This is an optimization exercise on Yosys and OpenROAD, whose aim is small area and a short achievable clock period, not a production implementation. Function was checked by simulation only, so behaviour that the tests miss may differ from the original. Not every run is shown, and edits may drop behaviour that the tests do not exercise.

run_1/port_trees.png
Scale bar: 100 µm.
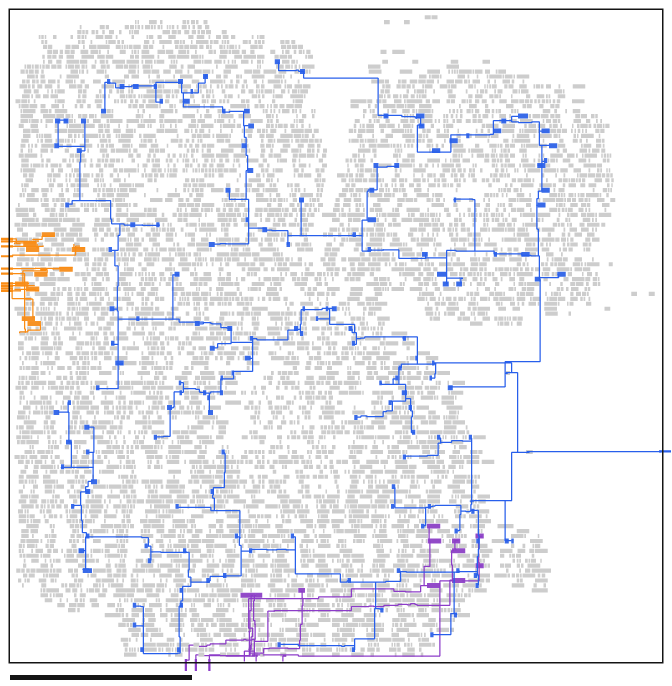
run_1/congestion_map.png
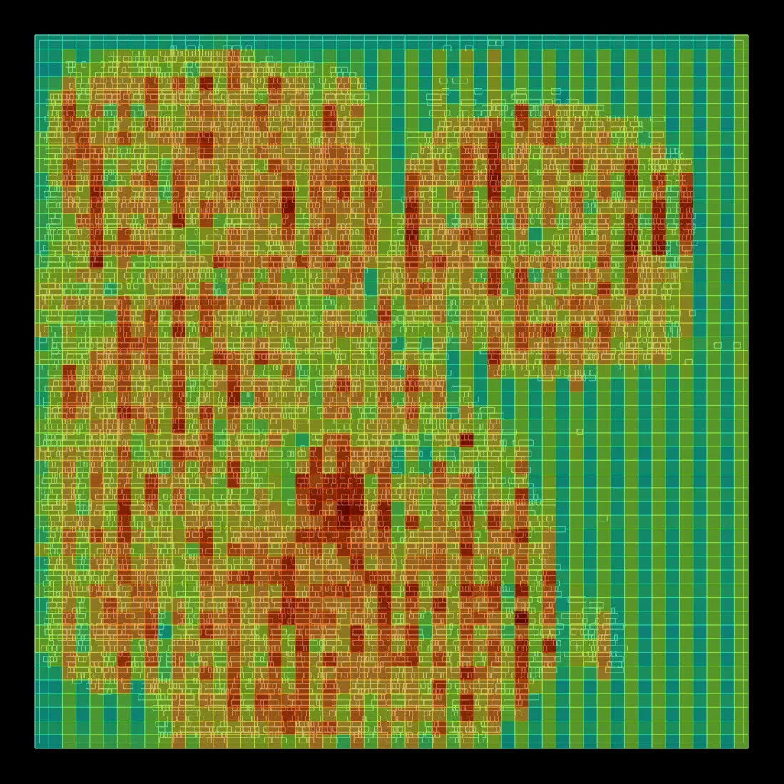
run_1/ff_map.png
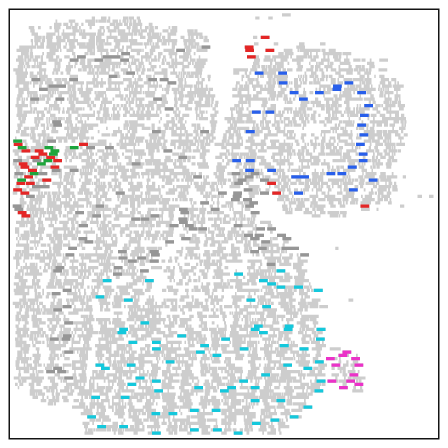
**run.sh**
```bash
#!/bin/bash
# synth_recipe.tcl (not shown) runs the flow's synth.tcl, then flattens the netlist and writes it again
# the make line also repeats each setting of config.mk as NAME=value (left out here)
make -C /OpenROAD-flow-scripts/flow DESIGN_CONFIG=/design/flow/config.mk WORK_HOME=/design/flow/orfs CLKGATE_MAP_FILE= SYNTH_SCRIPT=/design/flow/synth_recipe.tcl finish
```
**config.mk**
```make
export PLATFORM = sky130hd
export DESIGN_NAME = top
export DESIGN_NICKNAME = top
export VERILOG_FILES = /design/flow/design.v
export SDC_FILE = /design/flow/constraint.sdc
export NUM_CORES = 4
export LEC_CHECK = 0
export CAP_MARGIN = 20
export CORE_MARGIN = 2
export CORE_UTILIZATION = 40
export PLACE_DENSITY = 0.6
export SLEW_MARGIN = 20
```
**constraint.sdc**
```tcl
create_clock -name core_clock -period 14.0 [get_ports {clk}]
set_input_delay 2.8000 -clock core_clock [delete_from_list [all_inputs] [get_ports {clk}]]
set_output_delay 2.8000 -clock core_clock [all_outputs]
set_load 0.01 [all_outputs]
```
**design.v**
```verilog
module tmds(
	input wire clk,
	input wire rst,
	input wire [7:0] din,
	output reg [9:0] encoded
);
	logic [8:0] q_m;
	logic [9:0] q_out;
	logic signed [31:0] n1, n0, n1q7, n0q7;
	logic signed [31:0] cnt;
	logic signed [31:0] cnt_next;
	function logic signed [31:0] countones(input logic [7:0] in);
		countones = 0;
		for (int i = 0; i < 8; i++) begin
			countones = countones + {31'b0, in[i]};
		end
	endfunction
	always @(posedge clk) begin
		n1 = countones(din);
		cnt_next = cnt;
		if (n1 > 4 || (n1 == 4 && din[0] == 0)) begin
			q_m[0] = din[0];
			q_m[1] = !(q_m[0] ^ din[1]);
			q_m[2] = !(q_m[1] ^ din[2]);
			q_m[3] = !(q_m[2] ^ din[3]);
			q_m[4] = !(q_m[3] ^ din[4]);
			q_m[5] = !(q_m[4] ^ din[5]);
			q_m[6] = !(q_m[5] ^ din[6]);
			q_m[7] = !(q_m[6] ^ din[7]);
			q_m[8] = 0;
		end else begin
			q_m[0] = din[0];
			q_m[1] = q_m[0] ^ din[1];
			q_m[2] = q_m[1] ^ din[2];
			q_m[3] = q_m[2] ^ din[3];
			q_m[4] = q_m[3] ^ din[4];
			q_m[5] = q_m[4] ^ din[5];
			q_m[6] = q_m[5] ^ din[6];
			q_m[7] = q_m[6] ^ din[7];
			q_m[8] = 1;
		end
		n1q7 = countones(q_m[7:0]);
		n0q7 = 8 - n1q7;
		if (cnt_next == 0 || n1q7 == n0q7) begin
			q_out[9] = ~q_m[8];
			q_out[8] = q_m[8];
			q_out[7:0] = q_m[8] ? q_m[7:0] : ~q_m[7:0];
			if (q_m[8] == 0) begin
				cnt_next = cnt_next + (n0q7 - n1q7);
			end else begin
				cnt_next = cnt_next + (n1q7 - n0q7);
			end
		end else begin
			if ((cnt_next > 0 && n1q7 > n0q7) || (cnt_next < 0 && n0q7 > n1q7)) begin
				q_out[9] = 1;
				q_out[8] = q_m[8];
				q_out[7:0] = ~q_m[7:0];
				cnt_next = cnt_next + 2 * q_m[8] + (n0q7 - n1q7);
			end else begin
				q_out[9] = 0;
				q_out[8] = q_m[8];
				q_out[7:0] = q_m[7:0];
				cnt_next = cnt_next - 2 * !q_m[8] + (n1q7 - n0q7);
			end
		end
		encoded <= q_out;
		cnt <= rst ? 0 : cnt_next;
	end
endmodule
module gol(
	input wire clk,
	input wire rst,
	input wire [2:0] left,
	input wire [2:0] right,
	input logic [9:0] x,
	input logic [9:0] y,
	output logic [7:0] r,
	output logic [7:0] g,
	output logic [7:0] b
);
	parameter WIDTH  = 10;
	parameter HEIGHT = 9;
	parameter DELAY_BIT = 10;
	logic board[HEIGHT][WIDTH];
	assign board[0][0] = 1'b0;
	assign board[1][0] = 1'b0;
	assign board[2][0] = 1'b0;
	assign board[3][0] = left[0];
	assign board[4][0] = left[1];
	assign board[5][0] = left[2];
	assign board[6][0] = 1'b0;
	assign board[7][0] = 1'b0;
	assign board[8][0] = 1'b0;
	assign board[0][WIDTH - 1] = 1'b0;
	assign board[1][WIDTH - 1] = 1'b0;
	assign board[2][WIDTH - 1] = 1'b0;
	assign board[3][WIDTH - 1] = right[0];
	assign board[4][WIDTH - 1] = right[1];
	assign board[5][WIDTH - 1] = right[2];
	assign board[6][WIDTH - 1] = 1'b0;
	assign board[7][WIDTH - 1] = 1'b0;
	assign board[8][WIDTH - 1] = 1'b0;
	logic [9:0] l_score;
	logic [9:0] r_score;
	reg [DELAY_BIT:0] delay_counter;
	always @(posedge clk) begin
		if (rst) delay_counter <= 0;
		else delay_counter <= delay_counter[DELAY_BIT] ? 0 : delay_counter + 1;
	end
	wire step = !rst && delay_counter == {1'b0, {DELAY_BIT{1'b1}}};
	always @(posedge clk) begin
		if (rst) begin
			r_score <= 0;
			l_score <= 0;
		end else if (step) begin
			r_score <= r_score + ($countones({
			  1'b0, board[0][1], board[2][1]
			}) == 3) + ($countones({
			  board[0][1], board[1][1], board[2][1]
			}) == 3) + ($countones({
			  board[1][1], board[2][1], board[3][1]
			}) == 3) + ($countones({
			  board[5][1], board[6][1], board[7][1]
			}) == 3) + ($countones({
			  board[6][1], board[7][1], board[8][1]
			}) == 3) + ($countones({
			  board[7][1], board[8][1], board[0][1]
			}) == 3);
			l_score <= l_score + ($countones({
			  1'b0, board[0][8], board[2][8]
			}) == 3) + ($countones({
			  board[0][8], board[1][8], board[2][8]
			}) == 3) + ($countones({
			  board[1][8], board[2][8], board[3][8]
			}) == 3) + ($countones({
			  board[5][8], board[6][8], board[7][8]
			}) == 3) + ($countones({
			  board[6][8], board[7][8], board[8][8]
			}) == 3) + ($countones({
			  board[7][8], board[8][8], board[0][8]
			}) == 3);
		end
	end
always @(posedge clk) begin
if (rst) begin
for (int i = 0; i < HEIGHT; i++) begin
	for (int j = 1; j < WIDTH - 1; j++) begin
		board[i][j] <=
			(i == 6 && j == 6) ||
			(i == 7 && j == 7) ||
			(i == 8 && j == 5) ||
			(i == 8 && j == 6) ||
			(i == 8 && j == 7);
	end
end
end else if (step) begin
board[0][1] <= ((board[0][1] && $countones({
                  board[8][0],
                  board[8][1],
                  board[8][2],
                  board[0][0],
                  board[0][2],
                  board[1][0],
                  board[1][1],
                  board[1][2]
                })
             == 2) || $countones({
                  board[8][0],
                  board[8][1],
                  board[8][2],
                  board[0][0],
                  board[0][2],
                  board[1][0],
                  board[1][1],
                  board[1][2]
                })
             == 3);
board[1][1] <= ((board[1][1] && $countones({
                  board[0][0],
                  board[0][1],
                  board[0][2],
                  board[1][0],
                  board[1][2],
                  board[2][0],
                  board[2][1],
                  board[2][2]
                })
             == 2) || $countones({
                  board[0][0],
                  board[0][1],
                  board[0][2],
                  board[1][0],
                  board[1][2],
                  board[2][0],
                  board[2][1],
                  board[2][2]
                })
             == 3);
board[2][1] <= ((board[2][1] && $countones({
                  board[1][0],
                  board[1][1],
                  board[1][2],
                  board[2][0],
                  board[2][2],
                  board[3][0],
                  board[3][1],
                  board[3][2]
                })
             == 2) || $countones({
                  board[1][0],
                  board[1][1],
                  board[1][2],
                  board[2][0],
                  board[2][2],
                  board[3][0],
                  board[3][1],
                  board[3][2]
                })
             == 3);
board[3][1] <= ((board[3][1] && $countones({
                  board[2][0],
                  board[2][1],
                  board[2][2],
                  board[3][0],
                  board[3][2],
                  board[4][0],
                  board[4][1],
                  board[4][2]
                })
             == 2) || $countones({
                  board[2][0],
                  board[2][1],
                  board[2][2],
                  board[3][0],
                  board[3][2],
                  board[4][0],
                  board[4][1],
                  board[4][2]
                })
             == 3);
board[4][1] <= ((board[4][1] && $countones({
                  board[3][0],
                  board[3][1],
                  board[3][2],
                  board[4][0],
                  board[4][2],
                  board[5][0],
                  board[5][1],
                  board[5][2]
                })
             == 2) || $countones({
                  board[3][0],
                  board[3][1],
                  board[3][2],
                  board[4][0],
                  board[4][2],
                  board[5][0],
                  board[5][1],
                  board[5][2]
                })
             == 3);
board[5][1] <= ((board[5][1] && $countones({
                  board[4][0],
                  board[4][1],
                  board[4][2],
                  board[5][0],
                  board[5][2],
                  board[6][0],
                  board[6][1],
                  board[6][2]
                })
             == 2) || $countones({
                  board[4][0],
                  board[4][1],
                  board[4][2],
                  board[5][0],
                  board[5][2],
                  board[6][0],
                  board[6][1],
                  board[6][2]
                })
             == 3);
board[6][1] <= ((board[6][1] && $countones({
                  board[5][0],
                  board[5][1],
                  board[5][2],
                  board[6][0],
                  board[6][2],
                  board[7][0],
                  board[7][1],
                  board[7][2]
                })
             == 2) || $countones({
                  board[5][0],
                  board[5][1],
                  board[5][2],
                  board[6][0],
                  board[6][2],
                  board[7][0],
                  board[7][1],
                  board[7][2]
                })
             == 3);
board[7][1] <= ((board[7][1] && $countones({
                  board[6][0],
                  board[6][1],
                  board[6][2],
                  board[7][0],
                  board[7][2],
                  board[8][0],
                  board[8][1],
                  board[8][2]
                })
             == 2) || $countones({
                  board[6][0],
                  board[6][1],
                  board[6][2],
                  board[7][0],
                  board[7][2],
                  board[8][0],
                  board[8][1],
                  board[8][2]
                })
             == 3);
board[8][1] <= ((board[8][1] && $countones({
                  board[7][0],
                  board[7][1],
                  board[7][2],
                  board[8][0],
                  board[8][2],
                  board[0][0],
                  board[0][1],
                  board[0][2]
                })
             == 2) || $countones({
                  board[7][0],
                  board[7][1],
                  board[7][2],
                  board[8][0],
                  board[8][2],
                  board[0][0],
                  board[0][1],
                  board[0][2]
                })
             == 3);
board[0][2] <= ((board[0][2] && $countones({
                  board[8][1],
                  board[8][2],
                  board[8][3],
                  board[0][1],
                  board[0][3],
                  board[1][1],
                  board[1][2],
                  board[1][3]
                })
             == 2) || $countones({
                  board[8][1],
                  board[8][2],
                  board[8][3],
                  board[0][1],
                  board[0][3],
                  board[1][1],
                  board[1][2],
                  board[1][3]
                })
             == 3);
board[1][2] <= ((board[1][2] && $countones({
                  board[0][1],
                  board[0][2],
                  board[0][3],
                  board[1][1],
                  board[1][3],
                  board[2][1],
                  board[2][2],
                  board[2][3]
                })
             == 2) || $countones({
                  board[0][1],
                  board[0][2],
                  board[0][3],
                  board[1][1],
                  board[1][3],
                  board[2][1],
                  board[2][2],
                  board[2][3]
                })
             == 3);
board[2][2] <= ((board[2][2] && $countones({
                  board[1][1],
                  board[1][2],
                  board[1][3],
                  board[2][1],
                  board[2][3],
                  board[3][1],
                  board[3][2],
                  board[3][3]
                })
             == 2) || $countones({
                  board[1][1],
                  board[1][2],
                  board[1][3],
                  board[2][1],
                  board[2][3],
                  board[3][1],
                  board[3][2],
                  board[3][3]
                })
             == 3);
board[3][2] <= ((board[3][2] && $countones({
                  board[2][1],
                  board[2][2],
                  board[2][3],
                  board[3][1],
                  board[3][3],
                  board[4][1],
                  board[4][2],
                  board[4][3]
                })
             == 2) || $countones({
                  board[2][1],
                  board[2][2],
                  board[2][3],
                  board[3][1],
                  board[3][3],
                  board[4][1],
                  board[4][2],
                  board[4][3]
                })
             == 3);
board[4][2] <= ((board[4][2] && $countones({
                  board[3][1],
                  board[3][2],
                  board[3][3],
                  board[4][1],
                  board[4][3],
                  board[5][1],
                  board[5][2],
                  board[5][3]
                })
             == 2) || $countones({
                  board[3][1],
                  board[3][2],
                  board[3][3],
                  board[4][1],
                  board[4][3],
                  board[5][1],
                  board[5][2],
                  board[5][3]
                })
             == 3);
board[5][2] <= ((board[5][2] && $countones({
                  board[4][1],
                  board[4][2],
                  board[4][3],
                  board[5][1],
                  board[5][3],
                  board[6][1],
                  board[6][2],
                  board[6][3]
                })
             == 2) || $countones({
                  board[4][1],
                  board[4][2],
                  board[4][3],
                  board[5][1],
                  board[5][3],
                  board[6][1],
                  board[6][2],
                  board[6][3]
                })
             == 3);
board[6][2] <= ((board[6][2] && $countones({
                  board[5][1],
                  board[5][2],
                  board[5][3],
                  board[6][1],
                  board[6][3],
                  board[7][1],
                  board[7][2],
                  board[7][3]
                })
             == 2) || $countones({
                  board[5][1],
                  board[5][2],
                  board[5][3],
                  board[6][1],
                  board[6][3],
                  board[7][1],
                  board[7][2],
                  board[7][3]
                })
             == 3);
board[7][2] <= ((board[7][2] && $countones({
                  board[6][1],
                  board[6][2],
                  board[6][3],
                  board[7][1],
                  board[7][3],
                  board[8][1],
                  board[8][2],
                  board[8][3]
                })
             == 2) || $countones({
                  board[6][1],
                  board[6][2],
                  board[6][3],
                  board[7][1],
                  board[7][3],
                  board[8][1],
                  board[8][2],
                  board[8][3]
                })
             == 3);
board[8][2] <= ((board[8][2] && $countones({
                  board[7][1],
                  board[7][2],
                  board[7][3],
                  board[8][1],
                  board[8][3],
                  board[0][1],
                  board[0][2],
                  board[0][3]
                })
             == 2) || $countones({
                  board[7][1],
                  board[7][2],
                  board[7][3],
                  board[8][1],
                  board[8][3],
                  board[0][1],
                  board[0][2],
                  board[0][3]
                })
             == 3);
board[0][3] <= ((board[0][3] && $countones({
                  board[8][2],
                  board[8][3],
                  board[8][4],
                  board[0][2],
                  board[0][4],
                  board[1][2],
                  board[1][3],
                  board[1][4]
                })
             == 2) || $countones({
                  board[8][2],
                  board[8][3],
                  board[8][4],
                  board[0][2],
                  board[0][4],
                  board[1][2],
                  board[1][3],
                  board[1][4]
                })
             == 3);
board[1][3] <= ((board[1][3] && $countones({
                  board[0][2],
                  board[0][3],
                  board[0][4],
                  board[1][2],
                  board[1][4],
                  board[2][2],
                  board[2][3],
                  board[2][4]
                })
             == 2) || $countones({
                  board[0][2],
                  board[0][3],
                  board[0][4],
                  board[1][2],
                  board[1][4],
                  board[2][2],
                  board[2][3],
                  board[2][4]
                })
             == 3);
board[2][3] <= ((board[2][3] && $countones({
                  board[1][2],
                  board[1][3],
                  board[1][4],
                  board[2][2],
                  board[2][4],
                  board[3][2],
                  board[3][3],
                  board[3][4]
                })
             == 2) || $countones({
                  board[1][2],
                  board[1][3],
                  board[1][4],
                  board[2][2],
                  board[2][4],
                  board[3][2],
                  board[3][3],
                  board[3][4]
                })
             == 3);
board[3][3] <= ((board[3][3] && $countones({
                  board[2][2],
                  board[2][3],
                  board[2][4],
                  board[3][2],
                  board[3][4],
                  board[4][2],
                  board[4][3],
                  board[4][4]
                })
             == 2) || $countones({
                  board[2][2],
                  board[2][3],
                  board[2][4],
                  board[3][2],
                  board[3][4],
                  board[4][2],
                  board[4][3],
                  board[4][4]
                })
             == 3);
board[4][3] <= ((board[4][3] && $countones({
                  board[3][2],
                  board[3][3],
                  board[3][4],
                  board[4][2],
                  board[4][4],
                  board[5][2],
                  board[5][3],
                  board[5][4]
                })
             == 2) || $countones({
                  board[3][2],
                  board[3][3],
                  board[3][4],
                  board[4][2],
                  board[4][4],
                  board[5][2],
                  board[5][3],
                  board[5][4]
                })
             == 3);
board[5][3] <= ((board[5][3] && $countones({
                  board[4][2],
                  board[4][3],
                  board[4][4],
                  board[5][2],
                  board[5][4],
                  board[6][2],
                  board[6][3],
                  board[6][4]
                })
             == 2) || $countones({
                  board[4][2],
                  board[4][3],
                  board[4][4],
                  board[5][2],
                  board[5][4],
                  board[6][2],
                  board[6][3],
                  board[6][4]
                })
             == 3);
board[6][3] <= ((board[6][3] && $countones({
                  board[5][2],
                  board[5][3],
                  board[5][4],
                  board[6][2],
                  board[6][4],
                  board[7][2],
                  board[7][3],
                  board[7][4]
                })
             == 2) || $countones({
                  board[5][2],
                  board[5][3],
                  board[5][4],
                  board[6][2],
                  board[6][4],
                  board[7][2],
                  board[7][3],
                  board[7][4]
                })
             == 3);
board[7][3] <= ((board[7][3] && $countones({
                  board[6][2],
                  board[6][3],
                  board[6][4],
                  board[7][2],
                  board[7][4],
                  board[8][2],
                  board[8][3],
                  board[8][4]
                })
             == 2) || $countones({
                  board[6][2],
                  board[6][3],
                  board[6][4],
                  board[7][2],
                  board[7][4],
                  board[8][2],
                  board[8][3],
                  board[8][4]
                })
             == 3);
board[8][3] <= ((board[8][3] && $countones({
                  board[7][2],
                  board[7][3],
                  board[7][4],
                  board[8][2],
                  board[8][4],
                  board[0][2],
                  board[0][3],
                  board[0][4]
                })
             == 2) || $countones({
                  board[7][2],
                  board[7][3],
                  board[7][4],
                  board[8][2],
                  board[8][4],
                  board[0][2],
                  board[0][3],
                  board[0][4]
                })
             == 3);
board[0][4] <= ((board[0][4] && $countones({
                  board[8][3],
                  board[8][4],
                  board[8][5],
                  board[0][3],
                  board[0][5],
                  board[1][3],
                  board[1][4],
                  board[1][5]
                })
             == 2) || $countones({
                  board[8][3],
                  board[8][4],
                  board[8][5],
                  board[0][3],
                  board[0][5],
                  board[1][3],
                  board[1][4],
                  board[1][5]
                })
             == 3);
board[1][4] <= ((board[1][4] && $countones({
                  board[0][3],
                  board[0][4],
                  board[0][5],
                  board[1][3],
                  board[1][5],
                  board[2][3],
                  board[2][4],
                  board[2][5]
                })
             == 2) || $countones({
                  board[0][3],
                  board[0][4],
                  board[0][5],
                  board[1][3],
                  board[1][5],
                  board[2][3],
                  board[2][4],
                  board[2][5]
                })
             == 3);
board[2][4] <= ((board[2][4] && $countones({
                  board[1][3],
                  board[1][4],
                  board[1][5],
                  board[2][3],
                  board[2][5],
                  board[3][3],
                  board[3][4],
                  board[3][5]
                })
             == 2) || $countones({
                  board[1][3],
                  board[1][4],
                  board[1][5],
                  board[2][3],
                  board[2][5],
                  board[3][3],
                  board[3][4],
                  board[3][5]
                })
             == 3);
board[3][4] <= ((board[3][4] && $countones({
                  board[2][3],
                  board[2][4],
                  board[2][5],
                  board[3][3],
                  board[3][5],
                  board[4][3],
                  board[4][4],
                  board[4][5]
                })
             == 2) || $countones({
                  board[2][3],
                  board[2][4],
                  board[2][5],
                  board[3][3],
                  board[3][5],
                  board[4][3],
                  board[4][4],
                  board[4][5]
                })
             == 3);
board[4][4] <= ((board[4][4] && $countones({
                  board[3][3],
                  board[3][4],
                  board[3][5],
                  board[4][3],
                  board[4][5],
                  board[5][3],
                  board[5][4],
                  board[5][5]
                })
             == 2) || $countones({
                  board[3][3],
                  board[3][4],
                  board[3][5],
                  board[4][3],
                  board[4][5],
                  board[5][3],
                  board[5][4],
                  board[5][5]
                })
             == 3);
board[5][4] <= ((board[5][4] && $countones({
                  board[4][3],
                  board[4][4],
                  board[4][5],
                  board[5][3],
                  board[5][5],
                  board[6][3],
                  board[6][4],
                  board[6][5]
                })
             == 2) || $countones({
                  board[4][3],
                  board[4][4],
                  board[4][5],
                  board[5][3],
                  board[5][5],
                  board[6][3],
                  board[6][4],
                  board[6][5]
                })
             == 3);
board[6][4] <= ((board[6][4] && $countones({
                  board[5][3],
                  board[5][4],
                  board[5][5],
                  board[6][3],
                  board[6][5],
                  board[7][3],
                  board[7][4],
                  board[7][5]
                })
             == 2) || $countones({
                  board[5][3],
                  board[5][4],
                  board[5][5],
                  board[6][3],
                  board[6][5],
                  board[7][3],
                  board[7][4],
                  board[7][5]
                })
             == 3);
board[7][4] <= ((board[7][4] && $countones({
                  board[6][3],
                  board[6][4],
                  board[6][5],
                  board[7][3],
                  board[7][5],
                  board[8][3],
                  board[8][4],
                  board[8][5]
                })
             == 2) || $countones({
                  board[6][3],
                  board[6][4],
                  board[6][5],
                  board[7][3],
                  board[7][5],
                  board[8][3],
                  board[8][4],
                  board[8][5]
                })
             == 3);
board[8][4] <= ((board[8][4] && $countones({
                  board[7][3],
                  board[7][4],
                  board[7][5],
                  board[8][3],
                  board[8][5],
                  board[0][3],
                  board[0][4],
                  board[0][5]
                })
             == 2) || $countones({
                  board[7][3],
                  board[7][4],
                  board[7][5],
                  board[8][3],
                  board[8][5],
                  board[0][3],
                  board[0][4],
                  board[0][5]
                })
             == 3);
board[0][5] <= ((board[0][5] && $countones({
                  board[8][4],
                  board[8][5],
                  board[8][6],
                  board[0][4],
                  board[0][6],
                  board[1][4],
                  board[1][5],
                  board[1][6]
                })
             == 2) || $countones({
                  board[8][4],
                  board[8][5],
                  board[8][6],
                  board[0][4],
                  board[0][6],
                  board[1][4],
                  board[1][5],
                  board[1][6]
                })
             == 3);
board[1][5] <= ((board[1][5] && $countones({
                  board[0][4],
                  board[0][5],
                  board[0][6],
                  board[1][4],
                  board[1][6],
                  board[2][4],
                  board[2][5],
                  board[2][6]
                })
             == 2) || $countones({
                  board[0][4],
                  board[0][5],
                  board[0][6],
                  board[1][4],
                  board[1][6],
                  board[2][4],
                  board[2][5],
                  board[2][6]
                })
             == 3);
board[2][5] <= ((board[2][5] && $countones({
                  board[1][4],
                  board[1][5],
                  board[1][6],
                  board[2][4],
                  board[2][6],
                  board[3][4],
                  board[3][5],
                  board[3][6]
                })
             == 2) || $countones({
                  board[1][4],
                  board[1][5],
                  board[1][6],
                  board[2][4],
                  board[2][6],
                  board[3][4],
                  board[3][5],
                  board[3][6]
                })
             == 3);
board[3][5] <= ((board[3][5] && $countones({
                  board[2][4],
                  board[2][5],
                  board[2][6],
                  board[3][4],
                  board[3][6],
                  board[4][4],
                  board[4][5],
                  board[4][6]
                })
             == 2) || $countones({
                  board[2][4],
                  board[2][5],
                  board[2][6],
                  board[3][4],
                  board[3][6],
                  board[4][4],
                  board[4][5],
                  board[4][6]
                })
             == 3);
board[4][5] <= ((board[4][5] && $countones({
                  board[3][4],
                  board[3][5],
                  board[3][6],
                  board[4][4],
                  board[4][6],
                  board[5][4],
                  board[5][5],
                  board[5][6]
                })
             == 2) || $countones({
                  board[3][4],
                  board[3][5],
                  board[3][6],
                  board[4][4],
                  board[4][6],
                  board[5][4],
                  board[5][5],
                  board[5][6]
                })
             == 3);
board[5][5] <= ((board[5][5] && $countones({
                  board[4][4],
                  board[4][5],
                  board[4][6],
                  board[5][4],
                  board[5][6],
                  board[6][4],
                  board[6][5],
                  board[6][6]
                })
             == 2) || $countones({
                  board[4][4],
                  board[4][5],
                  board[4][6],
                  board[5][4],
                  board[5][6],
                  board[6][4],
                  board[6][5],
                  board[6][6]
                })
             == 3);
board[6][5] <= ((board[6][5] && $countones({
                  board[5][4],
                  board[5][5],
                  board[5][6],
                  board[6][4],
                  board[6][6],
                  board[7][4],
                  board[7][5],
                  board[7][6]
                })
             == 2) || $countones({
                  board[5][4],
                  board[5][5],
                  board[5][6],
                  board[6][4],
                  board[6][6],
                  board[7][4],
                  board[7][5],
                  board[7][6]
                })
             == 3);
board[7][5] <= ((board[7][5] && $countones({
                  board[6][4],
                  board[6][5],
                  board[6][6],
                  board[7][4],
                  board[7][6],
                  board[8][4],
                  board[8][5],
                  board[8][6]
                })
             == 2) || $countones({
                  board[6][4],
                  board[6][5],
                  board[6][6],
                  board[7][4],
                  board[7][6],
                  board[8][4],
                  board[8][5],
                  board[8][6]
                })
             == 3);
board[8][5] <= ((board[8][5] && $countones({
                  board[7][4],
                  board[7][5],
                  board[7][6],
                  board[8][4],
                  board[8][6],
                  board[0][4],
                  board[0][5],
                  board[0][6]
                })
             == 2) || $countones({
                  board[7][4],
                  board[7][5],
                  board[7][6],
                  board[8][4],
                  board[8][6],
                  board[0][4],
                  board[0][5],
                  board[0][6]
                })
             == 3);
board[0][6] <= ((board[0][6] && $countones({
                  board[8][5],
                  board[8][6],
                  board[8][7],
                  board[0][5],
                  board[0][7],
                  board[1][5],
                  board[1][6],
                  board[1][7]
                })
             == 2) || $countones({
                  board[8][5],
                  board[8][6],
                  board[8][7],
                  board[0][5],
                  board[0][7],
                  board[1][5],
                  board[1][6],
                  board[1][7]
                })
             == 3);
board[1][6] <= ((board[1][6] && $countones({
                  board[0][5],
                  board[0][6],
                  board[0][7],
                  board[1][5],
                  board[1][7],
                  board[2][5],
                  board[2][6],
                  board[2][7]
                })
             == 2) || $countones({
                  board[0][5],
                  board[0][6],
                  board[0][7],
                  board[1][5],
                  board[1][7],
                  board[2][5],
                  board[2][6],
                  board[2][7]
                })
             == 3);
board[2][6] <= ((board[2][6] && $countones({
                  board[1][5],
                  board[1][6],
                  board[1][7],
                  board[2][5],
                  board[2][7],
                  board[3][5],
                  board[3][6],
                  board[3][7]
                })
             == 2) || $countones({
                  board[1][5],
                  board[1][6],
                  board[1][7],
                  board[2][5],
                  board[2][7],
                  board[3][5],
                  board[3][6],
                  board[3][7]
                })
             == 3);
board[3][6] <= ((board[3][6] && $countones({
                  board[2][5],
                  board[2][6],
                  board[2][7],
                  board[3][5],
                  board[3][7],
                  board[4][5],
                  board[4][6],
                  board[4][7]
                })
             == 2) || $countones({
                  board[2][5],
                  board[2][6],
                  board[2][7],
                  board[3][5],
                  board[3][7],
                  board[4][5],
                  board[4][6],
                  board[4][7]
                })
             == 3);
board[4][6] <= ((board[4][6] && $countones({
                  board[3][5],
                  board[3][6],
                  board[3][7],
                  board[4][5],
                  board[4][7],
                  board[5][5],
                  board[5][6],
                  board[5][7]
                })
             == 2) || $countones({
                  board[3][5],
                  board[3][6],
                  board[3][7],
                  board[4][5],
                  board[4][7],
                  board[5][5],
                  board[5][6],
                  board[5][7]
                })
             == 3);
board[5][6] <= ((board[5][6] && $countones({
                  board[4][5],
                  board[4][6],
                  board[4][7],
                  board[5][5],
                  board[5][7],
                  board[6][5],
                  board[6][6],
                  board[6][7]
                })
             == 2) || $countones({
                  board[4][5],
                  board[4][6],
                  board[4][7],
                  board[5][5],
                  board[5][7],
                  board[6][5],
                  board[6][6],
                  board[6][7]
                })
             == 3);
board[6][6] <= ((board[6][6] && $countones({
                  board[5][5],
                  board[5][6],
                  board[5][7],
                  board[6][5],
                  board[6][7],
                  board[7][5],
                  board[7][6],
                  board[7][7]
                })
             == 2) || $countones({
                  board[5][5],
                  board[5][6],
                  board[5][7],
                  board[6][5],
                  board[6][7],
                  board[7][5],
                  board[7][6],
                  board[7][7]
                })
             == 3);
board[7][6] <= ((board[7][6] && $countones({
                  board[6][5],
                  board[6][6],
                  board[6][7],
                  board[7][5],
                  board[7][7],
                  board[8][5],
                  board[8][6],
                  board[8][7]
                })
             == 2) || $countones({
                  board[6][5],
                  board[6][6],
                  board[6][7],
                  board[7][5],
                  board[7][7],
                  board[8][5],
                  board[8][6],
                  board[8][7]
                })
             == 3);
board[8][6] <= ((board[8][6] && $countones({
                  board[7][5],
                  board[7][6],
                  board[7][7],
                  board[8][5],
                  board[8][7],
                  board[0][5],
                  board[0][6],
                  board[0][7]
                })
             == 2) || $countones({
                  board[7][5],
                  board[7][6],
                  board[7][7],
                  board[8][5],
                  board[8][7],
                  board[0][5],
                  board[0][6],
                  board[0][7]
                })
             == 3);
board[0][7] <= ((board[0][7] && $countones({
                  board[8][6],
                  board[8][7],
                  board[8][8],
                  board[0][6],
                  board[0][8],
                  board[1][6],
                  board[1][7],
                  board[1][8]
                })
             == 2) || $countones({
                  board[8][6],
                  board[8][7],
                  board[8][8],
                  board[0][6],
                  board[0][8],
                  board[1][6],
                  board[1][7],
                  board[1][8]
                })
             == 3);
board[1][7] <= ((board[1][7] && $countones({
                  board[0][6],
                  board[0][7],
                  board[0][8],
                  board[1][6],
                  board[1][8],
                  board[2][6],
                  board[2][7],
                  board[2][8]
                })
             == 2) || $countones({
                  board[0][6],
                  board[0][7],
                  board[0][8],
                  board[1][6],
                  board[1][8],
                  board[2][6],
                  board[2][7],
                  board[2][8]
                })
             == 3);
board[2][7] <= ((board[2][7] && $countones({
                  board[1][6],
                  board[1][7],
                  board[1][8],
                  board[2][6],
                  board[2][8],
                  board[3][6],
                  board[3][7],
                  board[3][8]
                })
             == 2) || $countones({
                  board[1][6],
                  board[1][7],
                  board[1][8],
                  board[2][6],
                  board[2][8],
                  board[3][6],
                  board[3][7],
                  board[3][8]
                })
             == 3);
board[3][7] <= ((board[3][7] && $countones({
                  board[2][6],
                  board[2][7],
                  board[2][8],
                  board[3][6],
                  board[3][8],
                  board[4][6],
                  board[4][7],
                  board[4][8]
                })
             == 2) || $countones({
                  board[2][6],
                  board[2][7],
                  board[2][8],
                  board[3][6],
                  board[3][8],
                  board[4][6],
                  board[4][7],
                  board[4][8]
                })
             == 3);
board[4][7] <= ((board[4][7] && $countones({
                  board[3][6],
                  board[3][7],
                  board[3][8],
                  board[4][6],
                  board[4][8],
                  board[5][6],
                  board[5][7],
                  board[5][8]
                })
             == 2) || $countones({
                  board[3][6],
                  board[3][7],
                  board[3][8],
                  board[4][6],
                  board[4][8],
                  board[5][6],
                  board[5][7],
                  board[5][8]
                })
             == 3);
board[5][7] <= ((board[5][7] && $countones({
                  board[4][6],
                  board[4][7],
                  board[4][8],
                  board[5][6],
                  board[5][8],
                  board[6][6],
                  board[6][7],
                  board[6][8]
                })
             == 2) || $countones({
                  board[4][6],
                  board[4][7],
                  board[4][8],
                  board[5][6],
                  board[5][8],
                  board[6][6],
                  board[6][7],
                  board[6][8]
                })
             == 3);
board[6][7] <= ((board[6][7] && $countones({
                  board[5][6],
                  board[5][7],
                  board[5][8],
                  board[6][6],
                  board[6][8],
                  board[7][6],
                  board[7][7],
                  board[7][8]
                })
             == 2) || $countones({
                  board[5][6],
                  board[5][7],
                  board[5][8],
                  board[6][6],
                  board[6][8],
                  board[7][6],
                  board[7][7],
                  board[7][8]
                })
             == 3);
board[7][7] <= ((board[7][7] && $countones({
                  board[6][6],
                  board[6][7],
                  board[6][8],
                  board[7][6],
                  board[7][8],
                  board[8][6],
                  board[8][7],
                  board[8][8]
                })
             == 2) || $countones({
                  board[6][6],
                  board[6][7],
                  board[6][8],
                  board[7][6],
                  board[7][8],
                  board[8][6],
                  board[8][7],
                  board[8][8]
                })
             == 3);
board[8][7] <= ((board[8][7] && $countones({
                  board[7][6],
                  board[7][7],
                  board[7][8],
                  board[8][6],
                  board[8][8],
                  board[0][6],
                  board[0][7],
                  board[0][8]
                })
             == 2) || $countones({
                  board[7][6],
                  board[7][7],
                  board[7][8],
                  board[8][6],
                  board[8][8],
                  board[0][6],
                  board[0][7],
                  board[0][8]
                })
             == 3);
board[0][8] <= ((board[0][8] && $countones({
                  board[8][7],
                  board[8][8],
                  board[8][9],
                  board[0][7],
                  board[0][9],
                  board[1][7],
                  board[1][8],
                  board[1][9]
                })
             == 2) || $countones({
                  board[8][7],
                  board[8][8],
                  board[8][9],
                  board[0][7],
                  board[0][9],
                  board[1][7],
                  board[1][8],
                  board[1][9]
                })
             == 3);
board[1][8] <= ((board[1][8] && $countones({
                  board[0][7],
                  board[0][8],
                  board[0][9],
                  board[1][7],
                  board[1][9],
                  board[2][7],
                  board[2][8],
                  board[2][9]
                })
             == 2) || $countones({
                  board[0][7],
                  board[0][8],
                  board[0][9],
                  board[1][7],
                  board[1][9],
                  board[2][7],
                  board[2][8],
                  board[2][9]
                })
             == 3);
board[2][8] <= ((board[2][8] && $countones({
                  board[1][7],
                  board[1][8],
                  board[1][9],
                  board[2][7],
                  board[2][9],
                  board[3][7],
                  board[3][8],
                  board[3][9]
                })
             == 2) || $countones({
                  board[1][7],
                  board[1][8],
                  board[1][9],
                  board[2][7],
                  board[2][9],
                  board[3][7],
                  board[3][8],
                  board[3][9]
                })
             == 3);
board[3][8] <= ((board[3][8] && $countones({
                  board[2][7],
                  board[2][8],
                  board[2][9],
                  board[3][7],
                  board[3][9],
                  board[4][7],
                  board[4][8],
                  board[4][9]
                })
             == 2) || $countones({
                  board[2][7],
                  board[2][8],
                  board[2][9],
                  board[3][7],
                  board[3][9],
                  board[4][7],
                  board[4][8],
                  board[4][9]
                })
             == 3);
board[4][8] <= ((board[4][8] && $countones({
                  board[3][7],
                  board[3][8],
                  board[3][9],
                  board[4][7],
                  board[4][9],
                  board[5][7],
                  board[5][8],
                  board[5][9]
                })
             == 2) || $countones({
                  board[3][7],
                  board[3][8],
                  board[3][9],
                  board[4][7],
                  board[4][9],
                  board[5][7],
                  board[5][8],
                  board[5][9]
                })
             == 3);
board[5][8] <= ((board[5][8] && $countones({
                  board[4][7],
                  board[4][8],
                  board[4][9],
                  board[5][7],
                  board[5][9],
                  board[6][7],
                  board[6][8],
                  board[6][9]
                })
             == 2) || $countones({
                  board[4][7],
                  board[4][8],
                  board[4][9],
                  board[5][7],
                  board[5][9],
                  board[6][7],
                  board[6][8],
                  board[6][9]
                })
             == 3);
board[6][8] <= ((board[6][8] && $countones({
                  board[5][7],
                  board[5][8],
                  board[5][9],
                  board[6][7],
                  board[6][9],
                  board[7][7],
                  board[7][8],
                  board[7][9]
                })
             == 2) || $countones({
                  board[5][7],
                  board[5][8],
                  board[5][9],
                  board[6][7],
                  board[6][9],
                  board[7][7],
                  board[7][8],
                  board[7][9]
                })
             == 3);
board[7][8] <= ((board[7][8] && $countones({
                  board[6][7],
                  board[6][8],
                  board[6][9],
                  board[7][7],
                  board[7][9],
                  board[8][7],
                  board[8][8],
                  board[8][9]
                })
             == 2) || $countones({
                  board[6][7],
                  board[6][8],
                  board[6][9],
                  board[7][7],
                  board[7][9],
                  board[8][7],
                  board[8][8],
                  board[8][9]
                })
             == 3);
board[8][8] <= ((board[8][8] && $countones({
                  board[7][7],
                  board[7][8],
                  board[7][9],
                  board[8][7],
                  board[8][9],
                  board[0][7],
                  board[0][8],
                  board[0][9]
                })
             == 2) || $countones({
                  board[7][7],
                  board[7][8],
                  board[7][9],
                  board[8][7],
                  board[8][9],
                  board[0][7],
                  board[0][8],
                  board[0][9]
                })
             == 3);
end
end
	always_comb begin
		if (x % 32 == 0 || y % 32 == 0) begin
			{r, g, b} = 24'h180802;
		end else if (x > 32 * 1 && x < 32 * 2 && y < 32 * 12 && y > 32 * 3) begin
			{r, g, b} = l_score[y / 32 - 3] ? 24'h8d479b : 0;
		end else if (x > 32 * 18 && x < 32 * 19 && y < 32 * 12 && y > 32 * 3) begin
			{r, g, b} = r_score[y / 32 - 3] ? 24'h479b7c : 0;
		end else if (x < 32 * 5 || x > 32 * 15 || y < 32 * 3 || y > 32 * 12) begin
			{r, g, b} = 24'h000000;
		end else begin
			{r, g, b} = board[y / 32 - 3][x / 32 - 5] ? 0 : 24'hffffff;
		end
	end
endmodule
`default_nettype none
module top(
	input wire clk,
	input wire rst,
	input wire [2:0] left,
	input wire [2:0] right,
	output wire [9:0] tmds_ch0,
	output wire [9:0] tmds_ch1,
	output wire [9:0] tmds_ch2,
	output wire [5:0] leds
);
	assign leds[5:0] = {left, right};
	localparam [9:0] FRAME_WIDTH = 800;
	localparam [9:0] FRAME_HEIGHT = 525;
	localparam [9:0] SCREEN_WIDTH = 640;
	localparam [9:0] SCREEN_HEIGHT = 480;
	localparam [9:0] HSYNC_PULSE_START = 16;
	localparam [9:0] HSYNC_PULSE_SIZE = 96;
	localparam [9:0] VSYNC_PULSE_START = 10;
	localparam [9:0] VSYNC_PULSE_SIZE = 2;
	wire pxl_clk = clk;
	logic [9:0] x;
	logic [9:0] y;
	logic hsync, vsync;
	logic data_enable;
	always @(posedge pxl_clk) begin
		if (rst) begin
			x <= 0;
			y <= 0;
		end else begin
			if (x == FRAME_WIDTH - 1) begin
				x <= 0;
				y <= y == FRAME_HEIGHT - 1 ? 0 : y + 1;
			end else x <= x + 1;
		end
	end
	always @(posedge pxl_clk) begin
		hsync <= !(SCREEN_WIDTH + HSYNC_PULSE_START <= x && x < SCREEN_WIDTH + HSYNC_PULSE_START + HSYNC_PULSE_SIZE);
		if (y == SCREEN_HEIGHT + VSYNC_PULSE_START) vsync <= !(x >= SCREEN_WIDTH + HSYNC_PULSE_START);
		else if (y == SCREEN_HEIGHT + VSYNC_PULSE_START + VSYNC_PULSE_SIZE) vsync <= 1'b0;  
		else vsync <= !(y >= SCREEN_HEIGHT + VSYNC_PULSE_START && y < SCREEN_HEIGHT + VSYNC_PULSE_START + VSYNC_PULSE_SIZE);
	end
	always @(posedge pxl_clk) begin
		if (rst) begin
			data_enable <= 0;
		end else begin
			data_enable <= x < SCREEN_WIDTH && y < SCREEN_HEIGHT;
		end
	end
	logic [7:0] r, g, b;
	logic [9:0] r_enc, g_enc, b_enc;
	tmds r_t(pxl_clk, rst, r, r_enc);
	tmds g_t(pxl_clk, rst, g, g_enc);
	tmds b_t(pxl_clk, rst, b, b_enc);
	gol gol(clk, rst, left, right, x, y, r, g, b);
	reg [9:0] tmds_logical_vals[2:0];
	always @(posedge pxl_clk) begin
		if (data_enable) begin
			tmds_logical_vals[0] <= b_enc;
		end else begin
		    case({vsync, hsync})
			2'b00: tmds_logical_vals[0] <= 10'b1101010100;
			2'b01: tmds_logical_vals[0] <= 10'b0010101011;
			2'b10: tmds_logical_vals[0] <= 10'b0101010100;
			2'b11: tmds_logical_vals[0] <= 10'b1010101011;
		    endcase
		end
		tmds_logical_vals[1] <= data_enable ? g_enc : 10'b1101010100;
		tmds_logical_vals[2] <= data_enable ? r_enc : 10'b1101010100;
	end
	assign tmds_ch0 = tmds_logical_vals[0];
	assign tmds_ch1 = tmds_logical_vals[1];
	assign tmds_ch2 = tmds_logical_vals[2];
endmodule
```
==> results_dict.tcl, run 1 <==
set metrics [dict create \
    synth.distinct_cells 108 \
    antenna_found_initial 1 \
    yosysWarnings 5 \
    cp_common_cell "fa_1" \
    nClkBuffers 58 \
    cts_tree "yes" \
    cts-root-buf "clkbuf_16" \
    critPathMaxStageDelay_ns 0.57 \
    coreArea_um2 125000 \
    postRouteAntennaNets 0 \
    largest_register_ffs 72 \
    multi_input_gates 4583 \
    synth_compound_area_frac 0.185 \
    skew_ns 0.0390 \
    die_w_um 359 \
    maxSlewViolCount 0 \
    place_hpwl_mm 114 \
    inverters 1032 \
    max_freq_mhz 74.3 \
    postCtsSetupRepairBufs 0 \
    synth-simple-area-share 0.128 \
    drive_gt1_frac 0.0626 \
    critPathMaxFanout 3 \
    seq-cell-share 0.101 \
    clk_pin_slew_worst_paths_ns 0.06 \
    synth_fa_ha_area_frac 0.393 \
    multi_input_area_share 0.731 \
    largest-register "gol.board" \
    rsz0062_at_grt "yes" \
    placed_cells 7787 \
    clkLatencyLatePin_ns 0.63 \
    netlist_area_um2 50400 \
    grt_pass1_wl_mm 233 \
    hold_class "reg2reg" \
    drt_iter0_markers 2568 \
    synth_nets 7361 \
    hold_viol 0 \
    endpoint_kind "register" \
    die_area_um2 129000 \
    syn-instance-count 6050 \
    final_common_cell "inv_1" \
    synth-async-reset-ratio 0 \
    worstSetupPathType "in2reg" \
    avgSynthCellArea_um2 8.33 \
    top_area_cell_class "multi-input combinational cells" \
    grt_overflow 0 \
    ys.flop_type "dfxtp_1" \
    worstPathRequired_ns 14.54 \
    cts-buffers-inserted 42 \
    crit_buf_inv 7 \
    clkSinkCount 278 \
    final_cell_mix "inv_1 (1,026), ha_1 (831), fa_1 (467), nor2_1 (433), a21oi_1 (419)" \
    n_all_buffers 244 \
    relSlewSlack 0.316 \
    avgViaCountPerCell 5.39 \
    tightest_slew_ns 1.02 \
    drc 0 \
    start_kind "input port" \
    row_count 130 \
    gp_congestion 0.916 \
    multi_input_area_um2 40500 \
    drv_cap 0 \
    clk_path_buf_depth 3 \
    clkCellAreaFrac 0.0254 \
    critPathSlowestCell "fa_1" \
    cts_max_level 2 \
    area.sequential_um2 5570 \
    area_growth_pct 9.85 \
    start_util 0.402 \
    dr.pass1.iters 6 \
    outcome "no timing/DRC/antenna violations" \
    taps 1650 \
    fin_setup_tns_ns 0 \
    routed_wl_mm 144 \
    routedWlPerCell_um 18.3 \
    grt_max_degree 74 \
    vias 42400 \
    synth_xor_area_frac 0.0754 \
    ys_seq_area_frac 0.110 \
    antenna_cells 0 \
    synth-edff-count 0 \
    synth.ff_latch_count 278 \
    instances_no_fill 7861 \
    seq_cells 278 \
    muxShareOfSynthArea 0.0168 \
    grt_pass1_vias 43000 \
    crit_family "adder cells" \
    period_needed_ns 13.46 \
    fin_crit_sh 0.961 \
    cp.arrival_ns 14.00 \
    nFillCells 12500 \
    setup_violations 0 \
    buf_share 0.0355 \
    synth_top_family_by_area "adder cells" \
    ctsResizeCount 0 \
    nets 7492 \
    fp.dieH_um 359 \
    hold_buffers 0 \
]
Notes on port_trees.png above:
| color | port | bits | direction | edge | end cells | buffers | wire |
|---|---|---|---|---|---|---|---|
| blue | rst | 1 | input | east | 157 | 3 | 3,180 µm |
| orange | tmds_ch1 | 10 | output | west | 10 | 10 | 315 µm |
| purple | right | 3 | input | south | 11 | 9 | 807 µm |
Port Buffers: 43
# IOs: 44

Notes on congestion_map.png above:
M2 GR Usage: 0.374
met3 usage: 0.0215
Util after Layout: 0.442
met1 Use GR: 0.304
total track usage: 0.221

Notes on ff_map.png above:
| color | name in the netlist | sequential cells |
|---|---|---|
| red | tmds_logical_vals | 28 |
| magenta | gol.delay_counter | 11 |
| green | r_t.encoded | 10 |
| blue | b_t.cnt | 32 |
| cyan | gol.board | 72 |
not colored: 125

run 1: path summary, 6_finish.rpt:
check | startpoint | end | slack, ns | cells after the start
max | right[2] | r_t.cnt[30] | 0.54 | 46
min | g_t.encoded[9] | tmds_logical_vals[1][9] | 0.41 | 1
max reg2reg | y[6] | g_t.cnt[31] | 0.84 | 55
min reg2reg | g_t.encoded[9] | tmds_logical_vals[1][9] | 0.41 | 1
run 1: through the flow:
stage / cell area, µm² / worst slack, ns / hold WS, ns
6_report: 55400 / 0.541 / 0.408
3_5_place_dp: 53900 / -0.219 / 0.391
2_1_floorplan: 50500 / -0.0812 / 0.386
4_1_cts: 55300 / 0.198 / 0.409
5_1_grt: 55400 / -0.119 / 0.412
3_3_place_gp: 53900 / -0.189 / 0.389
run 1: layer usage:
layer,part of all wire,GRT usage,up-vias
li1,-,-,20700
met1,0.47,0.304,20600
met2,0.47,0.374,893
met3,0.042,0.0215,176
met4,0.022,0.0511,2
met5,0.000091,0,-
run 1: cells in the mapped netlist (10+ instances only):
library cell / n / share of area
a2111oi_0: 28 / 0.0049
a211o_1: 10 / 0.0017
a211oi_1: 96 / 0.014
a211oi_2: 14 / 0.0035
a21boi_0: 17 / 0.0025
a21o_1: 108 / 0.016
a21oi_1: 423 / 0.042
a221oi_1: 14 / 0.0024
a311oi_1: 27 / 0.0047
a31oi_1: 56 / 0.0070
and2_1: 30 / 0.0037
and3_1: 32 / 0.0040
buf_2: 28 / 0.0028
buf_4: 16 / 0.0024
clkbuf_1: 106 / 0.0079
dfxtp_1: 278 / 0.11
fa_1: 468 / 0.19
ha_1: 835 / 0.21
inv_1: 1030 / 0.077
mux2i_1: 57 / 0.011
nand2_1: 312 / 0.023
nand2b_1: 63 / 0.0078
nand3_1: 91 / 0.0090
nand3b_1: 10 / 0.0015
nand4_1: 31 / 0.0038
nor2_1: 434 / 0.032
nor2b_1: 65 / 0.0081
nor3_1: 175 / 0.017
nor4_1: 34 / 0.0042
o2111ai_1: 10 / 0.0017
o211a_1: 32 / 0.0064
o211ai_1: 41 / 0.0061
o21a_1: 65 / 0.0097
o21ai_0: 268 / 0.027
o21bai_1: 54 / 0.0080
o22ai_1: 10 / 0.0012
o31a_1: 11 / 0.0019
o31ai_1: 20 / 0.0030
or2_2: 17 / 0.0021
or3_1: 33 / 0.0041
xnor2_1: 260 / 0.045
xor2_1: 160 / 0.028
==> run 2: a larger rewrite; changed files in full <==
==> design.v <==
module tmds #(
	parameter [7:0] C0 = 8'h00,  
	parameter [7:0] C1 = 8'hff,  
	parameter [7:0] C2 = 8'h00,  
	parameter [7:0] C3 = 8'h00,  
	parameter [7:0] C4 = 8'h00   
) (
	input wire clk,
	input wire rst_c,
	input wire [2:0] cls,
	output wire [9:0] encoded
);
	function automatic [8:0] qm_of(input [7:0] d);
		integer i, n1;
		reg xn;
		begin
			n1 = 0;
			for (i = 0; i < 8; i = i + 1) n1 = n1 + d[i];
			xn = (n1 > 4) || (n1 == 4 && d[0] == 1'b0);
			qm_of[0] = d[0];
			for (i = 1; i < 8; i = i + 1) qm_of[i] = qm_of[i-1] ^ d[i] ^ xn;
			qm_of[8] = !xn;
		end
	endfunction
	function automatic signed [3:0] dh_of(input [8:0] q);
		integer i, n1;
		begin
			n1 = 0;
			for (i = 0; i < 8; i = i + 1) n1 = n1 + q[i];
			dh_of = n1 - 4;
		end
	endfunction
	localparam [8:0] Q0 = qm_of(C0), Q1 = qm_of(C1), Q2 = qm_of(C2), Q3 = qm_of(C3), Q4 = qm_of(C4);
	localparam signed [3:0] D0 = dh_of(Q0), D1 = dh_of(Q1), D2 = dh_of(Q2), D3 = dh_of(Q3), D4 = dh_of(Q4);
	reg [8:0] qm;
	reg signed [3:0] dh;
	always @(*) begin
		case (cls)
			3'd0: begin qm = Q0; dh = D0; end
			3'd1: begin qm = Q1; dh = D1; end
			3'd2: begin qm = Q2; dh = D2; end
			3'd3: begin qm = Q3; dh = D3; end
			default: begin qm = Q4; dh = D4; end
		endcase
	end
	reg signed [3:0] h;
	wire hz = h == 0;
	wire inv = hz ? !qm[8] : (h[3] == dh[3]);
	reg signed [3:0] h_next;
	always @(*) begin
		if (hz) h_next = qm[8] ? dh : -dh;
		else if (inv) h_next = h + {3'b0, qm[8]} - dh;
		else h_next = h - {3'b0, !qm[8]} + dh;
	end
	always @(posedge clk) h <= rst_c ? 4'sd0 : h_next;
	assign encoded = {inv, qm[8], qm[7:0] ^ {8{inv}}};
endmodule
module gol(
	input wire clk,
	input wire rst,
	input wire [2:0] left,
	input wire [2:0] right,
	input wire [9:0] x,
	input wire [9:0] y,
	output reg [2:0] cls
);
	localparam H = 9;
	reg [71:0] b;
	wire [9:0] fb[0:H-1];
	genvar gr, gc;
	generate
		for (gr = 0; gr < H; gr = gr + 1) begin : fbr
			assign fb[gr][0] = (gr >= 3 && gr <= 5) ? left[gr-3] : 1'b0;
			assign fb[gr][9] = (gr >= 3 && gr <= 5) ? right[gr-3] : 1'b0;
			assign fb[gr][8:1] = b[gr*8 +: 8];
		end
	endgenerate
	reg [10:0] dc;
	always @(posedge clk) begin
		if (rst) dc <= 0;
		else dc <= dc[10] ? 11'd0 : dc + 11'd1;
	end
	wire step = dc == 11'd1023;
	wire vs[0:H-1][0:9];
	wire vk[0:H-1][0:9];
	generate
		for (gr = 0; gr < H; gr = gr + 1) begin : vr
			for (gc = 0; gc < 10; gc = gc + 1) begin : vc
				wire a = fb[(gr + H - 1) % H][gc];
				wire m = fb[gr][gc];
				wire d = fb[(gr + 1) % H][gc];
				assign vs[gr][gc] = a ^ m ^ d;
				assign vk[gr][gc] = (a & m) | (a & d) | (m & d);
			end
		end
	endgenerate
	wire [71:0] nb;
	generate
		for (gr = 0; gr < H; gr = gr + 1) begin : nr
			for (gc = 1; gc < 9; gc = gc + 1) begin : nc
				wire s0 = vs[gr][gc-1] ^ vs[gr][gc] ^ vs[gr][gc+1];
				wire k0 = (vs[gr][gc-1] & vs[gr][gc]) | (vs[gr][gc-1] & vs[gr][gc+1]) | (vs[gr][gc] & vs[gr][gc+1]);
				wire m0 = vk[gr][gc-1] ^ vk[gr][gc] ^ vk[gr][gc+1];
				wire m1 = (vk[gr][gc-1] & vk[gr][gc]) | (vk[gr][gc-1] & vk[gr][gc+1]) | (vk[gr][gc] & vk[gr][gc+1]);
				wire one = !m1 & (m0 ^ k0);
				wire two = (m1 & !m0 & !k0) | (m0 & !m1 & k0);
				assign nb[gr*8 + gc-1] = s0 ? one : (two & b[gr*8 + gc-1]);
			end
		end
	endgenerate
	localparam [71:0] GLIDER = (72'd1 << (6*8 + 6-1)) | (72'd1 << (7*8 + 7-1))
		| (72'd1 << (8*8 + 5-1)) | (72'd1 << (8*8 + 6-1)) | (72'd1 << (8*8 + 7-1));
	always @(posedge clk) begin
		if (rst) b <= GLIDER;
		else if (step) b <= nb;
	end
	function automatic [2:0] tri_count(input [71:0] bb, input integer c);
		tri_count = (bb[0*8+c-1] & bb[1*8+c-1] & bb[2*8+c-1])
			+ (bb[1*8+c-1] & bb[2*8+c-1] & bb[3*8+c-1])
			+ (bb[5*8+c-1] & bb[6*8+c-1] & bb[7*8+c-1])
			+ (bb[6*8+c-1] & bb[7*8+c-1] & bb[8*8+c-1])
			+ (bb[7*8+c-1] & bb[8*8+c-1] & bb[0*8+c-1]);
	endfunction
	reg [8:0] l_score, r_score;
	always @(posedge clk) begin
		if (rst) begin
			l_score <= 0;
			r_score <= 0;
		end else if (step) begin
			r_score <= r_score + tri_count(b, 1);
			l_score <= l_score + tri_count(b, 8);
		end
	end
	wire [4:0] xc = x[9:5];
	wire [4:0] yc = y[9:5];
	wire grid = x[4:0] == 0 || y[4:0] == 0;
	wire yin = yc >= 3 && yc <= 11;
	wire [3:0] row = yc - 5'd3;
	wire [3:0] col = xc - 5'd5;
	reg alive;
	always @(*) begin
		alive = 1'b0;
		for (int r = 0; r < H; r++)
			for (int c = 0; c < 10; c++)
				if (row == r && col == c) alive = fb[r][c];
	end
	always @(*) begin
		if (grid) cls = 3'd2;
		else if (xc == 1 && yin) cls = l_score[row] ? 3'd3 : 3'd0;
		else if (xc == 18 && yin) cls = r_score[row] ? 3'd4 : 3'd0;
		else if (xc < 5 || xc > 14 || !yin) cls = 3'd0;
		else cls = alive ? 3'd0 : 3'd1;
	end
endmodule
`default_nettype none
module top(
	input wire clk,
	input wire rst,
	input wire [2:0] left,
	input wire [2:0] right,
	output wire [9:0] tmds_ch0,
	output wire [9:0] tmds_ch1,
	output wire [9:0] tmds_ch2,
	output wire [5:0] leds
);
	assign leds[5:0] = {left, right};
	reg [9:0] x;
	reg [9:0] y;
	always @(posedge clk) begin
		if (rst) begin
			x <= 0;
			y <= 0;
		end else if (x == 10'd799) begin
			x <= 0;
			y <= y == 10'd524 ? 10'd0 : y + 10'd1;
		end else x <= x + 10'd1;
	end
	wire [2:0] cls;
	gol gol(clk, rst, left, right, x, y, cls);
	reg [2:0] cls1;
	always @(posedge clk) cls1 <= rst ? 3'd7 : cls;
	wire x0 = x == 10'd0;
	wire de_p = x >= 10'd1 && x <= 10'd640 && y < 10'd480;
	wire hs_p = !(x >= 10'd657 && x <= 10'd752);
	wire vs_p = !((y == 10'd490 && x >= 10'd657) || y == 10'd491 || y == 10'd492 || (y == 10'd493 && x0));
	reg [3:0] s;
	always @(posedge clk) begin
		if (cls1 == 3'd7) s <= 4'b0111;
		else if (de_p) s <= {1'b1, cls1};
		else s <= {2'b00, vs_p, hs_p};
	end
	wire grid_pp = x[4:0] == 5'd2 || (x >= 10'd2 ? y[4:0] == 5'd0 : y[4:0] == 5'd1);
	wire [2:0] ecls = s[3] ? s[2:0] : (grid_pp ? 3'd2 : 3'd0);
	wire rst_c = !s[3] && s[2];
	wire [9:0] r_enc, g_enc, b_enc;
	tmds #(.C0(8'h00), .C1(8'hff), .C2(8'h18), .C3(8'h8d), .C4(8'h47)) r_t(clk, rst_c, ecls, r_enc);
	tmds #(.C0(8'h00), .C1(8'hff), .C2(8'h08), .C3(8'h47), .C4(8'h9b)) g_t(clk, rst_c, ecls, g_enc);
	tmds #(.C0(8'h00), .C1(8'hff), .C2(8'h02), .C3(8'h9b), .C4(8'h7c)) b_t(clk, rst_c, ecls, b_enc);
	reg [9:0] ctl;
	always @(*) begin
		case (s[1:0])
			2'b00: ctl = 10'b1101010100;
			2'b01: ctl = 10'b0010101011;
			2'b10: ctl = 10'b0101010100;
			default: ctl = 10'b1010101011;
		endcase
	end
	assign tmds_ch0 = s[3] ? b_enc : ctl;
	assign tmds_ch1 = s[3] ? g_enc : 10'b1101010100;
	assign tmds_ch2 = s[3] ? r_enc : 10'b1101010100;
endmodule
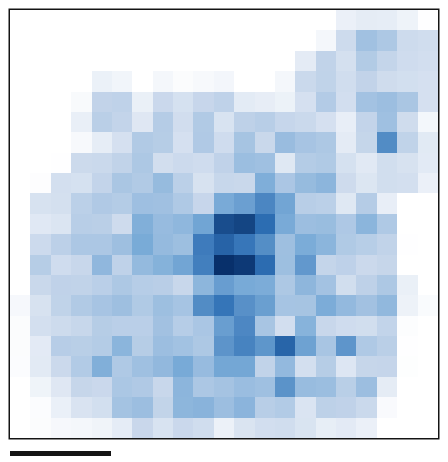
run_2/route_heat.png
Scale bar: 50 µm. The die is cut into 21 by 21 equal tiles; white is low, dark blue is high, scaled to the fullest tile. Values are wire area over tile area, all layers added.
fullest tile: 0.71
mean over tiles: 0.17
densest ninth of the die: center
nearly empty tiles: 23%
tiles over half the peak: 7.7%
emptiest ninth of the die: north-west
drt wl/cell: 18.0 µm
total track usage: 0.214
routed via count: 14,500
final WL: 46.2 mm

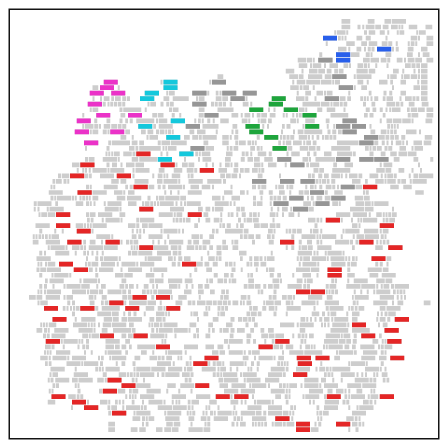
run_2/ff_map.png
| color | name in the netlist | sequential cells |
|---|---|---|
| magenta | gol.dc | 11 |
| red | gol.b | 72 |
| blue | r_t.h | 4 |
| cyan | gol.r_score | 9 |
| green | y | 10 |
fraction of area in registers: 0.151
Util after Layout: 0.441

==> results_dict.tcl, run 2 <==
set metrics [dict create \
    outcome "no timing/DRC/antenna violations" \
    endpoint_kind "primary output" \
    whs_path_depth 1 \
    period_needed_ns 7.04 \
    design_area_um2 18600 \
    avgSynthCellArea_um2 8.45 \
    nets 2338 \
    synth-edff-count 0 \
    gp_congestion 0.947 \
    maxSlewViolCount 0 \
    clk_path_buf_depth 2 \
    area_growth_pct 8.28 \
    avgViaCountPerCell 5.63 \
    r2r-end "b_t.h[1]" \
    synth.ff_latch_count 140 \
    die_area_um2 44500 \
    relSlewSlack 0.304 \
    clkSinkCount 140 \
    grt_overflow 0 \
    critPathSlowestCell "clkdlybuf4s50_1" \
    die_w_um 211 \
    largest-register "gol.b" \
    hold_class "reg2reg" \
    cts-buffers-inserted 17 \
    netlist_area_um2 17100 \
    worstPathRequired_ns 11.20 \
    postRouteAntennaNets 0 \
    start_kind "input port" \
    skew_ns 0.00855 \
    dr.pass1.iters 5 \
    wl_met3_mm 2.87 \
    yosysWarnings 5 \
    top_layer "met4" \
    nFillCells 4041 \
    coreArea_um2 42100 \
    synthTopCellsByArea "fa_1 (24%), dfxtp_1 (16%), ha_1 (7.4%)" \
    start_util 0.407 \
    worstRegToRegCells 12 \
    yosysMostFrequentCell "nor2_1" \
    row_count 75 \
    tightest_slew_ns 1.04 \
    r2r_start "x[5]" \
    crit_buf_inv 2 \
    setup_violations 0 \
    instances_no_fill 2570 \
    synth-async-reset-ratio 0 \
    final.setup.worst_slack_ns 6.96 \
    ys.flop_type "dfxtp_1" \
    area.sequential_um2 2810 \
    holdCritStartpoint "gol.dc[0]" \
    critPathMaxStageDelay_ns 0.80 \
    synth_top_area_frac 0.244 \
    place_area_um2 18000 \
    antenna_found_initial 0 \
    clkLatencyLatePin_ns 0.45 \
    cts_max_level 4 \
    hold_viol 0 \
    wl_met1_mm 21.0 \
    multi_input_area_um2 13100 \
    largest_register_ffs 72 \
    grt_pass1_wl_mm 75.5 \
    holdWs_ns 0.467 \
]
run 2: per-stage QoR:
step | utilization
after detailed placement | 0.427
after global routing | 0.441
after global placement | 0.427
final | 0.441
after CTS | 0.441
after floorplan | -
run 2: worst max path at each step:
| stage | startpoint | to | slack [ns] | cells past startpoint |
|---|---|---|---|---|
| after global placement | right[1] | leds[1] | 7.00 | 2 |
| after floorplan | right[0] | leds[0] | 8.28 | 1 |
| after detailed placement | right[1] | leds[1] | 6.97 | 2 |
| after global routing | s[3] | tmds_ch2[0] | 6.88 | 8 |
| after CTS | right[1] | leds[1] | 6.96 | 2 |
| final | right[1] | leds[1] | 6.96 | 2 |
run 2: logic make-up (layout without fill, tap and decap cells):
group           Yosys count  after routing  share of synthesized area
buf+inv                 315            317                     0.0720
simple gates            645            645                      0.184
fa+ha+maj               311            311                      0.319
compound gates          463            463                      0.176
flops                   140            140                      0.163
xor+xnor                118            118                     0.0607
mux                      37             37                     0.0254
run 2: cell type report:
cell class                      instances  share of cell area
Clock buffer                           19              0.0244
Clock inverter                         12             0.00748
Inverter                              231              0.0467
Multi-Input combinational cell       1574               0.706
Sequential cell                       140               0.151
Tap cell                              539              0.0363
Timing Repair Buffer                   55              0.0278
run 2: routing by layer:
layer,up-vias,GRT usage
met5,-,0
met4,0,0.0738
met3,84,0.0357
met2,413,0.342
met1,7066,0.295
li1,6901,-
--- run 3 (changed files replaced; the others as in run 2) ---
removed: run.sh
==> design.v <==
module tmds_r(
	input wire [3:0] h,
	input wire [2:0] c,
	output wire [3:0] hn,
	output wire inv
);
	assign hn[0] = (h[0] & h[2] & !c[1]) | (!h[0] & !h[2] & !h[3] & !c[1]) | (h[3] & c[1]) | (h[0] & !h[2] & c[1]) | (h[2] & !h[3] & c[2]) | (!h[0] & h[2] & !c[0] & c[1]);
	assign hn[1] = (h[1] & h[2] & !c[1]) | (!h[1] & !h[2] & c[0] & c[1]) | (h[2] & h[3] & !c[0] & !c[2]) | (!h[0] & h[1] & !c[0] & !c[1]) | (h[2] & h[3] & c[0] & !c[1]) | (h[0] & !h[1] & !h[2] & c[2]) | (h[0] & !h[1] & h[2] & !c[0] & c[1]) | (h[0] & h[1] & !h[2] & !c[0] & c[1]) | (!h[0] & !h[1] & !h[2] & !h[3] & c[0]);
	assign hn[2] = (h[1] & c[1]) | (!h[1] & !h[2] & !c[0] & !c[2]) | (h[2] & c[2]) | (h[2] & c[0] & c[1]) | (!h[2] & h[3] & !c[2]) | (!h[0] & h[1] & !c[2]) | (h[0] & !h[2] & c[0] & !c[1]) | (h[0] & h[1] & c[2]);
	assign hn[3] = (h[3] & c[2]) | (h[0] & !h[2] & !c[0] & !c[1] & !c[2]) | (!h[0] & h[1] & !c[0] & c[1]) | (h[1] & h[2] & c[0] & c[1]) | (!h[0] & h[2] & !h[3] & c[0] & c[1]) | (h[0] & h[1] & !h[2] & !c[1] & !c[2]);
	assign inv = (!h[2] & !h[3] & !c[0] & !c[2]) | (h[3] & c[0]) | (h[0] & h[2] & c[0]) | (h[3] & c[2]) | (h[0] & h[2] & c[2]) | (h[2] & c[0] & !c[1]);
endmodule
module tmds_g(
	input wire [3:0] h,
	input wire [2:0] c,
	output wire [3:0] hn,
	output wire inv
);
	assign hn[0] = (!h[2] & !h[3] & !c[1] & !c[2]) | (!h[0] & h[3] & c[1]) | (!h[0] & h[3] & c[2]) | (!h[0] & !h[1] & h[3] & c[0]) | (!h[0] & h[1] & !h[2] & !c[1]);
	assign hn[1] = (h[1] & c[1]) | (!h[1] & !h[3] & !c[1]) | (h[1] & c[2]) | (h[3] & c[0] & !c[1]) | (!h[2] & h[3] & c[1]) | (!h[1] & h[2] & !c[1] & !c[2]) | (!h[2] & c[2]);
	assign hn[2] = (h[0]) | (h[2] & !h[3]);
	assign hn[3] = (!h[1] & h[3] & c[1]) | (h[1] & !h[3] & !c[1] & !c[2]) | (!h[1] & h[3] & c[2]) | (h[2] & !h[3] & !c[1] & !c[2]) | (h[0] & h[2] & c[0]) | (h[1] & h[2] & !h[3] & !c[1]);
	assign inv = (!h[0] & !h[3] & c[1]) | (h[3] & !c[0] & !c[1]) | (!h[3] & c[0] & !c[1]) | (h[0] & c[2]);
endmodule
module tmds_b(
	input wire [3:0] h,
	input wire [2:0] c,
	output wire [3:0] hn,
	output wire inv
);
	assign hn[0] = (h[0] & !h[1] & !h[2]) | (h[2] & !h[3] & c[1]) | (!h[2] & h[3] & !c[1] & !c[2]) | (h[2] & c[2]) | (!h[0] & !h[3] & c[1]) | (!h[2] & h[3] & !c[0] & c[1]) | (h[0] & !h[2] & !c[1] & !c[2]) | (h[2] & c[0] & c[1]) | (!h[0] & !h[3] & c[2]) | (!h[0] & h[2] & !c[0] & !c[1]);
	assign hn[1] = (h[0] & c[1]) | (!h[1] & !h[3]) | (h[0] & c[2]) | (h[3] & c[0] & !c[1]) | (!h[0] & !h[1] & !c[0] & !c[2]) | (!h[3] & c[0] & c[1]);
	assign hn[2] = (!h[1] & !h[2] & !h[3] & c[1]) | (h[1] & h[2] & !c[1] & !c[2]) | (!h[0] & !h[2] & c[0] & c[1]) | (!h[0] & !h[1] & !h[2] & !c[0] & !c[1]) | (!h[1] & !h[2] & !h[3] & c[2]) | (h[0] & !h[1] & h[3] & !c[0] & c[1]) | (h[0] & !h[1] & h[3] & c[0] & !c[1]) | (h[1] & h[3] & !c[0] & !c[1] & !c[2]);
	assign hn[3] = (!h[2] & !h[3] & !c[1] & !c[2]) | (h[1] & h[2]) | (!h[0] & c[2]) | (!h[1] & h[3] & c[0] & c[1]) | (!h[1] & h[3] & c[2]) | (!h[0] & !h[1] & !h[2] & c[0]) | (!h[0] & !h[2] & h[3] & c[1]);
	assign inv = (!h[3] & c[2]) | (!h[3] & c[0] & !c[1]) | (h[3] & c[0] & c[1]) | (h[0] & !h[3] & !c[0] & c[1]) | (h[3] & !c[0] & !c[1] & !c[2]) | (!h[0] & h[1] & c[0]);
endmodule
module gol(
	input wire clk,
	input wire rst,
	input wire [2:0] left,
	input wire [2:0] right,
	input wire [9:0] x,
	input wire [9:0] y,
	output reg [2:0] cls
);
	function automatic life(input [1:0] vl, input [1:0] vr, input [1:0] u, input self);
		reg c0, n0, m0, m1;
		begin
			{c0, n0} = vl[0] + vr[0] + u[0];
			{m1, m0} = vl[1] + vr[1] + u[1];
			life = !m1 && (m0 ^ c0) && (n0 || self);
		end
	endfunction
	function automatic [1:0] vsum(input a, input b, input c);
		vsum = a + b + c;
	endfunction
	function automatic [1:0] hsum(input a, input b);
		hsum = a + b;
	endfunction
	reg [10:0] dc;
	always @(posedge clk) begin
		if (rst) dc <= 0;
		else dc <= dc[10] ? 11'd0 : dc + 11'd1;
	end
	wire step = dc == 11'd1023;
	wire turn = dc >= 11'd1014 && dc <= 11'd1022;
	reg [71:0] ring;
	wire [7:0] rrow[0:8];
	genvar gp;
	generate
		for (gp = 0; gp < 9; gp = gp + 1) begin : rr
			assign rrow[gp] = ring[gp*8 +: 8];
		end
	endgenerate
	wire [1:0] ev_v[0:9];
	wire [8:1] ev;
	genvar gc;
	generate
		assign ev_v[0] = 2'd0;
		assign ev_v[9] = 2'd0;
		for (gc = 1; gc <= 8; gc = gc + 1) begin : evv
			assign ev_v[gc] = vsum(rrow[1][gc-1], rrow[2][gc-1], rrow[3][gc-1]);
		end
		for (gc = 1; gc <= 8; gc = gc + 1) begin : evc
			assign ev[gc] = life(ev_v[gc-1], ev_v[gc+1], hsum(rrow[1][gc-1], rrow[3][gc-1]), rrow[2][gc-1]);
		end
	endgenerate
	reg [5:0] q[0:8];
	reg [1:0] z[0:3];
	integer i;
	always @(posedge clk) begin
		q[0] <= ev[7:2];
		for (i = 1; i < 9; i = i + 1) q[i] <= q[i-1];
		z[0] <= {ev[8], ev[1]};
		for (i = 1; i < 4; i = i + 1) z[i] <= z[i-1];
	end
	wire [4:0] el, er;
	wire [1:0] lv[2:6];
	wire [1:0] rv[2:6];
	assign lv[2] = vsum(1'b0, 1'b0, left[0]);
	assign lv[3] = vsum(1'b0, left[0], left[1]);
	assign lv[4] = vsum(left[0], left[1], left[2]);
	assign lv[5] = vsum(left[1], left[2], 1'b0);
	assign lv[6] = vsum(left[2], 1'b0, 1'b0);
	assign rv[2] = vsum(1'b0, 1'b0, right[0]);
	assign rv[3] = vsum(1'b0, right[0], right[1]);
	assign rv[4] = vsum(right[0], right[1], right[2]);
	assign rv[5] = vsum(right[1], right[2], 1'b0);
	assign rv[6] = vsum(right[2], 1'b0, 1'b0);
	generate
		for (gp = 2; gp <= 6; gp = gp + 1) begin : edge_cells
			wire [1:0] u1 = hsum(rrow[gp-1][0], rrow[gp+1][0]);
			wire [1:0] v2 = vsum(rrow[gp-1][1], rrow[gp][1], rrow[gp+1][1]);
			wire [1:0] v7 = vsum(rrow[gp-1][6], rrow[gp][6], rrow[gp+1][6]);
			wire [1:0] u8 = hsum(rrow[gp-1][7], rrow[gp+1][7]);
			assign el[gp-2] = life(lv[gp], v2, u1, rrow[gp][0]);
			assign er[gp-2] = life(v7, rv[gp], u8, rrow[gp][7]);
		end
	endgenerate
	wire [71:0] nb;
	generate
		for (gp = 0; gp < 9; gp = gp + 1) begin : nbr
			if (gp >= 2 && gp <= 6) begin : mid
				assign nb[gp*8 +: 8] = {er[gp-2], q[(10 - gp) % 9], el[gp-2]};
			end else begin : outer
				assign nb[gp*8 +: 8] = {z[(10 - gp) % 9][1], q[(10 - gp) % 9], z[(10 - gp) % 9][0]};
			end
		end
	endgenerate
	localparam [71:0] GLIDER = (72'd1 << (6*8 + 6-1)) | (72'd1 << (7*8 + 7-1))
		| (72'd1 << (8*8 + 5-1)) | (72'd1 << (8*8 + 6-1)) | (72'd1 << (8*8 + 7-1));
	always @(posedge clk) begin
		if (rst) ring <= GLIDER;
		else if (step) ring <= nb;
		else if (turn) ring <= {ring[7:0], ring[71:8]};
	end
	function automatic [2:0] tri_count(input [71:0] bb, input integer c);
		tri_count = (bb[0*8+c-1] & bb[1*8+c-1] & bb[2*8+c-1])
			+ (bb[1*8+c-1] & bb[2*8+c-1] & bb[3*8+c-1])
			+ (bb[5*8+c-1] & bb[6*8+c-1] & bb[7*8+c-1])
			+ (bb[6*8+c-1] & bb[7*8+c-1] & bb[8*8+c-1])
			+ (bb[7*8+c-1] & bb[8*8+c-1] & bb[0*8+c-1]);
	endfunction
	reg [8:0] l_score, r_score;
	always @(posedge clk) begin
		if (rst) begin
			l_score <= 0;
			r_score <= 0;
		end else if (step) begin
			r_score <= r_score + tri_count(ring, 1);
			l_score <= l_score + tri_count(ring, 8);
		end
	end
	wire [4:0] xc = x[9:5];
	wire [4:0] yc = y[9:5];
	wire grid = x[4:0] == 0 || y[4:0] == 0;
	wire yin = yc >= 3 && yc <= 11;
	wire [3:0] row = yc - 5'd3;
	wire [3:0] col = xc - 5'd5;
	wire [3:0] jt = dc[3:0] - 4'd6;
	wire [4:0] pd = {1'b0, row} + 5'd9 - {1'b0, jt};
	wire [3:0] pos = (turn && dc != 11'd1014) ? (pd >= 5'd9 ? pd - 5'd9 : pd) : row;
	wire [7:0] prow = rrow[pos];
	reg alive;
	always @(*) begin
		alive = 1'b0;
		for (int r = 0; r < 9; r++)
			for (int c = 1; c < 9; c++)
				alive = alive | (pos == r && col == c && rrow[r][c-1]);
		alive = alive | (col == 0 && ((row == 3 && left[0]) || (row == 4 && left[1]) || (row == 5 && left[2])));
		alive = alive | (col == 9 && ((row == 3 && right[0]) || (row == 4 && right[1]) || (row == 5 && right[2])));
	end
	always @(*) begin
		if (grid) cls = 3'd2;
		else if (xc == 1 && yin) cls = l_score[row] ? 3'd3 : 3'd0;
		else if (xc == 18 && yin) cls = r_score[row] ? 3'd4 : 3'd0;
		else if (xc < 5 || xc > 14 || !yin) cls = 3'd0;
		else cls = alive ? 3'd0 : 3'd1;
	end
endmodule
`default_nettype none
module top(
	input wire clk,
	input wire rst,
	input wire [2:0] left,
	input wire [2:0] right,
	output wire [9:0] tmds_ch0,
	output wire [9:0] tmds_ch1,
	output wire [9:0] tmds_ch2,
	output wire [5:0] leds
);
	assign leds[5:0] = {left, right};
	reg [9:0] x;
	reg [9:0] y;
	always @(posedge clk) begin
		if (rst) begin
			x <= 0;
			y <= 0;
		end else if (x == 10'd799) begin
			x <= 0;
			y <= y == 10'd524 ? 10'd0 : y + 10'd1;
		end else x <= x + 10'd1;
	end
	wire [2:0] cls;
	gol gol(clk, rst, left, right, x, y, cls);
	reg [2:0] cls1;
	always @(posedge clk) cls1 <= rst ? 3'd7 : cls;
	wire x0 = x == 10'd0;
	wire de_p = x >= 10'd1 && x <= 10'd640 && y < 10'd480;
	wire hs_p = !(x >= 10'd657 && x <= 10'd752);
	wire vs_p = !((y == 10'd490 && x >= 10'd657) || y == 10'd491 || y == 10'd492 || (y == 10'd493 && x0));
	reg [3:0] s;
	always @(posedge clk) begin
		if (cls1 == 3'd7) s <= 4'b0111;
		else if (de_p) s <= {1'b1, cls1};
		else s <= {2'b00, vs_p, hs_p};
	end
	wire grid_pp = x[4:0] == 5'd2 || (x >= 10'd2 ? y[4:0] == 5'd0 : y[4:0] == 5'd1);
	wire [2:0] ecls = s[3] ? s[2:0] : (grid_pp ? 3'd2 : 3'd0);
	wire rst_c = !s[3] && s[2];
	reg [3:0] h_r, h_g, h_b;
	wire [3:0] hn_r, hn_g, hn_b;
	wire inv_r, inv_g, inv_b;
	tmds_r r_t(h_r, ecls, hn_r, inv_r);
	tmds_g g_t(h_g, ecls, hn_g, inv_g);
	tmds_b b_t(h_b, ecls, hn_b, inv_b);
	always @(posedge clk) begin
		h_r <= rst_c ? 4'd4 : hn_r;
		h_g <= rst_c ? 4'd3 : hn_g;
		h_b <= rst_c ? 4'd2 : hn_b;
	end
	reg [8:0] qm_r, qm_g, qm_b;
	always @(*) begin
		case (s[2:0])
			3'd0: begin qm_r = 9'h100; qm_g = 9'h100; qm_b = 9'h100; end
			3'd1: begin qm_r = 9'h0ff; qm_g = 9'h0ff; qm_b = 9'h0ff; end
			3'd2: begin qm_r = 9'h108; qm_g = 9'h1f8; qm_b = 9'h1fe; end
			3'd3: begin qm_r = 9'h17b; qm_g = 9'h13d; qm_b = 9'h023; end
			default: begin qm_r = 9'h13d; qm_g = 9'h023; qm_b = 9'h07e; end
		endcase
	end
	wire [9:0] r_enc = {inv_r, qm_r[8], qm_r[7:0] ^ {8{inv_r}}};
	wire [9:0] g_enc = {inv_g, qm_g[8], qm_g[7:0] ^ {8{inv_g}}};
	wire [9:0] b_enc = {inv_b, qm_b[8], qm_b[7:0] ^ {8{inv_b}}};
	reg [9:0] ctl;
	always @(*) begin
		case (s[1:0])
			2'b00: ctl = 10'b1101010100;
			2'b01: ctl = 10'b0010101011;
			2'b10: ctl = 10'b0101010100;
			default: ctl = 10'b1010101011;
		endcase
	end
	assign tmds_ch0 = s[3] ? b_enc : ctl;
	assign tmds_ch1 = s[3] ? g_enc : 10'b1101010100;
	assign tmds_ch2 = s[3] ? r_enc : 10'b1101010100;
endmodule
==> flow/run.sh <==
#!/bin/bash
# The standard layout (standard.sh, unchanged synthesis and steps),
# except that the port buffers are sky130_fd_sc_hd__buf_4 rather than the
# cell buffer_ports picks by itself (a slow clkdlybuf4s50_1).
set -euo pipefail
cd "$(dirname "$0")/.."
export BUFFER_PORTS_ARGS="-buffer_cell sky130_fd_sc_hd__buf_4"
bash standard.sh finish > flow_standard.log 2>&1
==> standard.sh <==
#!/bin/bash
# synth_recipe.tcl (not shown) runs the flow's synth.tcl, then flattens the netlist and writes it again
# the make line also repeats each setting of config.mk as NAME=value (left out here)
make -C /OpenROAD-flow-scripts/flow DESIGN_CONFIG=/design/flow/config.mk WORK_HOME=/design/flow/orfs CLKGATE_MAP_FILE= SYNTH_SCRIPT=/design/flow/synth_recipe.tcl "${@:-finish}"
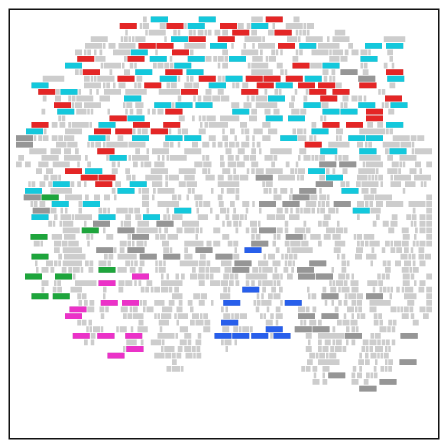
run_3/ff_map.png
| color | name in the netlist | sequential cells |
|---|---|---|
| cyan | gol.ring | 72 |
| red | gol.q | 54 |
| blue | y | 10 |
| magenta | gol.dc | 11 |
| green | gol.r_score | 9 |
not colored: 46
fraction of area in registers: 0.309
Util after Layout: 0.445

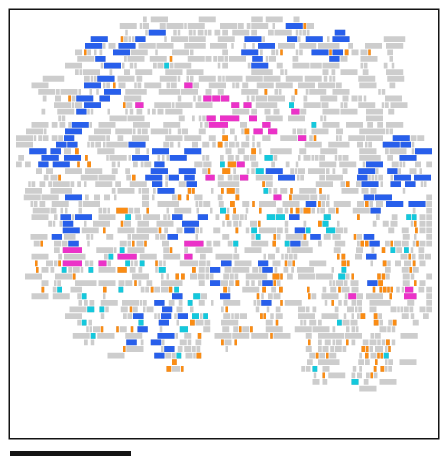
run_3/gates.png
Scale bar: 50 µm.
| color | family | cells |
|---|---|---|
| orange | nor cells | 162 |
| cyan | and/or cells | 51 |
| blue | fa/ha/maj cells | 116 |
| magenta | mux cells | 29 |
Cell Count, Final, Fillers Out: 1,754
most common cell after layout, fill and taps aside: dfxtp_1
multi-input gate share of total cell area: 0.538

==> results_dict.tcl, run 3 <==
set metrics [dict create \
    start_kind "register" \
    start_util 0.404 \
    cts-root-buf "clkbuf_16" \
    max_freq_mhz 143 \
    tightest_slew_ns 1.13 \
    hold_viol 0 \
    grt_overflow 0 \
    synthTopCellsByCount "dfxtp_1 (202), nand2_1 (130), a21oi_1 (106), nor2_1 (106), inv_1 (102)" \
    crit_path_start "x[7]" \
    row_count 63 \
    r2r_start "y[5]" \
    ys_seq_area_frac 0.339 \
    largest_register_ffs 72 \
    num_io_pins 44 \
    drive_gt1_frac 0.0895 \
    r2r_slack_ns 8.80 \
    clkSinkCount 202 \
    gp_congestion 0.906 \
    syn-instance-count 1367 \
    place_hpwl_mm 21.4 \
    outcome "no timing/DRC/antenna violations" \
    avgViaCountPerCell 5.59 \
    ys.flop_type "dfxtp_1" \
    grt_pass1_wl_mm 49.6 \
    clk_pin_slew_worst_paths_ns 0.06 \
    r2r-end "cls1[0]" \
    cts_tree "yes" \
    drt_iter0_markers 957 \
    endpoint_kind "primary output" \
    die_area_um2 31200 \
    clkLatencyLatePin_ns 0.51 \
    hold_class "reg2reg" \
    avgSynthCellArea_um2 8.72 \
    grt_pass1_vias 9087 \
    synth.ff_latch_count 202 \
    yosysWarnings 4 \
    rsz0062_at_grt "no" \
    cts-buffers-inserted 23 \
    synthTopCellsByArea "dfxtp_1 (34%), fa_1 (8.9%), ha_1 (6.6%)" \
    postRouteAntennaNets 0 \
    routed_wl_mm 30.4 \
    critPathMaxFanout 26 \
    maxSlewViolCount 0 \
    relSlewSlack 0.238 \
    nets 1472 \
    crit_end "tmds_ch0[4]" \
    synth.distinct_cells 80 \
    cts_max_level 1 \
    area.sequential_um2 4040 \
    synth_top_area_frac 0.339 \
    grt_max_degree 70 \
    netlist_area_um2 11900 \
    critPathMaxStageDelay_ns 0.66 \
    reg.largest.list "gol.ring (72), gol.q (54), gol.dc (11)" \
    worstPathRequired_ns 11.20 \
    place_area_um2 12300 \
    fin_crit_sh 0.499 \
    port_buffers 43 \
    postCtsSetupRepairBufs 0 \
    synth-async-reset-ratio 0 \
    routedWlPerCell_um 17.3 \
    clk_path_buf_depth 3 \
    period_needed_ns 6.98 \
    fp.dieH_um 177 \
    grt_usage 0.196 \
    skew_ns 0.0122 \
    drc 0 \
    worstRegToRegCells 15 \
    synth_top_cell_by_area "dfxtp_1" \
    largest-register "gol.ring" \
    nFillCells 2942 \
    holdCritStartpoint "gol.q[3][2]" \
    design_area_um2 13100 \
    die_w_um 177 \
    path_cells "or4_4 -> o41ai_1 -> o2111a_2 -> or2_0 -> a211o_1 -> o21bai_1 -> a31oi_1 -> buf_4" \
    vias 9807 \
    synth_nets 1491 \
    ctsResizeCount 0 \
    synth-edff-count 0 \
    yosysMostFrequentCell "dfxtp_1" \
    drv_cap 0 \
    cp.arrival_ns 4.18 \
    setup_violations 0 \
    fin_setup_tns_ns 0 \
    whs_path_depth 0 \
    dr.pass1.iters 5 \
    coreArea_um2 29500 \
    multi_input_area_um2 7060 \
    hold_buffers 0 \
    antenna_found_initial 1 \
    critPathSlowestCell "or4_4" \
    worstSetupPathType "reg2out" \
    area_growth_pct 10.0 \
    final_cell_mix "dfxtp_1 (202), nand2_1 (130), a21oi_1 (106), nor2_1 (105), inv_1 (102)" \
]
==> run 3: kinds of logic after synthesis <==
kind of cell,Yosys count,share of synthesized area
mux,29,0.0315
xor+xnor,62,0.0456
compound gates,357,0.197
simple gates,406,0.162
flops,202,0.339
fa+ha+maj,116,0.155
buf+inv,195,0.0699
==> run 3: worst min-delay path by stage <==
| stage | to |
|---|---|
| after floorplan | gol.q[1][1] |
| after global placement | gol.q[3][0] |
| after detailed placement | gol.q[6][2] |
| after CTS | gol.q[7][2] |
| after global routing | gol.q[4][2] |
| final | gol.q[4][2] |
==> run 3: area by class of cell <==
type | instances | area share
multi-input cells | 970 | 0.538
flip-flops and latches | 202 | 0.309
clock buffers | 31 | 0.0508
well taps | 390 | 0.0372
inverters | 102 | 0.0292
repair buffers | 49 | 0.0281
clock inverters | 9 | 0.00773
diodes | 1 | 0.000191
==> run 3: stage by stage <==
| step | worst slack (ns) | util | instances | hold slack, ns |
|---|---|---|---|---|
| after floorplan | 8.17 | - | 1367 | 0.331 |
| after global placement | 7.68 | 0.419 | 1713 | 0.334 |
| after CTS | 7.04 | 0.445 | 1753 | 0.345 |
| final | 7.02 | 0.445 | 1754 | 0.344 |
| after global routing | 6.69 | 0.445 | 1753 | 0.348 |
| after detailed placement | 7.58 | 0.419 | 1713 | 0.335 |
==> run 3: critical path, delay by kind of cell (launching register included) <==
| kind | cells | cell delay (ns) |
|---|---|---|
| AND/OR/NAND/NOR | 2 | 1.27 |
| AO/OA/AOI/OAI | 5 | 1.64 |
| flip-flops | 1 | 0.58 |
| buffers and inverters | 1 | 0.18 |
==> run 3: routing by layer <==
layer / track usage / share of wire / vias to the layer above
met5: 0 / 0 / -
met4: 0.0368 / 0.016 / 0
met3: 0.0314 / 0.064 / 40
met2: 0.309 / 0.44 / 295
met1: 0.286 / 0.48 / 4705
li1: - / - / 4767
==> run 3 -> run 4 <==
==> run.sh (new file) <==
#!/bin/bash
# synth_recipe.tcl (not shown) runs the flow's synth.tcl, then flattens the netlist and writes it again
# the make line also repeats each setting of config.mk as NAME=value (left out here)
make -C /OpenROAD-flow-scripts/flow DESIGN_CONFIG=/design/flow/config.mk WORK_HOME=/design/flow/orfs CLKGATE_MAP_FILE= SYNTH_SCRIPT=/design/flow/synth_recipe.tcl finish
removed: flow/run.sh
removed: standard.sh
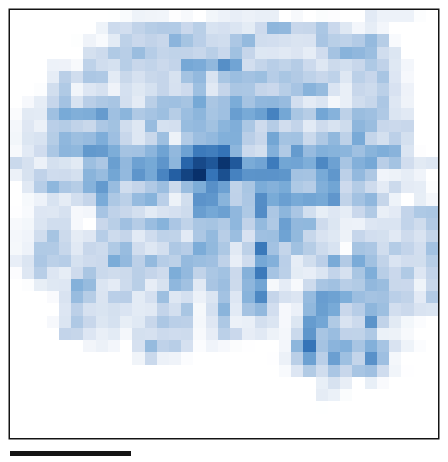
run_4/route_heat.png
Scale bar: 50 µm. The die is cut into 35 by 35 equal tiles; white is low, dark blue is high, scaled to the fullest tile. Values are wire area over tile area, all layers added.
nearly empty tiles: 27%
emptiest ninth of the die: south-west
tiles over half the peak: 7.0%
fullest tile: 0.74
mean over tiles: 0.16

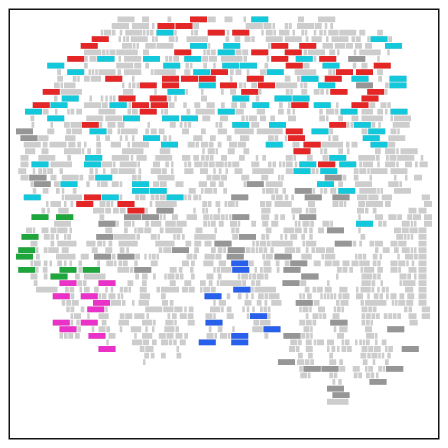
run_4/ff_map.png
| color | name in the netlist | sequential cells |
|---|---|---|
| red | gol.q | 54 |
| cyan | gol.ring | 72 |
| blue | y | 10 |
| green | gol.r_score | 9 |
| magenta | gol.dc | 11 |
not colored: 46

==> results_dict.tcl, run 4 <==
set metrics [dict create \
    outcome "no timing/DRC/antenna violations" \
    setup_violations 0 \
    area_growth_pct 10.9 \
    synth.ff_latch_count 202 \
    period_needed_ns 7.47 \
    yosysWarnings 4 \
    critPathMaxFanout 26 \
    reg.largest.list "gol.ring (72), gol.q (54), gol.dc (11)" \
    synth-async-reset-ratio 0 \
    maxSlewViolCount 0 \
    synth-simple-area-share 0.162 \
    muxShareOfSynthArea 0.0315 \
    place_area_um2 12500 \
    synth.distinct_cells 80 \
    synth_compound_area_frac 0.197 \
    yosysMostFrequentCell "dfxtp_1" \
    ctsResizeCount 0 \
    drv_cap 0 \
    final_cell_mix "dfxtp_1 (202), nand2_1 (130), a21oi_1 (106), nor2_1 (105), inv_1 (102)" \
    postCtsSetupRepairBufs 0 \
    clk_pin_slew_worst_paths_ns 0.07 \
    crit_buf_inv 1 \
    hold_viol 0 \
    synth_nets 1491 \
    synthTopCellsByArea "dfxtp_1 (34%), fa_1 (8.9%), ha_1 (6.6%)" \
    start_util 0.404 \
    endpoint_kind "primary output" \
    coreArea_um2 29500 \
    drc 0 \
    place_hpwl_mm 21.8 \
    grt_pass1_wl_mm 49.8 \
    cp.arrival_ns 4.67 \
    grt_usage 0.197 \
    grt_overflow 0 \
    gp_congestion 0.913 \
    cts-buffers-inserted 23 \
    placed_cells 1716 \
    synth_top_area_frac 0.339 \
    ys.flop_type "dfxtp_1" \
    avgViaCountPerCell 5.59 \
    cts_max_level 1 \
    largest_register_ffs 72 \
    design_area_um2 13200 \
    cts-root-buf "clkbuf_16" \
    utilization 0.448 \
    routedWlPerCell_um 17.4 \
    final_common_cell "dfxtp_1" \
    clk_path_buf_depth 3 \
    die_area_um2 31200 \
    synthTopCellsByCount "dfxtp_1 (202), nand2_1 (130), a21oi_1 (106), nor2_1 (106), inv_1 (102)" \
    drive_gt1_frac 0.0622 \
    skew_ns 0.0268 \
    path_cells "or4_4 -> o41ai_1 -> o2111a_2 -> or2_0 -> a211o_1 -> o21bai_1 -> a31oi_1 -> clkdlybuf4s50_1" \
    num_io_pins 44 \
    synth_fa_ha_area_frac 0.155 \
    hold_buffers 0 \
    synth_top_cell_by_area "dfxtp_1" \
    syn-instance-count 1367 \
    critPathSlowestCell "or4_4" \
    hold_class "reg2reg" \
    routed_wl_mm 30.6 \
    ys_seq_area_frac 0.339 \
    die_w_um 177 \
    grt_pass1_vias 9285 \
    synth_xor_area_frac 0.0456 \
    synth-edff-count 0 \
    fp.dieH_um 177 \
    tightest_slew_ns 0.977 \
    vias 9823 \
    grt_max_degree 70 \
    worstSetupPathType "reg2out" \
    fin_setup_tns_ns 0 \
    drt_iter0_markers 804 \
    instances_no_fill 1757 \
    start_kind "register" \
    max_freq_mhz 134 \
    worstPathRequired_ns 11.20 \
    cts_tree "yes" \
    postRouteAntennaNets 0 \
    crit_family "compound AO/OA/AOI/OAI gates" \
    relSlewSlack 0.346 \
    clkSinkCount 202 \
    netlist_area_um2 11900 \
    nets 1475 \
    synth_top_family_by_area "compound AO/OA/AOI/OAI gates" \
    dr.pass1.iters 7 \
    clkLatencyLatePin_ns 0.52 \
    antenna_cells 0 \
    port_buffers 43 \
    antenna_found_initial 0 \
    row_count 63 \
    avgSynthCellArea_um2 8.72 \
    fin_crit_sh 0.533 \
    critPathMaxStageDelay_ns 0.67 \
    largest-register "gol.ring" \
    rsz0062_at_grt "no" \
]
## run 4: cell counts after synthesis
No cell type changed its count.
## run 4: final timing paths
kind,start,to,slack [ns],cells after the start
max,x[7],tmds_ch0[4],6.53,8
min,gol.q[3][3],gol.q[4][3],0.33,0
max reg2reg,y[5],cls1[0],8.87,15
min reg2reg,gol.q[3][3],gol.q[4][3],0.33,0
## run 4: kinds of logic after synthesis
logic type,count (synthesis)
simple gates,406
compound gates,357
flops,202
buf+inv,195
fa+ha+maj,116
xor+xnor,62
mux,29
## run 4: stage by stage
step / setup WS, ns / hold slack, ns
after floorplan: 8.17 / 0.331
after global routing: 6.27 / 0.341
after detailed placement: 7.11 / 0.336
after global placement: 7.11 / 0.336
final: 6.53 / 0.331
after CTS: 6.56 / 0.333
## run 4: final cells by class
type                       instances  area (µm²)
fill                            2891       16300
multi-input combinational        970        7060
sequential                       202        4040
clock buffer                      27         621
timing repair buffer              52         495
tap                              390         488
inverter                         102         383
clock inverter                    14         124
## run 4: per-layer routing
metal / vias to the layer above / GRT usage / part of all wire
met2: 250 / 0.313 / 0.45
met1: 4761 / 0.279 / 0.47
met4: 0 / 0.0362 / 0.013
met5: - / 0 / 0
met3: 30 / 0.0409 / 0.066
li1: 4782 / - / -
--- run 5 (changed files replaced; the others as in run 4) ---
removed: run.sh
==> design.v <==
module tmds_r(
	input wire clk,
	input wire rst_c,
	input wire [2:0] c,
	output wire inv
);
	reg [3:0] h;
	wire [3:0] hn;
	always @(posedge clk) h <= rst_c ? 4'd4 : hn;
	assign hn[0] = (h[0] & h[2] & !c[1]) | (!h[0] & !h[2] & !h[3] & !c[1]) | (h[3] & c[1]) | (h[0] & !h[2] & c[1]) | (h[2] & !h[3] & c[2]) | (!h[0] & h[2] & !c[0] & c[1]);
	assign hn[1] = (h[1] & h[2] & !c[1]) | (!h[1] & !h[2] & c[0] & c[1]) | (h[2] & h[3] & !c[0] & !c[2]) | (!h[0] & h[1] & !c[0] & !c[1]) | (h[2] & h[3] & c[0] & !c[1]) | (h[0] & !h[1] & !h[2] & c[2]) | (h[0] & !h[1] & h[2] & !c[0] & c[1]) | (h[0] & h[1] & !h[2] & !c[0] & c[1]) | (!h[0] & !h[1] & !h[2] & !h[3] & c[0]);
	assign hn[2] = (h[1] & c[1]) | (!h[1] & !h[2] & !c[0] & !c[2]) | (h[2] & c[2]) | (h[2] & c[0] & c[1]) | (!h[2] & h[3] & !c[2]) | (!h[0] & h[1] & !c[2]) | (h[0] & !h[2] & c[0] & !c[1]) | (h[0] & h[1] & c[2]);
	assign hn[3] = (h[3] & c[2]) | (h[0] & !h[2] & !c[0] & !c[1] & !c[2]) | (!h[0] & h[1] & !c[0] & c[1]) | (h[1] & h[2] & c[0] & c[1]) | (!h[0] & h[2] & !h[3] & c[0] & c[1]) | (h[0] & h[1] & !h[2] & !c[1] & !c[2]);
	assign inv = (!h[2] & !h[3] & !c[0] & !c[2]) | (h[3] & c[0]) | (h[0] & h[2] & c[0]) | (h[3] & c[2]) | (h[0] & h[2] & c[2]) | (h[2] & c[0] & !c[1]);
endmodule
module tmds_g(
	input wire clk,
	input wire rst_c,
	input wire [2:0] c,
	output wire inv
);
	reg [3:0] h;
	wire [3:0] hn;
	always @(posedge clk) h <= rst_c ? 4'd3 : hn;
	assign hn[0] = (!h[2] & !h[3] & !c[1] & !c[2]) | (!h[0] & h[3] & c[1]) | (!h[0] & h[3] & c[2]) | (!h[0] & !h[1] & h[3] & c[0]) | (!h[0] & h[1] & !h[2] & !c[1]);
	assign hn[1] = (h[1] & c[1]) | (!h[1] & !h[3] & !c[1]) | (h[1] & c[2]) | (h[3] & c[0] & !c[1]) | (!h[2] & h[3] & c[1]) | (!h[1] & h[2] & !c[1] & !c[2]) | (!h[2] & c[2]);
	assign hn[2] = (h[0]) | (h[2] & !h[3]);
	assign hn[3] = (!h[1] & h[3] & c[1]) | (h[1] & !h[3] & !c[1] & !c[2]) | (!h[1] & h[3] & c[2]) | (h[2] & !h[3] & !c[1] & !c[2]) | (h[0] & h[2] & c[0]) | (h[1] & h[2] & !h[3] & !c[1]);
	assign inv = (!h[0] & !h[3] & c[1]) | (h[3] & !c[0] & !c[1]) | (!h[3] & c[0] & !c[1]) | (h[0] & c[2]);
endmodule
module tmds_b(
	input wire clk,
	input wire rst_c,
	input wire [2:0] c,
	output wire inv
);
	reg [3:0] h;
	wire [3:0] hn;
	always @(posedge clk) h <= rst_c ? 4'd2 : hn;
	assign hn[0] = (h[0] & !h[1] & !h[2]) | (h[2] & !h[3] & c[1]) | (!h[2] & h[3] & !c[1] & !c[2]) | (h[2] & c[2]) | (!h[0] & !h[3] & c[1]) | (!h[2] & h[3] & !c[0] & c[1]) | (h[0] & !h[2] & !c[1] & !c[2]) | (h[2] & c[0] & c[1]) | (!h[0] & !h[3] & c[2]) | (!h[0] & h[2] & !c[0] & !c[1]);
	assign hn[1] = (h[0] & c[1]) | (!h[1] & !h[3]) | (h[0] & c[2]) | (h[3] & c[0] & !c[1]) | (!h[0] & !h[1] & !c[0] & !c[2]) | (!h[3] & c[0] & c[1]);
	assign hn[2] = (!h[1] & !h[2] & !h[3] & c[1]) | (h[1] & h[2] & !c[1] & !c[2]) | (!h[0] & !h[2] & c[0] & c[1]) | (!h[0] & !h[1] & !h[2] & !c[0] & !c[1]) | (!h[1] & !h[2] & !h[3] & c[2]) | (h[0] & !h[1] & h[3] & !c[0] & c[1]) | (h[0] & !h[1] & h[3] & c[0] & !c[1]) | (h[1] & h[3] & !c[0] & !c[1] & !c[2]);
	assign hn[3] = (!h[2] & !h[3] & !c[1] & !c[2]) | (h[1] & h[2]) | (!h[0] & c[2]) | (!h[1] & h[3] & c[0] & c[1]) | (!h[1] & h[3] & c[2]) | (!h[0] & !h[1] & !h[2] & c[0]) | (!h[0] & !h[2] & h[3] & c[1]);
	assign inv = (!h[3] & c[2]) | (!h[3] & c[0] & !c[1]) | (h[3] & c[0] & c[1]) | (h[0] & !h[3] & !c[0] & c[1]) | (h[3] & !c[0] & !c[1] & !c[2]) | (!h[0] & h[1] & c[0]);
endmodule
module gol(
	input wire clk,
	input wire rst,
	input wire [2:0] left,
	input wire [2:0] right,
	input wire [9:0] x,
	input wire [9:0] y,
	output reg [2:0] cls
);
	function automatic life(input [1:0] vl, input [1:0] vr, input [1:0] u, input self);
		reg c0, n0, m0, m1;
		begin
			{c0, n0} = vl[0] + vr[0] + u[0];
			{m1, m0} = vl[1] + vr[1] + u[1];
			life = !m1 && (m0 ^ c0) && (n0 || self);
		end
	endfunction
	function automatic [1:0] vsum(input a, input b, input c);
		vsum = a + b + c;
	endfunction
	function automatic [1:0] hsum(input a, input b);
		hsum = a + b;
	endfunction
	reg [10:0] dc;
	always @(posedge clk) begin
		if (rst) dc <= 0;
		else dc <= dc[10] ? 11'd0 : dc + 11'd1;
	end
	wire step = dc == 11'd1023;
	wire turn = dc >= 11'd1014 && dc <= 11'd1022;
	reg [71:0] ring;
	wire [7:0] rrow[0:8];
	genvar gp;
	generate
		for (gp = 0; gp < 9; gp = gp + 1) begin : rr
			assign rrow[gp] = ring[gp*8 +: 8];
		end
	endgenerate
	wire [1:0] ev_v[0:9];
	wire [8:1] ev;
	genvar gc;
	generate
		assign ev_v[0] = 2'd0;
		assign ev_v[9] = 2'd0;
		for (gc = 1; gc <= 8; gc = gc + 1) begin : evv
			assign ev_v[gc] = vsum(rrow[1][gc-1], rrow[2][gc-1], rrow[3][gc-1]);
		end
		for (gc = 1; gc <= 8; gc = gc + 1) begin : evc
			assign ev[gc] = life(ev_v[gc-1], ev_v[gc+1], hsum(rrow[1][gc-1], rrow[3][gc-1]), rrow[2][gc-1]);
		end
	endgenerate
	reg [5:0] q[0:8];
	reg [1:0] z[0:3];
	integer i;
	always @(posedge clk) begin
		q[0] <= ev[7:2];
		for (i = 1; i < 9; i = i + 1) q[i] <= q[i-1];
		z[0] <= {ev[8], ev[1]};
		for (i = 1; i < 4; i = i + 1) z[i] <= z[i-1];
	end
	wire [4:0] el, er;
	wire [1:0] lv[2:6];
	wire [1:0] rv[2:6];
	assign lv[2] = vsum(1'b0, 1'b0, left[0]);
	assign lv[3] = vsum(1'b0, left[0], left[1]);
	assign lv[4] = vsum(left[0], left[1], left[2]);
	assign lv[5] = vsum(left[1], left[2], 1'b0);
	assign lv[6] = vsum(left[2], 1'b0, 1'b0);
	assign rv[2] = vsum(1'b0, 1'b0, right[0]);
	assign rv[3] = vsum(1'b0, right[0], right[1]);
	assign rv[4] = vsum(right[0], right[1], right[2]);
	assign rv[5] = vsum(right[1], right[2], 1'b0);
	assign rv[6] = vsum(right[2], 1'b0, 1'b0);
	generate
		for (gp = 2; gp <= 6; gp = gp + 1) begin : edge_cells
			wire [1:0] u1 = hsum(rrow[gp-1][0], rrow[gp+1][0]);
			wire [1:0] v2 = vsum(rrow[gp-1][1], rrow[gp][1], rrow[gp+1][1]);
			wire [1:0] v7 = vsum(rrow[gp-1][6], rrow[gp][6], rrow[gp+1][6]);
			wire [1:0] u8 = hsum(rrow[gp-1][7], rrow[gp+1][7]);
			assign el[gp-2] = life(lv[gp], v2, u1, rrow[gp][0]);
			assign er[gp-2] = life(v7, rv[gp], u8, rrow[gp][7]);
		end
	endgenerate
	wire [71:0] nb;
	generate
		for (gp = 0; gp < 9; gp = gp + 1) begin : nbr
			if (gp >= 2 && gp <= 6) begin : mid
				assign nb[gp*8 +: 8] = {er[gp-2], q[(10 - gp) % 9], el[gp-2]};
			end else begin : outer
				assign nb[gp*8 +: 8] = {z[(10 - gp) % 9][1], q[(10 - gp) % 9], z[(10 - gp) % 9][0]};
			end
		end
	endgenerate
	localparam [71:0] GLIDER = (72'd1 << (6*8 + 6-1)) | (72'd1 << (7*8 + 7-1))
		| (72'd1 << (8*8 + 5-1)) | (72'd1 << (8*8 + 6-1)) | (72'd1 << (8*8 + 7-1));
	always @(posedge clk) begin
		if (rst) ring <= GLIDER;
		else if (step) ring <= nb;
		else if (turn) ring <= {ring[7:0], ring[71:8]};
	end
	function automatic [2:0] tri_count(input [71:0] bb, input integer c);
		tri_count = (bb[0*8+c-1] & bb[1*8+c-1] & bb[2*8+c-1])
			+ (bb[1*8+c-1] & bb[2*8+c-1] & bb[3*8+c-1])
			+ (bb[5*8+c-1] & bb[6*8+c-1] & bb[7*8+c-1])
			+ (bb[6*8+c-1] & bb[7*8+c-1] & bb[8*8+c-1])
			+ (bb[7*8+c-1] & bb[8*8+c-1] & bb[0*8+c-1]);
	endfunction
	reg [8:0] l_score, r_score;
	always @(posedge clk) begin
		if (rst) begin
			l_score <= 0;
			r_score <= 0;
		end else if (step) begin
			r_score <= r_score + tri_count(ring, 1);
			l_score <= l_score + tri_count(ring, 8);
		end
	end
	wire [4:0] xc = x[9:5];
	wire [4:0] yc = y[9:5];
	wire grid = x[4:0] == 0 || y[4:0] == 0;
	wire yin = yc >= 3 && yc <= 11;
	wire [3:0] row = yc - 5'd3;
	wire [3:0] col = xc - 5'd5;
	wire [3:0] jt = dc[3:0] - 4'd6;
	wire [4:0] pd = {1'b0, row} + 5'd9 - {1'b0, jt};
	wire [3:0] pos = (turn && dc != 11'd1014) ? (pd >= 5'd9 ? pd - 5'd9 : pd) : row;
	wire [7:0] prow = rrow[pos];
	reg alive;
	always @(*) begin
		alive = 1'b0;
		for (int r = 0; r < 9; r++)
			for (int c = 1; c < 9; c++)
				alive = alive | (pos == r && col == c && rrow[r][c-1]);
		alive = alive | (col == 0 && ((row == 3 && left[0]) || (row == 4 && left[1]) || (row == 5 && left[2])));
		alive = alive | (col == 9 && ((row == 3 && right[0]) || (row == 4 && right[1]) || (row == 5 && right[2])));
	end
	localparam [2:0] CK = 3'd0, CW = 3'd1, CG = 3'd2, CL = 3'd3, CR = 3'd4, CX = 3'd7;
	always @(*) begin
		if (grid) cls = CG;
		else if (xc == 1 && yin) cls = l_score[row] ? CL : CK;
		else if (xc == 18 && yin) cls = r_score[row] ? CR : CK;
		else if (xc < 5 || xc > 14 || !yin) cls = CK;
		else cls = alive ? CK : CW;
	end
endmodule
`default_nettype none
module top(
	input wire clk,
	input wire rst,
	input wire [2:0] left,
	input wire [2:0] right,
	output wire [9:0] tmds_ch0,
	output wire [9:0] tmds_ch1,
	output wire [9:0] tmds_ch2,
	output wire [5:0] leds
);
	assign leds[5:0] = {left, right};
	reg [9:0] x;
	reg [9:0] y;
	always @(posedge clk) begin
		if (rst) begin
			x <= 0;
			y <= 0;
		end else if (x == 10'd799) begin
			x <= 0;
			y <= y == 10'd524 ? 10'd0 : y + 10'd1;
		end else x <= x + 10'd1;
	end
	wire [2:0] cls;
	gol gol(clk, rst, left, right, x, y, cls);
	reg [2:0] cls1;
	localparam [2:0] CK = 3'd0, CW = 3'd1, CG = 3'd2, CL = 3'd3, CR = 3'd4, CX = 3'd7;
	always @(posedge clk) cls1 <= rst ? CX : cls;
	wire x0 = x == 10'd0;
	wire de_p = x >= 10'd1 && x <= 10'd640 && y < 10'd480;
	wire hs_p = !(x >= 10'd657 && x <= 10'd752);
	wire vs_p = !((y == 10'd490 && x >= 10'd657) || y == 10'd491 || y == 10'd492 || (y == 10'd493 && x0));
	reg [2:0] c2;
	reg de2, vs2, hs2;
	always @(posedge clk) begin
		c2 <= cls1;
		de2 <= de_p;
		vs2 <= vs_p;
		hs2 <= hs_p;
	end
	wire rst_c = c2 == CX;
	wire inv_r, inv_g, inv_b;
	tmds_r r_t(clk, rst_c, c2, inv_r);
	tmds_g g_t(clk, rst_c, c2, inv_g);
	tmds_b b_t(clk, rst_c, c2, inv_b);
	reg [8:0] qm_r, qm_g, qm_b;
	always @(*) begin
		case (c2)
			CK: begin qm_r = 9'h100; qm_g = 9'h100; qm_b = 9'h100; end
			CW: begin qm_r = 9'h0ff; qm_g = 9'h0ff; qm_b = 9'h0ff; end
			CG: begin qm_r = 9'h108; qm_g = 9'h1f8; qm_b = 9'h1fe; end
			CL: begin qm_r = 9'h17b; qm_g = 9'h13d; qm_b = 9'h023; end
			default: begin qm_r = 9'h13d; qm_g = 9'h023; qm_b = 9'h07e; end
		endcase
	end
	wire [9:0] r_enc = {inv_r, qm_r[8], qm_r[7:0] ^ {8{inv_r}}};
	wire [9:0] g_enc = {inv_g, qm_g[8], qm_g[7:0] ^ {8{inv_g}}};
	wire [9:0] b_enc = {inv_b, qm_b[8], qm_b[7:0] ^ {8{inv_b}}};
	reg [9:0] ctl;
	always @(*) begin
		case ({vs2, hs2})
			2'b00: ctl = 10'b1101010100;
			2'b01: ctl = 10'b0010101011;
			2'b10: ctl = 10'b0101010100;
			default: ctl = 10'b1010101011;
		endcase
	end
	assign tmds_ch0 = de2 ? b_enc : ctl;
	assign tmds_ch1 = de2 ? g_enc : 10'b1101010100;
	assign tmds_ch2 = de2 ? r_enc : 10'b1101010100;
endmodule
==> flow/run.sh <==
#!/bin/bash
# The standard layout (standard.sh, unchanged synthesis and steps),
# except that the port buffers are sky130_fd_sc_hd__buf_4 rather than the
# cell buffer_ports picks by itself (a slow clkdlybuf4s50_1).
set -euo pipefail
cd "$(dirname "$0")/.."
export BUFFER_PORTS_ARGS="-buffer_cell sky130_fd_sc_hd__buf_4"
bash standard.sh finish > flow_standard.log 2>&1
==> standard.sh <==
#!/bin/bash
# synth_recipe.tcl (not shown) runs the flow's synth.tcl, then flattens the netlist and writes it again
# the make line also repeats each setting of config.mk as NAME=value (left out here)
make -C /OpenROAD-flow-scripts/flow DESIGN_CONFIG=/design/flow/config.mk WORK_HOME=/design/flow/orfs CLKGATE_MAP_FILE= SYNTH_SCRIPT=/design/flow/synth_recipe.tcl "${@:-finish}"
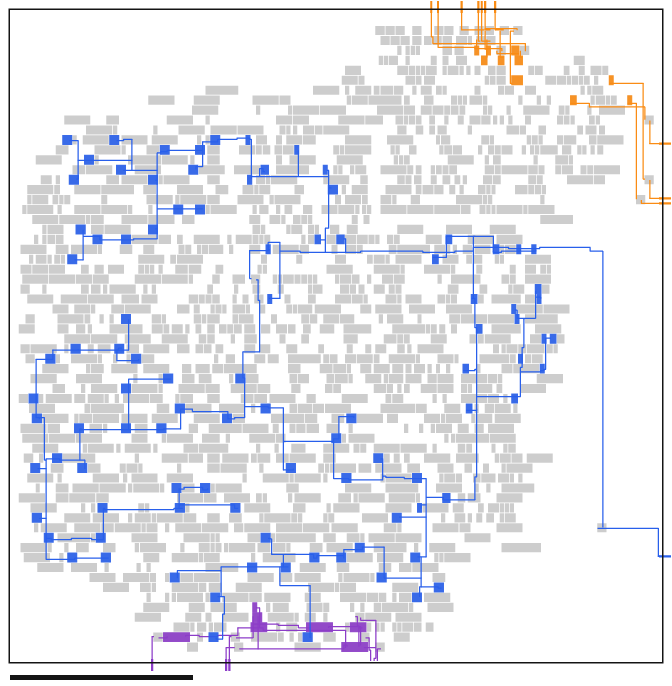
run_5/port_trees.png
Scale bar: 50 µm.
| color | port | bits | direction | edge | end cells | buffers | wire |
|---|---|---|---|---|---|---|---|
| purple | right | 3 | input | south | 7 | 6 | 204 µm |
| blue | rst | 1 | input | east | 97 | 2 | 1,310 µm |
| orange | tmds_ch1 | 10 | output | 7 north, 3 east | 10 | 10 | 276 µm |

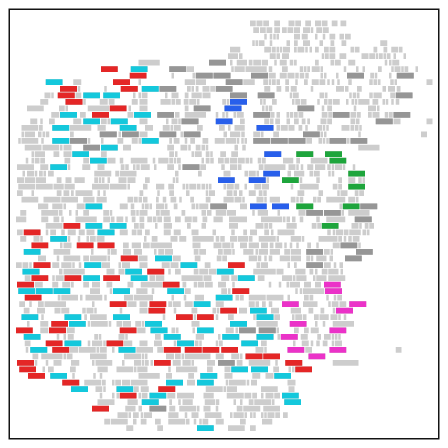
run_5/ff_map.png
| color | name in the netlist | sequential cells |
|---|---|---|
| green | gol.r_score | 9 |
| magenta | gol.dc | 11 |
| cyan | gol.ring | 72 |
| blue | y | 10 |
| red | gol.q | 54 |
not colored: 48
Reg area: 4080 µm²
Util after Layout: 0.450

==> results_dict.tcl, run 5 <==
set metrics [dict create \
    outcome "no timing/DRC/antenna violations" \
    die_w_um 178 \
    worstSetupPathType "in2out" \
    maxSlewViolCount 0 \
    fin_setup_tns_ns 0 \
    synth.distinct_cells 78 \
    syn-instance-count 1362 \
    num_io_pins 44 \
    hold_buffers 0 \
    critPathMaxFanout 5 \
    grt_pass1_wl_mm 48.5 \
    r2r_start "y[5]" \
    coreArea_um2 29800 \
    rsz0062_at_grt "no" \
    holdCritStartpoint "cls1[1]" \
    synth.ff_latch_count 204 \
    hold_class "reg2reg" \
    final_cell_mix "dfxtp_1 (204), nor2_1 (173), mux2i_1 (95), inv_1 (94), nand2_1 (80)" \
    grt_pass1_vias 9087 \
    place_area_um2 12600 \
    tightest_slew_ns 0.993 \
    start_kind "input port" \
    skew_ns 0.0236 \
    design_area_um2 13400 \
    cp.arrival_ns 3.09 \
    netlist_area_um2 12200 \
    fp.dieH_um 178 \
    relSlewSlack 0.337 \
    clkLatencyLatePin_ns 0.53 \
    endpoint_kind "primary output" \
    worstRegToRegCells 16 \
    setup_violations 0 \
    yosysWarnings 7 \
    yosysMostFrequentCell "dfxtp_1" \
    cts_tree "yes" \
    antenna_found_initial 0 \
    max_freq_mhz 170 \
    antenna_cells 0 \
    clk_path_buf_depth 3 \
    r2r-end "cls1[0]" \
    postRouteAntennaNets 0 \
    synth-edff-count 0 \
    crit_family "buffers and inverters" \
    r2r_slack_ns 8.77 \
    largest_register_ffs 72 \
    ctsResizeCount 0 \
    synth_top_area_frac 0.336 \
    synth-async-reset-ratio 0 \
    synth_nets 1485 \
    die_area_um2 31800 \
    synth_top_cell_by_area "dfxtp_1" \
    dr.pass1.iters 5 \
    ys_seq_area_frac 0.336 \
    worstHoldEndpoint "c2[1]" \
    clk_pin_slew_worst_paths_ns 0.06 \
    start_util 0.408 \
    drc 0 \
    fin_crit_sh 0.421 \
    final_common_cell "dfxtp_1" \
    holdWs_ns 0.326 \
    placed_cells 1712 \
    clkSinkCount 204 \
    area_growth_pct 10.3 \
    period_needed_ns 5.89 \
    place_ws_ns 8.11 \
    instances_no_fill 1751 \
    grt_usage 0.188 \
    port_buffers 43 \
    synthTopCellsByArea "dfxtp_1 (34%), fa_1 (8.7%), mux2i_1 (7.8%)" \
    cts-root-buf "clkbuf_16" \
    final.setup.worst_slack_ns 8.11 \
    grt_max_degree 78 \
    reg.largest.list "gol.ring (72), gol.q (54), gol.dc (11)" \
    largest-register "gol.ring" \
    hold_viol 0 \
    synthTopCellsByCount "dfxtp_1 (204), nor2_1 (173), mux2i_1 (95)" \
    drive_gt1_frac 0.0882 \
    critPathMaxStageDelay_ns 0.15 \
    place_hpwl_mm 20.5 \
    crit_buf_inv 2 \
    gp_congestion 0.862 \
    worstPathRequired_ns 11.20 \
    avgSynthCellArea_um2 8.93 \
    postCtsSetupRepairBufs 0 \
    cts_max_level 1 \
    cp_common_cell "buf_4" \
    row_count 63 \
    cts-buffers-inserted 23 \
]
run 5: changes by cell type in the layout (fill, tap and decap cells not counted), sizes merged, moves of 42 or more:
cell	previous run	this run
buf	10	52
a22oi	63	13
mux2i	18	95
nand2	130	81
a211oi	8	74
clkdlybuf4s50	42	0
nor2	106	173
run 5: worst max path at each step:
| stage | start | to | slack [ns] | cells after the start |
|---|---|---|---|---|
| after floorplan | right[0] | leds[0] | 8.28 | 1 |
| after global placement | right[0] | leds[0] | 8.11 | 2 |
| after detailed placement | right[0] | leds[0] | 8.11 | 2 |
| after CTS | c2[2] | tmds_ch0[2] | 8.08 | 8 |
| after global routing | c2[2] | tmds_ch0[2] | 7.88 | 8 |
| final | right[0] | leds[0] | 8.11 | 2 |
run 5: area by class of cell:
cell class                 count  area (µm²)
clock buffer                  31         656
inverter                      96         360
multi-input combinational    970        7330
timing repair buffer          52         390
sequential                   204        4080
clock inverter                 8         105
fill                        2925       16400
tap                          390         488
run 5: kinds of logic after synthesis:
group / synth area share
multiplexers: 0.0967
flip-flops: 0.336
adder cells (fa/ha/maj): 0.152
XOR/XNOR: 0.0461
buffers and inverters: 0.0628
AND/OR/NAND/NOR: 0.153
AO/OA/AOI/OAI: 0.154
run 5: layer usage:
layer	part of all wire	GRT usage	routed length, µm	vias to the layer above
met5	0	0	0	-
met4	0.022	0.0464	645	0
met3	0.034	0.0217	1000	33
met2	0.46	0.303	13500	147
met1	0.48	0.268	14100	4600
li1	-	-	-	4722
run 5: worst register-to-register path, stage by stage, from the launching register on:
cell and delay [ns]:
dfxtp_1 0.79, inv_1 0.30, ha_1 0.62, inv_1 0.09
ha_1 0.30, inv_1 0.06, ha_1 0.16, inv_1 0.05
fa_1 0.56, or4b_1 0.46, a32o_2 0.29, o21ai_2 0.15
a31oi_2 0.20, or3_1 0.42, a22o_1 0.21, or3_1 0.34
a31oi_1 0.17
==> run 5 -> run 6 <==
--- a/config.mk
+++ b/config.mk
@@ -8,5 +8,6 @@
 export CAP_MARGIN = 20
 export CORE_MARGIN = 2
 export CORE_UTILIZATION = 40
+export CTS_BUF_LIST = sky130_fd_sc_hd__clkbuf_4
 export PLACE_DENSITY = 0.6
 export SLEW_MARGIN = 20
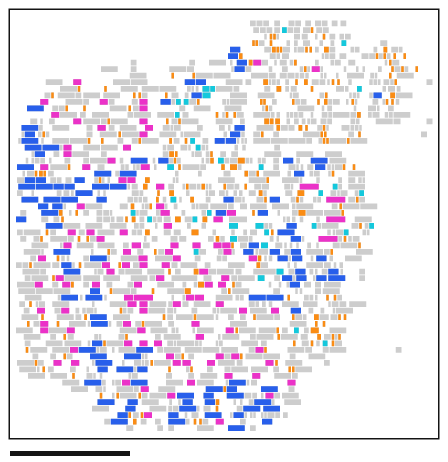
run_6/gates.png
Scale bar: 50 µm.
| color | family | cells |
|---|---|---|
| orange | nor cells | 222 |
| cyan | and/or cells | 35 |
| magenta | mux cells | 110 |
| blue | fa/ha/maj cells | 116 |

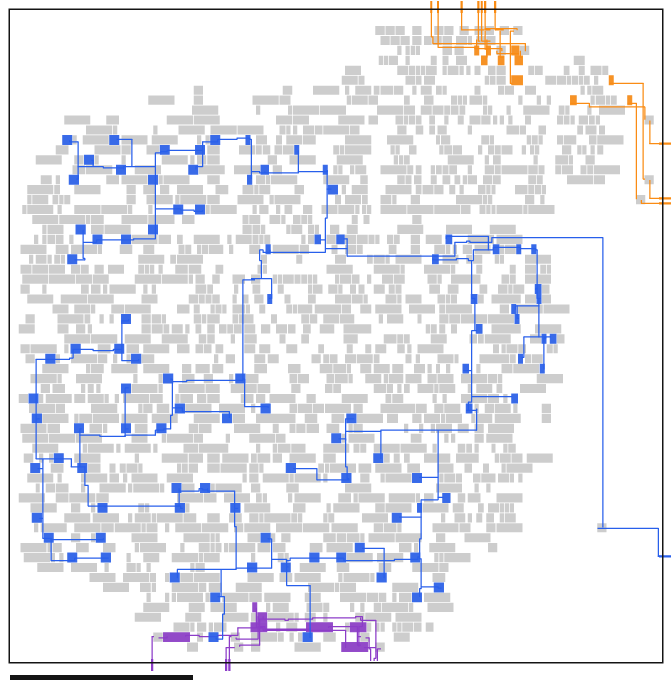
run_6/port_trees.png
Scale bar: 50 µm.
| color | port | bits | direction | edge | end cells | buffers | wire |
|---|---|---|---|---|---|---|---|
| purple | right | 3 | input | south | 7 | 6 | 207 µm |
| orange | tmds_ch1 | 10 | output | 7 north, 3 east | 10 | 10 | 276 µm |
| blue | rst | 1 | input | east | 97 | 2 | 1,310 µm |

==> results_dict.tcl, run 6 <==
set metrics [dict create \
    drv_cap 0 \
    postCtsSetupRepairBufs 0 \
    die_area_um2 31800 \
    fin_crit_sh 0.432 \
    fp.dieH_um 178 \
    clk_path_buf_depth 3 \
    antenna_found_initial 1 \
    worstSetupPathType "reg2out" \
    synthTopCellsByArea "dfxtp_1 (34%), fa_1 (8.7%), mux2i_1 (7.8%)" \
    fin_setup_tns_ns 0 \
    final_common_cell "dfxtp_1" \
    grt_pass1_vias 9399 \
    clkSinkCount 204 \
    drive_gt1_frac 0.117 \
    yosysMostFrequentCell "dfxtp_1" \
    gp_congestion 0.862 \
    nFillCells 2966 \
    vias 9697 \
    critPathMaxFanout 29 \
    hold_buffers 0 \
    worstRegToRegCells 16 \
    maxSlewViolCount 0 \
    final_cell_mix "dfxtp_1 (204), nor2_1 (173), mux2i_1 (95), inv_1 (94), nand2_1 (80)" \
    grt_usage 0.191 \
    yosysWarnings 7 \
    synth.distinct_cells 78 \
    max_freq_mhz 165 \
    grt_overflow 0 \
    muxShareOfSynthArea 0.0967 \
    routedWlPerCell_um 16.4 \
    placed_cells 1712 \
    synth-edff-count 0 \
    synth-simple-area-share 0.153 \
    synth_fa_ha_area_frac 0.152 \
    cts-buffers-inserted 55 \
    design_area_um2 13300 \
    row_count 63 \
    setup_violations 0 \
    netlist_area_um2 12200 \
    start_kind "register" \
    nets 1502 \
    place_area_um2 12600 \
    synth_top_area_frac 0.336 \
    outcome "no timing/DRC/antenna violations" \
    relSlewSlack 0.328 \
    avgViaCountPerCell 5.37 \
    worstPathRequired_ns 11.20 \
    synth_nets 1485 \
    cts_max_level 2 \
    synth_compound_area_frac 0.154 \
    avgSynthCellArea_um2 8.93 \
    syn-instance-count 1362 \
    skew_ns 0.0887 \
    reg.largest.list "gol.ring (72), gol.q (54), gol.dc (11)" \
    hold_viol 0 \
    clk_pin_slew_worst_paths_ns 0.07 \
    rsz0062_at_grt "no" \
    ctsResizeCount 0 \
    endpoint_kind "primary output" \
    whs_path_depth 0 \
    die_w_um 178 \
]
==> run 6: cell counts after synthesis <==
No cell type changed its count.
==> run 6: layer usage <==
layer / part of all wire / vias to the layer above / wire length (µm) / global-route usage
met5: 0 / - / 0 / 0
met4: 0.021 / 0 / 627 / 0.0623
met3: 0.043 / 39 / 1270 / 0.0328
met2: 0.46 / 181 / 13500 / 0.301
met1: 0.48 / 4659 / 14100 / 0.266
li1: - / 4818 / - / -
==> run 6: cell type report <==
| type | count | area [µm²] | share of cell area |
|---|---|---|---|
| antenna | 1 | 2.50 | 0.000188 |
| clock buffer | 72 | 541 | 0.0406 |
| clock inverter | 22 | 131 | 0.00986 |
| inverter | 96 | 360 | 0.0270 |
| multi-input combinational | 970 | 7330 | 0.550 |
| sequential | 204 | 4080 | 0.307 |
| tap | 390 | 488 | 0.0366 |
| timing repair buffer | 52 | 390 | 0.0293 |
==> run 6: cells by family after synthesis <==
group,count (synthesis)
and+or+nand+nor,402
AOI/OAI and AO/OA,278
DFF,204
buffers and inverters,188
adders and majority gates,116
muxes,110
xor gates and xnor gates,64
==> run 6: critical path, stage by stage (launching register included) <==
cell      delay, ns
dfxtp_1        0.98
nor2_1         0.18
mux2i_1        0.18
o221ai_1       0.14
a21oi_1        0.50
xor2_1         0.19
nor2_1         0.07
nor2_1         0.17
buf_4          0.15
==> run 6: path summary, 6_finish.rpt <==
path          startpoint           to  slack (ns)
min reg2reg  gol.q[6][3]  gol.q[7][3]        0.31
max                c2[2]  tmds_ch0[2]        7.96
min          gol.q[6][3]  gol.q[7][3]        0.31
max reg2reg         y[5]      cls1[0]        8.80
==> run 6: stage by stage <==
step,hold slack (ns),util
finish,0.312,0.447
global placement,0.312,0.424
detailed placement,0.312,0.424
global route,0.324,0.447
floorplan,0.310,-
CTS,0.310,0.447
==> run 6 -> run 7 <==
==> flow/run.sh (replaced) <==
#!/bin/bash
# The standard layout (standard.sh, unchanged synthesis and steps),
# except that the port buffers are sky130_fd_sc_hd__buf_2 rather than the
# cell buffer_ports picks by itself (a slow clkdlybuf4s50_1).
set -euo pipefail
cd "$(dirname "$0")/.."
export BUFFER_PORTS_ARGS="-buffer_cell sky130_fd_sc_hd__buf_2"
bash standard.sh finish > flow_standard.log 2>&1
--- a/config.mk
+++ b/config.mk
@@ -8,6 +8,6 @@
 export CAP_MARGIN = 20
 export CORE_MARGIN = 2
 export CORE_UTILIZATION = 40
-export CTS_BUF_LIST = sky130_fd_sc_hd__clkbuf_4
+export CTS_BUF_LIST = sky130_fd_sc_hd__clkbuf_2 sky130_fd_sc_hd__clkbuf_4
 export PLACE_DENSITY = 0.6
 export SLEW_MARGIN = 20
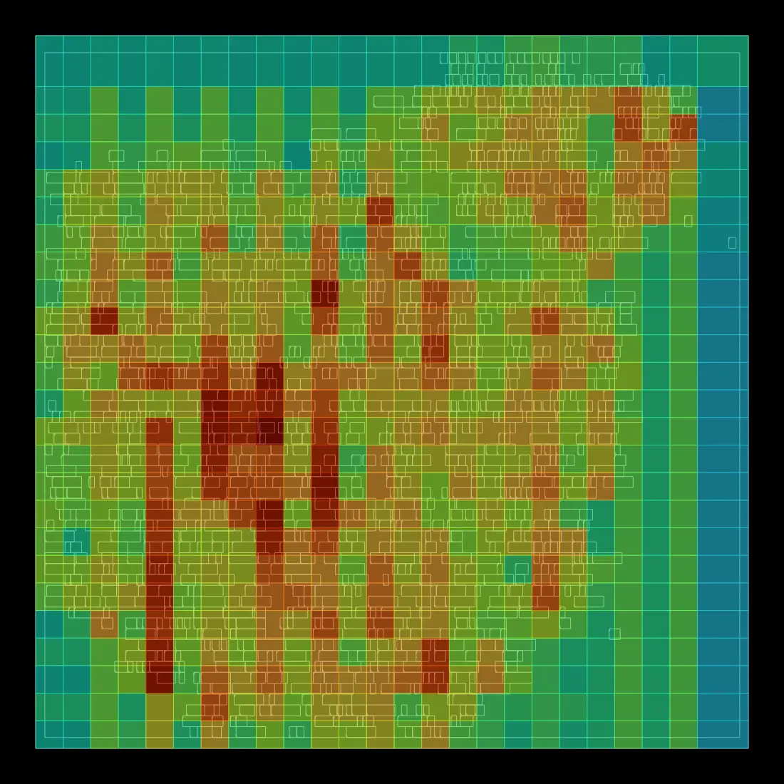
run_7/congestion_map.png
met1 Use GR: 0.262
Util after Layout: 0.445
met3 usage: 0.0341

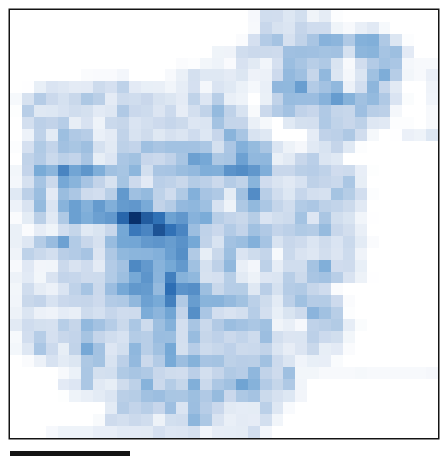
run_7/route_heat.png
Scale bar: 50 µm. The die is cut into 36 by 36 equal tiles; white is low, dark blue is high, scaled to the fullest tile. Values are wire area over tile area, all layers added.
mean over tiles: 0.15
tiles over half the peak: 5.0%
nearly empty tiles: 28%
emptiest ninth of the die: south-east
fullest tile: 0.78
drt wl/cell: 16.3 µm
routed via count: 9,681
total track usage: 0.193

==> results_dict.tcl, run 7 <==
set metrics [dict create \
    synthTopCellsByArea "dfxtp_1 (34%), fa_1 (8.7%), mux2i_1 (7.8%)" \
    drv_cap 0 \
    hold_class "reg2reg" \
    largest_register_ffs 72 \
    setup_violations 0 \
    fin_setup_tns_ns 0 \
    yosysMostFrequentCell "dfxtp_1" \
    instances_no_fill 1814 \
    avgSynthCellArea_um2 8.93 \
    grt_overflow 0 \
    syn-instance-count 1362 \
    critPathSlowestCell "buf_2" \
    ys.flop_type "dfxtp_1" \
    area_growth_pct 9.16 \
    max_freq_mhz 168 \
    place_ws_ns 8.06 \
    hold_buffers 0 \
    place_area_um2 12600 \
    cts_tree "yes" \
    antenna_found_initial 1 \
    avgViaCountPerCell 5.34 \
    synth_top_cell_by_area "dfxtp_1" \
    dr.pass1.iters 5 \
    cp.arrival_ns 3.14 \
    synth-async-reset-ratio 0 \
    crit_buf_inv 2 \
    rsz0062_at_grt "no" \
    synth-edff-count 0 \
    outcome "no timing/DRC/antenna violations" \
    num_io_pins 44 \
    synth.distinct_cells 78 \
    cts-buffers-inserted 55 \
    period_needed_ns 5.94 \
    skew_ns 0.0299 \
    cp_common_cell "buf_2" \
    synth.ff_latch_count 204 \
    whs_path_depth 0 \
    yosysWarnings 7 \
    cp.depth 2 \
    relSlewSlack 0.324 \
    drc 0 \
    worstRegToRegCells 16 \
    clk_path_buf_depth 3 \
    die_w_um 178 \
    netlist_area_um2 12200 \
    ctsResizeCount 0 \
    path_cells "buf_2 -> buf_2" \
    ys_seq_area_frac 0.336 \
    worstPathRequired_ns 11.20 \
    maxSlewViolCount 0 \
    holdWs_ns 0.326 \
    gp_congestion 0.827 \
    clkLatencyLatePin_ns 0.67 \
    largest-register "gol.ring" \
    critPathMaxStageDelay_ns 0.18 \
    row_count 63 \
    crit_family "buffers and inverters" \
    synth_nets 1485 \
    drt_iter0_markers 573 \
    port_buffers 43 \
    synthTopCellsByCount "dfxtp_1 (204), nor2_1 (173), mux2i_1 (95)" \
    grt_max_degree 97 \
    grt_pass1_vias 9565 \
    cts-root-buf "clkbuf_4" \
    final_common_cell "dfxtp_1" \
    endpoint_kind "primary output" \
    place_hpwl_mm 20.5 \
    clk_pin_slew_worst_paths_ns 0.06 \
    critPathMaxFanout 5 \
    fin_crit_sh 0.424 \
    postCtsSetupRepairBufs 0 \
    routed_wl_mm 29.5 \
    placed_cells 1713 \
    start_util 0.408 \
    cts_max_level 2 \
    grt_pass1_wl_mm 49.3 \
    synth_top_area_frac 0.336 \
    reg.largest.list "gol.ring (72), gol.q (54), gol.dc (11)" \
    design_area_um2 13300 \
    final_cell_mix "dfxtp_1 (204), nor2_1 (173), mux2i_1 (95), inv_1 (94), clkbuf_4 (81)" \
    tightest_slew_ns 1.01 \
    coreArea_um2 29800 \
    fp.dieH_um 178 \
    clkSinkCount 204 \
    worstSetupPathType "in2out" \
    start_kind "input port" \
    drive_gt1_frac 0.121 \
    hold_viol 0 \
    postRouteAntennaNets 0 \
    die_area_um2 31800 \
    nets 1504 \
    final.setup.worst_slack_ns 8.06 \
]
## run 7: per-layer routing
metal	part of all wire	GRT usage	vias up
met3	0.046	0.0341	60
li1	-	-	4819
met2	0.46	0.308	214
met5	0	0	-
met4	0.027	0.0661	0
met1	0.47	0.262	4588
## run 7: path summary, 6_finish.rpt
kind	startpoint	slack, ns	to
max	right[0]	8.06	leds[0]
min	cls1[2]	0.33	c2[2]
max reg2reg	y[5]	8.88	cls1[0]
min reg2reg	cls1[2]	0.33	c2[2]
## run 7: cell type report
type                            instances  area [µm²]
Fill cell                            2947       16500
Multi-Input combinational cell        970        7330
Sequential cell                       204        4080
Clock buffer                           81         608
Tap cell                              390         488
Inverter                               96         360
Timing Repair Buffer                   54         320
Clock inverter                         18        82.6
Antenna cell                            1        2.50
## run 7: worst register-to-register path, cell delays in order, from the launching register on
cell	delay (ns)
dfxtp_1	0.73
inv_1	0.27
ha_1	0.60
inv_1	0.09
ha_1	0.29
inv_1	0.06
ha_1	0.17
inv_1	0.06
fa_1	0.56
or4b_1	0.46
a32o_2	0.29
o21ai_2	0.15
a31oi_2	0.19
or3_1	0.42
a22o_1	0.21
or3_1	0.34
a31oi_1	0.17
## run 7: cells by family (layout without fill, tap and decap cells)
logic type | after synthesis | in the layout | synth area share
flops | 204 | 204 | 0.336
fa+ha+maj | 116 | 116 | 0.152
buf+inv | 188 | 249 | 0.0628
mux | 110 | 110 | 0.0967
xor+xnor | 64 | 64 | 0.0461
compound gates | 278 | 278 | 0.154
simple gates | 402 | 402 | 0.153
other cells | 0 | 1 | 0
==> run 7 -> run 8 <==
==> flow/run.sh (replaced) <==
#!/bin/bash
# The standard layout (standard.sh: ORFS with the standard flow's synthesis script
# and steps), with two changes:
#  - synthesis maps the logic with flow/abc.script, an area-oriented ABC
#    script, in place of ORFS's abc_speed.script (a copy of ORFS's scripts
#    folder with that one file replaced; everything else is unchanged, so
#    the registers and their names are those of the standard synthesis);
#  - the port buffers are sky130_fd_sc_hd__buf_2 rather than the cell
#    buffer_ports picks by itself (a slow clkdlybuf4s50_1).
set -euo pipefail
cd "$(dirname "$0")/.."
rm -rf scripts_abc
cp -r "$FLOW_HOME/scripts" scripts_abc
cp flow/abc.script scripts_abc/abc_speed.script
export BUFFER_PORTS_ARGS="-buffer_cell sky130_fd_sc_hd__buf_2"
bash standard.sh SCRIPTS_DIR="$PWD/scripts_abc" finish > flow_standard.log 2>&1
==> flow/abc.script (new file) <==
strash
&get -n
&st
&dch -f
&nf -R 1000
&put
mfs2 -a
strash
&get -n
&st
&dch -f
&nf -R 1000
&put
mfs2 -a
strash
&get -n
&st
&dch -f
&nf -R 1000
&put
mfs2 -a
strash
&get -n
&st
&dch -f
&nf -R 1000
&put
topo
--- a/config.mk
+++ b/config.mk
@@ -7,7 +7,9 @@
 export LEC_CHECK = 0
 export CAP_MARGIN = 20
 export CORE_MARGIN = 2
-export CORE_UTILIZATION = 40
-export CTS_BUF_LIST = sky130_fd_sc_hd__clkbuf_2 sky130_fd_sc_hd__clkbuf_4
-export PLACE_DENSITY = 0.6
+export CORE_UTILIZATION = 60
+export CTS_BUF_LIST = sky130_fd_sc_hd__clkbuf_4 sky130_fd_sc_hd__clkbuf_8
+export CTS_CLUSTER_DIAMETER = 60
+export CTS_CLUSTER_SIZE = 16
+export PLACE_DENSITY = 0.8
 export SLEW_MARGIN = 20
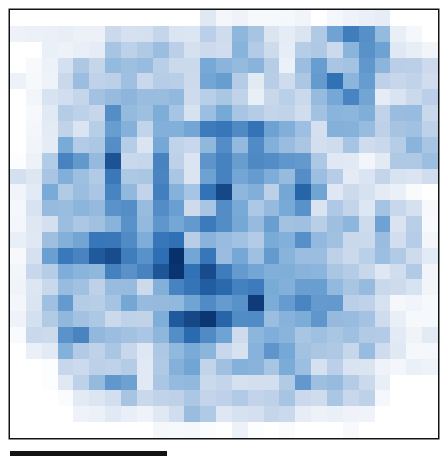
run_8/route_heat.png
Scale bar: 50 µm. The die is cut into 27 by 27 equal tiles; white is low, dark blue is high, scaled to the fullest tile. Values are wire area over tile area, all layers added.
densest ninth of the die: center
mean over tiles: 0.22
nearly empty tiles: 9.6%
fullest tile: 0.69
tiles over half the peak: 19%

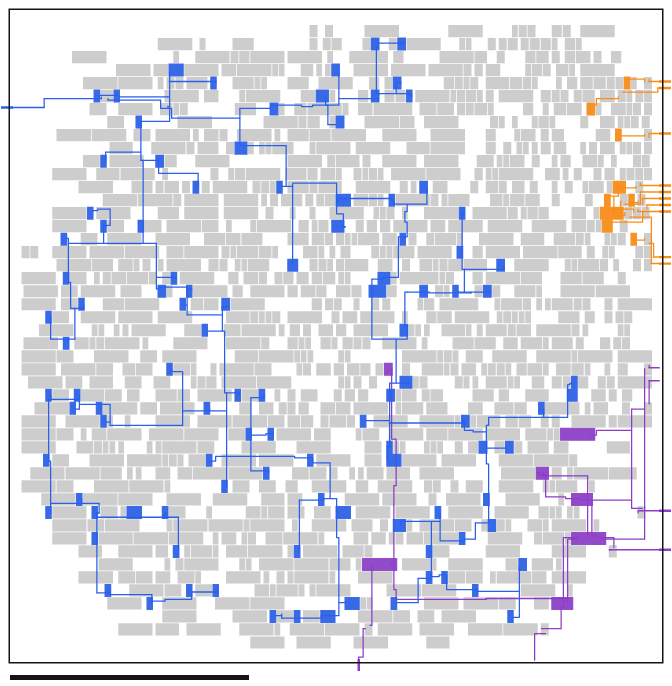
run_8/port_trees.png
Scale bar: 50 µm.
| color | port | bits | direction | edge | end cells | buffers | wire |
|---|---|---|---|---|---|---|---|
| purple | right | 3 | input | 2 east, 1 south | 7 | 6 | 325 µm |
| orange | tmds_ch1 | 10 | output | east | 10 | 10 | 118 µm |
| blue | rst | 1 | input | west | 105 | 2 | 1,060 µm |

==> results_dict.tcl, run 8 <==
set metrics [dict create \
    drc 0 \
    final_common_cell "dfxtp_1" \
    routed_wl_mm 24.7 \
    endpoint_kind "primary output" \
    outcome "no timing/DRC/antenna violations" \
    cp_common_cell "buf_2" \
    relSlewSlack 0.350 \
    grt_overflow 0 \
    grt_pass1_vias 8069 \
    worstSetupPathType "in2out" \
    skew_ns 0.0312 \
    synth-edff-count 0 \
    ys.flop_type "dfxtp_1" \
    nFillCells 1390 \
    postRouteAntennaNets 0 \
    place_hpwl_mm 17.4 \
    synth_top_area_frac 0.389 \
    postCtsSetupRepairBufs 0 \
    worstPathRequired_ns 11.20 \
    max_freq_mhz 167 \
    cts-buffers-inserted 18 \
    fp.dieH_um 136 \
    critPathMaxFanout 5 \
    antenna_found_initial 0 \
    final_cell_mix "dfxtp_1 (204), nor2_1 (161), clkinv_1 (92), a21oi_1 (76), a222oi_1 (70)" \
    hold_viol 0 \
    critPathMaxStageDelay_ns 0.21 \
    clkLatencyLatePin_ns 0.53 \
    nets 1303 \
    cts_max_level 1 \
    synth_nets 1245 \
    coreArea_um2 17200 \
    path_cells "buf_2 -> buf_2" \
    hold_buffers 0 \
    reg.largest.list "gol.ring (72), gol.q (54), gol.dc (11)" \
    avgViaCountPerCell 6.21 \
    dr.pass1.iters 9 \
    num_io_pins 44 \
    avgSynthCellArea_um2 9.36 \
    antenna_cells 0 \
    largest_register_ffs 72 \
    cts_tree "yes" \
    area_growth_pct 7.80 \
    port_buffers 43 \
    routedWlPerCell_um 17.5 \
    grt_max_degree 77 \
    grt_pass1_wl_mm 40.6 \
    clk_path_buf_depth 3 \
    synth.distinct_cells 52 \
    synthTopCellsByArea "dfxtp_1 (39%), fa_1 (10%), ha_1 (7.4%)" \
    fin_setup_tns_ns 0 \
    cp.arrival_ns 3.19 \
    synth-async-reset-ratio 0 \
    clk_pin_slew_worst_paths_ns 0.09 \
    utilization 0.657 \
    synthTopCellsByCount "dfxtp_1 (204), nor2_1 (162), clkinv_1 (92)" \
    design_area_um2 11300 \
    yosysMostFrequentCell "dfxtp_1" \
    crit_family "buffers and inverters" \
    drive_gt1_frac 0.0683 \
    start_util 0.609 \
    row_count 48 \
    start_kind "input port" \
    yosysWarnings 7 \
    crit_buf_inv 2 \
    gp_congestion 0.851 \
    vias 8763 \
    place_area_um2 11000 \
    netlist_area_um2 10500 \
    drv_cap 0 \
    maxSlewViolCount 0 \
    rsz0062_at_grt "no" \
    critPathSlowestCell "buf_2" \
    hold_class "reg2reg" \
    ctsResizeCount 0 \
    largest-register "gol.ring" \
    tightest_slew_ns 0.976 \
    die_w_um 136 \
    die_area_um2 18600 \
    cts-root-buf "clkbuf_8" \
    clkSinkCount 204 \
    synth.ff_latch_count 204 \
    period_needed_ns 5.99 \
    drt_iter0_markers 1156 \
    grt_usage 0.271 \
    synth_top_cell_by_area "dfxtp_1" \
    fin_crit_sh 0.428 \
    syn-instance-count 1122 \
    setup_violations 0 \
    ys_seq_area_frac 0.389 \
]
## run 8: path summary, 6_finish.rpt
kind / to / cells past startpoint / slack [ns] / from
max reg2reg: cls1[0] / 19 / 8.93 / y[5]
max: leds[0] / 2 / 8.01 / right[0]
min: c2[0] / 0 / 0.33 / cls1[0]
min reg2reg: c2[0] / 0 / 0.33 / cls1[0]
## run 8: stage by stage
stage / setup WS [ns] / std cells / hold WS [ns]
finish: 8.01 / 1411 / 0.334
global route: 7.93 / 1411 / 0.345
CTS: 7.99 / 1410 / 0.337
detailed placement: 7.99 / 1384 / 0.314
global placement: 7.99 / 1384 / 0.313
floorplan: 7.59 / 1122 / 0.310
## run 8: final cells by class
type	count	area, µm²	area share
clock inverters	4	41.3	0.00365
flip-flops and latches	204	4080	0.361
clock buffers	22	303	0.0267
inverters	92	345	0.0305
repair buffers	48	253	0.0223
well taps	225	282	0.0249
multi-input cells	816	6020	0.531
## run 8: per-layer routing
metal	global-route usage	share of wire	wire length [µm]	vias up
met5	0	0	0	-
li1	-	-	-	4227
met2	0.428	0.46	11300	323
met3	0.0447	0.066	1630	56
met4	0.0938	0.029	719	0
met1	0.379	0.45	11000	4157
## run 8: cell families (layout without fill, tap and decap cells)
family                     after synthesis  count (layout)  share of synthesized area
AOI/OAI and AO/OA                      280             280                      0.190
muxes                                    6               6                     0.0105
xor gates and xnor gates                39              39                     0.0325
DFF                                    204             204                      0.389
and+or+nand+nor                        376             376                      0.163
adders and majority gates              115             115                      0.175
buffers and inverters                  102             166                     0.0400
==> run 8 -> run 9 <==
--- a/config.mk
+++ b/config.mk
@@ -7,9 +7,9 @@
 export LEC_CHECK = 0
 export CAP_MARGIN = 20
 export CORE_MARGIN = 2
-export CORE_UTILIZATION = 60
-export CTS_BUF_LIST = sky130_fd_sc_hd__clkbuf_4 sky130_fd_sc_hd__clkbuf_8
+export CORE_UTILIZATION = 40
+export CTS_BUF_LIST = sky130_fd_sc_hd__clkbuf_8
 export CTS_CLUSTER_DIAMETER = 60
 export CTS_CLUSTER_SIZE = 16
-export PLACE_DENSITY = 0.8
+export PLACE_DENSITY = 0.6
 export SLEW_MARGIN = 20
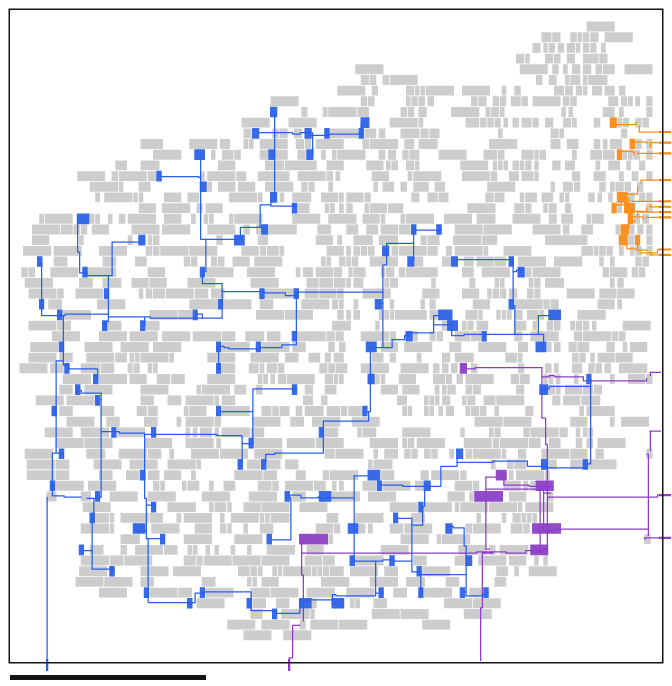
run_9/port_trees.png
Scale bar: 50 µm.
| color | port | bits | direction | edge | end cells | buffers | wire |
|---|---|---|---|---|---|---|---|
| purple | right | 3 | input | 2 east, 1 south | 7 | 6 | 398 µm |
| blue | rst | 1 | input | south | 105 | 2 | 1,230 µm |
| orange | tmds_ch1 | 10 | output | east | 10 | 10 | 105 µm |

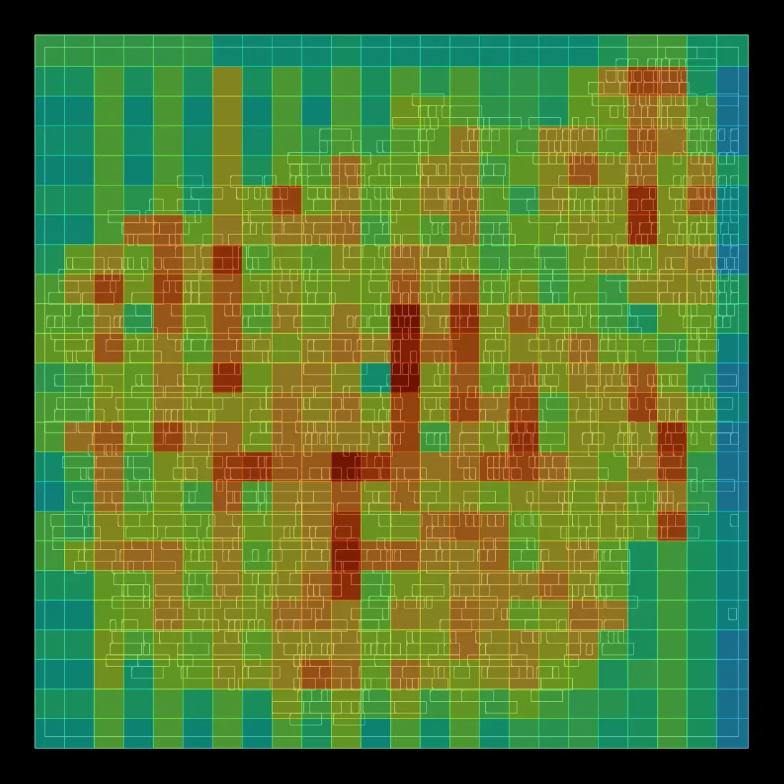
run_9/congestion_map.png
total track usage: 0.190
Util after Layout: 0.447

==> results_dict.tcl, run 9 <==
set metrics [dict create \
    postRouteAntennaNets 0 \
    r2r_slack_ns 8.86 \
    clkSinkCount 204 \
    grt_pass1_vias 8149 \
    period_needed_ns 6.01 \
    dr.pass1.iters 10 \
    relSlewSlack 0.389 \
    critPathMaxStageDelay_ns 0.23 \
    synth_xor_area_frac 0.0325 \
    grt_max_degree 77 \
    critPathSlowestCell "buf_2" \
    drt_iter0_markers 952 \
    reg.largest.list "gol.ring (72), gol.q (54), gol.dc (11)" \
    start_kind "input port" \
    synth-edff-count 0 \
    setup_violations 0 \
    synth_top_family_by_area "compound AO/OA/AOI/OAI gates" \
    port_buffers 43 \
    drc 0 \
    worstSetupPathType "in2out" \
    max_freq_mhz 166 \
    cp.arrival_ns 3.21 \
    crit_family "buffers and inverters" \
    cts-buffers-inserted 21 \
    antenna_cells 0 \
    largest-register "gol.ring" \
    die_w_um 166 \
    synth-async-reset-ratio 0 \
    gp_congestion 0.819 \
    avgViaCountPerCell 5.74 \
    instances_no_fill 1532 \
    routedWlPerCell_um 17.2 \
    placed_cells 1497 \
    row_count 59 \
    fin_setup_tns_ns 0 \
    nFillCells 2537 \
    nets 1309 \
    synth.distinct_cells 52 \
    fp.dieH_um 166 \
    worstPathRequired_ns 11.20 \
    synth_nets 1245 \
    num_io_pins 44 \
    routed_wl_mm 26.4 \
    synth.ff_latch_count 204 \
    cts-root-buf "clkbuf_8" \
    path_cells "buf_2 -> buf_2" \
    ys_seq_area_frac 0.389 \
    avgSynthCellArea_um2 9.36 \
    ys.flop_type "dfxtp_1" \
    area.sequential_um2 4080 \
    postCtsSetupRepairBufs 0 \
    coreArea_um2 25900 \
    vias 8799 \
    final.setup.worst_slack_ns 7.99 \
    yosysWarnings 7 \
    multi_input_area_um2 6020 \
    tightest_slew_ns 0.916 \
    maxSlewViolCount 0 \
    muxShareOfSynthArea 0.0105 \
    rsz0062_at_grt "no" \
    synthTopCellsByCount "dfxtp_1 (204), nor2_1 (162), clkinv_1 (92)" \
    drive_gt1_frac 0.0760 \
    cts_tree "yes" \
    critPathMaxFanout 5 \
    synth_fa_ha_area_frac 0.175 \
    design_area_um2 11600 \
    endpoint_kind "primary output" \
    ctsResizeCount 0 \
    holdWs_ns 0.331 \
    hold_class "reg2reg" \
    skew_ns 0.0410 \
    grt_pass1_wl_mm 43.7 \
    place_hpwl_mm 18.1 \
    syn-instance-count 1122 \
    start_util 0.405 \
    drv_cap 0 \
    crit_buf_inv 2 \
    place_area_um2 11100 \
    yosysMostFrequentCell "dfxtp_1" \
    netlist_area_um2 10500 \
    area_growth_pct 10.2 \
    hold_buffers 0 \
    fin_crit_sh 0.429 \
    synth-simple-area-share 0.163 \
    place_ws_ns 7.97 \
    grt_overflow 0 \
    cp_common_cell "buf_2" \
    largest_register_ffs 72 \
    synth_compound_area_frac 0.190 \
    antenna_found_initial 0 \
    clk_path_buf_depth 3 \
    synth_top_cell_by_area "dfxtp_1" \
    final_common_cell "dfxtp_1" \
    die_area_um2 27600 \
    outcome "no timing/DRC/antenna violations" \
    clkLatencyLatePin_ns 0.57 \
    synthTopCellsByArea "dfxtp_1 (39%), fa_1 (10%), ha_1 (7.4%)" \
    synth_top_area_frac 0.389 \
    final_cell_mix "dfxtp_1 (204), nor2_1 (161), clkinv_1 (92), a21oi_1 (76), a222oi_1 (70)" \
    cts_max_level 1 \
    clk_pin_slew_worst_paths_ns 0.08 \
    hold_viol 0 \
]
## run 9: cell counts after synthesis
Identical to the previous run, type by type.
## run 9: routing by layer
| layer | global-route usage | up-vias | wire length, µm |
|---|---|---|---|
| met5 | 0 | - | 0 |
| met2 | 0.304 | 246 | 11900 |
| met1 | 0.275 | 4268 | 12500 |
| li1 | - | 4241 | - |
| met4 | 0.0408 | 0 | 476 |
| met3 | 0.0274 | 44 | 1570 |
## run 9: final timing paths
check | startpoint | to | cells past startpoint
max | right[0] | leds[0] | 2
max reg2reg | y[5] | cls1[0] | 22
min reg2reg | cls1[2] | c2[2] | 0
min | cls1[2] | c2[2] | 0
## run 9: final cells by class
cell class                 instances  area share
multi-input combinational        816       0.520
sequential                       204       0.353
tap                              335      0.0362
inverter                          92      0.0298
clock buffer                      22      0.0262
timing repair buffer              51      0.0238
clock inverter                    12      0.0112
## run 9: cells by family after synthesis
kind of cell | after synthesis
compound gates | 280
fa+ha+maj | 115
xor+xnor | 39
simple gates | 376
mux | 6
buf+inv | 102
flops | 204
==> run 9 -> run 10 <==
--- a/design.v
+++ b/design.v
@@ -53,11 +53,10 @@
 	output reg [2:0] cls
 );
 	function automatic life(input [1:0] vl, input [1:0] vr, input [1:0] u, input self);
-		reg c0, n0, m0, m1;
+		reg [3:0] n;
 		begin
-			{c0, n0} = vl[0] + vr[0] + u[0];
-			{m1, m0} = vl[1] + vr[1] + u[1];
-			life = !m1 && (m0 ^ c0) && (n0 || self);
+			n = vl + vr + u;
+			life = n == 4'd3 || (n == 4'd2 && self);
 		end
 	endfunction
 	function automatic [1:0] vsum(input a, input b, input c);
@@ -166,10 +165,18 @@
 	wire yin = yc >= 3 && yc <= 11;
 	wire [3:0] row = yc - 5'd3;
 	wire [3:0] col = xc - 5'd5;
-	wire [3:0] jt = dc[3:0] - 4'd6;
-	wire [4:0] pd = {1'b0, row} + 5'd9 - {1'b0, jt};
-	wire [3:0] pos = (turn && dc != 11'd1014) ? (pd >= 5'd9 ? pd - 5'd9 : pd) : row;
-	wire [7:0] prow = rrow[pos];
+	reg [3:0] pos;
+	wire row_up = x == 10'd799 && y[4:0] == 5'd31;
+	wire frame_up = x == 10'd799 && y == 10'd524;
+	always @(posedge clk) begin
+		if (rst) pos <= 4'd6;
+		else case ({row_up, frame_up, turn})
+			3'b100, 3'b011: pos <= pos == 4'd8 ? 4'd0 : pos + 4'd1;
+			3'b010: pos <= pos >= 4'd7 ? pos - 4'd7 : pos + 4'd2;
+			3'b001: pos <= pos == 4'd0 ? 4'd8 : pos - 4'd1;
+			default: pos <= pos;
+		endcase
+	end
 	reg alive;
 	always @(*) begin
 		alive = 1'b0;
==> flow/run.sh (replaced) <==
#!/bin/bash
# The standard layout (standard.sh: ORFS with the standard flow's synthesis script
# and steps), with these changes:
#  - synthesis maps the logic with flow/abc.script, an area-oriented ABC
#    script, in place of ORFS's abc_speed.script (a copy of ORFS's scripts
#    folder with that one file replaced), and without the adder step
#    (ADDER_MAP_FILE empty), so ABC maps all of the logic. The registers
#    and their names are those of the standard synthesis;
#  - the port buffers are sky130_fd_sc_hd__buf_2 rather than the cell
#    buffer_ports picks by itself (a slow clkdlybuf4s50_1).
#  - clock tree synthesis inserts no dummy loads.
# ORFS's own logs are under orfs/logs; make's output is in flow_standard.log.
set -euo pipefail
cd "$(dirname "$0")/.."
rm -rf scripts_abc
cp -r "$FLOW_HOME/scripts" scripts_abc
cp flow/abc.script scripts_abc/abc_speed.script
export BUFFER_PORTS_ARGS="-buffer_cell sky130_fd_sc_hd__buf_2"
export CTS_ARGS="-sink_clustering_enable -repair_clock_nets -sink_clustering_size 16 -sink_clustering_max_diameter 60 -buf_list sky130_fd_sc_hd__clkbuf_8 -dont_use_dummy_load"
bash standard.sh SCRIPTS_DIR="$PWD/scripts_abc" ADDER_MAP_FILE= finish > flow_standard.log 2>&1
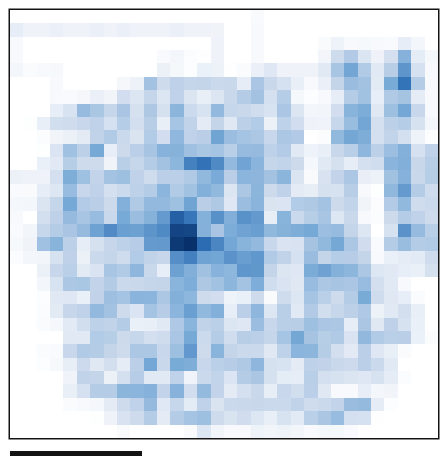
run_10/route_heat.png
Scale bar: 50 µm. The die is cut into 32 by 32 equal tiles; white is low, dark blue is high, scaled to the fullest tile. Values are wire area over tile area, all layers added.
densest ninth of the die: center
fullest tile: 0.80
mean over tiles: 0.17
routed via count: 9,215
final WL: 27.0 mm
total track usage: 0.202

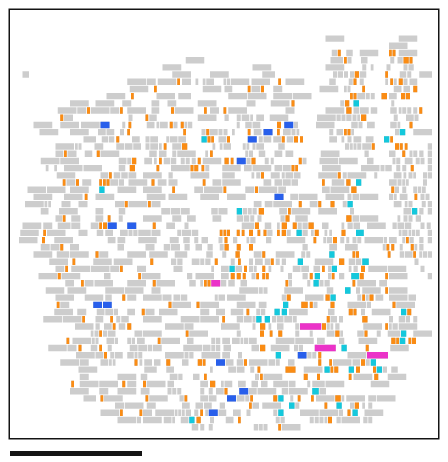
run_10/gates.png
Scale bar: 50 µm.
| color | family | cells |
|---|---|---|
| magenta | mux cells | 4 |
| blue | fa/ha/maj cells | 15 |
| cyan | and/or cells | 42 |
| orange | nor cells | 271 |
Cell Count, Final, Fillers Out: 1,550
multi-input gate share of total cell area: 0.522

==> results_dict.tcl, run 10 <==
set metrics [dict create \
    grt_max_degree 79 \
    largest-register "gol.ring" \
    holdWs_ns 0.304 \
    gp_congestion 0.924 \
    whs_path_depth 0 \
    worstRegToRegCells 11 \
    cp.arrival_ns 3.17 \
    grt_pass1_wl_mm 43.6 \
    r2r_start "gol.dc[8]" \
    synth_top_area_frac 0.418 \
    cts-buffers-inserted 19 \
    tightest_slew_ns 0.927 \
    synth_xor_area_frac 0.0950 \
    dr.pass1.iters 7 \
    synth.distinct_cells 53 \
    drc 0 \
    antenna_found_initial 1 \
    die_area_um2 26200 \
    start_util 0.408 \
    synth-edff-count 0 \
    coreArea_um2 24400 \
    period_needed_ns 5.97 \
    rsz0062_at_grt "no" \
    synthTopCellsByArea "dfxtp_1 (42%), nor2_1 (7.4%), a222oi_1 (7.3%)" \
    worstPathRequired_ns 11.20 \
    yosysMostFrequentCell "dfxtp_1" \
    synth_fa_ha_area_frac 0.0151 \
    routedWlPerCell_um 17.4 \
    syn-instance-count 1167 \
    drv_cap 0 \
    die_w_um 162 \
    drt_iter0_markers 927 \
    avgViaCountPerCell 5.95 \
    maxSlewViolCount 0 \
    hold_class "reg2reg" \
    hold_buffers 0 \
    row_count 57 \
    clkLatencyLatePin_ns 0.55 \
    fin_crit_sh 0.426 \
    synth.ff_latch_count 208 \
    skew_ns 0.0709 \
    ctsResizeCount 0 \
    avgSynthCellArea_um2 8.53 \
    area_growth_pct 8.81 \
    clkSinkCount 208 \
    nFillCells 2444 \
    holdCritStartpoint "gol.q[7][5]" \
    port_buffers 43 \
    ys.flop_type "dfxtp_1" \
    hold_viol 0 \
    cts_max_level 1 \
    max_freq_mhz 168 \
    synth-simple-area-share 0.202 \
    utilization 0.444 \
    postCtsSetupRepairBufs 0 \
    crit_path_start "c2[0]" \
    largest_register_ffs 72 \
    fp.dieH_um 162 \
    reg.largest.list "gol.ring (72), gol.q (54), gol.dc (11)" \
    synth-async-reset-ratio 0 \
    postRouteAntennaNets 0 \
    endpoint_kind "primary output" \
    relSlewSlack 0.376 \
    fin_setup_tns_ns 0 \
    grt_pass1_vias 8120 \
    setup_violations 0 \
    synth_top_cell_by_area "dfxtp_1" \
    synth_nets 1175 \
    clk_path_buf_depth 3 \
    ys_seq_area_frac 0.418 \
    critPathMaxFanout 14 \
    start_kind "register" \
    netlist_area_um2 9960 \
    outcome "no timing/DRC/antenna violations" \
    cts_tree "yes" \
    worstSetupPathType "reg2out" \
    final_cell_mix "dfxtp_1 (208), nor2_1 (196), a21oi_1 (97), nand2_1 (90), xnor2_1 (82)" \
    place_hpwl_mm 18.5 \
    synth_compound_area_frac 0.246 \
    muxShareOfSynthArea 0.00779 \
    clk_pin_slew_worst_paths_ns 0.09 \
    drive_gt1_frac 0.0604 \
    synthTopCellsByCount "dfxtp_1 (208), nor2_1 (197), a21oi_1 (97)" \
    synth_top_family_by_area "compound AO/OA/AOI/OAI gates" \
    nets 1235 \
    place_area_um2 10600 \
    final_common_cell "dfxtp_1" \
    grt_overflow 0 \
    design_area_um2 10800 \
    num_io_pins 44 \
    yosysWarnings 7 \
    cts-root-buf "clkbuf_8" \
]
## run 10: area by class of cell
class / instances / area [µm²] / share of cell area
diodes: 1 / 2.50 / 0.000231
clock buffers: 19 / 262 / 0.0241
inverters: 23 / 86.3 / 0.00797
multi-input cells: 926 / 5650 / 0.522
flip-flops and latches: 208 / 4160 / 0.384
well taps: 324 / 405 / 0.0374
repair buffers: 49 / 263 / 0.0243
## run 10: final timing paths
path / endpoint / slack, ns
setup / recovery: tmds_ch0[4] / 8.03
hold / removal: gol.q[8][5] / 0.30
setup reg to reg: gol.r_score[8] / 10.40
hold reg to reg: gol.q[8][5] / 0.30
## run 10: kinds of logic after synthesis
| family | after synthesis |
|---|---|
| AND/OR/NAND/NOR | 451 |
| XOR/XNOR | 108 |
| AO/OA/AOI/OAI | 348 |
| flip-flops | 208 |
| buffers and inverters | 33 |
| multiplexers | 4 |
| adder cells (fa/ha/maj) | 15 |
## run 10: critical path, stage by stage, from the launching register on
cell,delay (ns)
dfxtp_1,0.61
clkinv_1,0.18
nor2_1,0.61
a211oi_1,0.09
o21ai_0,0.32
a21oi_1,0.15
xor2_1,0.22
nand2_1,0.07
nand2_1,0.07
o21ai_0,0.13
buf_2,0.19
## run 10: per-layer routing
layer	vias to the layer above	track usage	wire length (µm)
met1	4363	0.283	12500
met3	39	0.0273	1610
met4	0	0.0587	758
li1	4519	-	-
met5	-	0	0
met2	294	0.325	12100
## run 10: metrics by stage
step	setup slack (ns)	std cells
3_5_place_dp	8.06	1530
6_report	8.03	1550
5_1_grt	7.67	1549
3_3_place_gp	8.06	1530
4_1_cts	8.01	1549
2_1_floorplan	6.15	1167
==> run 10 -> run 11 <==
--- a/flow/run.sh
+++ b/flow/run.sh
@@ -8,7 +8,6 @@
 #    and their names are those of the standard synthesis;
 #  - the port buffers are sky130_fd_sc_hd__buf_2 rather than the cell
 #    buffer_ports picks by itself (a slow clkdlybuf4s50_1).
-#  - clock tree synthesis inserts no dummy loads.
 # ORFS's own logs are under orfs/logs; make's output is in flow_standard.log.
 set -euo pipefail
 cd "$(dirname "$0")/.."
@@ -16,5 +15,4 @@
 cp -r "$FLOW_HOME/scripts" scripts_abc
 cp flow/abc.script scripts_abc/abc_speed.script
 export BUFFER_PORTS_ARGS="-buffer_cell sky130_fd_sc_hd__buf_2"
-export CTS_ARGS="-sink_clustering_enable -repair_clock_nets -sink_clustering_size 16 -sink_clustering_max_diameter 60 -buf_list sky130_fd_sc_hd__clkbuf_8 -dont_use_dummy_load"
 bash standard.sh SCRIPTS_DIR="$PWD/scripts_abc" ADDER_MAP_FILE= finish > flow_standard.log 2>&1
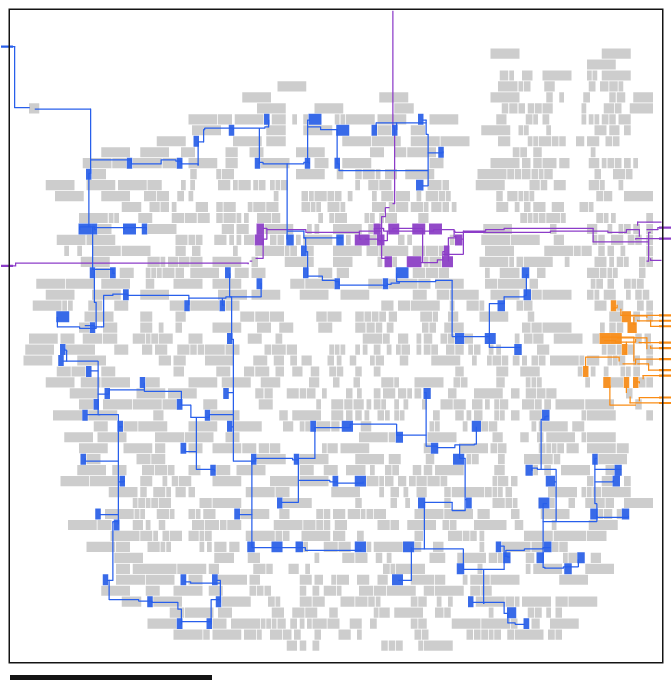
run_11/port_trees.png
Scale bar: 50 µm.
| color | port | bits | direction | edge | end cells | buffers | wire |
|---|---|---|---|---|---|---|---|
| orange | tmds_ch1 | 10 | output | east | 10 | 10 | 139 µm |
| purple | right | 3 | input | 2 east, 1 west | 13 | 6 | 372 µm |
| blue | rst | 1 | input | west | 108 | 2 | 1,200 µm |

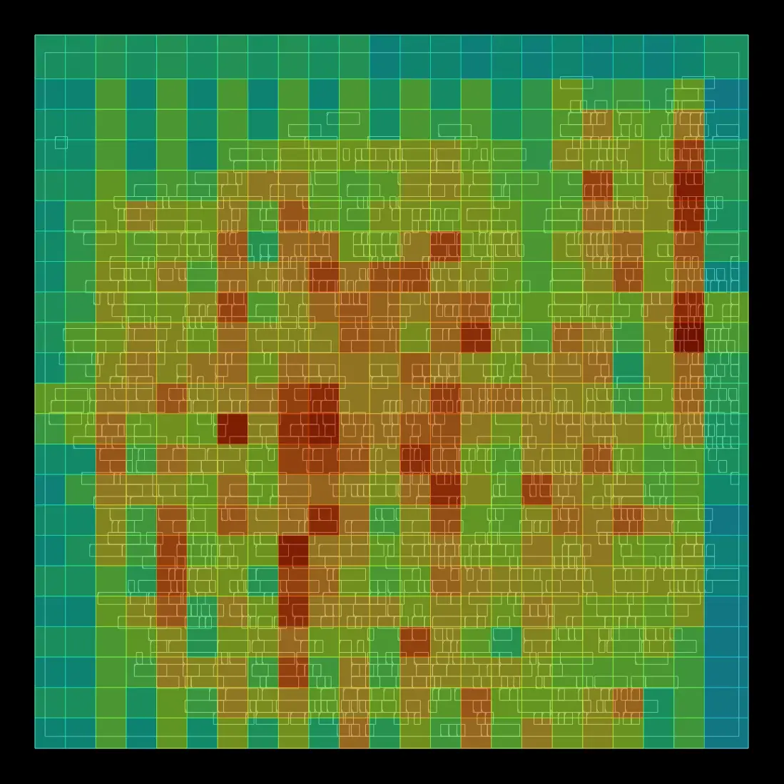
run_11/congestion_map.png
total track usage: 0.203
met1 Use GR: 0.284
met3 usage: 0.0276

==> results_dict.tcl, run 11 <==
set metrics [dict create \
    synth-edff-count 0 \
    place_hpwl_mm 18.5 \
    largest-register "gol.ring" \
    row_count 57 \
    cts_max_level 1 \
    synth_top_area_frac 0.418 \
    antenna_found_initial 1 \
    hold_class "reg2reg" \
    crit_path_start "c2[0]" \
    period_needed_ns 6.00 \
    multi_input_area_um2 5650 \
    hold_viol 0 \
    drive_gt1_frac 0.0673 \
    fin_crit_sh 0.429 \
    holdCritStartpoint "cls1[0]" \
    r2r_start "gol.dc[8]" \
    start_kind "register" \
    grt_max_degree 79 \
    yosysMostFrequentCell "dfxtp_1" \
    outcome "no timing/DRC/antenna violations" \
    design_area_um2 10900 \
    setup_violations 0 \
    final_common_cell "dfxtp_1" \
    drt_iter0_markers 990 \
    place_area_um2 10600 \
    synthTopCellsByCount "dfxtp_1 (208), nor2_1 (197), a21oi_1 (97)" \
    clk_pin_slew_worst_paths_ns 0.09 \
    synth_nets 1175 \
    ys.flop_type "dfxtp_1" \
    critPathMaxFanout 14 \
    final.setup.worst_slack_ns 8.00 \
    cts-buffers-inserted 19 \
    final_cell_mix "dfxtp_1 (208), nor2_1 (196), a21oi_1 (97), nand2_1 (90), xnor2_1 (82)" \
    place_ws_ns 8.06 \
    avgViaCountPerCell 5.91 \
    synth_top_cell_by_area "dfxtp_1" \
    area.sequential_um2 4160 \
    fp.dieH_um 162 \
    synth-async-reset-ratio 0 \
    muxShareOfSynthArea 0.00779 \
    area_growth_pct 9.98 \
    largest_register_ffs 72 \
    netlist_area_um2 9960 \
    synth_fa_ha_area_frac 0.0151 \
    holdWs_ns 0.335 \
    avgSynthCellArea_um2 8.53 \
    cp.arrival_ns 3.20 \
    cts_tree "yes" \
    grt_overflow 0 \
    nFillCells 2437 \
    synth.distinct_cells 53 \
    hold_buffers 0 \
    routedWlPerCell_um 17.3 \
    synth_top_family_by_area "compound AO/OA/AOI/OAI gates" \
    synth_compound_area_frac 0.246 \
    postRouteAntennaNets 0 \
    ys_seq_area_frac 0.418 \
    maxSlewViolCount 0 \
    tightest_slew_ns 0.914 \
    coreArea_um2 24400 \
    grt_pass1_vias 8167 \
    rsz0062_at_grt "no" \
    grt_pass1_wl_mm 43.8 \
    drc 0 \
    max_freq_mhz 167 \
    skew_ns 0.0326 \
    syn-instance-count 1167 \
    clkSinkCount 208 \
    endpoint_kind "primary output" \
    synth-simple-area-share 0.202 \
    cts-root-buf "clkbuf_8" \
    drv_cap 0 \
    port_buffers 43 \
    die_w_um 162 \
    dr.pass1.iters 7 \
    start_util 0.408 \
    synth.ff_latch_count 208 \
    nets 1235 \
    synthTopCellsByArea "dfxtp_1 (42%), nor2_1 (7.4%), a222oi_1 (7.3%)" \
    fin_setup_tns_ns 0 \
    die_area_um2 26200 \
    relSlewSlack 0.386 \
    yosysWarnings 7 \
    worstSetupPathType "reg2out" \
]
[run 11: cell counts after synthesis]
No cell type changed its count.
[run 11: layer usage]
metal | part of all wire | wire length, µm | track usage | vias up
met1 | 0.47 | 12600 | 0.284 | 4347
met4 | 0.029 | 788 | 0.0611 | 0
li1 | - | - | - | 4529
met3 | 0.056 | 1520 | 0.0276 | 40
met5 | 0 | 0 | 0 | -
met2 | 0.45 | 12000 | 0.325 | 290
[run 11: critical path, stage by stage (launching register included)]
cell	delay [ns]
dfxtp_1	0.62
clkinv_1	0.19
nor2_1	0.61
a211oi_1	0.09
o21ai_0	0.32
a21oi_1	0.15
xor2_1	0.22
nand2_1	0.07
nand2_1	0.07
o21ai_0	0.13
buf_2	0.19
[run 11: worst paths after layout]
kind	end	slack, ns	cells past startpoint
worst max register to register	gol.r_score[8]	10.41	11
worst max-delay path	tmds_ch0[4]	8.00	10
worst min-delay path	c2[0]	0.33	0
worst min register to register	c2[0]	0.33	0
[run 11: area by class of cell]
type / count / area share
clock inverter: 7 / 0.00811
inverter: 23 / 0.00788
timing repair buffer: 49 / 0.0240
sequential: 208 / 0.380
tap: 324 / 0.0370
multi-input combinational: 926 / 0.516
antenna: 1 / 0.000229
clock buffer: 21 / 0.0264
[run 11: kinds of logic after synthesis]
family / Yosys count
fa+ha+maj: 15
xor+xnor: 108
buf+inv: 33
compound gates: 348
flops: 208
mux: 4
simple gates: 451
[run 11: through the flow]
stage                      util  instances
after global routing      0.449       1558
after detailed placement  0.433       1530
after CTS                 0.449       1558
after global placement    0.433       1530
final                     0.449       1559
after floorplan               -       1167
==> run 11 -> run 12 <==
--- a/flow/run.sh
+++ b/flow/run.sh
@@ -8,6 +8,7 @@
 #    and their names are those of the standard synthesis;
 #  - the port buffers are sky130_fd_sc_hd__buf_2 rather than the cell
 #    buffer_ports picks by itself (a slow clkdlybuf4s50_1).
+#  - clock tree synthesis inserts no dummy loads.
 # ORFS's own logs are under orfs/logs; make's output is in flow_standard.log.
 set -euo pipefail
 cd "$(dirname "$0")/.."
@@ -15,4 +16,5 @@
 cp -r "$FLOW_HOME/scripts" scripts_abc
 cp flow/abc.script scripts_abc/abc_speed.script
 export BUFFER_PORTS_ARGS="-buffer_cell sky130_fd_sc_hd__buf_2"
-bash standard.sh SCRIPTS_DIR="$PWD/scripts_abc" ADDER_MAP_FILE= finish > flow_standard.log 2>&1
+export CTS_ARGS="-sink_clustering_enable -repair_clock_nets -sink_clustering_size 16 -sink_clustering_max_diameter 60 -buf_list sky130_fd_sc_hd__clkbuf_8 -dont_use_dummy_load"
+bash standard.sh SCRIPTS_DIR="$PWD/scripts_abc" ADDER_MAP_FILE= SETUP_SLACK_MARGIN=8.2 finish > flow_standard.log 2>&1
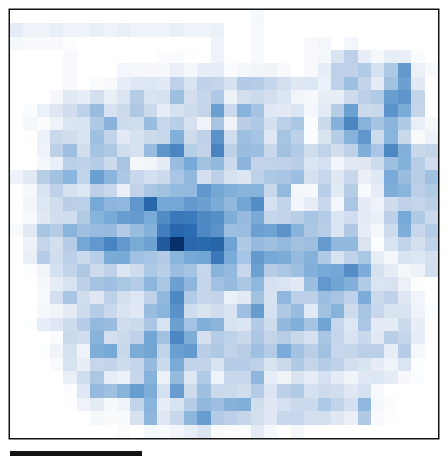
run_12/route_heat.png
Scale bar: 50 µm. The die is cut into 32 by 32 equal tiles; white is low, dark blue is high, scaled to the fullest tile. Values are wire area over tile area, all layers added.
mean over tiles: 0.17
emptiest ninth of the die: north-west
nearly empty tiles: 20%
final WL: 26.8 mm
total track usage: 0.203
routed via count: 9,154
drt wl/cell: 17.2 µm

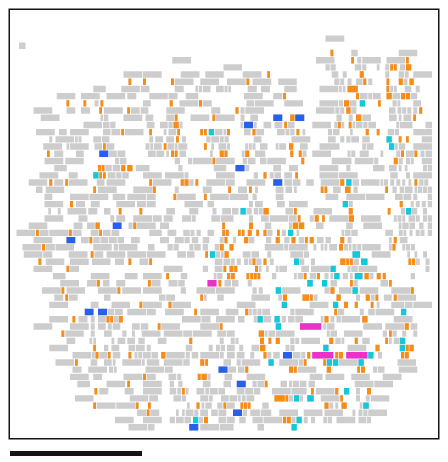
run_12/gates.png
Scale bar: 50 µm.
| color | family | cells |
|---|---|---|
| magenta | mux cells | 4 |
| blue | fa/ha/maj cells | 15 |
| cyan | and/or cells | 42 |
| orange | nor cells | 271 |

==> results_dict.tcl, run 12 <==
set metrics [dict create \
    die_w_um 162 \
    drt_iter0_markers 933 \
    yosysWarnings 7 \
    clk_path_buf_depth 3 \
    r2r-end "gol.r_score[8]" \
    clkLatencyLatePin_ns 0.54 \
    holdWs_ns 0.308 \
    max_freq_mhz 172 \
    relSlewSlack 0.416 \
    clkSinkCount 208 \
    reg.largest.list "gol.ring (72), gol.q (54), gol.dc (11)" \
    synth-edff-count 0 \
    cts-buffers-inserted 19 \
    synth.distinct_cells 53 \
    synth_nets 1175 \
    endpoint_kind "primary output" \
    synth-async-reset-ratio 0 \
    hold_class "reg2reg" \
    crit_end "leds[3]" \
    clk_pin_slew_worst_paths_ns 0.10 \
    place_area_um2 10600 \
    dr.pass1.iters 9 \
    nets 1244 \
    tightest_slew_ns 0.868 \
    ys_seq_area_frac 0.418 \
    postRouteAntennaNets 0 \
    avgSynthCellArea_um2 8.53 \
    cp.depth 2 \
    antenna_found_initial 0 \
    grt_overflow 0 \
    die_area_um2 26200 \
    r2r_start "gol.dc[8]" \
    cts_tree "yes" \
    syn-instance-count 1167 \
    final.setup.worst_slack_ns 8.18 \
    worstRegToRegCells 11 \
    grt_pass1_vias 8147 \
    utilization 0.452 \
    gp_congestion 0.909 \
    crit_path_start "left[0]" \
    path_cells "buf_12 -> buf_6" \
    maxSlewViolCount 0 \
    placed_cells 1530 \
    row_count 57 \
    start_util 0.408 \
    synthTopCellsByArea "dfxtp_1 (42%), nor2_1 (7.4%), a222oi_1 (7.3%)" \
    setup_violations 0 \
    rsz0062_at_grt "yes" \
    cts-root-buf "clkbuf_8" \
    synthTopCellsByCount "dfxtp_1 (208), nor2_1 (197), a21oi_1 (97)" \
    critPathSlowestCell "buf_12" \
    drive_gt1_frac 0.0721 \
    final_cell_mix "dfxtp_1 (205), nor2_1 (195), a21oi_1 (96), nand2_1 (90), xnor2_1 (82)" \
    critPathMaxFanout 5 \
    largest_register_ffs 72 \
    drv_cap 0 \
    instances_no_fill 1558 \
    coreArea_um2 24400 \
    final_common_cell "dfxtp_1" \
    hold_viol 0 \
    synth_top_area_frac 0.418 \
    grt_pass1_wl_mm 43.8 \
    num_io_pins 44 \
    drc 0 \
    cts_max_level 1 \
    avgViaCountPerCell 5.88 \
    netlist_area_um2 9960 \
    yosysMostFrequentCell "dfxtp_1" \
    start_kind "input port" \
    crit_family "buffers and inverters" \
    period_needed_ns 5.82 \
    synth_top_cell_by_area "dfxtp_1" \
    critPathMaxStageDelay_ns 0.11 \
    cp.arrival_ns 3.02 \
    skew_ns 0.0338 \
    fp.dieH_um 162 \
    largest-register "gol.ring" \
    place_ws_ns 8.05 \
    design_area_um2 11000 \
    worstPathRequired_ns 11.20 \
    fin_setup_tns_ns 0 \
    antenna_cells 0 \
    synth.ff_latch_count 208 \
    worstSetupPathType "in2out" \
    outcome "no timing/DRC/antenna violations" \
    place_hpwl_mm 18.4 \
    fin_crit_sh 0.416 \
    crit_buf_inv 2 \
    ys.flop_type "dfxtp_1" \
    area_growth_pct 10.8 \
]
==> run 12: final cells by class <==
| type | instances | area (µm²) |
|---|---|---|
| Tap cell | 324 | 405 |
| Fill cell | 2400 | 13400 |
| Inverter | 23 | 86.3 |
| Multi-Input combinational cell | 926 | 5670 |
| Sequential cell | 208 | 4170 |
| Clock buffer | 19 | 262 |
| Timing Repair Buffer | 58 | 448 |
==> run 12: metal layers <==
layer / vias to the layer above / track usage / routed length [µm]
met5: - / 0 / 0
met4: 0 / 0.0595 / 723
li1: 4540 / - / -
met3: 44 / 0.0337 / 1610
met2: 273 / 0.320 / 12000
met1: 4297 / 0.286 / 12500
==> run 12: kinds of logic after synthesis <==
logic type,Yosys count,share of synthesized area
AOI/OAI and AO/OA,348,0.246
adders and majority gates,15,0.0151
DFF,208,0.418
buffers and inverters,33,0.0162
xor gates and xnor gates,108,0.0950
muxes,4,0.00779
and+or+nand+nor,451,0.202
==> run 12: what timing repair did <==
action,in CTS,in global routing
cloned,0,0
setup endpoints to repair,12,24
endpoints found under the hold margin,0,0
hold buffers,0,0
resized for setup,26,10
buffers inserted,5,4
==> run 12: worst min-delay path by stage <==
stage | startpoint | to | slack [ns] | cells past startpoint
3_3_place_gp | cls1[0] | c2[0] | 0.32 | 0
6_report | gol.q[2][0] | gol.q[3][0] | 0.31 | 0
3_5_place_dp | cls1[1] | c2[1] | 0.32 | 0
4_1_cts | gol.q[2][0] | gol.q[3][0] | 0.31 | 0
5_1_grt | gol.q[2][0] | gol.q[3][0] | 0.31 | 0
2_1_floorplan | cls1[0] | c2[0] | 0.31 | 0
==> run 12 -> run 13 <==
--- a/flow/run.sh
+++ b/flow/run.sh
@@ -15,6 +15,6 @@
 rm -rf scripts_abc
 cp -r "$FLOW_HOME/scripts" scripts_abc
 cp flow/abc.script scripts_abc/abc_speed.script
-export BUFFER_PORTS_ARGS="-buffer_cell sky130_fd_sc_hd__buf_2"
+export BUFFER_PORTS_ARGS="-buffer_cell sky130_fd_sc_hd__buf_1"
 export CTS_ARGS="-sink_clustering_enable -repair_clock_nets -sink_clustering_size 16 -sink_clustering_max_diameter 60 -buf_list sky130_fd_sc_hd__clkbuf_8 -dont_use_dummy_load"
 bash standard.sh SCRIPTS_DIR="$PWD/scripts_abc" ADDER_MAP_FILE= SETUP_SLACK_MARGIN=8.2 finish > flow_standard.log 2>&1
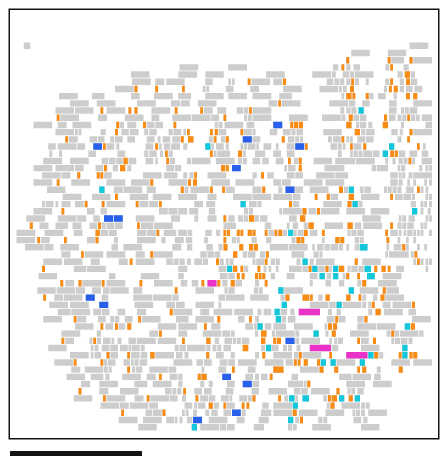
run_13/gates.png
Scale bar: 50 µm.
| color | family | cells |
|---|---|---|
| magenta | mux cells | 4 |
| cyan | and/or cells | 42 |
| blue | fa/ha/maj cells | 15 |
| orange | nor cells | 271 |

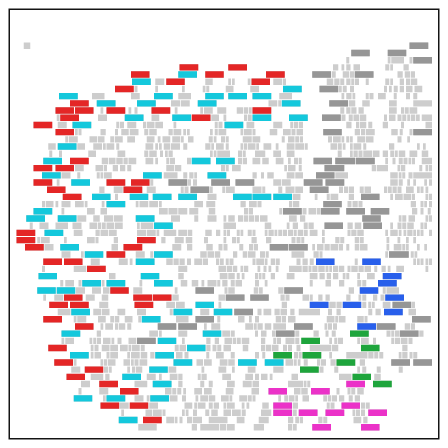
run_13/ff_map.png
| color | name in the netlist | sequential cells |
|---|---|---|
| red | gol.q | 54 |
| blue | y | 10 |
| green | gol.r_score | 9 |
| magenta | gol.dc | 11 |
| cyan | gol.ring | 72 |
not colored: 52
Util after Layout: 0.451
fraction of area in registers: 0.379

==> results_dict.tcl, run 13 <==
set metrics [dict create \
    rsz0062_at_grt "yes" \
    routedWlPerCell_um 17.5 \
    coreArea_um2 24400 \
    crit_buf_inv 2 \
    start_util 0.408 \
    synthTopCellsByCount "dfxtp_1 (208), nor2_1 (197), a21oi_1 (97)" \
    synth.ff_latch_count 208 \
    syn-instance-count 1167 \
    maxSlewViolCount 0 \
    die_w_um 162 \
    antenna_found_initial 0 \
    hold_class "reg2reg" \
    clkLatencyLatePin_ns 0.55 \
    holdCritStartpoint "gol.q[5][1]" \
    ys_seq_area_frac 0.418 \
    reg.largest.list "gol.ring (72), gol.q (54), gol.dc (11)" \
    final_cell_mix "dfxtp_1 (205), nor2_1 (195), a21oi_1 (96), nand2_1 (90), xnor2_1 (82)" \
    skew_ns 0.0614 \
    instances_no_fill 1556 \
    largest_register_ffs 72 \
    fin_setup_tns_ns 0 \
    nets 1242 \
    place_ws_ns 7.87 \
    critPathMaxFanout 2 \
    synth_top_cell_by_area "dfxtp_1" \
    outcome "no timing/DRC/antenna violations" \
    synth_nets 1175 \
    cts_max_level 1 \
    hold_viol 0 \
    clk_path_buf_depth 3 \
    antenna_cells 0 \
    tightest_slew_ns 0.893 \
    drive_gt1_frac 0.0463 \
    design_area_um2 11000 \
    largest-register "gol.ring" \
    worstSetupPathType "in2out" \
    gp_congestion 0.906 \
    worstPathRequired_ns 11.20 \
    fp.dieH_um 162 \
    cp.arrival_ns 3.02 \
    crit_path_start "right[0]" \
    grt_max_degree 79 \
    final.setup.worst_slack_ns 8.18 \
    avgSynthCellArea_um2 8.53 \
    hold_buffers 0 \
    synth-async-reset-ratio 0 \
    port_buffers 43 \
    row_count 57 \
    start_kind "input port" \
    dr.pass1.iters 8 \
    crit_family "buffers and inverters" \
    synth-edff-count 0 \
    place_area_um2 10500 \
    vias 9141 \
    endpoint_kind "primary output" \
    relSlewSlack 0.402 \
    drc 0 \
    place_hpwl_mm 18.6 \
    drv_cap 0 \
    fin_crit_sh 0.415 \
    max_freq_mhz 172 \
    grt_overflow 0 \
    cts-root-buf "clkbuf_8" \
    synth.distinct_cells 53 \
    cts-buffers-inserted 20 \
    num_io_pins 44 \
    setup_violations 0 \
    netlist_area_um2 9960 \
    synthTopCellsByArea "dfxtp_1 (42%), nor2_1 (7.4%), a222oi_1 (7.3%)" \
    period_needed_ns 5.82 \
    critPathMaxStageDelay_ns 0.11 \
    synth_top_area_frac 0.418 \
    path_cells "buf_8 -> buf_6" \
    grt_pass1_wl_mm 43.7 \
    critPathSlowestCell "buf_6" \
    area_growth_pct 10.4 \
    cts_tree "yes" \
    die_area_um2 26200 \
    yosysMostFrequentCell "dfxtp_1" \
    clk_pin_slew_worst_paths_ns 0.10 \
    placed_cells 1530 \
    grt_pass1_vias 8157 \
    r2r_start "gol.dc[8]" \
    final_common_cell "dfxtp_1" \
    routed_wl_mm 27.2 \
    grt_usage 0.203 \
    avgViaCountPerCell 5.87 \
    ys.flop_type "dfxtp_1" \
    drt_iter0_markers 1023 \
]
==> run 13: cells by family after synthesis <==
logic type                 after synthesis  share of synthesized area
AOI/OAI and AO/OA                      348                      0.246
buffers and inverters                   33                     0.0162
DFF                                    208                      0.418
and+or+nand+nor                        451                      0.202
adders and majority gates               15                     0.0151
muxes                                    4                    0.00779
xor gates and xnor gates               108                     0.0950
==> run 13: metal layers <==
metal,vias to the layer above,wire length (µm),track usage
met5,-,0,0
met4,0,670,0.0559
met3,40,1680,0.0299
met2,283,12300,0.332
met1,4279,12500,0.281
li1,4539,-,-
==> run 13: final timing paths <==
check,endpoint,cells after the start,slack (ns)
hold reg to reg,gol.q[6][1],0,0.32
setup reg to reg,gol.r_score[8],11,10.38
setup / recovery,leds[0],2,8.18
hold / removal,gol.q[6][1],0,0.32
==> run 13: per-stage QoR <==
stage | hold WS (ns)
2_1_floorplan | 0.310
3_3_place_gp | 0.314
3_5_place_dp | 0.314
4_1_cts | 0.320
5_1_grt | 0.336
6_report | 0.324
==> run 13: area by class of cell <==
type / instances / area [µm²]
inverters: 23 / 86.3
fillers: 2465 / 13400
clock buffers: 20 / 275
multi-input cells: 926 / 5660
repair buffers: 55 / 393
well taps: 324 / 405
flip-flops and latches: 208 / 4170
==> run 13: what timing repair did <==
item                       in CTS  in global routing
resized for setup              40                  8
setup endpoints to repair      13                 18
buffers inserted                5                  1
pin swaps                       0                  0
==> run 13 -> run 14 <==
--- a/flow/run.sh
+++ b/flow/run.sh
@@ -6,9 +6,11 @@
 #    folder with that one file replaced), and without the adder step
 #    (ADDER_MAP_FILE empty), so ABC maps all of the logic. The registers
 #    and their names are those of the standard synthesis;
-#  - the port buffers are sky130_fd_sc_hd__buf_2 rather than the cell
+#  - the port buffers are sky130_fd_sc_hd__buf_1 rather than the cell
 #    buffer_ports picks by itself (a slow clkdlybuf4s50_1).
-#  - clock tree synthesis inserts no dummy loads.
+#  - clock tree synthesis inserts no dummy loads;
+#  - repair_timing aims for 8.2 ns of setup slack (SETUP_SLACK_MARGIN), so
+#    it sizes up the few gates and buffers on the longest paths.
 # ORFS's own logs are under orfs/logs; make's output is in flow_standard.log.
 set -euo pipefail
 cd "$(dirname "$0")/.."
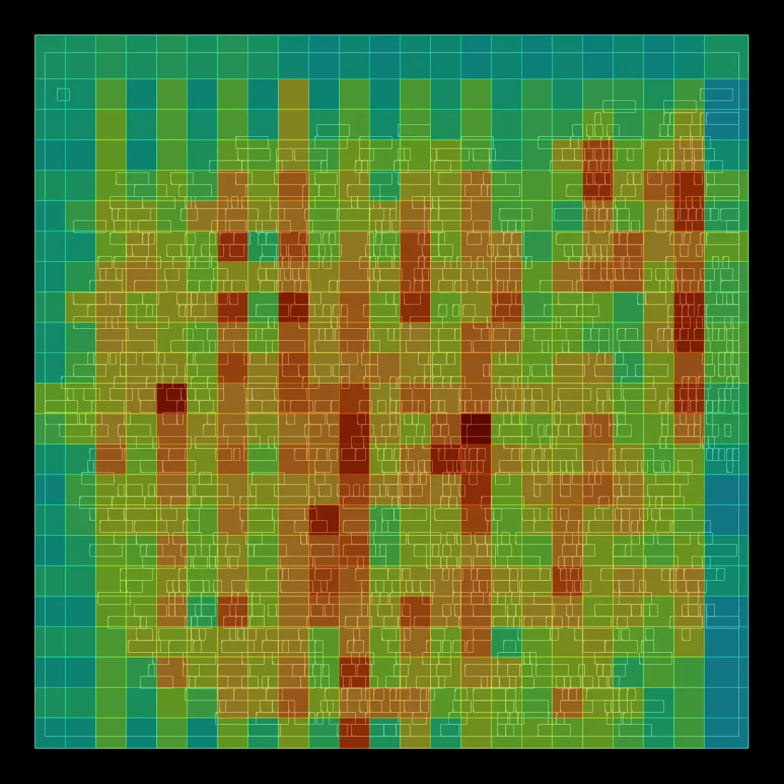
run_14/congestion_map.png
met1 Use GR: 0.281
drt wl/cell: 17.5 µm
total track usage: 0.203
met3 usage: 0.0299
M2 GR Usage: 0.332

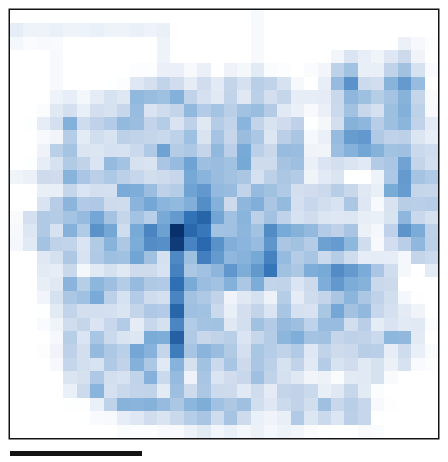
run_14/route_heat.png
Scale bar: 50 µm. The die is cut into 32 by 32 equal tiles; white is low, dark blue is high, scaled to the fullest tile. Values are wire area over tile area, all layers added.
nearly empty tiles: 22%
densest ninth of the die: center
tiles over half the peak: 6.2%
fullest tile: 0.78
mean over tiles: 0.17
final WL: 27.2 mm
routed via count: 9,141

==> results_dict.tcl, run 14 <==
set metrics [dict create \
    hold_buffers 0 \
    reg.largest.list "gol.ring (72), gol.q (54), gol.dc (11)" \
    synth.distinct_cells 53 \
    ys_seq_area_frac 0.418 \
    hold_class "reg2reg" \
    row_count 57 \
    final_common_cell "dfxtp_1" \
    cts-buffers-inserted 20 \
    largest_register_ffs 72 \
    clkLatencyLatePin_ns 0.55 \
    netlist_area_um2 9960 \
    postRouteAntennaNets 0 \
    endpoint_kind "primary output" \
    rsz0062_at_grt "yes" \
    yosysMostFrequentCell "dfxtp_1" \
    avgViaCountPerCell 5.87 \
    design_area_um2 11000 \
    place_ws_ns 7.87 \
    fp.dieH_um 162 \
    synth_nets 1175 \
    fin_crit_sh 0.415 \
    place_hpwl_mm 18.6 \
    cts_tree "yes" \
    clk_path_buf_depth 3 \
    path_cells "buf_8 -> buf_6" \
    clk_pin_slew_worst_paths_ns 0.10 \
    coreArea_um2 24400 \
    port_buffers 43 \
    synthTopCellsByCount "dfxtp_1 (208), nor2_1 (197), a21oi_1 (97)" \
    r2r-end "gol.r_score[8]" \
    syn-instance-count 1167 \
    drive_gt1_frac 0.0463 \
    synth_top_cell_by_area "dfxtp_1" \
    critPathMaxStageDelay_ns 0.11 \
    place_area_um2 10500 \
    worstRegToRegCells 11 \
    num_io_pins 44 \
    grt_overflow 0 \
    cp.depth 2 \
    crit_path_start "right[0]" \
    cts-root-buf "clkbuf_8" \
    fin_setup_tns_ns 0 \
    clkSinkCount 208 \
    final.setup.worst_slack_ns 8.18 \
    antenna_found_initial 0 \
    synth_top_area_frac 0.418 \
    outcome "no timing/DRC/antenna violations" \
    synth-edff-count 0 \
    cts_max_level 1 \
    yosysWarnings 7 \
    r2r_start "gol.dc[8]" \
    nets 1242 \
    nFillCells 2465 \
    drc 0 \
    grt_max_degree 79 \
    final_cell_mix "dfxtp_1 (205), nor2_1 (195), a21oi_1 (96), nand2_1 (90), xnor2_1 (82)" \
    grt_pass1_vias 8157 \
    tightest_slew_ns 0.893 \
    crit_family "buffers and inverters" \
    hold_viol 0 \
    die_w_um 162 \
    worstSetupPathType "in2out" \
    gp_congestion 0.906 \
    largest-register "gol.ring" \
    cp.arrival_ns 3.02 \
    dr.pass1.iters 8 \
    area_growth_pct 10.4 \
    start_kind "input port" \
    grt_pass1_wl_mm 43.7 \
    max_freq_mhz 172 \
    ys.flop_type "dfxtp_1" \
    die_area_um2 26200 \
    avgSynthCellArea_um2 8.53 \
    drv_cap 0 \
    worstPathRequired_ns 11.20 \
    period_needed_ns 5.82 \
    holdWs_ns 0.324 \
    maxSlewViolCount 0 \
    r2r_slack_ns 10.38 \
    synth-async-reset-ratio 0 \
    setup_violations 0 \
    relSlewSlack 0.402 \
    crit_end "leds[0]" \
    drt_iter0_markers 1023 \
    synth.ff_latch_count 208 \
    antenna_cells 0 \
    synthTopCellsByArea "dfxtp_1 (42%), nor2_1 (7.4%), a222oi_1 (7.3%)" \
    start_util 0.408 \
    critPathMaxFanout 2 \
    crit_buf_inv 2 \
    skew_ns 0.0614 \
    critPathSlowestCell "buf_6" \
]
## run 14: cell type report
| type | count | area (µm²) | area share |
|---|---|---|---|
| Clock buffer | 20 | 275 | 0.0250 |
| Inverter | 23 | 86.3 | 0.00786 |
| Multi-Input combinational cell | 926 | 5660 | 0.515 |
| Sequential cell | 208 | 4170 | 0.379 |
| Tap cell | 324 | 405 | 0.0369 |
| Timing Repair Buffer | 55 | 393 | 0.0358 |
## run 14: cell families (layout without fill, tap and decap cells)
| kind of cell | after synthesis | in the layout | synth area share |
|---|---|---|---|
| xor+xnor | 108 | 108 | 0.0950 |
| buf+inv | 33 | 98 | 0.0162 |
| compound gates | 348 | 348 | 0.246 |
| mux | 4 | 4 | 0.00779 |
| flops | 208 | 208 | 0.418 |
| fa+ha+maj | 15 | 15 | 0.0151 |
| simple gates | 451 | 451 | 0.202 |
## run 14: through the flow
stage               std cells  utilization
detailed placement       1530        0.431
floorplan                1167            -
global placement         1530        0.431
global route             1556        0.451
CTS                      1555        0.449
finish                   1556        0.451
## run 14: worst min-delay path by stage
stage,startpoint,end,cells after the start
global placement,cls1[0],c2[0],0
CTS,gol.q[5][1],gol.q[6][1],0
floorplan,cls1[0],c2[0],0
global route,gol.q[5][1],gol.q[6][1],0
finish,gol.q[5][1],gol.q[6][1],0
detailed placement,cls1[1],c2[1],0
## run 14: layer usage
layer / global-route usage / vias up / part of all wire
met5: 0 / - / 0
met4: 0.0559 / 0 / 0.025
met3: 0.0299 / 40 / 0.062
met2: 0.332 / 283 / 0.45
met1: 0.281 / 4279 / 0.46
li1: - / 4539 / -
## run 14: repair_timing
action	in CTS	in global routing
endpoints found under the setup margin	13	18
resized for setup	40	8
buffers inserted	5	1
cloned	0	0
==> run 14 -> run 15 <==
==> config.mk (replaced) <==
export PLATFORM = sky130hd
export DESIGN_NAME = top
export DESIGN_NICKNAME = top
export VERILOG_FILES = /design/flow/design.v
export SDC_FILE = /design/flow/constraint.sdc
export NUM_CORES = 4
export LEC_CHECK = 0
export CAP_MARGIN = 20
export CORE_MARGIN = 2
export CORE_UTILIZATION = 60
export PLACE_DENSITY = 0.8
export SLEW_MARGIN = 20
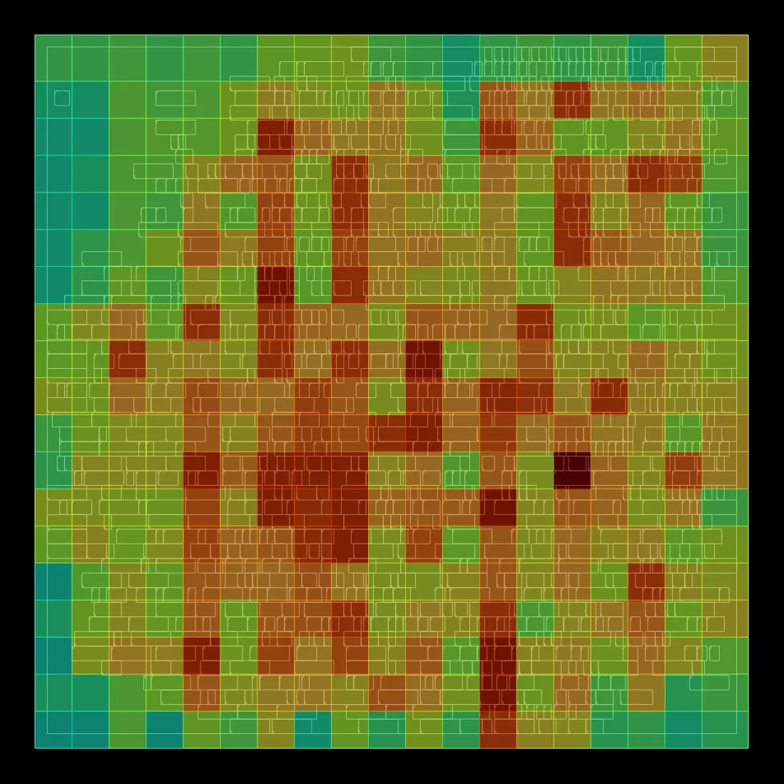
run_15/congestion_map.png
M2 GR Usage: 0.454
Most Used Layer, Global Route: met2

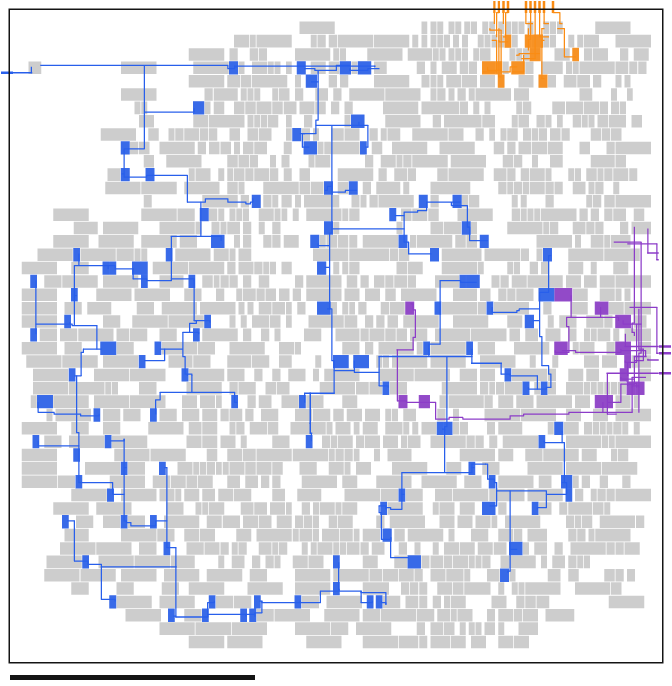
run_15/port_trees.png
Scale bar: 50 µm.
| color | port | bits | direction | edge | end cells | buffers | wire |
|---|---|---|---|---|---|---|---|
| blue | rst | 1 | input | west | 108 | 2 | 1,040 µm |
| purple | right | 3 | input | east | 13 | 9 | 320 µm |
| orange | tmds_ch1 | 10 | output | north | 10 | 10 | 131 µm |

==> results_dict.tcl, run 15 <==
set metrics [dict create \
    nets 1239 \
    ys.flop_type "dfxtp_1" \
    drv_cap 0 \
    yosysMostFrequentCell "dfxtp_1" \
    avgSynthCellArea_um2 8.53 \
    fin_crit_sh 0.415 \
    grt_overflow 0 \
    avgViaCountPerCell 6.48 \
    place_hpwl_mm 17.3 \
    antenna_cells 0 \
    die_area_um2 17600 \
    critPathMaxStageDelay_ns 0.11 \
    synth_top_area_frac 0.418 \
    start_kind "input port" \
    vias 9395 \
    worstSetupPathType "in2out" \
    path_cells "buf_12 -> buf_6" \
    dr.pass1.iters 9 \
    grt_pass1_vias 8401 \
    cp.depth 2 \
    row_count 47 \
    skew_ns 0.0422 \
    antenna_found_initial 0 \
    crit_family "buffers and inverters" \
    nFillCells 1397 \
    relSlewSlack 0.317 \
    clkLatencyLatePin_ns 0.52 \
    final.setup.worst_slack_ns 8.19 \
    synthTopCellsByArea "dfxtp_1 (42%), nor2_1 (7.4%), a222oi_1 (7.3%)" \
    area_growth_pct 8.52 \
    clkSinkCount 208 \
    critPathSlowestCell "buf_6" \
    setup_violations 0 \
    synth_top_cell_by_area "dfxtp_1" \
    start_util 0.607 \
    outcome "no timing/DRC/antenna violations" \
    synth_nets 1175 \
    reg.largest.list "gol.ring (72), gol.q (54), gol.dc (11)" \
    period_needed_ns 5.81 \
    routedWlPerCell_um 17.8 \
    coreArea_um2 16400 \
    synth.ff_latch_count 208 \
    area.sequential_um2 4170 \
    cp.arrival_ns 3.01 \
    grt_usage 0.284 \
    maxSlewViolCount 0 \
    fp.dieH_um 133 \
    ys_seq_area_frac 0.418 \
    largest_register_ffs 72 \
    hold_class "reg2reg" \
    synthTopCellsByCount "dfxtp_1 (208), nor2_1 (197), a21oi_1 (97)" \
    netlist_area_um2 9960 \
    cts_max_level 1 \
    tightest_slew_ns 1.02 \
    cts_tree "yes" \
    worstRegToRegCells 13 \
    endpoint_kind "primary output" \
    multi_input_area_um2 5660 \
    die_w_um 133 \
    whs_path_depth 0 \
    place_ws_ns 7.90 \
    crit_buf_inv 2 \
    synth-edff-count 0 \
    port_buffers 43 \
    hold_buffers 0 \
    worstPathRequired_ns 11.20 \
    drive_gt1_frac 0.0423 \
    largest-register "gol.ring" \
    num_io_pins 44 \
    rsz0062_at_grt "yes" \
    grt_pass1_wl_mm 42.0 \
    max_freq_mhz 172 \
    clk_pin_slew_worst_paths_ns 0.09 \
    gp_congestion 0.899 \
    postRouteAntennaNets 0 \
    fin_setup_tns_ns 0 \
    final_cell_mix "dfxtp_1 (206), nor2_1 (195), a21oi_1 (97), nand2_1 (90), xnor2_1 (82)" \
    routed_wl_mm 25.8 \
    synth.distinct_cells 53 \
    yosysWarnings 7 \
    clk_path_buf_depth 3 \
    hold_viol 0 \
    synth-async-reset-ratio 0 \
    syn-instance-count 1167 \
    drc 0 \
    cts-root-buf "clkbuf_8" \
    cts-buffers-inserted 18 \
    grt_max_degree 78 \
    final_common_cell "dfxtp_1" \
    drt_iter0_markers 1341 \
    critPathMaxFanout 2 \
]
-- run 15: cell counts after synthesis --
No cell type changed its count.
-- run 15: cells by family (layout without fill, tap and decap cells) --
kind of cell | after synthesis | after routing | synth area share
xor+xnor | 108 | 108 | 0.0950
buf+inv | 33 | 95 | 0.0162
compound gates | 348 | 348 | 0.246
mux | 4 | 4 | 0.00779
flops | 208 | 208 | 0.418
fa+ha+maj | 15 | 15 | 0.0151
simple gates | 451 | 451 | 0.202
-- run 15: final cells by class --
| cell class | count | area share |
|---|---|---|
| tap | 220 | 0.0255 |
| sequential | 208 | 0.386 |
| multi-input combinational | 926 | 0.524 |
| timing repair buffer | 54 | 0.0343 |
| inverter | 23 | 0.00799 |
| clock buffer | 18 | 0.0229 |
-- run 15: routing by layer --
| layer | GRT usage | part of all wire |
|---|---|---|
| met1 | 0.395 | 0.44 |
| met2 | 0.454 | 0.46 |
| met3 | 0.0467 | 0.078 |
| met4 | 0.0884 | 0.024 |
| met5 | 0 | 0 |
-- run 15: repair_timing --
item / CTS / global route
endpoints found under the setup margin: 9 / 21
gates resized for setup: 37 / 5
buffers inserted: 5 / 2
-- run 15: final timing paths --
kind / startpoint / endpoint / slack [ns]
setup reg to reg: gol.dc[8] / gol.pos[0] / 10.43
hold reg to reg: cls1[2] / c2[2] / 0.33
setup / recovery: right[0] / leds[0] / 8.19
hold / removal: cls1[2] / c2[2] / 0.33
-- run 15: worst reg2reg max path, delay by kind of cell (launching register included) --
family | cells | cell delay (ns)
AND/OR/NAND/NOR | 8 | 1.58
flip-flops | 1 | 0.40
AO/OA/AOI/OAI | 2 | 0.35
buffers and inverters | 2 | 0.98
multiplexers | 1 | 0.14
-- run 15: stage by stage --
stage | hold WS, ns | util | cells | area (µm²)
2_1_floorplan | 0.310 | - | 1167 | 9960
3_3_place_gp | 0.312 | 0.632 | 1424 | 10400
3_5_place_dp | 0.314 | 0.632 | 1424 | 10400
4_1_cts | 0.337 | 0.657 | 1447 | 10800
5_1_grt | 0.351 | 0.659 | 1449 | 10800
6_report | 0.334 | 0.659 | 1449 | 10800
==> run 15 -> run 16 <==
--- a/design.v
+++ b/design.v
@@ -84,8 +84,8 @@
 	wire [8:1] ev;
 	genvar gc;
 	generate
-		assign ev_v[0] = 2'd0;
-		assign ev_v[9] = 2'd0;
+		assign ev_v[0] = {1'b0, step && left[0]};
+		assign ev_v[9] = {1'b0, step && right[0]};
 		for (gc = 1; gc <= 8; gc = gc + 1) begin : evv
 			assign ev_v[gc] = vsum(rrow[1][gc-1], rrow[2][gc-1], rrow[3][gc-1]);
 		end
@@ -103,20 +103,20 @@
 		for (i = 1; i < 4; i = i + 1) z[i] <= z[i-1];
 	end
 	wire [4:0] el, er;
-	wire [1:0] lv[2:6];
-	wire [1:0] rv[2:6];
-	assign lv[2] = vsum(1'b0, 1'b0, left[0]);
+	wire [1:0] lv[3:6];
+	wire [1:0] rv[3:6];
 	assign lv[3] = vsum(1'b0, left[0], left[1]);
 	assign lv[4] = vsum(left[0], left[1], left[2]);
 	assign lv[5] = vsum(left[1], left[2], 1'b0);
 	assign lv[6] = vsum(left[2], 1'b0, 1'b0);
-	assign rv[2] = vsum(1'b0, 1'b0, right[0]);
 	assign rv[3] = vsum(1'b0, right[0], right[1]);
 	assign rv[4] = vsum(right[0], right[1], right[2]);
 	assign rv[5] = vsum(right[1], right[2], 1'b0);
 	assign rv[6] = vsum(right[2], 1'b0, 1'b0);
 	generate
-		for (gp = 2; gp <= 6; gp = gp + 1) begin : edge_cells
+		assign el[0] = ev[1];
+		assign er[0] = ev[8];
+		for (gp = 3; gp <= 6; gp = gp + 1) begin : edge_cells
 			wire [1:0] u1 = hsum(rrow[gp-1][0], rrow[gp+1][0]);
 			wire [1:0] v2 = vsum(rrow[gp-1][1], rrow[gp][1], rrow[gp+1][1]);
 			wire [1:0] v7 = vsum(rrow[gp-1][6], rrow[gp][6], rrow[gp+1][6]);
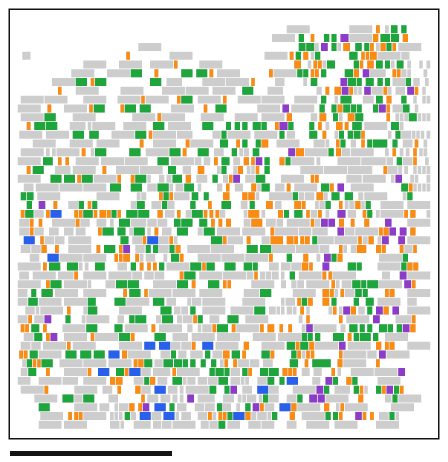
run_16/gates.png
Scale bar: 50 µm.
| color | family | cells |
|---|---|---|
| orange | nor cells | 300 |
| blue | fa/ha/maj cells | 18 |
| purple | and/or cells | 51 |
| green | aoi and oai cells | 297 |

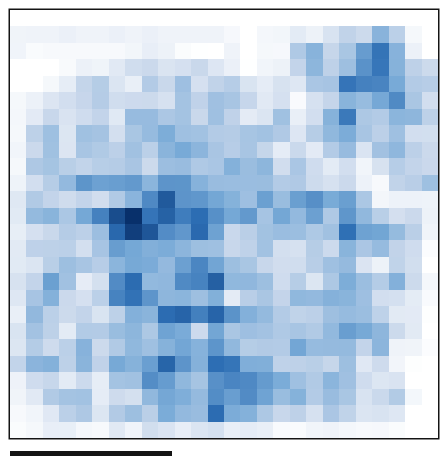
run_16/route_heat.png
Scale bar: 50 µm. The die is cut into 26 by 26 equal tiles; white is low, dark blue is high, scaled to the fullest tile. Values are wire area over tile area, all layers added.
emptiest ninth of the die: north-west
mean over tiles: 0.24
fullest tile: 0.79
tiles over half the peak: 14%
nearly empty tiles: 7.7%
final WL: 25.0 mm
drt wl/cell: 17.3 µm
routed via count: 9,284
total track usage: 0.276

==> results_dict.tcl, run 16 <==
set metrics [dict create \
    outcome "no timing/DRC/antenna violations" \
    synth-edff-count 0 \
    netlist_area_um2 9900 \
    avgSynthCellArea_um2 8.45 \
    skew_ns 0.0420 \
    drv_cap 0 \
    final_cell_mix "nor2_1 (215), dfxtp_1 (206), nand2_1 (99), a21oi_1 (85), a222oi_1 (80)" \
    r2r_start "gol.dc[0]" \
    synth_top_area_frac 0.421 \
    critPathMaxFanout 2 \
    hold_viol 0 \
    ys.flop_type "dfxtp_1" \
    drt_iter0_markers 1236 \
    cp.arrival_ns 3.03 \
    start_util 0.619 \
    yosysWarnings 7 \
    instances_no_fill 1451 \
    synth.ff_latch_count 208 \
    cts-root-buf "clkbuf_8" \
    final_common_cell "nor2_1" \
    nets 1245 \
    port_buffers 43 \
    placed_cells 1425 \
    max_freq_mhz 172 \
    worstRegToRegCells 10 \
    relSlewSlack 0.439 \
    fin_crit_sh 0.416 \
    start_kind "input port" \
    cts_tree "yes" \
    synth_top_cell_by_area "dfxtp_1" \
    synth.distinct_cells 48 \
    area_growth_pct 8.72 \
    drive_gt1_frac 0.0413 \
    largest_register_ffs 72 \
    r2r_slack_ns 10.57 \
    antenna_found_initial 0 \
    period_needed_ns 5.83 \
    crit_buf_inv 2 \
    dr.pass1.iters 11 \
    worstHoldEndpoint "c2[0]" \
    hold_class "reg2reg" \
    place_ws_ns 7.82 \
    r2r-end "gol.r_score[8]" \
    largest-register "gol.ring" \
    postRouteAntennaNets 0 \
    cts-buffers-inserted 18 \
    grt_pass1_vias 8275 \
    fp.dieH_um 132 \
    drc 0 \
    critPathMaxStageDelay_ns 0.12 \
    place_hpwl_mm 17.2 \
    die_area_um2 17500 \
    synthTopCellsByArea "dfxtp_1 (42%), nor2_1 (8.2%), a222oi_1 (8.1%)" \
    setup_violations 0 \
    holdWs_ns 0.331 \
    holdCritStartpoint "cls1[0]" \
    worstSetupPathType "in2out" \
    die_w_um 132 \
    fin_setup_tns_ns 0 \
    endpoint_kind "primary output" \
    yosysMostFrequentCell "nor2_1" \
    whs_path_depth 0 \
    clkSinkCount 208 \
    syn-instance-count 1172 \
    final.setup.worst_slack_ns 8.17 \
    reg.largest.list "gol.ring (72), gol.q (54), gol.dc (11)" \
    gp_congestion 0.894 \
    synth_nets 1180 \
    coreArea_um2 16000 \
    synth-async-reset-ratio 0 \
    multi_input_area_um2 5660 \
    clkLatencyLatePin_ns 0.52 \
    clk_path_buf_depth 3 \
    clk_pin_slew_worst_paths_ns 0.09 \
    critPathSlowestCell "buf_6" \
    antenna_cells 0 \
    grt_max_degree 75 \
    rsz0062_at_grt "yes" \
    avgViaCountPerCell 6.40 \
    grt_overflow 0 \
    area.sequential_um2 4170 \
    nFillCells 1393 \
    crit_family "buffers and inverters" \
    maxSlewViolCount 0 \
    synthTopCellsByCount "nor2_1 (216), dfxtp_1 (208), nand2_1 (99)" \
    row_count 46 \
    grt_pass1_wl_mm 40.9 \
    cts_max_level 1 \
    path_cells "buf_12 -> buf_6" \
    ys_seq_area_frac 0.421 \
    num_io_pins 44 \
    tightest_slew_ns 0.838 \
    worstPathRequired_ns 11.20 \
]
==> run 16: cell count changes after synthesis, moves of 8 or more <==
cell / change
clkinv_1: -12
nand2_1: +9
a22oi_1: -8
a21oi_1: -12
nor2_1: +19
==> run 16: cell type report <==
type	count	area share
clock buffer	18	0.0230
sequential	208	0.387
tap	216	0.0251
multi-input combinational	943	0.525
timing repair buffer	55	0.0356
inverter	11	0.00384
==> run 16: worst max-delay path by stage <==
stage	startpoint	end	slack (ns)	depth (start not counted)
after floorplan	right[0]	leds[0]	8.28	1
after global placement	left[0]	leds[3]	7.83	2
after detailed placement	left[0]	leds[3]	7.82	2
after CTS	left[0]	leds[3]	8.17	2
after global routing	left[0]	leds[3]	8.17	2
final	left[0]	leds[3]	8.17	2
==> run 16: what timing repair did <==
item                       4_1_cts  5_1_grt
gates resized for setup         40        3
hold buffers                     0        0
setup endpoints to repair        6       17
setup buffers                    6        2
==> run 16: logic make-up (layout without fill, tap and decap cells) <==
group | count (synthesis) | in the layout | synth area share
adder cells (fa/ha/maj) | 18 | 18 | 0.0182
flip-flops | 208 | 208 | 0.421
multiplexers | 2 | 2 | 0.00215
AO/OA/AOI/OAI | 312 | 312 | 0.225
XOR/XNOR | 106 | 106 | 0.0938
AND/OR/NAND/NOR | 505 | 505 | 0.229
buffers and inverters | 21 | 84 | 0.0118
==> run 16: stage by stage <==
| step | instance area [µm²] | utilization |
|---|---|---|
| final | 10800 | 0.673 |
| after global routing | 10800 | 0.673 |
| after CTS | 10700 | 0.671 |
| after detailed placement | 10300 | 0.645 |
| after global placement | 10300 | 0.644 |
| after floorplan | 9900 | - |
==> run 16: layer usage <==
layer	track usage	vias to the layer above	wire length, µm
met5	0	-	0
met4	0.0854	0	750
met3	0.0402	60	1790
met2	0.450	381	11600
met1	0.380	4334	10900
li1	-	4509	-
==> run 16 -> run 17 <==
--- a/flow/run.sh
+++ b/flow/run.sh
@@ -18,5 +18,5 @@
 cp -r "$FLOW_HOME/scripts" scripts_abc
 cp flow/abc.script scripts_abc/abc_speed.script
 export BUFFER_PORTS_ARGS="-buffer_cell sky130_fd_sc_hd__buf_1"
-export CTS_ARGS="-sink_clustering_enable -repair_clock_nets -sink_clustering_size 16 -sink_clustering_max_diameter 60 -buf_list sky130_fd_sc_hd__clkbuf_8 -dont_use_dummy_load"
+export CTS_ARGS="-sink_clustering_enable -repair_clock_nets -sink_clustering_size 10 -sink_clustering_max_diameter 40 -buf_list sky130_fd_sc_hd__clkbuf_4 -dont_use_dummy_load"
 bash standard.sh SCRIPTS_DIR="$PWD/scripts_abc" ADDER_MAP_FILE= SETUP_SLACK_MARGIN=8.2 finish > flow_standard.log 2>&1
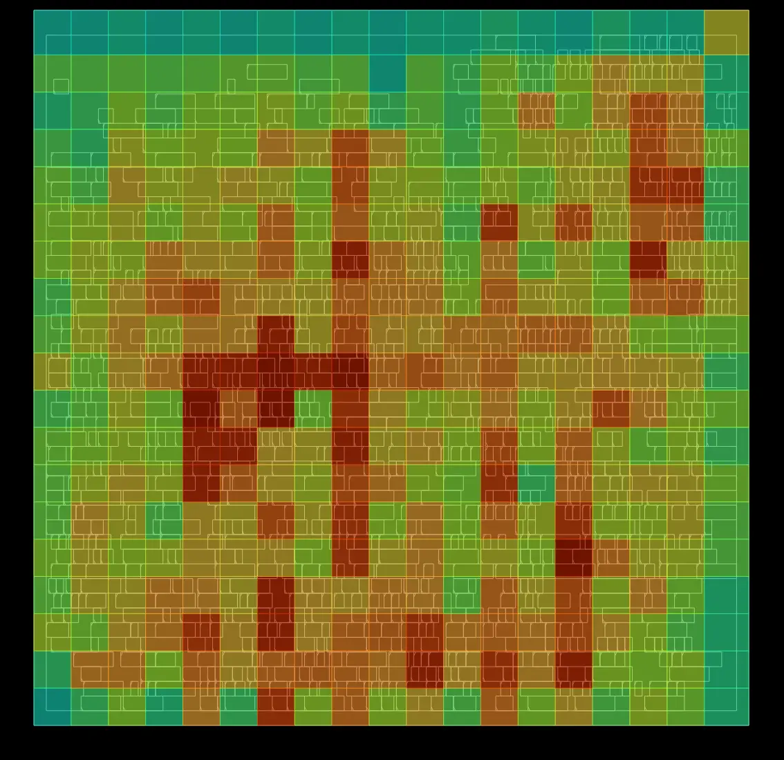
run_17/congestion_map.png
drt wl/cell: 17.2 µm
met1 Use GR: 0.382

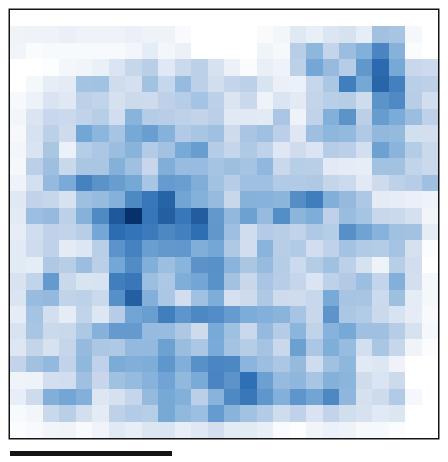
run_17/route_heat.png
Scale bar: 50 µm. The die is cut into 26 by 26 equal tiles; white is low, dark blue is high, scaled to the fullest tile. Values are wire area over tile area, all layers added.
fullest tile: 0.80
mean over tiles: 0.24
nearly empty tiles: 7.8%
tiles over half the peak: 15%
total track usage: 0.279
routed via count: 9,338
final WL: 25.2 mm

==> results_dict.tcl, run 17 <==
set metrics [dict create \
    outcome "no timing/DRC/antenna violations" \
    reg.largest.list "gol.ring (72), gol.q (54), gol.dc (11)" \
    worstPathRequired_ns 11.20 \
    crit_family "buffers and inverters" \
    setup_violations 0 \
    nets 1254 \
    cts_tree "yes" \
    instances_no_fill 1461 \
    clkSinkCount 208 \
    synth.ff_latch_count 208 \
    final_cell_mix "nor2_1 (215), dfxtp_1 (205), nand2_1 (99), a21oi_1 (85), a222oi_1 (80)" \
    grt_pass1_vias 8347 \
    final_common_cell "nor2_1" \
    fin_crit_sh 0.416 \
    grt_max_degree 75 \
    maxSlewViolCount 0 \
    hold_class "reg2reg" \
    critPathMaxFanout 3 \
    clk_path_buf_depth 3 \
    worstRegToRegCells 10 \
    synth_top_cell_by_area "dfxtp_1" \
    synth.distinct_cells 48 \
    critPathSlowestCell "buf_6" \
    avgSynthCellArea_um2 8.45 \
    die_w_um 132 \
    drt_iter0_markers 1195 \
    clkLatencyLatePin_ns 0.67 \
    grt_pass1_wl_mm 41.2 \
    avgViaCountPerCell 6.39 \
    r2r_slack_ns 10.58 \
    period_needed_ns 5.83 \
    coreArea_um2 16000 \
    place_ws_ns 7.82 \
    hold_viol 0 \
    antenna_found_initial 1 \
    endpoint_kind "primary output" \
    cp.arrival_ns 3.03 \
    placed_cells 1425 \
    postRouteAntennaNets 0 \
    synth-edff-count 0 \
    final.setup.worst_slack_ns 8.17 \
    skew_ns 0.0433 \
    ys_seq_area_frac 0.421 \
    grt_overflow 0 \
    holdWs_ns 0.325 \
    dr.pass1.iters 13 \
    start_kind "input port" \
    yosysMostFrequentCell "nor2_1" \
    whs_path_depth 0 \
    path_cells "buf_12 -> buf_6" \
    r2r_start "gol.dc[0]" \
    yosysWarnings 7 \
    clk_pin_slew_worst_paths_ns 0.10 \
    largest_register_ffs 72 \
    synth-async-reset-ratio 0 \
    drive_gt1_frac 0.0498 \
    r2r-end "gol.r_score[8]" \
    relSlewSlack 0.441 \
    synthTopCellsByCount "nor2_1 (216), dfxtp_1 (208), nand2_1 (99)" \
    cts_max_level 1 \
    rsz0062_at_grt "yes" \
    synth_nets 1180 \
    crit_buf_inv 2 \
    ys.flop_type "dfxtp_1" \
    drc 0 \
    netlist_area_um2 9900 \
    holdCritStartpoint "gol.q[7][4]" \
    fin_setup_tns_ns 0 \
    drv_cap 0 \
    design_area_um2 10700 \
    worstSetupPathType "in2out" \
    row_count 46 \
    area_growth_pct 8.33 \
    synthTopCellsByArea "dfxtp_1 (42%), nor2_1 (8.2%), a222oi_1 (8.1%)" \
    start_util 0.619 \
    place_hpwl_mm 17.2 \
    fp.dieH_um 132 \
    cts-buffers-inserted 29 \
    place_area_um2 10300 \
    syn-instance-count 1172 \
    num_io_pins 44 \
    max_freq_mhz 172 \
    port_buffers 43 \
    gp_congestion 0.894 \
    cts-root-buf "clkbuf_4" \
    tightest_slew_ns 0.835 \
    critPathMaxStageDelay_ns 0.12 \
    worstHoldEndpoint "gol.q[8][4]" \
    largest-register "gol.ring" \
    synth_top_area_frac 0.421 \
    die_area_um2 17500 \
]
==> run 17: kinds of logic after synthesis <==
| kind of cell | after synthesis | synth area share |
|---|---|---|
| DFF | 208 | 0.421 |
| and+or+nand+nor | 505 | 0.229 |
| adders and majority gates | 18 | 0.0182 |
| muxes | 2 | 0.00215 |
| AOI/OAI and AO/OA | 312 | 0.225 |
| xor gates and xnor gates | 106 | 0.0938 |
| buffers and inverters | 21 | 0.0118 |
==> run 17: worst max-delay path by stage <==
stage                  start  endpoint  slack (ns)  cells past startpoint
floorplan           right[0]   leds[0]        8.28                      1
global placement     left[0]   leds[3]        7.83                      2
detailed placement   left[0]   leds[3]        7.82                      2
CTS                  left[0]   leds[3]        8.09                      2
global route         left[0]   leds[3]        8.17                      2
finish               left[0]   leds[3]        8.17                      2
==> run 17: timing repair <==
item | 4_1_cts | 5_1_grt
gates resized for setup | 37 | 8
setup endpoints to repair | 17 | 23
setup buffers | 5 | 1
hold buffers | 0 | 0
==> run 17: cell type report <==
cell class,instances,area (µm²)
fillers,1395,5280
flip-flops and latches,208,4170
clock buffers,29,218
multi-input cells,943,5660
repair buffers,53,368
diodes,1,2.50
inverters,11,41.3
well taps,216,270
==> run 17: stage by stage <==
step,utilization
final,0.670
after global routing,0.670
after CTS,0.668
after detailed placement,0.645
after global placement,0.644
after floorplan,-
==> run 17: metal layers <==
| layer | part of all wire | global-route usage | vias up |
|---|---|---|---|
| met2 | 0.46 | 0.445 | 384 |
| met1 | 0.43 | 0.382 | 4353 |
| li1 | - | - | 4545 |
| met5 | 0 | 0.0139 | - |
| met3 | 0.081 | 0.0502 | 56 |
| met4 | 0.027 | 0.0914 | 0 |
==> run 17 -> run 18 <==
--- a/config.mk
+++ b/config.mk
@@ -7,6 +7,6 @@
 export LEC_CHECK = 0
 export CAP_MARGIN = 20
 export CORE_MARGIN = 2
-export CORE_UTILIZATION = 60
-export PLACE_DENSITY = 0.8
+export CORE_UTILIZATION = 70
+export PLACE_DENSITY = 0.9
 export SLEW_MARGIN = 20
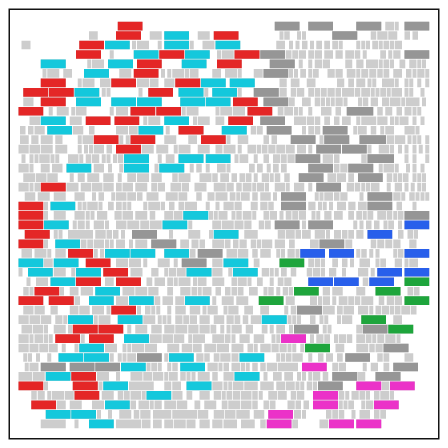
run_18/ff_map.png
| color | name in the netlist | sequential cells |
|---|---|---|
| green | gol.r_score | 9 |
| cyan | gol.ring | 72 |
| blue | y | 10 |
| red | gol.q | 54 |
| magenta | gol.dc | 11 |
not colored: 52

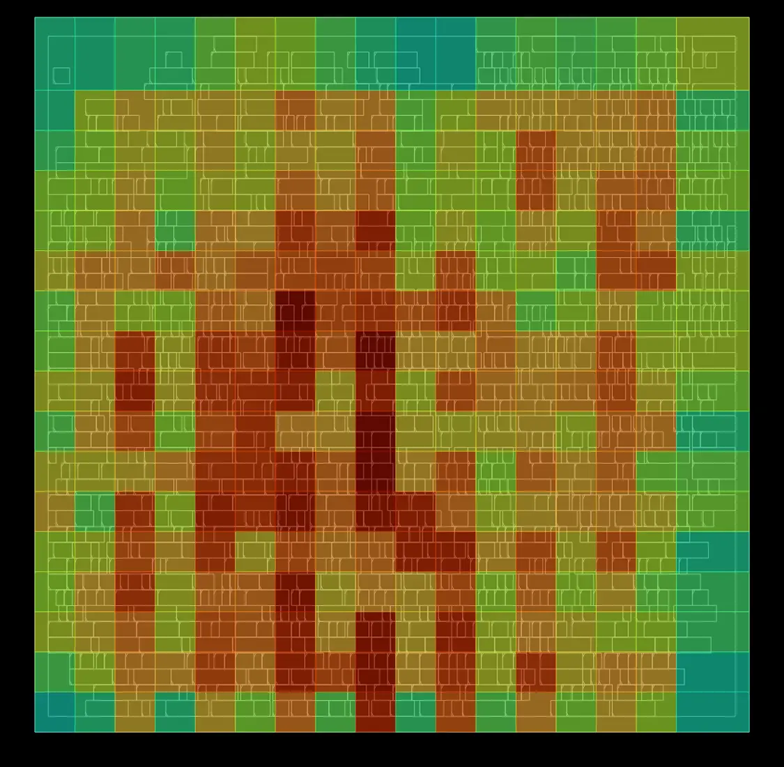
run_18/congestion_map.png
M2 GR Usage: 0.536
met1 Use GR: 0.443
Util after Layout: 0.775

==> results_dict.tcl, run 18 <==
set metrics [dict create \
    nets 1259 \
    synthTopCellsByArea "dfxtp_1 (42%), nor2_1 (8.2%), a222oi_1 (8.1%)" \
    final_cell_mix "nor2_1 (215), dfxtp_1 (205), nand2_1 (99), a21oi_1 (85), a222oi_1 (80)" \
    reg.largest.list "gol.ring (72), gol.q (54), gol.dc (11)" \
    worstRegToRegCells 14 \
    yosysMostFrequentCell "nor2_1" \
    coreArea_um2 13800 \
    hold_buffers 0 \
    yosysWarnings 7 \
    routedWlPerCell_um 17.4 \
    synth.distinct_cells 48 \
    routed_wl_mm 24.9 \
    critPathMaxFanout 4 \
    nFillCells 1003 \
    r2r_start "gol.ring[16]" \
    synth-edff-count 0 \
    worstHoldEndpoint "gol.q[4][5]" \
    row_count 43 \
    largest-register "gol.ring" \
    clkSinkCount 208 \
    grt_max_degree 75 \
    postRouteAntennaNets 0 \
    cts-root-buf "clkbuf_4" \
    place_ws_ns 7.84 \
    die_w_um 123 \
    hold_class "reg2reg" \
    cts-buffers-inserted 30 \
    die_area_um2 15100 \
    antenna_found_initial 0 \
    final.setup.worst_slack_ns 8.17 \
    antenna_cells 0 \
    synth_top_area_frac 0.421 \
    maxSlewViolCount 0 \
    fin_crit_sh 0.416 \
    clk_path_buf_depth 3 \
    fin_setup_tns_ns 0 \
    relSlewSlack 0.452 \
    drive_gt1_frac 0.0520 \
    port_buffers 43 \
    synth_nets 1180 \
    synth-async-reset-ratio 0 \
    setup_violations 0 \
    period_needed_ns 5.83 \
    ys_seq_area_frac 0.421 \
    cts_tree "yes" \
    crit_family "buffers and inverters" \
    netlist_area_um2 9900 \
    endpoint_kind "primary output" \
    area_growth_pct 8.23 \
    avgViaCountPerCell 6.65 \
    drc 0 \
    hold_viol 0 \
    num_io_pins 44 \
    ys.flop_type "dfxtp_1" \
    skew_ns 0.0613 \
    rsz0062_at_grt "yes" \
    vias 9509 \
    grt_usage 0.329 \
    worstPathRequired_ns 11.20 \
    worstSetupPathType "in2out" \
    grt_pass1_wl_mm 40.4 \
    critPathMaxStageDelay_ns 0.12 \
    holdCritStartpoint "gol.q[3][5]" \
    crit_buf_inv 2 \
    critPathSlowestCell "buf_6" \
    largest_register_ffs 72 \
    r2r_slack_ns 10.60 \
    synthTopCellsByCount "nor2_1 (216), dfxtp_1 (208), nand2_1 (99)" \
    avgSynthCellArea_um2 8.45 \
    cts_max_level 1 \
    synth_top_cell_by_area "dfxtp_1" \
    whs_path_depth 0 \
    drt_iter0_markers 1569 \
    r2r-end "gol.r_score[8]" \
    cp.arrival_ns 3.03 \
    clkLatencyLatePin_ns 0.67 \
    drv_cap 0 \
    synth.ff_latch_count 208 \
    place_hpwl_mm 16.6 \
    clk_pin_slew_worst_paths_ns 0.10 \
    tightest_slew_ns 0.822 \
    syn-instance-count 1172 \
    start_util 0.716 \
    fp.dieH_um 123 \
    max_freq_mhz 172 \
    grt_pass1_vias 8304 \
    dr.pass1.iters 10 \
    grt_overflow 0 \
    outcome "no timing/DRC/antenna violations" \
    gp_congestion 0.899 \
    final_common_cell "nor2_1" \
    start_kind "input port" \
    path_cells "buf_12 -> buf_6" \
]
## run 18: timing repair
action / 4_1_cts / 5_1_grt
pin swaps: 0 / 0
buffers inserted: 5 / 3
endpoints found under the setup margin: 11 / 22
gates resized for setup: 39 / 8
## run 18: kinds of logic after synthesis
kind of cell | Yosys count | synth area share
AOI/OAI and AO/OA | 312 | 0.225
xor gates and xnor gates | 106 | 0.0938
adders and majority gates | 18 | 0.0182
DFF | 208 | 0.421
buffers and inverters | 21 | 0.0118
muxes | 2 | 0.00215
and+or+nand+nor | 505 | 0.229
## run 18: worst max-delay path by stage
stage / to / from / slack, ns / cells past startpoint
global placement: leds[3] / left[0] / 7.86 / 2
global route: leds[3] / left[0] / 8.17 / 2
CTS: leds[3] / left[0] / 8.10 / 2
finish: leds[3] / left[0] / 8.17 / 2
detailed placement: leds[3] / left[0] / 7.84 / 2
floorplan: leds[0] / right[0] / 8.28 / 1
## run 18: metrics by stage
step	utilization	hold WS [ns]	cell area (µm²)	instances
detailed placement	0.744	0.313	10300	1391
floorplan	-	0.310	9900	1172
global route	0.775	0.292	10700	1429
finish	0.775	0.284	10700	1429
global placement	0.744	0.311	10300	1391
CTS	0.772	0.286	10700	1426
## run 18: cell type report
cell class,instances,area (µm²),area share
flip-flops and latches,208,4170,0.389
inverters,11,41.3,0.00385
repair buffers,57,408,0.0381
well taps,180,225,0.0210
multi-input cells,943,5650,0.527
clock buffers,30,225,0.0210
## run 18: routing by layer
| metal | up-vias | routed length (µm) | share of wire | global-route usage |
|---|---|---|---|---|
| li1 | 4568 | - | - | - |
| met1 | 4375 | 10300 | 0.41 | 0.443 |
| met2 | 499 | 11400 | 0.46 | 0.536 |
| met3 | 67 | 2320 | 0.093 | 0.0415 |
| met4 | 0 | 828 | 0.033 | 0.134 |
| met5 | - | 0 | 0 | 0 |
==> run 18 -> run 19 <==
--- a/flow/run.sh
+++ b/flow/run.sh
@@ -8,7 +8,8 @@
 #    and their names are those of the standard synthesis;
 #  - the port buffers are sky130_fd_sc_hd__buf_1 rather than the cell
 #    buffer_ports picks by itself (a slow clkdlybuf4s50_1).
-#  - clock tree synthesis inserts no dummy loads;
+#  - clock tree synthesis uses sky130_fd_sc_hd__clkbuf_4 in clusters of at
+#    most 10 flip-flops within 40 um, and inserts no dummy loads;
 #  - repair_timing aims for 8.2 ns of setup slack (SETUP_SLACK_MARGIN), so
 #    it sizes up the few gates and buffers on the longest paths.
 # ORFS's own logs are under orfs/logs; make's output is in flow_standard.log.
--- a/config.mk
+++ b/config.mk
@@ -7,6 +7,6 @@
 export LEC_CHECK = 0
 export CAP_MARGIN = 20
 export CORE_MARGIN = 2
-export CORE_UTILIZATION = 70
-export PLACE_DENSITY = 0.9
+export CORE_UTILIZATION = 60
+export PLACE_DENSITY = 0.8
 export SLEW_MARGIN = 20
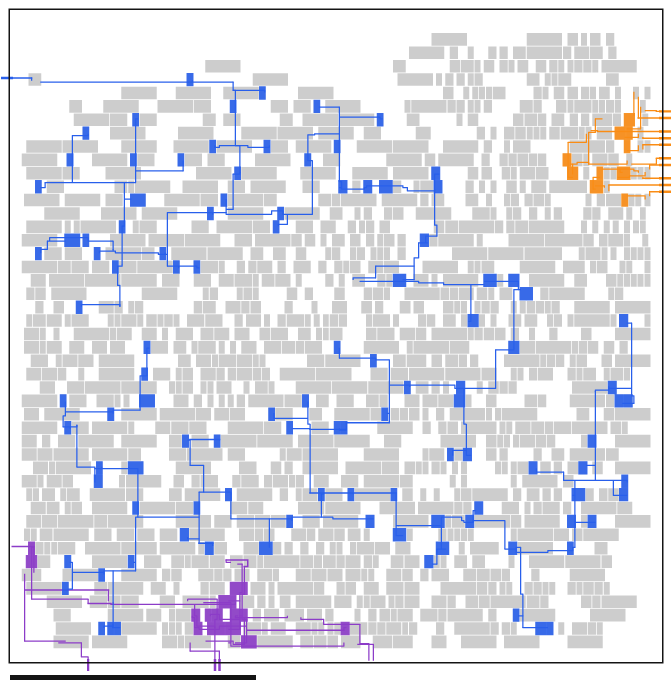
run_19/port_trees.png
Scale bar: 50 µm.
| color | port | bits | direction | edge | end cells | buffers | wire |
|---|---|---|---|---|---|---|---|
| orange | tmds_ch1 | 10 | output | east | 10 | 10 | 147 µm |
| blue | rst | 1 | input | west | 108 | 2 | 1,020 µm |
| purple | right | 3 | input | south | 13 | 9 | 334 µm |

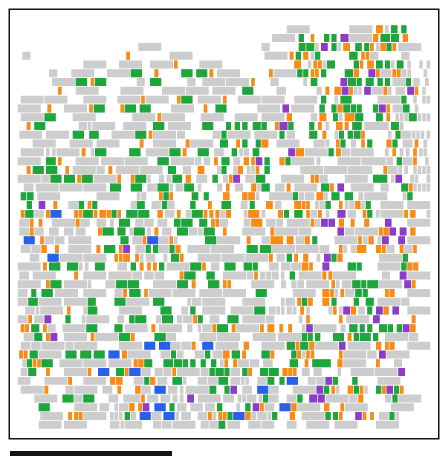
run_19/gates.png
Scale bar: 50 µm.
| color | family | cells |
|---|---|---|
| purple | and/or cells | 51 |
| blue | fa/ha/maj cells | 18 |
| orange | nor cells | 300 |
| green | aoi and oai cells | 297 |

==> results_dict.tcl, run 19 <==
set metrics [dict create \
    outcome "no timing/DRC/antenna violations" \
    crit_family "buffers and inverters" \
    row_count 46 \
    worstSetupPathType "in2out" \
    final_common_cell "nor2_1" \
    instances_no_fill 1461 \
    avgViaCountPerCell 6.39 \
    grt_max_degree 75 \
    yosysMostFrequentCell "nor2_1" \
    antenna_found_initial 1 \
    die_w_um 132 \
    netlist_area_um2 9900 \
    setup_violations 0 \
    gp_congestion 0.894 \
    die_area_um2 17500 \
    routedWlPerCell_um 17.2 \
    cts-root-buf "clkbuf_4" \
    max_freq_mhz 172 \
    placed_cells 1425 \
    ys.flop_type "dfxtp_1" \
    busiest_layer "met2" \
    relSlewSlack 0.441 \
    grt_overflow 0 \
    drt_iter0_markers 1195 \
    syn-instance-count 1172 \
    place_hpwl_mm 17.2 \
    postRouteAntennaNets 0 \
    clk_pin_slew_worst_paths_ns 0.10 \
    critPathMaxStageDelay_ns 0.12 \
    synth_top_area_frac 0.421 \
    drc 0 \
    path_cells "buf_12 -> buf_6" \
    drive_gt1_frac 0.0498 \
    drv_cap 0 \
    rsz0062_at_grt "yes" \
    met2_length_mm 11.5 \
    ys_seq_area_frac 0.421 \
    nFillCells 1395 \
    cts_max_level 1 \
    reg.largest.list "gol.ring (72), gol.q (54), gol.dc (11)" \
    utilization 0.670 \
    fin_setup_tns_ns 0 \
    fin_crit_sh 0.416 \
    critPathMaxFanout 3 \
    start_util 0.619 \
    port_buffers 43 \
    vias 9338 \
    cts_tree "yes" \
    grt_pass1_wl_mm 41.2 \
    synth_nets 1180 \
    met3_usage 0.0502 \
    synthTopCellsByArea "dfxtp_1 (42%), nor2_1 (8.2%), a222oi_1 (8.1%)" \
    synth.distinct_cells 48 \
    start_kind "input port" \
    grt_usage 0.279 \
    routed_wl_mm 25.2 \
    largest-register "gol.ring" \
    coreArea_um2 16000 \
    crit_buf_inv 2 \
    period_needed_ns 5.83 \
    synth.ff_latch_count 208 \
    cp.arrival_ns 3.03 \
    grt_use_met1 0.382 \
    area_growth_pct 8.33 \
    wl_met1_mm 10.9 \
    top_layer "met4" \
    fp.dieH_um 132 \
    synth-edff-count 0 \
    hold_class "reg2reg" \
    clkLatencyLatePin_ns 0.67 \
    hold_buffers 0 \
    yosysWarnings 7 \
    maxSlewViolCount 0 \
    cts-buffers-inserted 29 \
    endpoint_kind "primary output" \
    nets 1254 \
    use_met2 0.445 \
    synth_top_cell_by_area "dfxtp_1" \
]
==> run 19: changes by cell type in the layout (fill, tap and decap cells not counted) <==
cell,before,now
buf_4,14,10
buf_8,1,3
buf_12,5,3
nor3_1,58,56
clkbuf_4,31,30
diode_2,0,1
nor3_2,0,2
==> run 19: final timing paths <==
check                            startpoint        endpoint  slack [ns]  cells past startpoint
worst max-delay path                left[0]         leds[3]        8.17                      2
worst min-delay path            gol.q[7][4]     gol.q[8][4]        0.32                      0
worst max register to register    gol.dc[0]  gol.r_score[8]       10.58                     10
worst min register to register  gol.q[7][4]     gol.q[8][4]        0.32                      0
==> run 19: area by class of cell <==
type                       instances  area [µm²]  share of cell area
tap                              216         270              0.0252
inverter                          11        41.3             0.00385
timing repair buffer              53         368              0.0343
sequential                       208        4170               0.389
multi-input combinational        943        5660               0.528
antenna                            1        2.50            0.000233
clock buffer                      29         218              0.0203
==> run 19: timing repair <==
| item | CTS | global route |
|---|---|---|
| endpoints found under the hold margin | 0 | 0 |
| resized for setup | 37 | 8 |
| buffers inserted | 5 | 1 |
| gates cloned | 0 | 0 |
| setup endpoints to repair | 17 | 23 |
==> run 19: kinds of logic after synthesis <==
logic type / Yosys count / synth area share
buffers and inverters: 21 / 0.0118
adders and majority gates: 18 / 0.0182
and+or+nand+nor: 505 / 0.229
xor gates and xnor gates: 106 / 0.0938
DFF: 208 / 0.421
muxes: 2 / 0.00215
AOI/OAI and AO/OA: 312 / 0.225
==> run 19: worst register-to-register path: cells and delay by family, from the launching register on <==
| family | cells | cell delay [ns] |
|---|---|---|
| DFF | 1 | 0.39 |
| and+or+nand+nor | 9 | 2.55 |
| AOI/OAI and AO/OA | 1 | 0.35 |
==> run 19: stage by stage <==
step / worst slack, ns / instance area [µm²] / hold slack, ns
2_1_floorplan: 8.28 / 9900 / 0.310
3_3_place_gp: 7.83 / 10300 / 0.313
3_5_place_dp: 7.82 / 10300 / 0.312
4_1_cts: 8.09 / 10700 / 0.294
5_1_grt: 8.17 / 10700 / 0.326
6_report: 8.17 / 10700 / 0.325
==> run 19 -> run 20 <==
--- a/flow/run.sh
+++ b/flow/run.sh
@@ -20,4 +20,4 @@
 cp flow/abc.script scripts_abc/abc_speed.script
 export BUFFER_PORTS_ARGS="-buffer_cell sky130_fd_sc_hd__buf_1"
 export CTS_ARGS="-sink_clustering_enable -repair_clock_nets -sink_clustering_size 10 -sink_clustering_max_diameter 40 -buf_list sky130_fd_sc_hd__clkbuf_4 -dont_use_dummy_load"
-bash standard.sh SCRIPTS_DIR="$PWD/scripts_abc" ADDER_MAP_FILE= SETUP_SLACK_MARGIN=8.2 finish > flow_standard.log 2>&1
+bash standard.sh SCRIPTS_DIR="$PWD/scripts_abc" ADDER_MAP_FILE= SETUP_SLACK_MARGIN=8.3 finish > flow_standard.log 2>&1
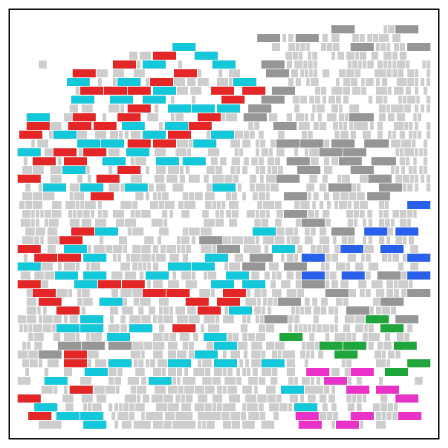
run_20/ff_map.png
| color | name in the netlist | sequential cells |
|---|---|---|
| red | gol.q | 54 |
| green | gol.r_score | 9 |
| magenta | gol.dc | 11 |
| blue | y | 10 |
| cyan | gol.ring | 72 |
not colored: 52
Util after Layout: 0.673
Reg area: 4170 µm²
fraction of area in registers: 0.387

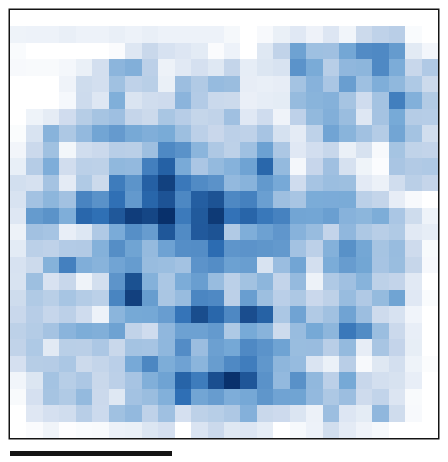
run_20/route_heat.png
Scale bar: 50 µm. The die is cut into 26 by 26 equal tiles; white is low, dark blue is high, scaled to the fullest tile. Values are wire area over tile area, all layers added.
densest ninth of the die: center
mean over tiles: 0.24
fullest tile: 0.73
tiles over half the peak: 22%
nearly empty tiles: 8.7%
routed via count: 9,386
total track usage: 0.281

==> results_dict.tcl, run 20 <==
set metrics [dict create \
    outcome "no timing/DRC/antenna violations" \
    worstRegToRegCells 12 \
    start_util 0.619 \
    grt_overflow 0 \
    synth_nets 1180 \
    hold_viol 0 \
    crit_path_start "left[0]" \
    clk_pin_slew_worst_paths_ns 0.10 \
    r2r_start "gol.dc[0]" \
    synthTopCellsByArea "dfxtp_1 (42%), nor2_1 (8.2%), a222oi_1 (8.1%)" \
    start_kind "input port" \
    largest_register_ffs 72 \
    hold_buffers 0 \
    gp_congestion 0.906 \
    fp.dieH_um 132 \
    ys_seq_area_frac 0.421 \
    port_buffers 43 \
    num_io_pins 44 \
    synth.distinct_cells 48 \
    holdCritStartpoint "gol.z[1][1]" \
    largest-register "gol.ring" \
    yosysMostFrequentCell "nor2_1" \
    synthTopCellsByCount "nor2_1 (216), dfxtp_1 (208), nand2_1 (99)" \
    cp.depth 2 \
    worstPathRequired_ns 11.20 \
    fin_crit_sh 0.417 \
    critPathMaxStageDelay_ns 0.12 \
    area_growth_pct 8.72 \
    drc 0 \
    synth_top_cell_by_area "dfxtp_1" \
    antenna_found_initial 1 \
    drt_iter0_markers 1314 \
    final_cell_mix "nor2_1 (214), dfxtp_1 (205), nand2_1 (99), a21oi_1 (85), a222oi_1 (80)" \
    endpoint_kind "primary output" \
    tightest_slew_ns 0.841 \
    coreArea_um2 16000 \
    syn-instance-count 1172 \
    synth-async-reset-ratio 0 \
    routed_wl_mm 25.1 \
    skew_ns 0.0589 \
    drv_cap 0 \
    clkSinkCount 208 \
    clkLatencyLatePin_ns 0.68 \
    die_w_um 132 \
    grt_max_degree 79 \
    crit_buf_inv 2 \
    die_area_um2 17500 \
    rsz0062_at_grt "yes" \
    period_needed_ns 5.83 \
    crit_family "buffers and inverters" \
    routedWlPerCell_um 17.2 \
    synth_top_area_frac 0.421 \
    grt_pass1_vias 8498 \
    netlist_area_um2 9900 \
    grt_pass1_wl_mm 41.6 \
    critPathMaxFanout 4 \
    cts_max_level 1 \
    nets 1259 \
    whs_path_depth 0 \
    drive_gt1_frac 0.0536 \
    postRouteAntennaNets 0 \
    max_freq_mhz 171 \
    fin_setup_tns_ns 0 \
    clk_path_buf_depth 3 \
    cts_tree "yes" \
    worstSetupPathType "in2out" \
    synth-edff-count 0 \
    relSlewSlack 0.440 \
    path_cells "buf_12 -> buf_8" \
    critPathSlowestCell "buf_8" \
    ys.flop_type "dfxtp_1" \
    yosysWarnings 7 \
    cts-buffers-inserted 31 \
    multi_input_area_um2 5660 \
    cts-root-buf "clkbuf_4" \
    synth.ff_latch_count 208 \
    maxSlewViolCount 0 \
    avgViaCountPerCell 6.40 \
    reg.largest.list "gol.ring (72), gol.q (54), gol.dc (11)" \
    hold_class "reg2reg" \
    nFillCells 1364 \
    row_count 46 \
    final_common_cell "nor2_1" \
    avgSynthCellArea_um2 8.45 \
    cp.arrival_ns 3.03 \
    place_hpwl_mm 17.0 \
    setup_violations 0 \
    dr.pass1.iters 12 \
]
run 20: cell families (layout without fill, tap and decap cells):
| family | after synthesis | count (layout) | synth area share |
|---|---|---|---|
| compound gates | 312 | 312 | 0.225 |
| other cells | 0 | 1 | 0 |
| fa+ha+maj | 18 | 18 | 0.0182 |
| mux | 2 | 2 | 0.00215 |
| flops | 208 | 208 | 0.421 |
| simple gates | 505 | 505 | 0.229 |
| xor+xnor | 106 | 106 | 0.0938 |
| buf+inv | 21 | 98 | 0.0118 |
run 20: per-stage QoR:
step	hold slack (ns)	worst slack, ns	area (µm²)	std cells
3_3_place_gp	0.314	7.84	10300	1426
3_5_place_dp	0.314	7.84	10300	1426
5_1_grt	0.259	8.17	10800	1466
4_1_cts	0.262	8.06	10700	1462
2_1_floorplan	0.310	8.30	9930	1172
6_report	0.280	8.17	10800	1466
run 20: layout make-up:
type                       instances  area share
sequential                       208       0.387
multi-input combinational        943       0.525
clock buffer                      31      0.0216
tap                              216      0.0251
antenna                            1    0.000232
timing repair buffer              56      0.0366
inverter                          11     0.00384
run 20: layer usage:
metal  wire (µm)  vias to the layer above  share of wire  GRT usage
li1            -                     4556              -          -
met4         670                        0          0.027     0.0956
met1       11100                     4376           0.44      0.387
met3        1990                       57          0.079     0.0452
met2       11400                      397           0.45      0.449
met5           0                        -              0          0
run 20: path summary, 6_finish.rpt:
| path | to | slack (ns) |
|---|---|---|
| hold reg to reg | gol.z[2][1] | 0.28 |
| setup / recovery | leds[3] | 8.17 |
| hold / removal | gol.z[2][1] | 0.28 |
| setup reg to reg | gol.ring[16] | 10.21 |
run 20: what timing repair did:
action                                  4_1_cts  5_1_grt
endpoints found under the setup margin       17       24
resized for setup                            37       11
endpoints found under the hold margin         0        0
setup buffers                                 5        3
gates cloned                                  0        0
==> run 20 -> run 21 <==
--- a/flow/run.sh
+++ b/flow/run.sh
@@ -18,6 +18,6 @@
 rm -rf scripts_abc
 cp -r "$FLOW_HOME/scripts" scripts_abc
 cp flow/abc.script scripts_abc/abc_speed.script
-export BUFFER_PORTS_ARGS="-buffer_cell sky130_fd_sc_hd__buf_1"
+export BUFFER_PORTS_ARGS="-buffer_cell sky130_fd_sc_hd__buf_2"
 export CTS_ARGS="-sink_clustering_enable -repair_clock_nets -sink_clustering_size 10 -sink_clustering_max_diameter 40 -buf_list sky130_fd_sc_hd__clkbuf_4 -dont_use_dummy_load"
 bash standard.sh SCRIPTS_DIR="$PWD/scripts_abc" ADDER_MAP_FILE= SETUP_SLACK_MARGIN=8.3 finish > flow_standard.log 2>&1
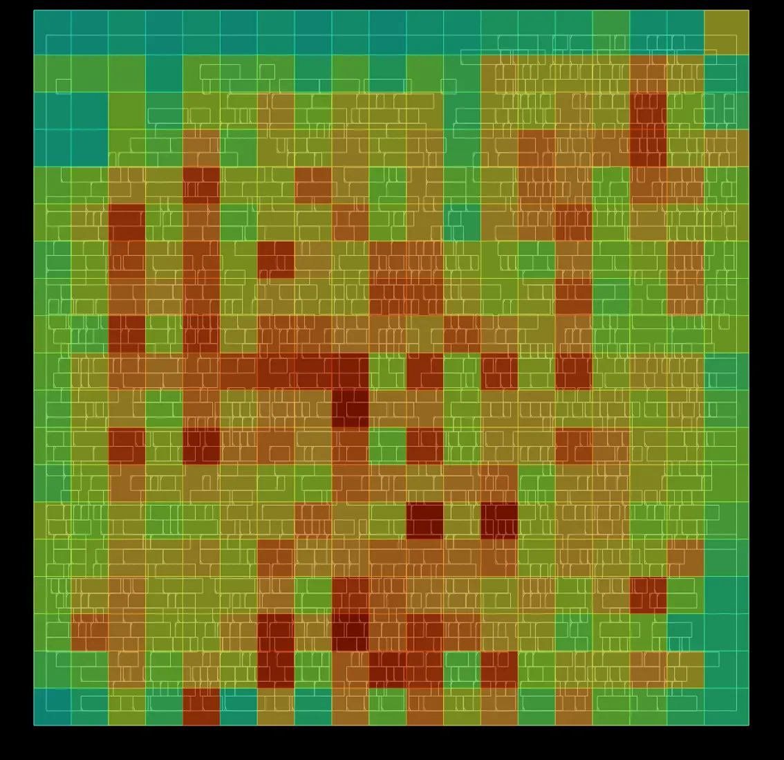
run_21/congestion_map.png
met3 usage: 0.0471
M2 GR Usage: 0.433
met1 Use GR: 0.388

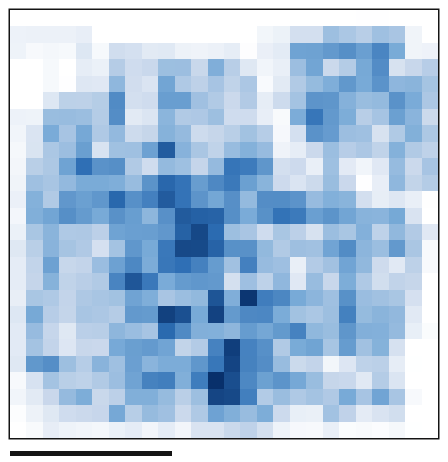
run_21/route_heat.png
Scale bar: 50 µm. The die is cut into 26 by 26 equal tiles; white is low, dark blue is high, scaled to the fullest tile. Values are wire area over tile area, all layers added.
mean over tiles: 0.23
emptiest ninth of the die: north-west
tiles over half the peak: 24%
fullest tile: 0.68

==> results_dict.tcl, run 21 <==
set metrics [dict create \
    grt_pass1_vias 8138 \
    clkSinkCount 208 \
    skew_ns 0.106 \
    num_io_pins 44 \
    cts-buffers-inserted 29 \
    start_util 0.619 \
    fin_setup_tns_ns 0 \
    crit_buf_inv 2 \
    final_cell_mix "nor2_1 (215), dfxtp_1 (205), nand2_1 (99), a21oi_1 (85), a222oi_1 (80)" \
    hold_buffers 0 \
    place_ws_ns 8.03 \
    fp.dieH_um 132 \
    cts_tree "yes" \
    cp.arrival_ns 3.03 \
    coreArea_um2 16000 \
    dr.pass1.iters 10 \
    period_needed_ns 5.83 \
    maxSlewViolCount 0 \
    synth_nets 1180 \
    relSlewSlack 0.453 \
    synthTopCellsByCount "nor2_1 (216), dfxtp_1 (208), nand2_1 (99)" \
    start_kind "input port" \
    crit_family "buffers and inverters" \
    syn-instance-count 1172 \
    nFillCells 1399 \
    grt_usage 0.275 \
    grt_max_degree 74 \
    max_freq_mhz 172 \
    critPathMaxStageDelay_ns 0.12 \
    ys_seq_area_frac 0.421 \
    setup_violations 0 \
    postRouteAntennaNets 0 \
    avgViaCountPerCell 6.41 \
    fin_crit_sh 0.416 \
    routedWlPerCell_um 16.9 \
    outcome "no timing/DRC/antenna violations" \
    avgSynthCellArea_um2 8.45 \
    area_growth_pct 9.00 \
    routed_wl_mm 24.7 \
    endpoint_kind "primary output" \
    ys.flop_type "dfxtp_1" \
    drt_iter0_markers 1181 \
    critPathSlowestCell "buf_8" \
    synth-edff-count 0 \
    clkLatencyLatePin_ns 0.68 \
    rsz0062_at_grt "yes" \
    drc 0 \
    worstSetupPathType "in2out" \
    drive_gt1_frac 0.0754 \
    clk_path_buf_depth 3 \
    gp_congestion 0.936 \
    worstPathRequired_ns 11.20 \
    synth_top_area_frac 0.421 \
    hold_class "reg2reg" \
    synth_top_cell_by_area "dfxtp_1" \
    critPathMaxFanout 4 \
    grt_overflow 0 \
    yosysWarnings 7 \
    cts-root-buf "clkbuf_4" \
    synth-async-reset-ratio 0 \
    clk_pin_slew_worst_paths_ns 0.09 \
    vias 9377 \
    synth.distinct_cells 48 \
    synthTopCellsByArea "dfxtp_1 (42%), nor2_1 (8.2%), a222oi_1 (8.1%)" \
    path_cells "buf_12 -> buf_8" \
    holdWs_ns 0.331 \
    r2r_slack_ns 10.41 \
    grt_pass1_wl_mm 40.8 \
    synth.ff_latch_count 208 \
    drv_cap 0 \
]
run 21: path summary, 6_finish.rpt:
kind,cells after the start,start,to
worst max-delay path,2,left[0],leds[3]
worst min-delay path,0,cls1[2],c2[2]
worst max register to register,12,gol.dc[0],gol.ring[16]
worst min register to register,0,cls1[2],c2[2]
run 21: area by class of cell:
type | count | area [µm²] | share of cell area
multi-input cells | 943 | 5660 | 0.524
flip-flops and latches | 208 | 4170 | 0.386
repair buffers | 55 | 434 | 0.0402
well taps | 216 | 270 | 0.0250
clock buffers | 29 | 218 | 0.0202
inverters | 11 | 41.3 | 0.00383
diodes | 1 | 2.50 | 0.000232
run 21: logic make-up (layout without fill, tap and decap cells):
kind of cell,Yosys count,after routing,synth area share
buffers and inverters,21,95,0.0118
AND/OR/NAND/NOR,505,505,0.229
multiplexers,2,2,0.00215
AO/OA/AOI/OAI,312,312,0.225
other,0,1,0
XOR/XNOR,106,106,0.0938
adder cells (fa/ha/maj),18,18,0.0182
flip-flops,208,208,0.421
run 21: repair_timing:
action,CTS,global route
resized for setup,30,6
endpoints found under the setup margin,17,24
endpoints found under the hold margin,0,0
buffers inserted,5,3
cloned,0,0
run 21: through the flow:
stage | std cells | util | area [µm²]
finish | 1463 | 0.674 | 10800
global route | 1463 | 0.674 | 10800
CTS | 1459 | 0.671 | 10700
detailed placement | 1425 | 0.648 | 10400
global placement | 1425 | 0.648 | 10400
floorplan | 1172 | - | 9930
run 21: per-layer routing:
layer,up-vias,share of wire,GRT usage
met5,-,0,0
met4,0,0.022,0.0866
met3,44,0.079,0.0471
met2,383,0.46,0.433
met1,4390,0.44,0.388
li1,4560,-,-

==> screenshots <==
Track usage over the die.
Plate I
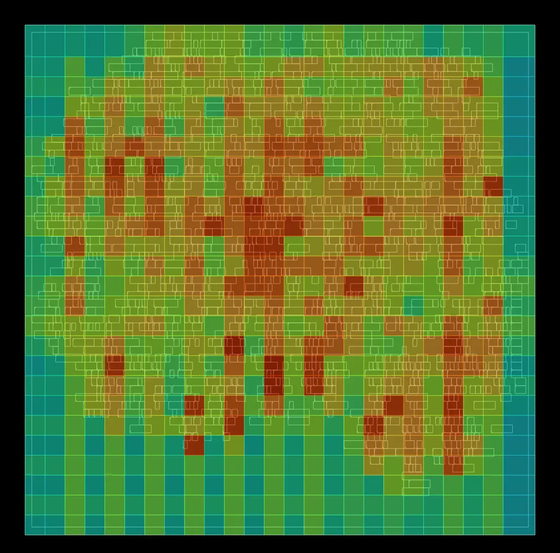
Plate II
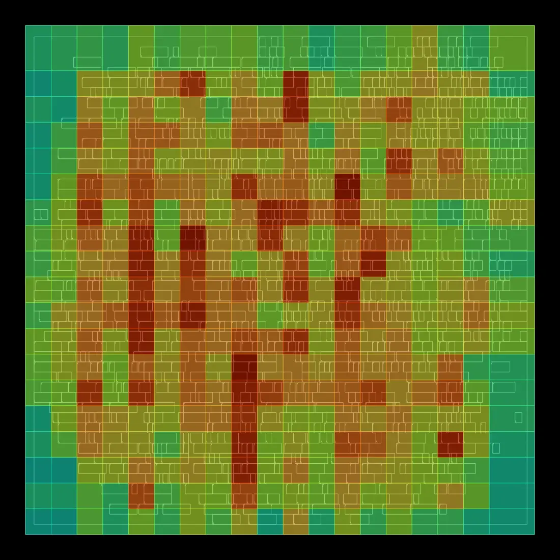
Plate III
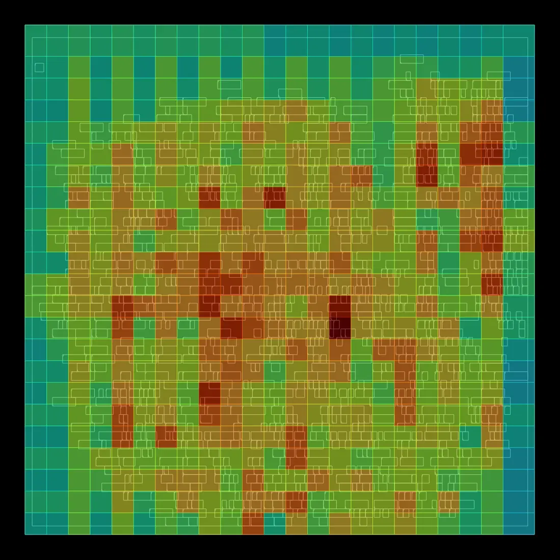
Plate IV
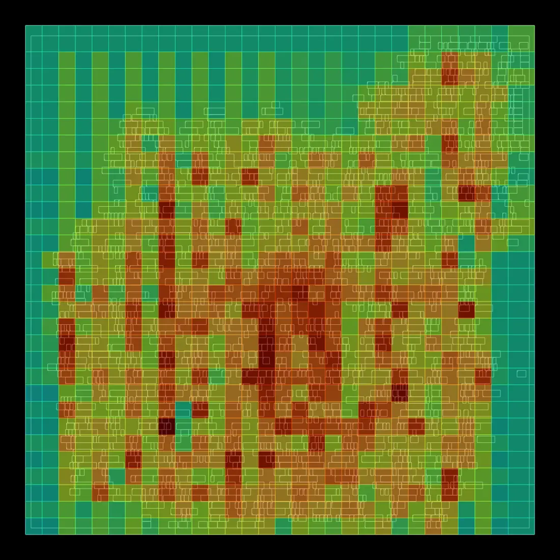
Plate V
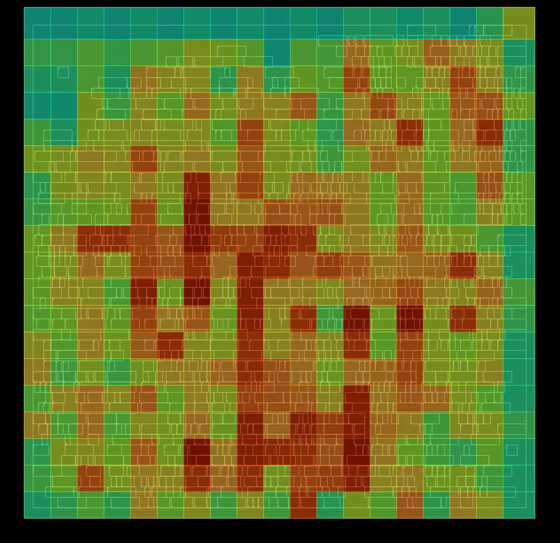
Plate VI
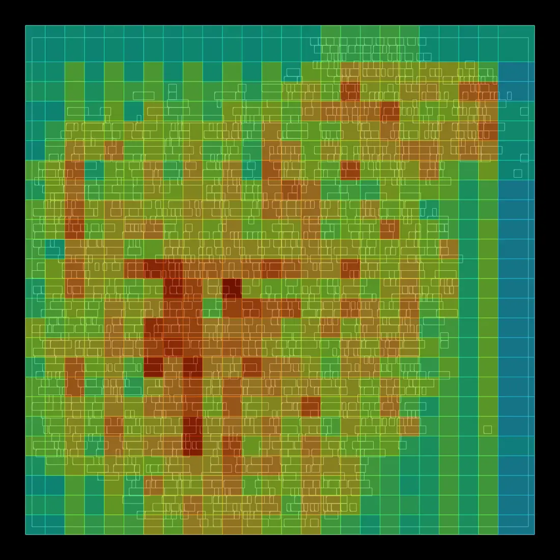
For run 12, see Plate III.
For run 6, see Plate VI.
For run 4, see Plate I.
For run 8, see Plate II.
For run 20, see Plate V.
For run 2, see Plate IV.


## Gallery

Track usage over the die.
shot_01.png
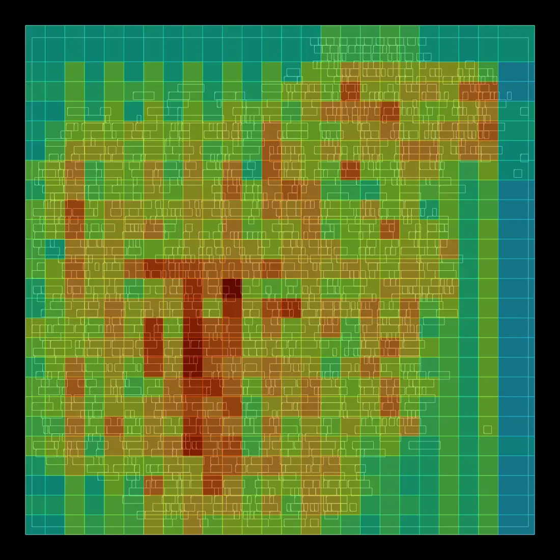
shot_02.png
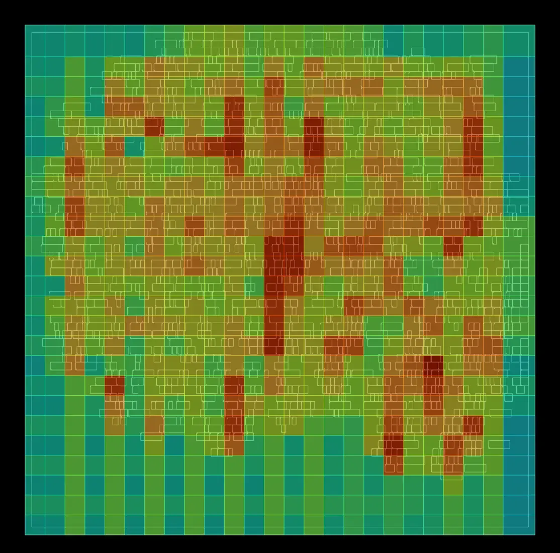
shot_03.png
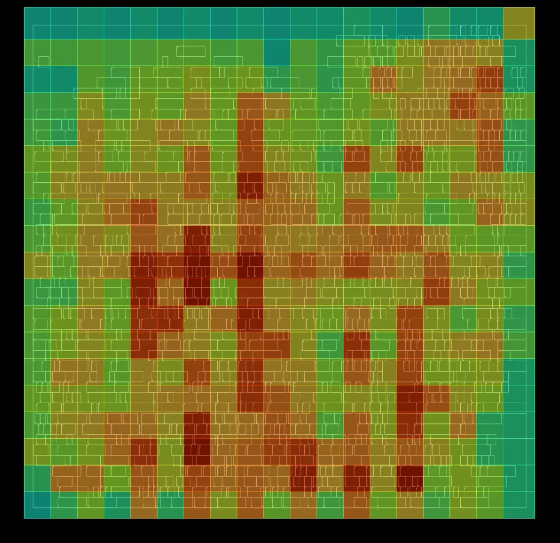
shot_04.png
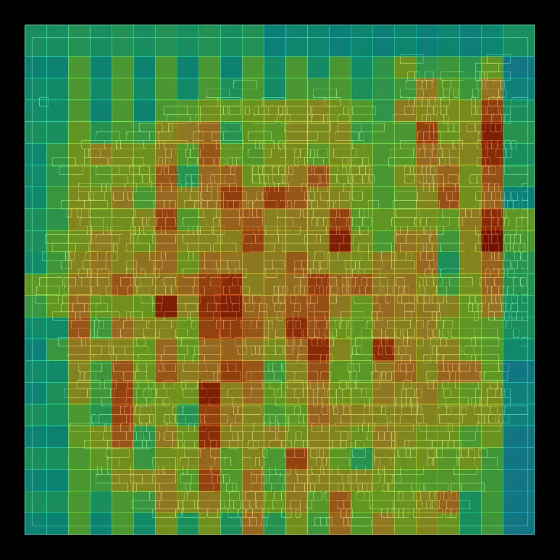
shot_04.png is run 10.
shot_03.png is run 16.
shot_02.png is run 3.
shot_01.png is run 5.

[afterwards: timing with drivers on the ports]
The results above use ideal ports. As a check the final layouts listed here were re-extracted and re-timed, cells and wires unchanged.
Step 1 (the two cells are an assumption about what drives the block):
set clk [get_ports {clk}]
set_driving_cell -lib_cell sky130_fd_sc_hd__clkbuf_16 $clk
set_driving_cell -lib_cell sky130_fd_sc_hd__buf_2 [delete_from_list [all_inputs] $clk]
Step 2, shift: input delay + t, output delay - t, t = (earliest + latest rising clock arrival at the registers) / 2. This alone moves slack from input paths to output paths.
Slacks: no drivers / after step 1 / after step 2; pairs: no drivers / after step 1.
run	t (ns)	setup slack, ns	clock arrival spread, ns
run 1	0.676	0.541 / 0.581 / -0.096	0.042 / 0.043
run 2	0.494	6.958 / 6.936 / 6.936	0.009 / 0.009
run 3	0.555	7.016 / 6.964 / 7.519	0.013 / 0.012
run 4	0.565	6.531 / 6.478 / 7.029	0.027 / 0.027
run 5	0.562	8.109 / 8.067 / 8.087	0.024 / 0.024
run 6	0.719	7.955 / 7.916 / 8.086	0.089 / 0.089
run 7	0.703	8.058 / 8.039 / 8.039	0.032 / 0.032
run 8	0.554	8.014 / 7.991 / 7.991	0.031 / 0.031
run 9	0.587	7.990 / 7.964 / 7.964	0.046 / 0.045
run 10	0.552	8.031 / 7.988 / 7.997	0.098 / 0.098
run 11	0.571	7.999 / 7.956 / 8.004	0.045 / 0.044
run 12	0.552	8.181 / 8.121 / 8.046	0.059 / 0.058
run 13	0.556	8.183 / 8.119 / 8.119	0.071 / 0.071
run 14	0.556	8.183 / 8.119 / 8.119	0.071 / 0.071
run 15	0.537	8.190 / 8.135 / 8.135	0.046 / 0.046
run 16	0.531	8.173 / 8.126 / 8.108	0.055 / 0.054
run 17	0.689	8.170 / 8.125 / 8.125	0.043 / 0.043
run 18	0.672	8.171 / 8.117 / 8.070	0.067 / 0.067
run 19	0.689	8.170 / 8.125 / 8.125	0.043 / 0.043
run 20	0.695	8.167 / 8.122 / 8.122	0.063 / 0.063
run 21	0.664	8.170 / 8.124 / 8.124	0.120 / 0.120
With both steps, setup timing fails in run 1, where it was met with ideal ports. The setup slack of run 1, which loses most, moves by +0.040 ns with the drivers and by -0.637 ns with both steps.
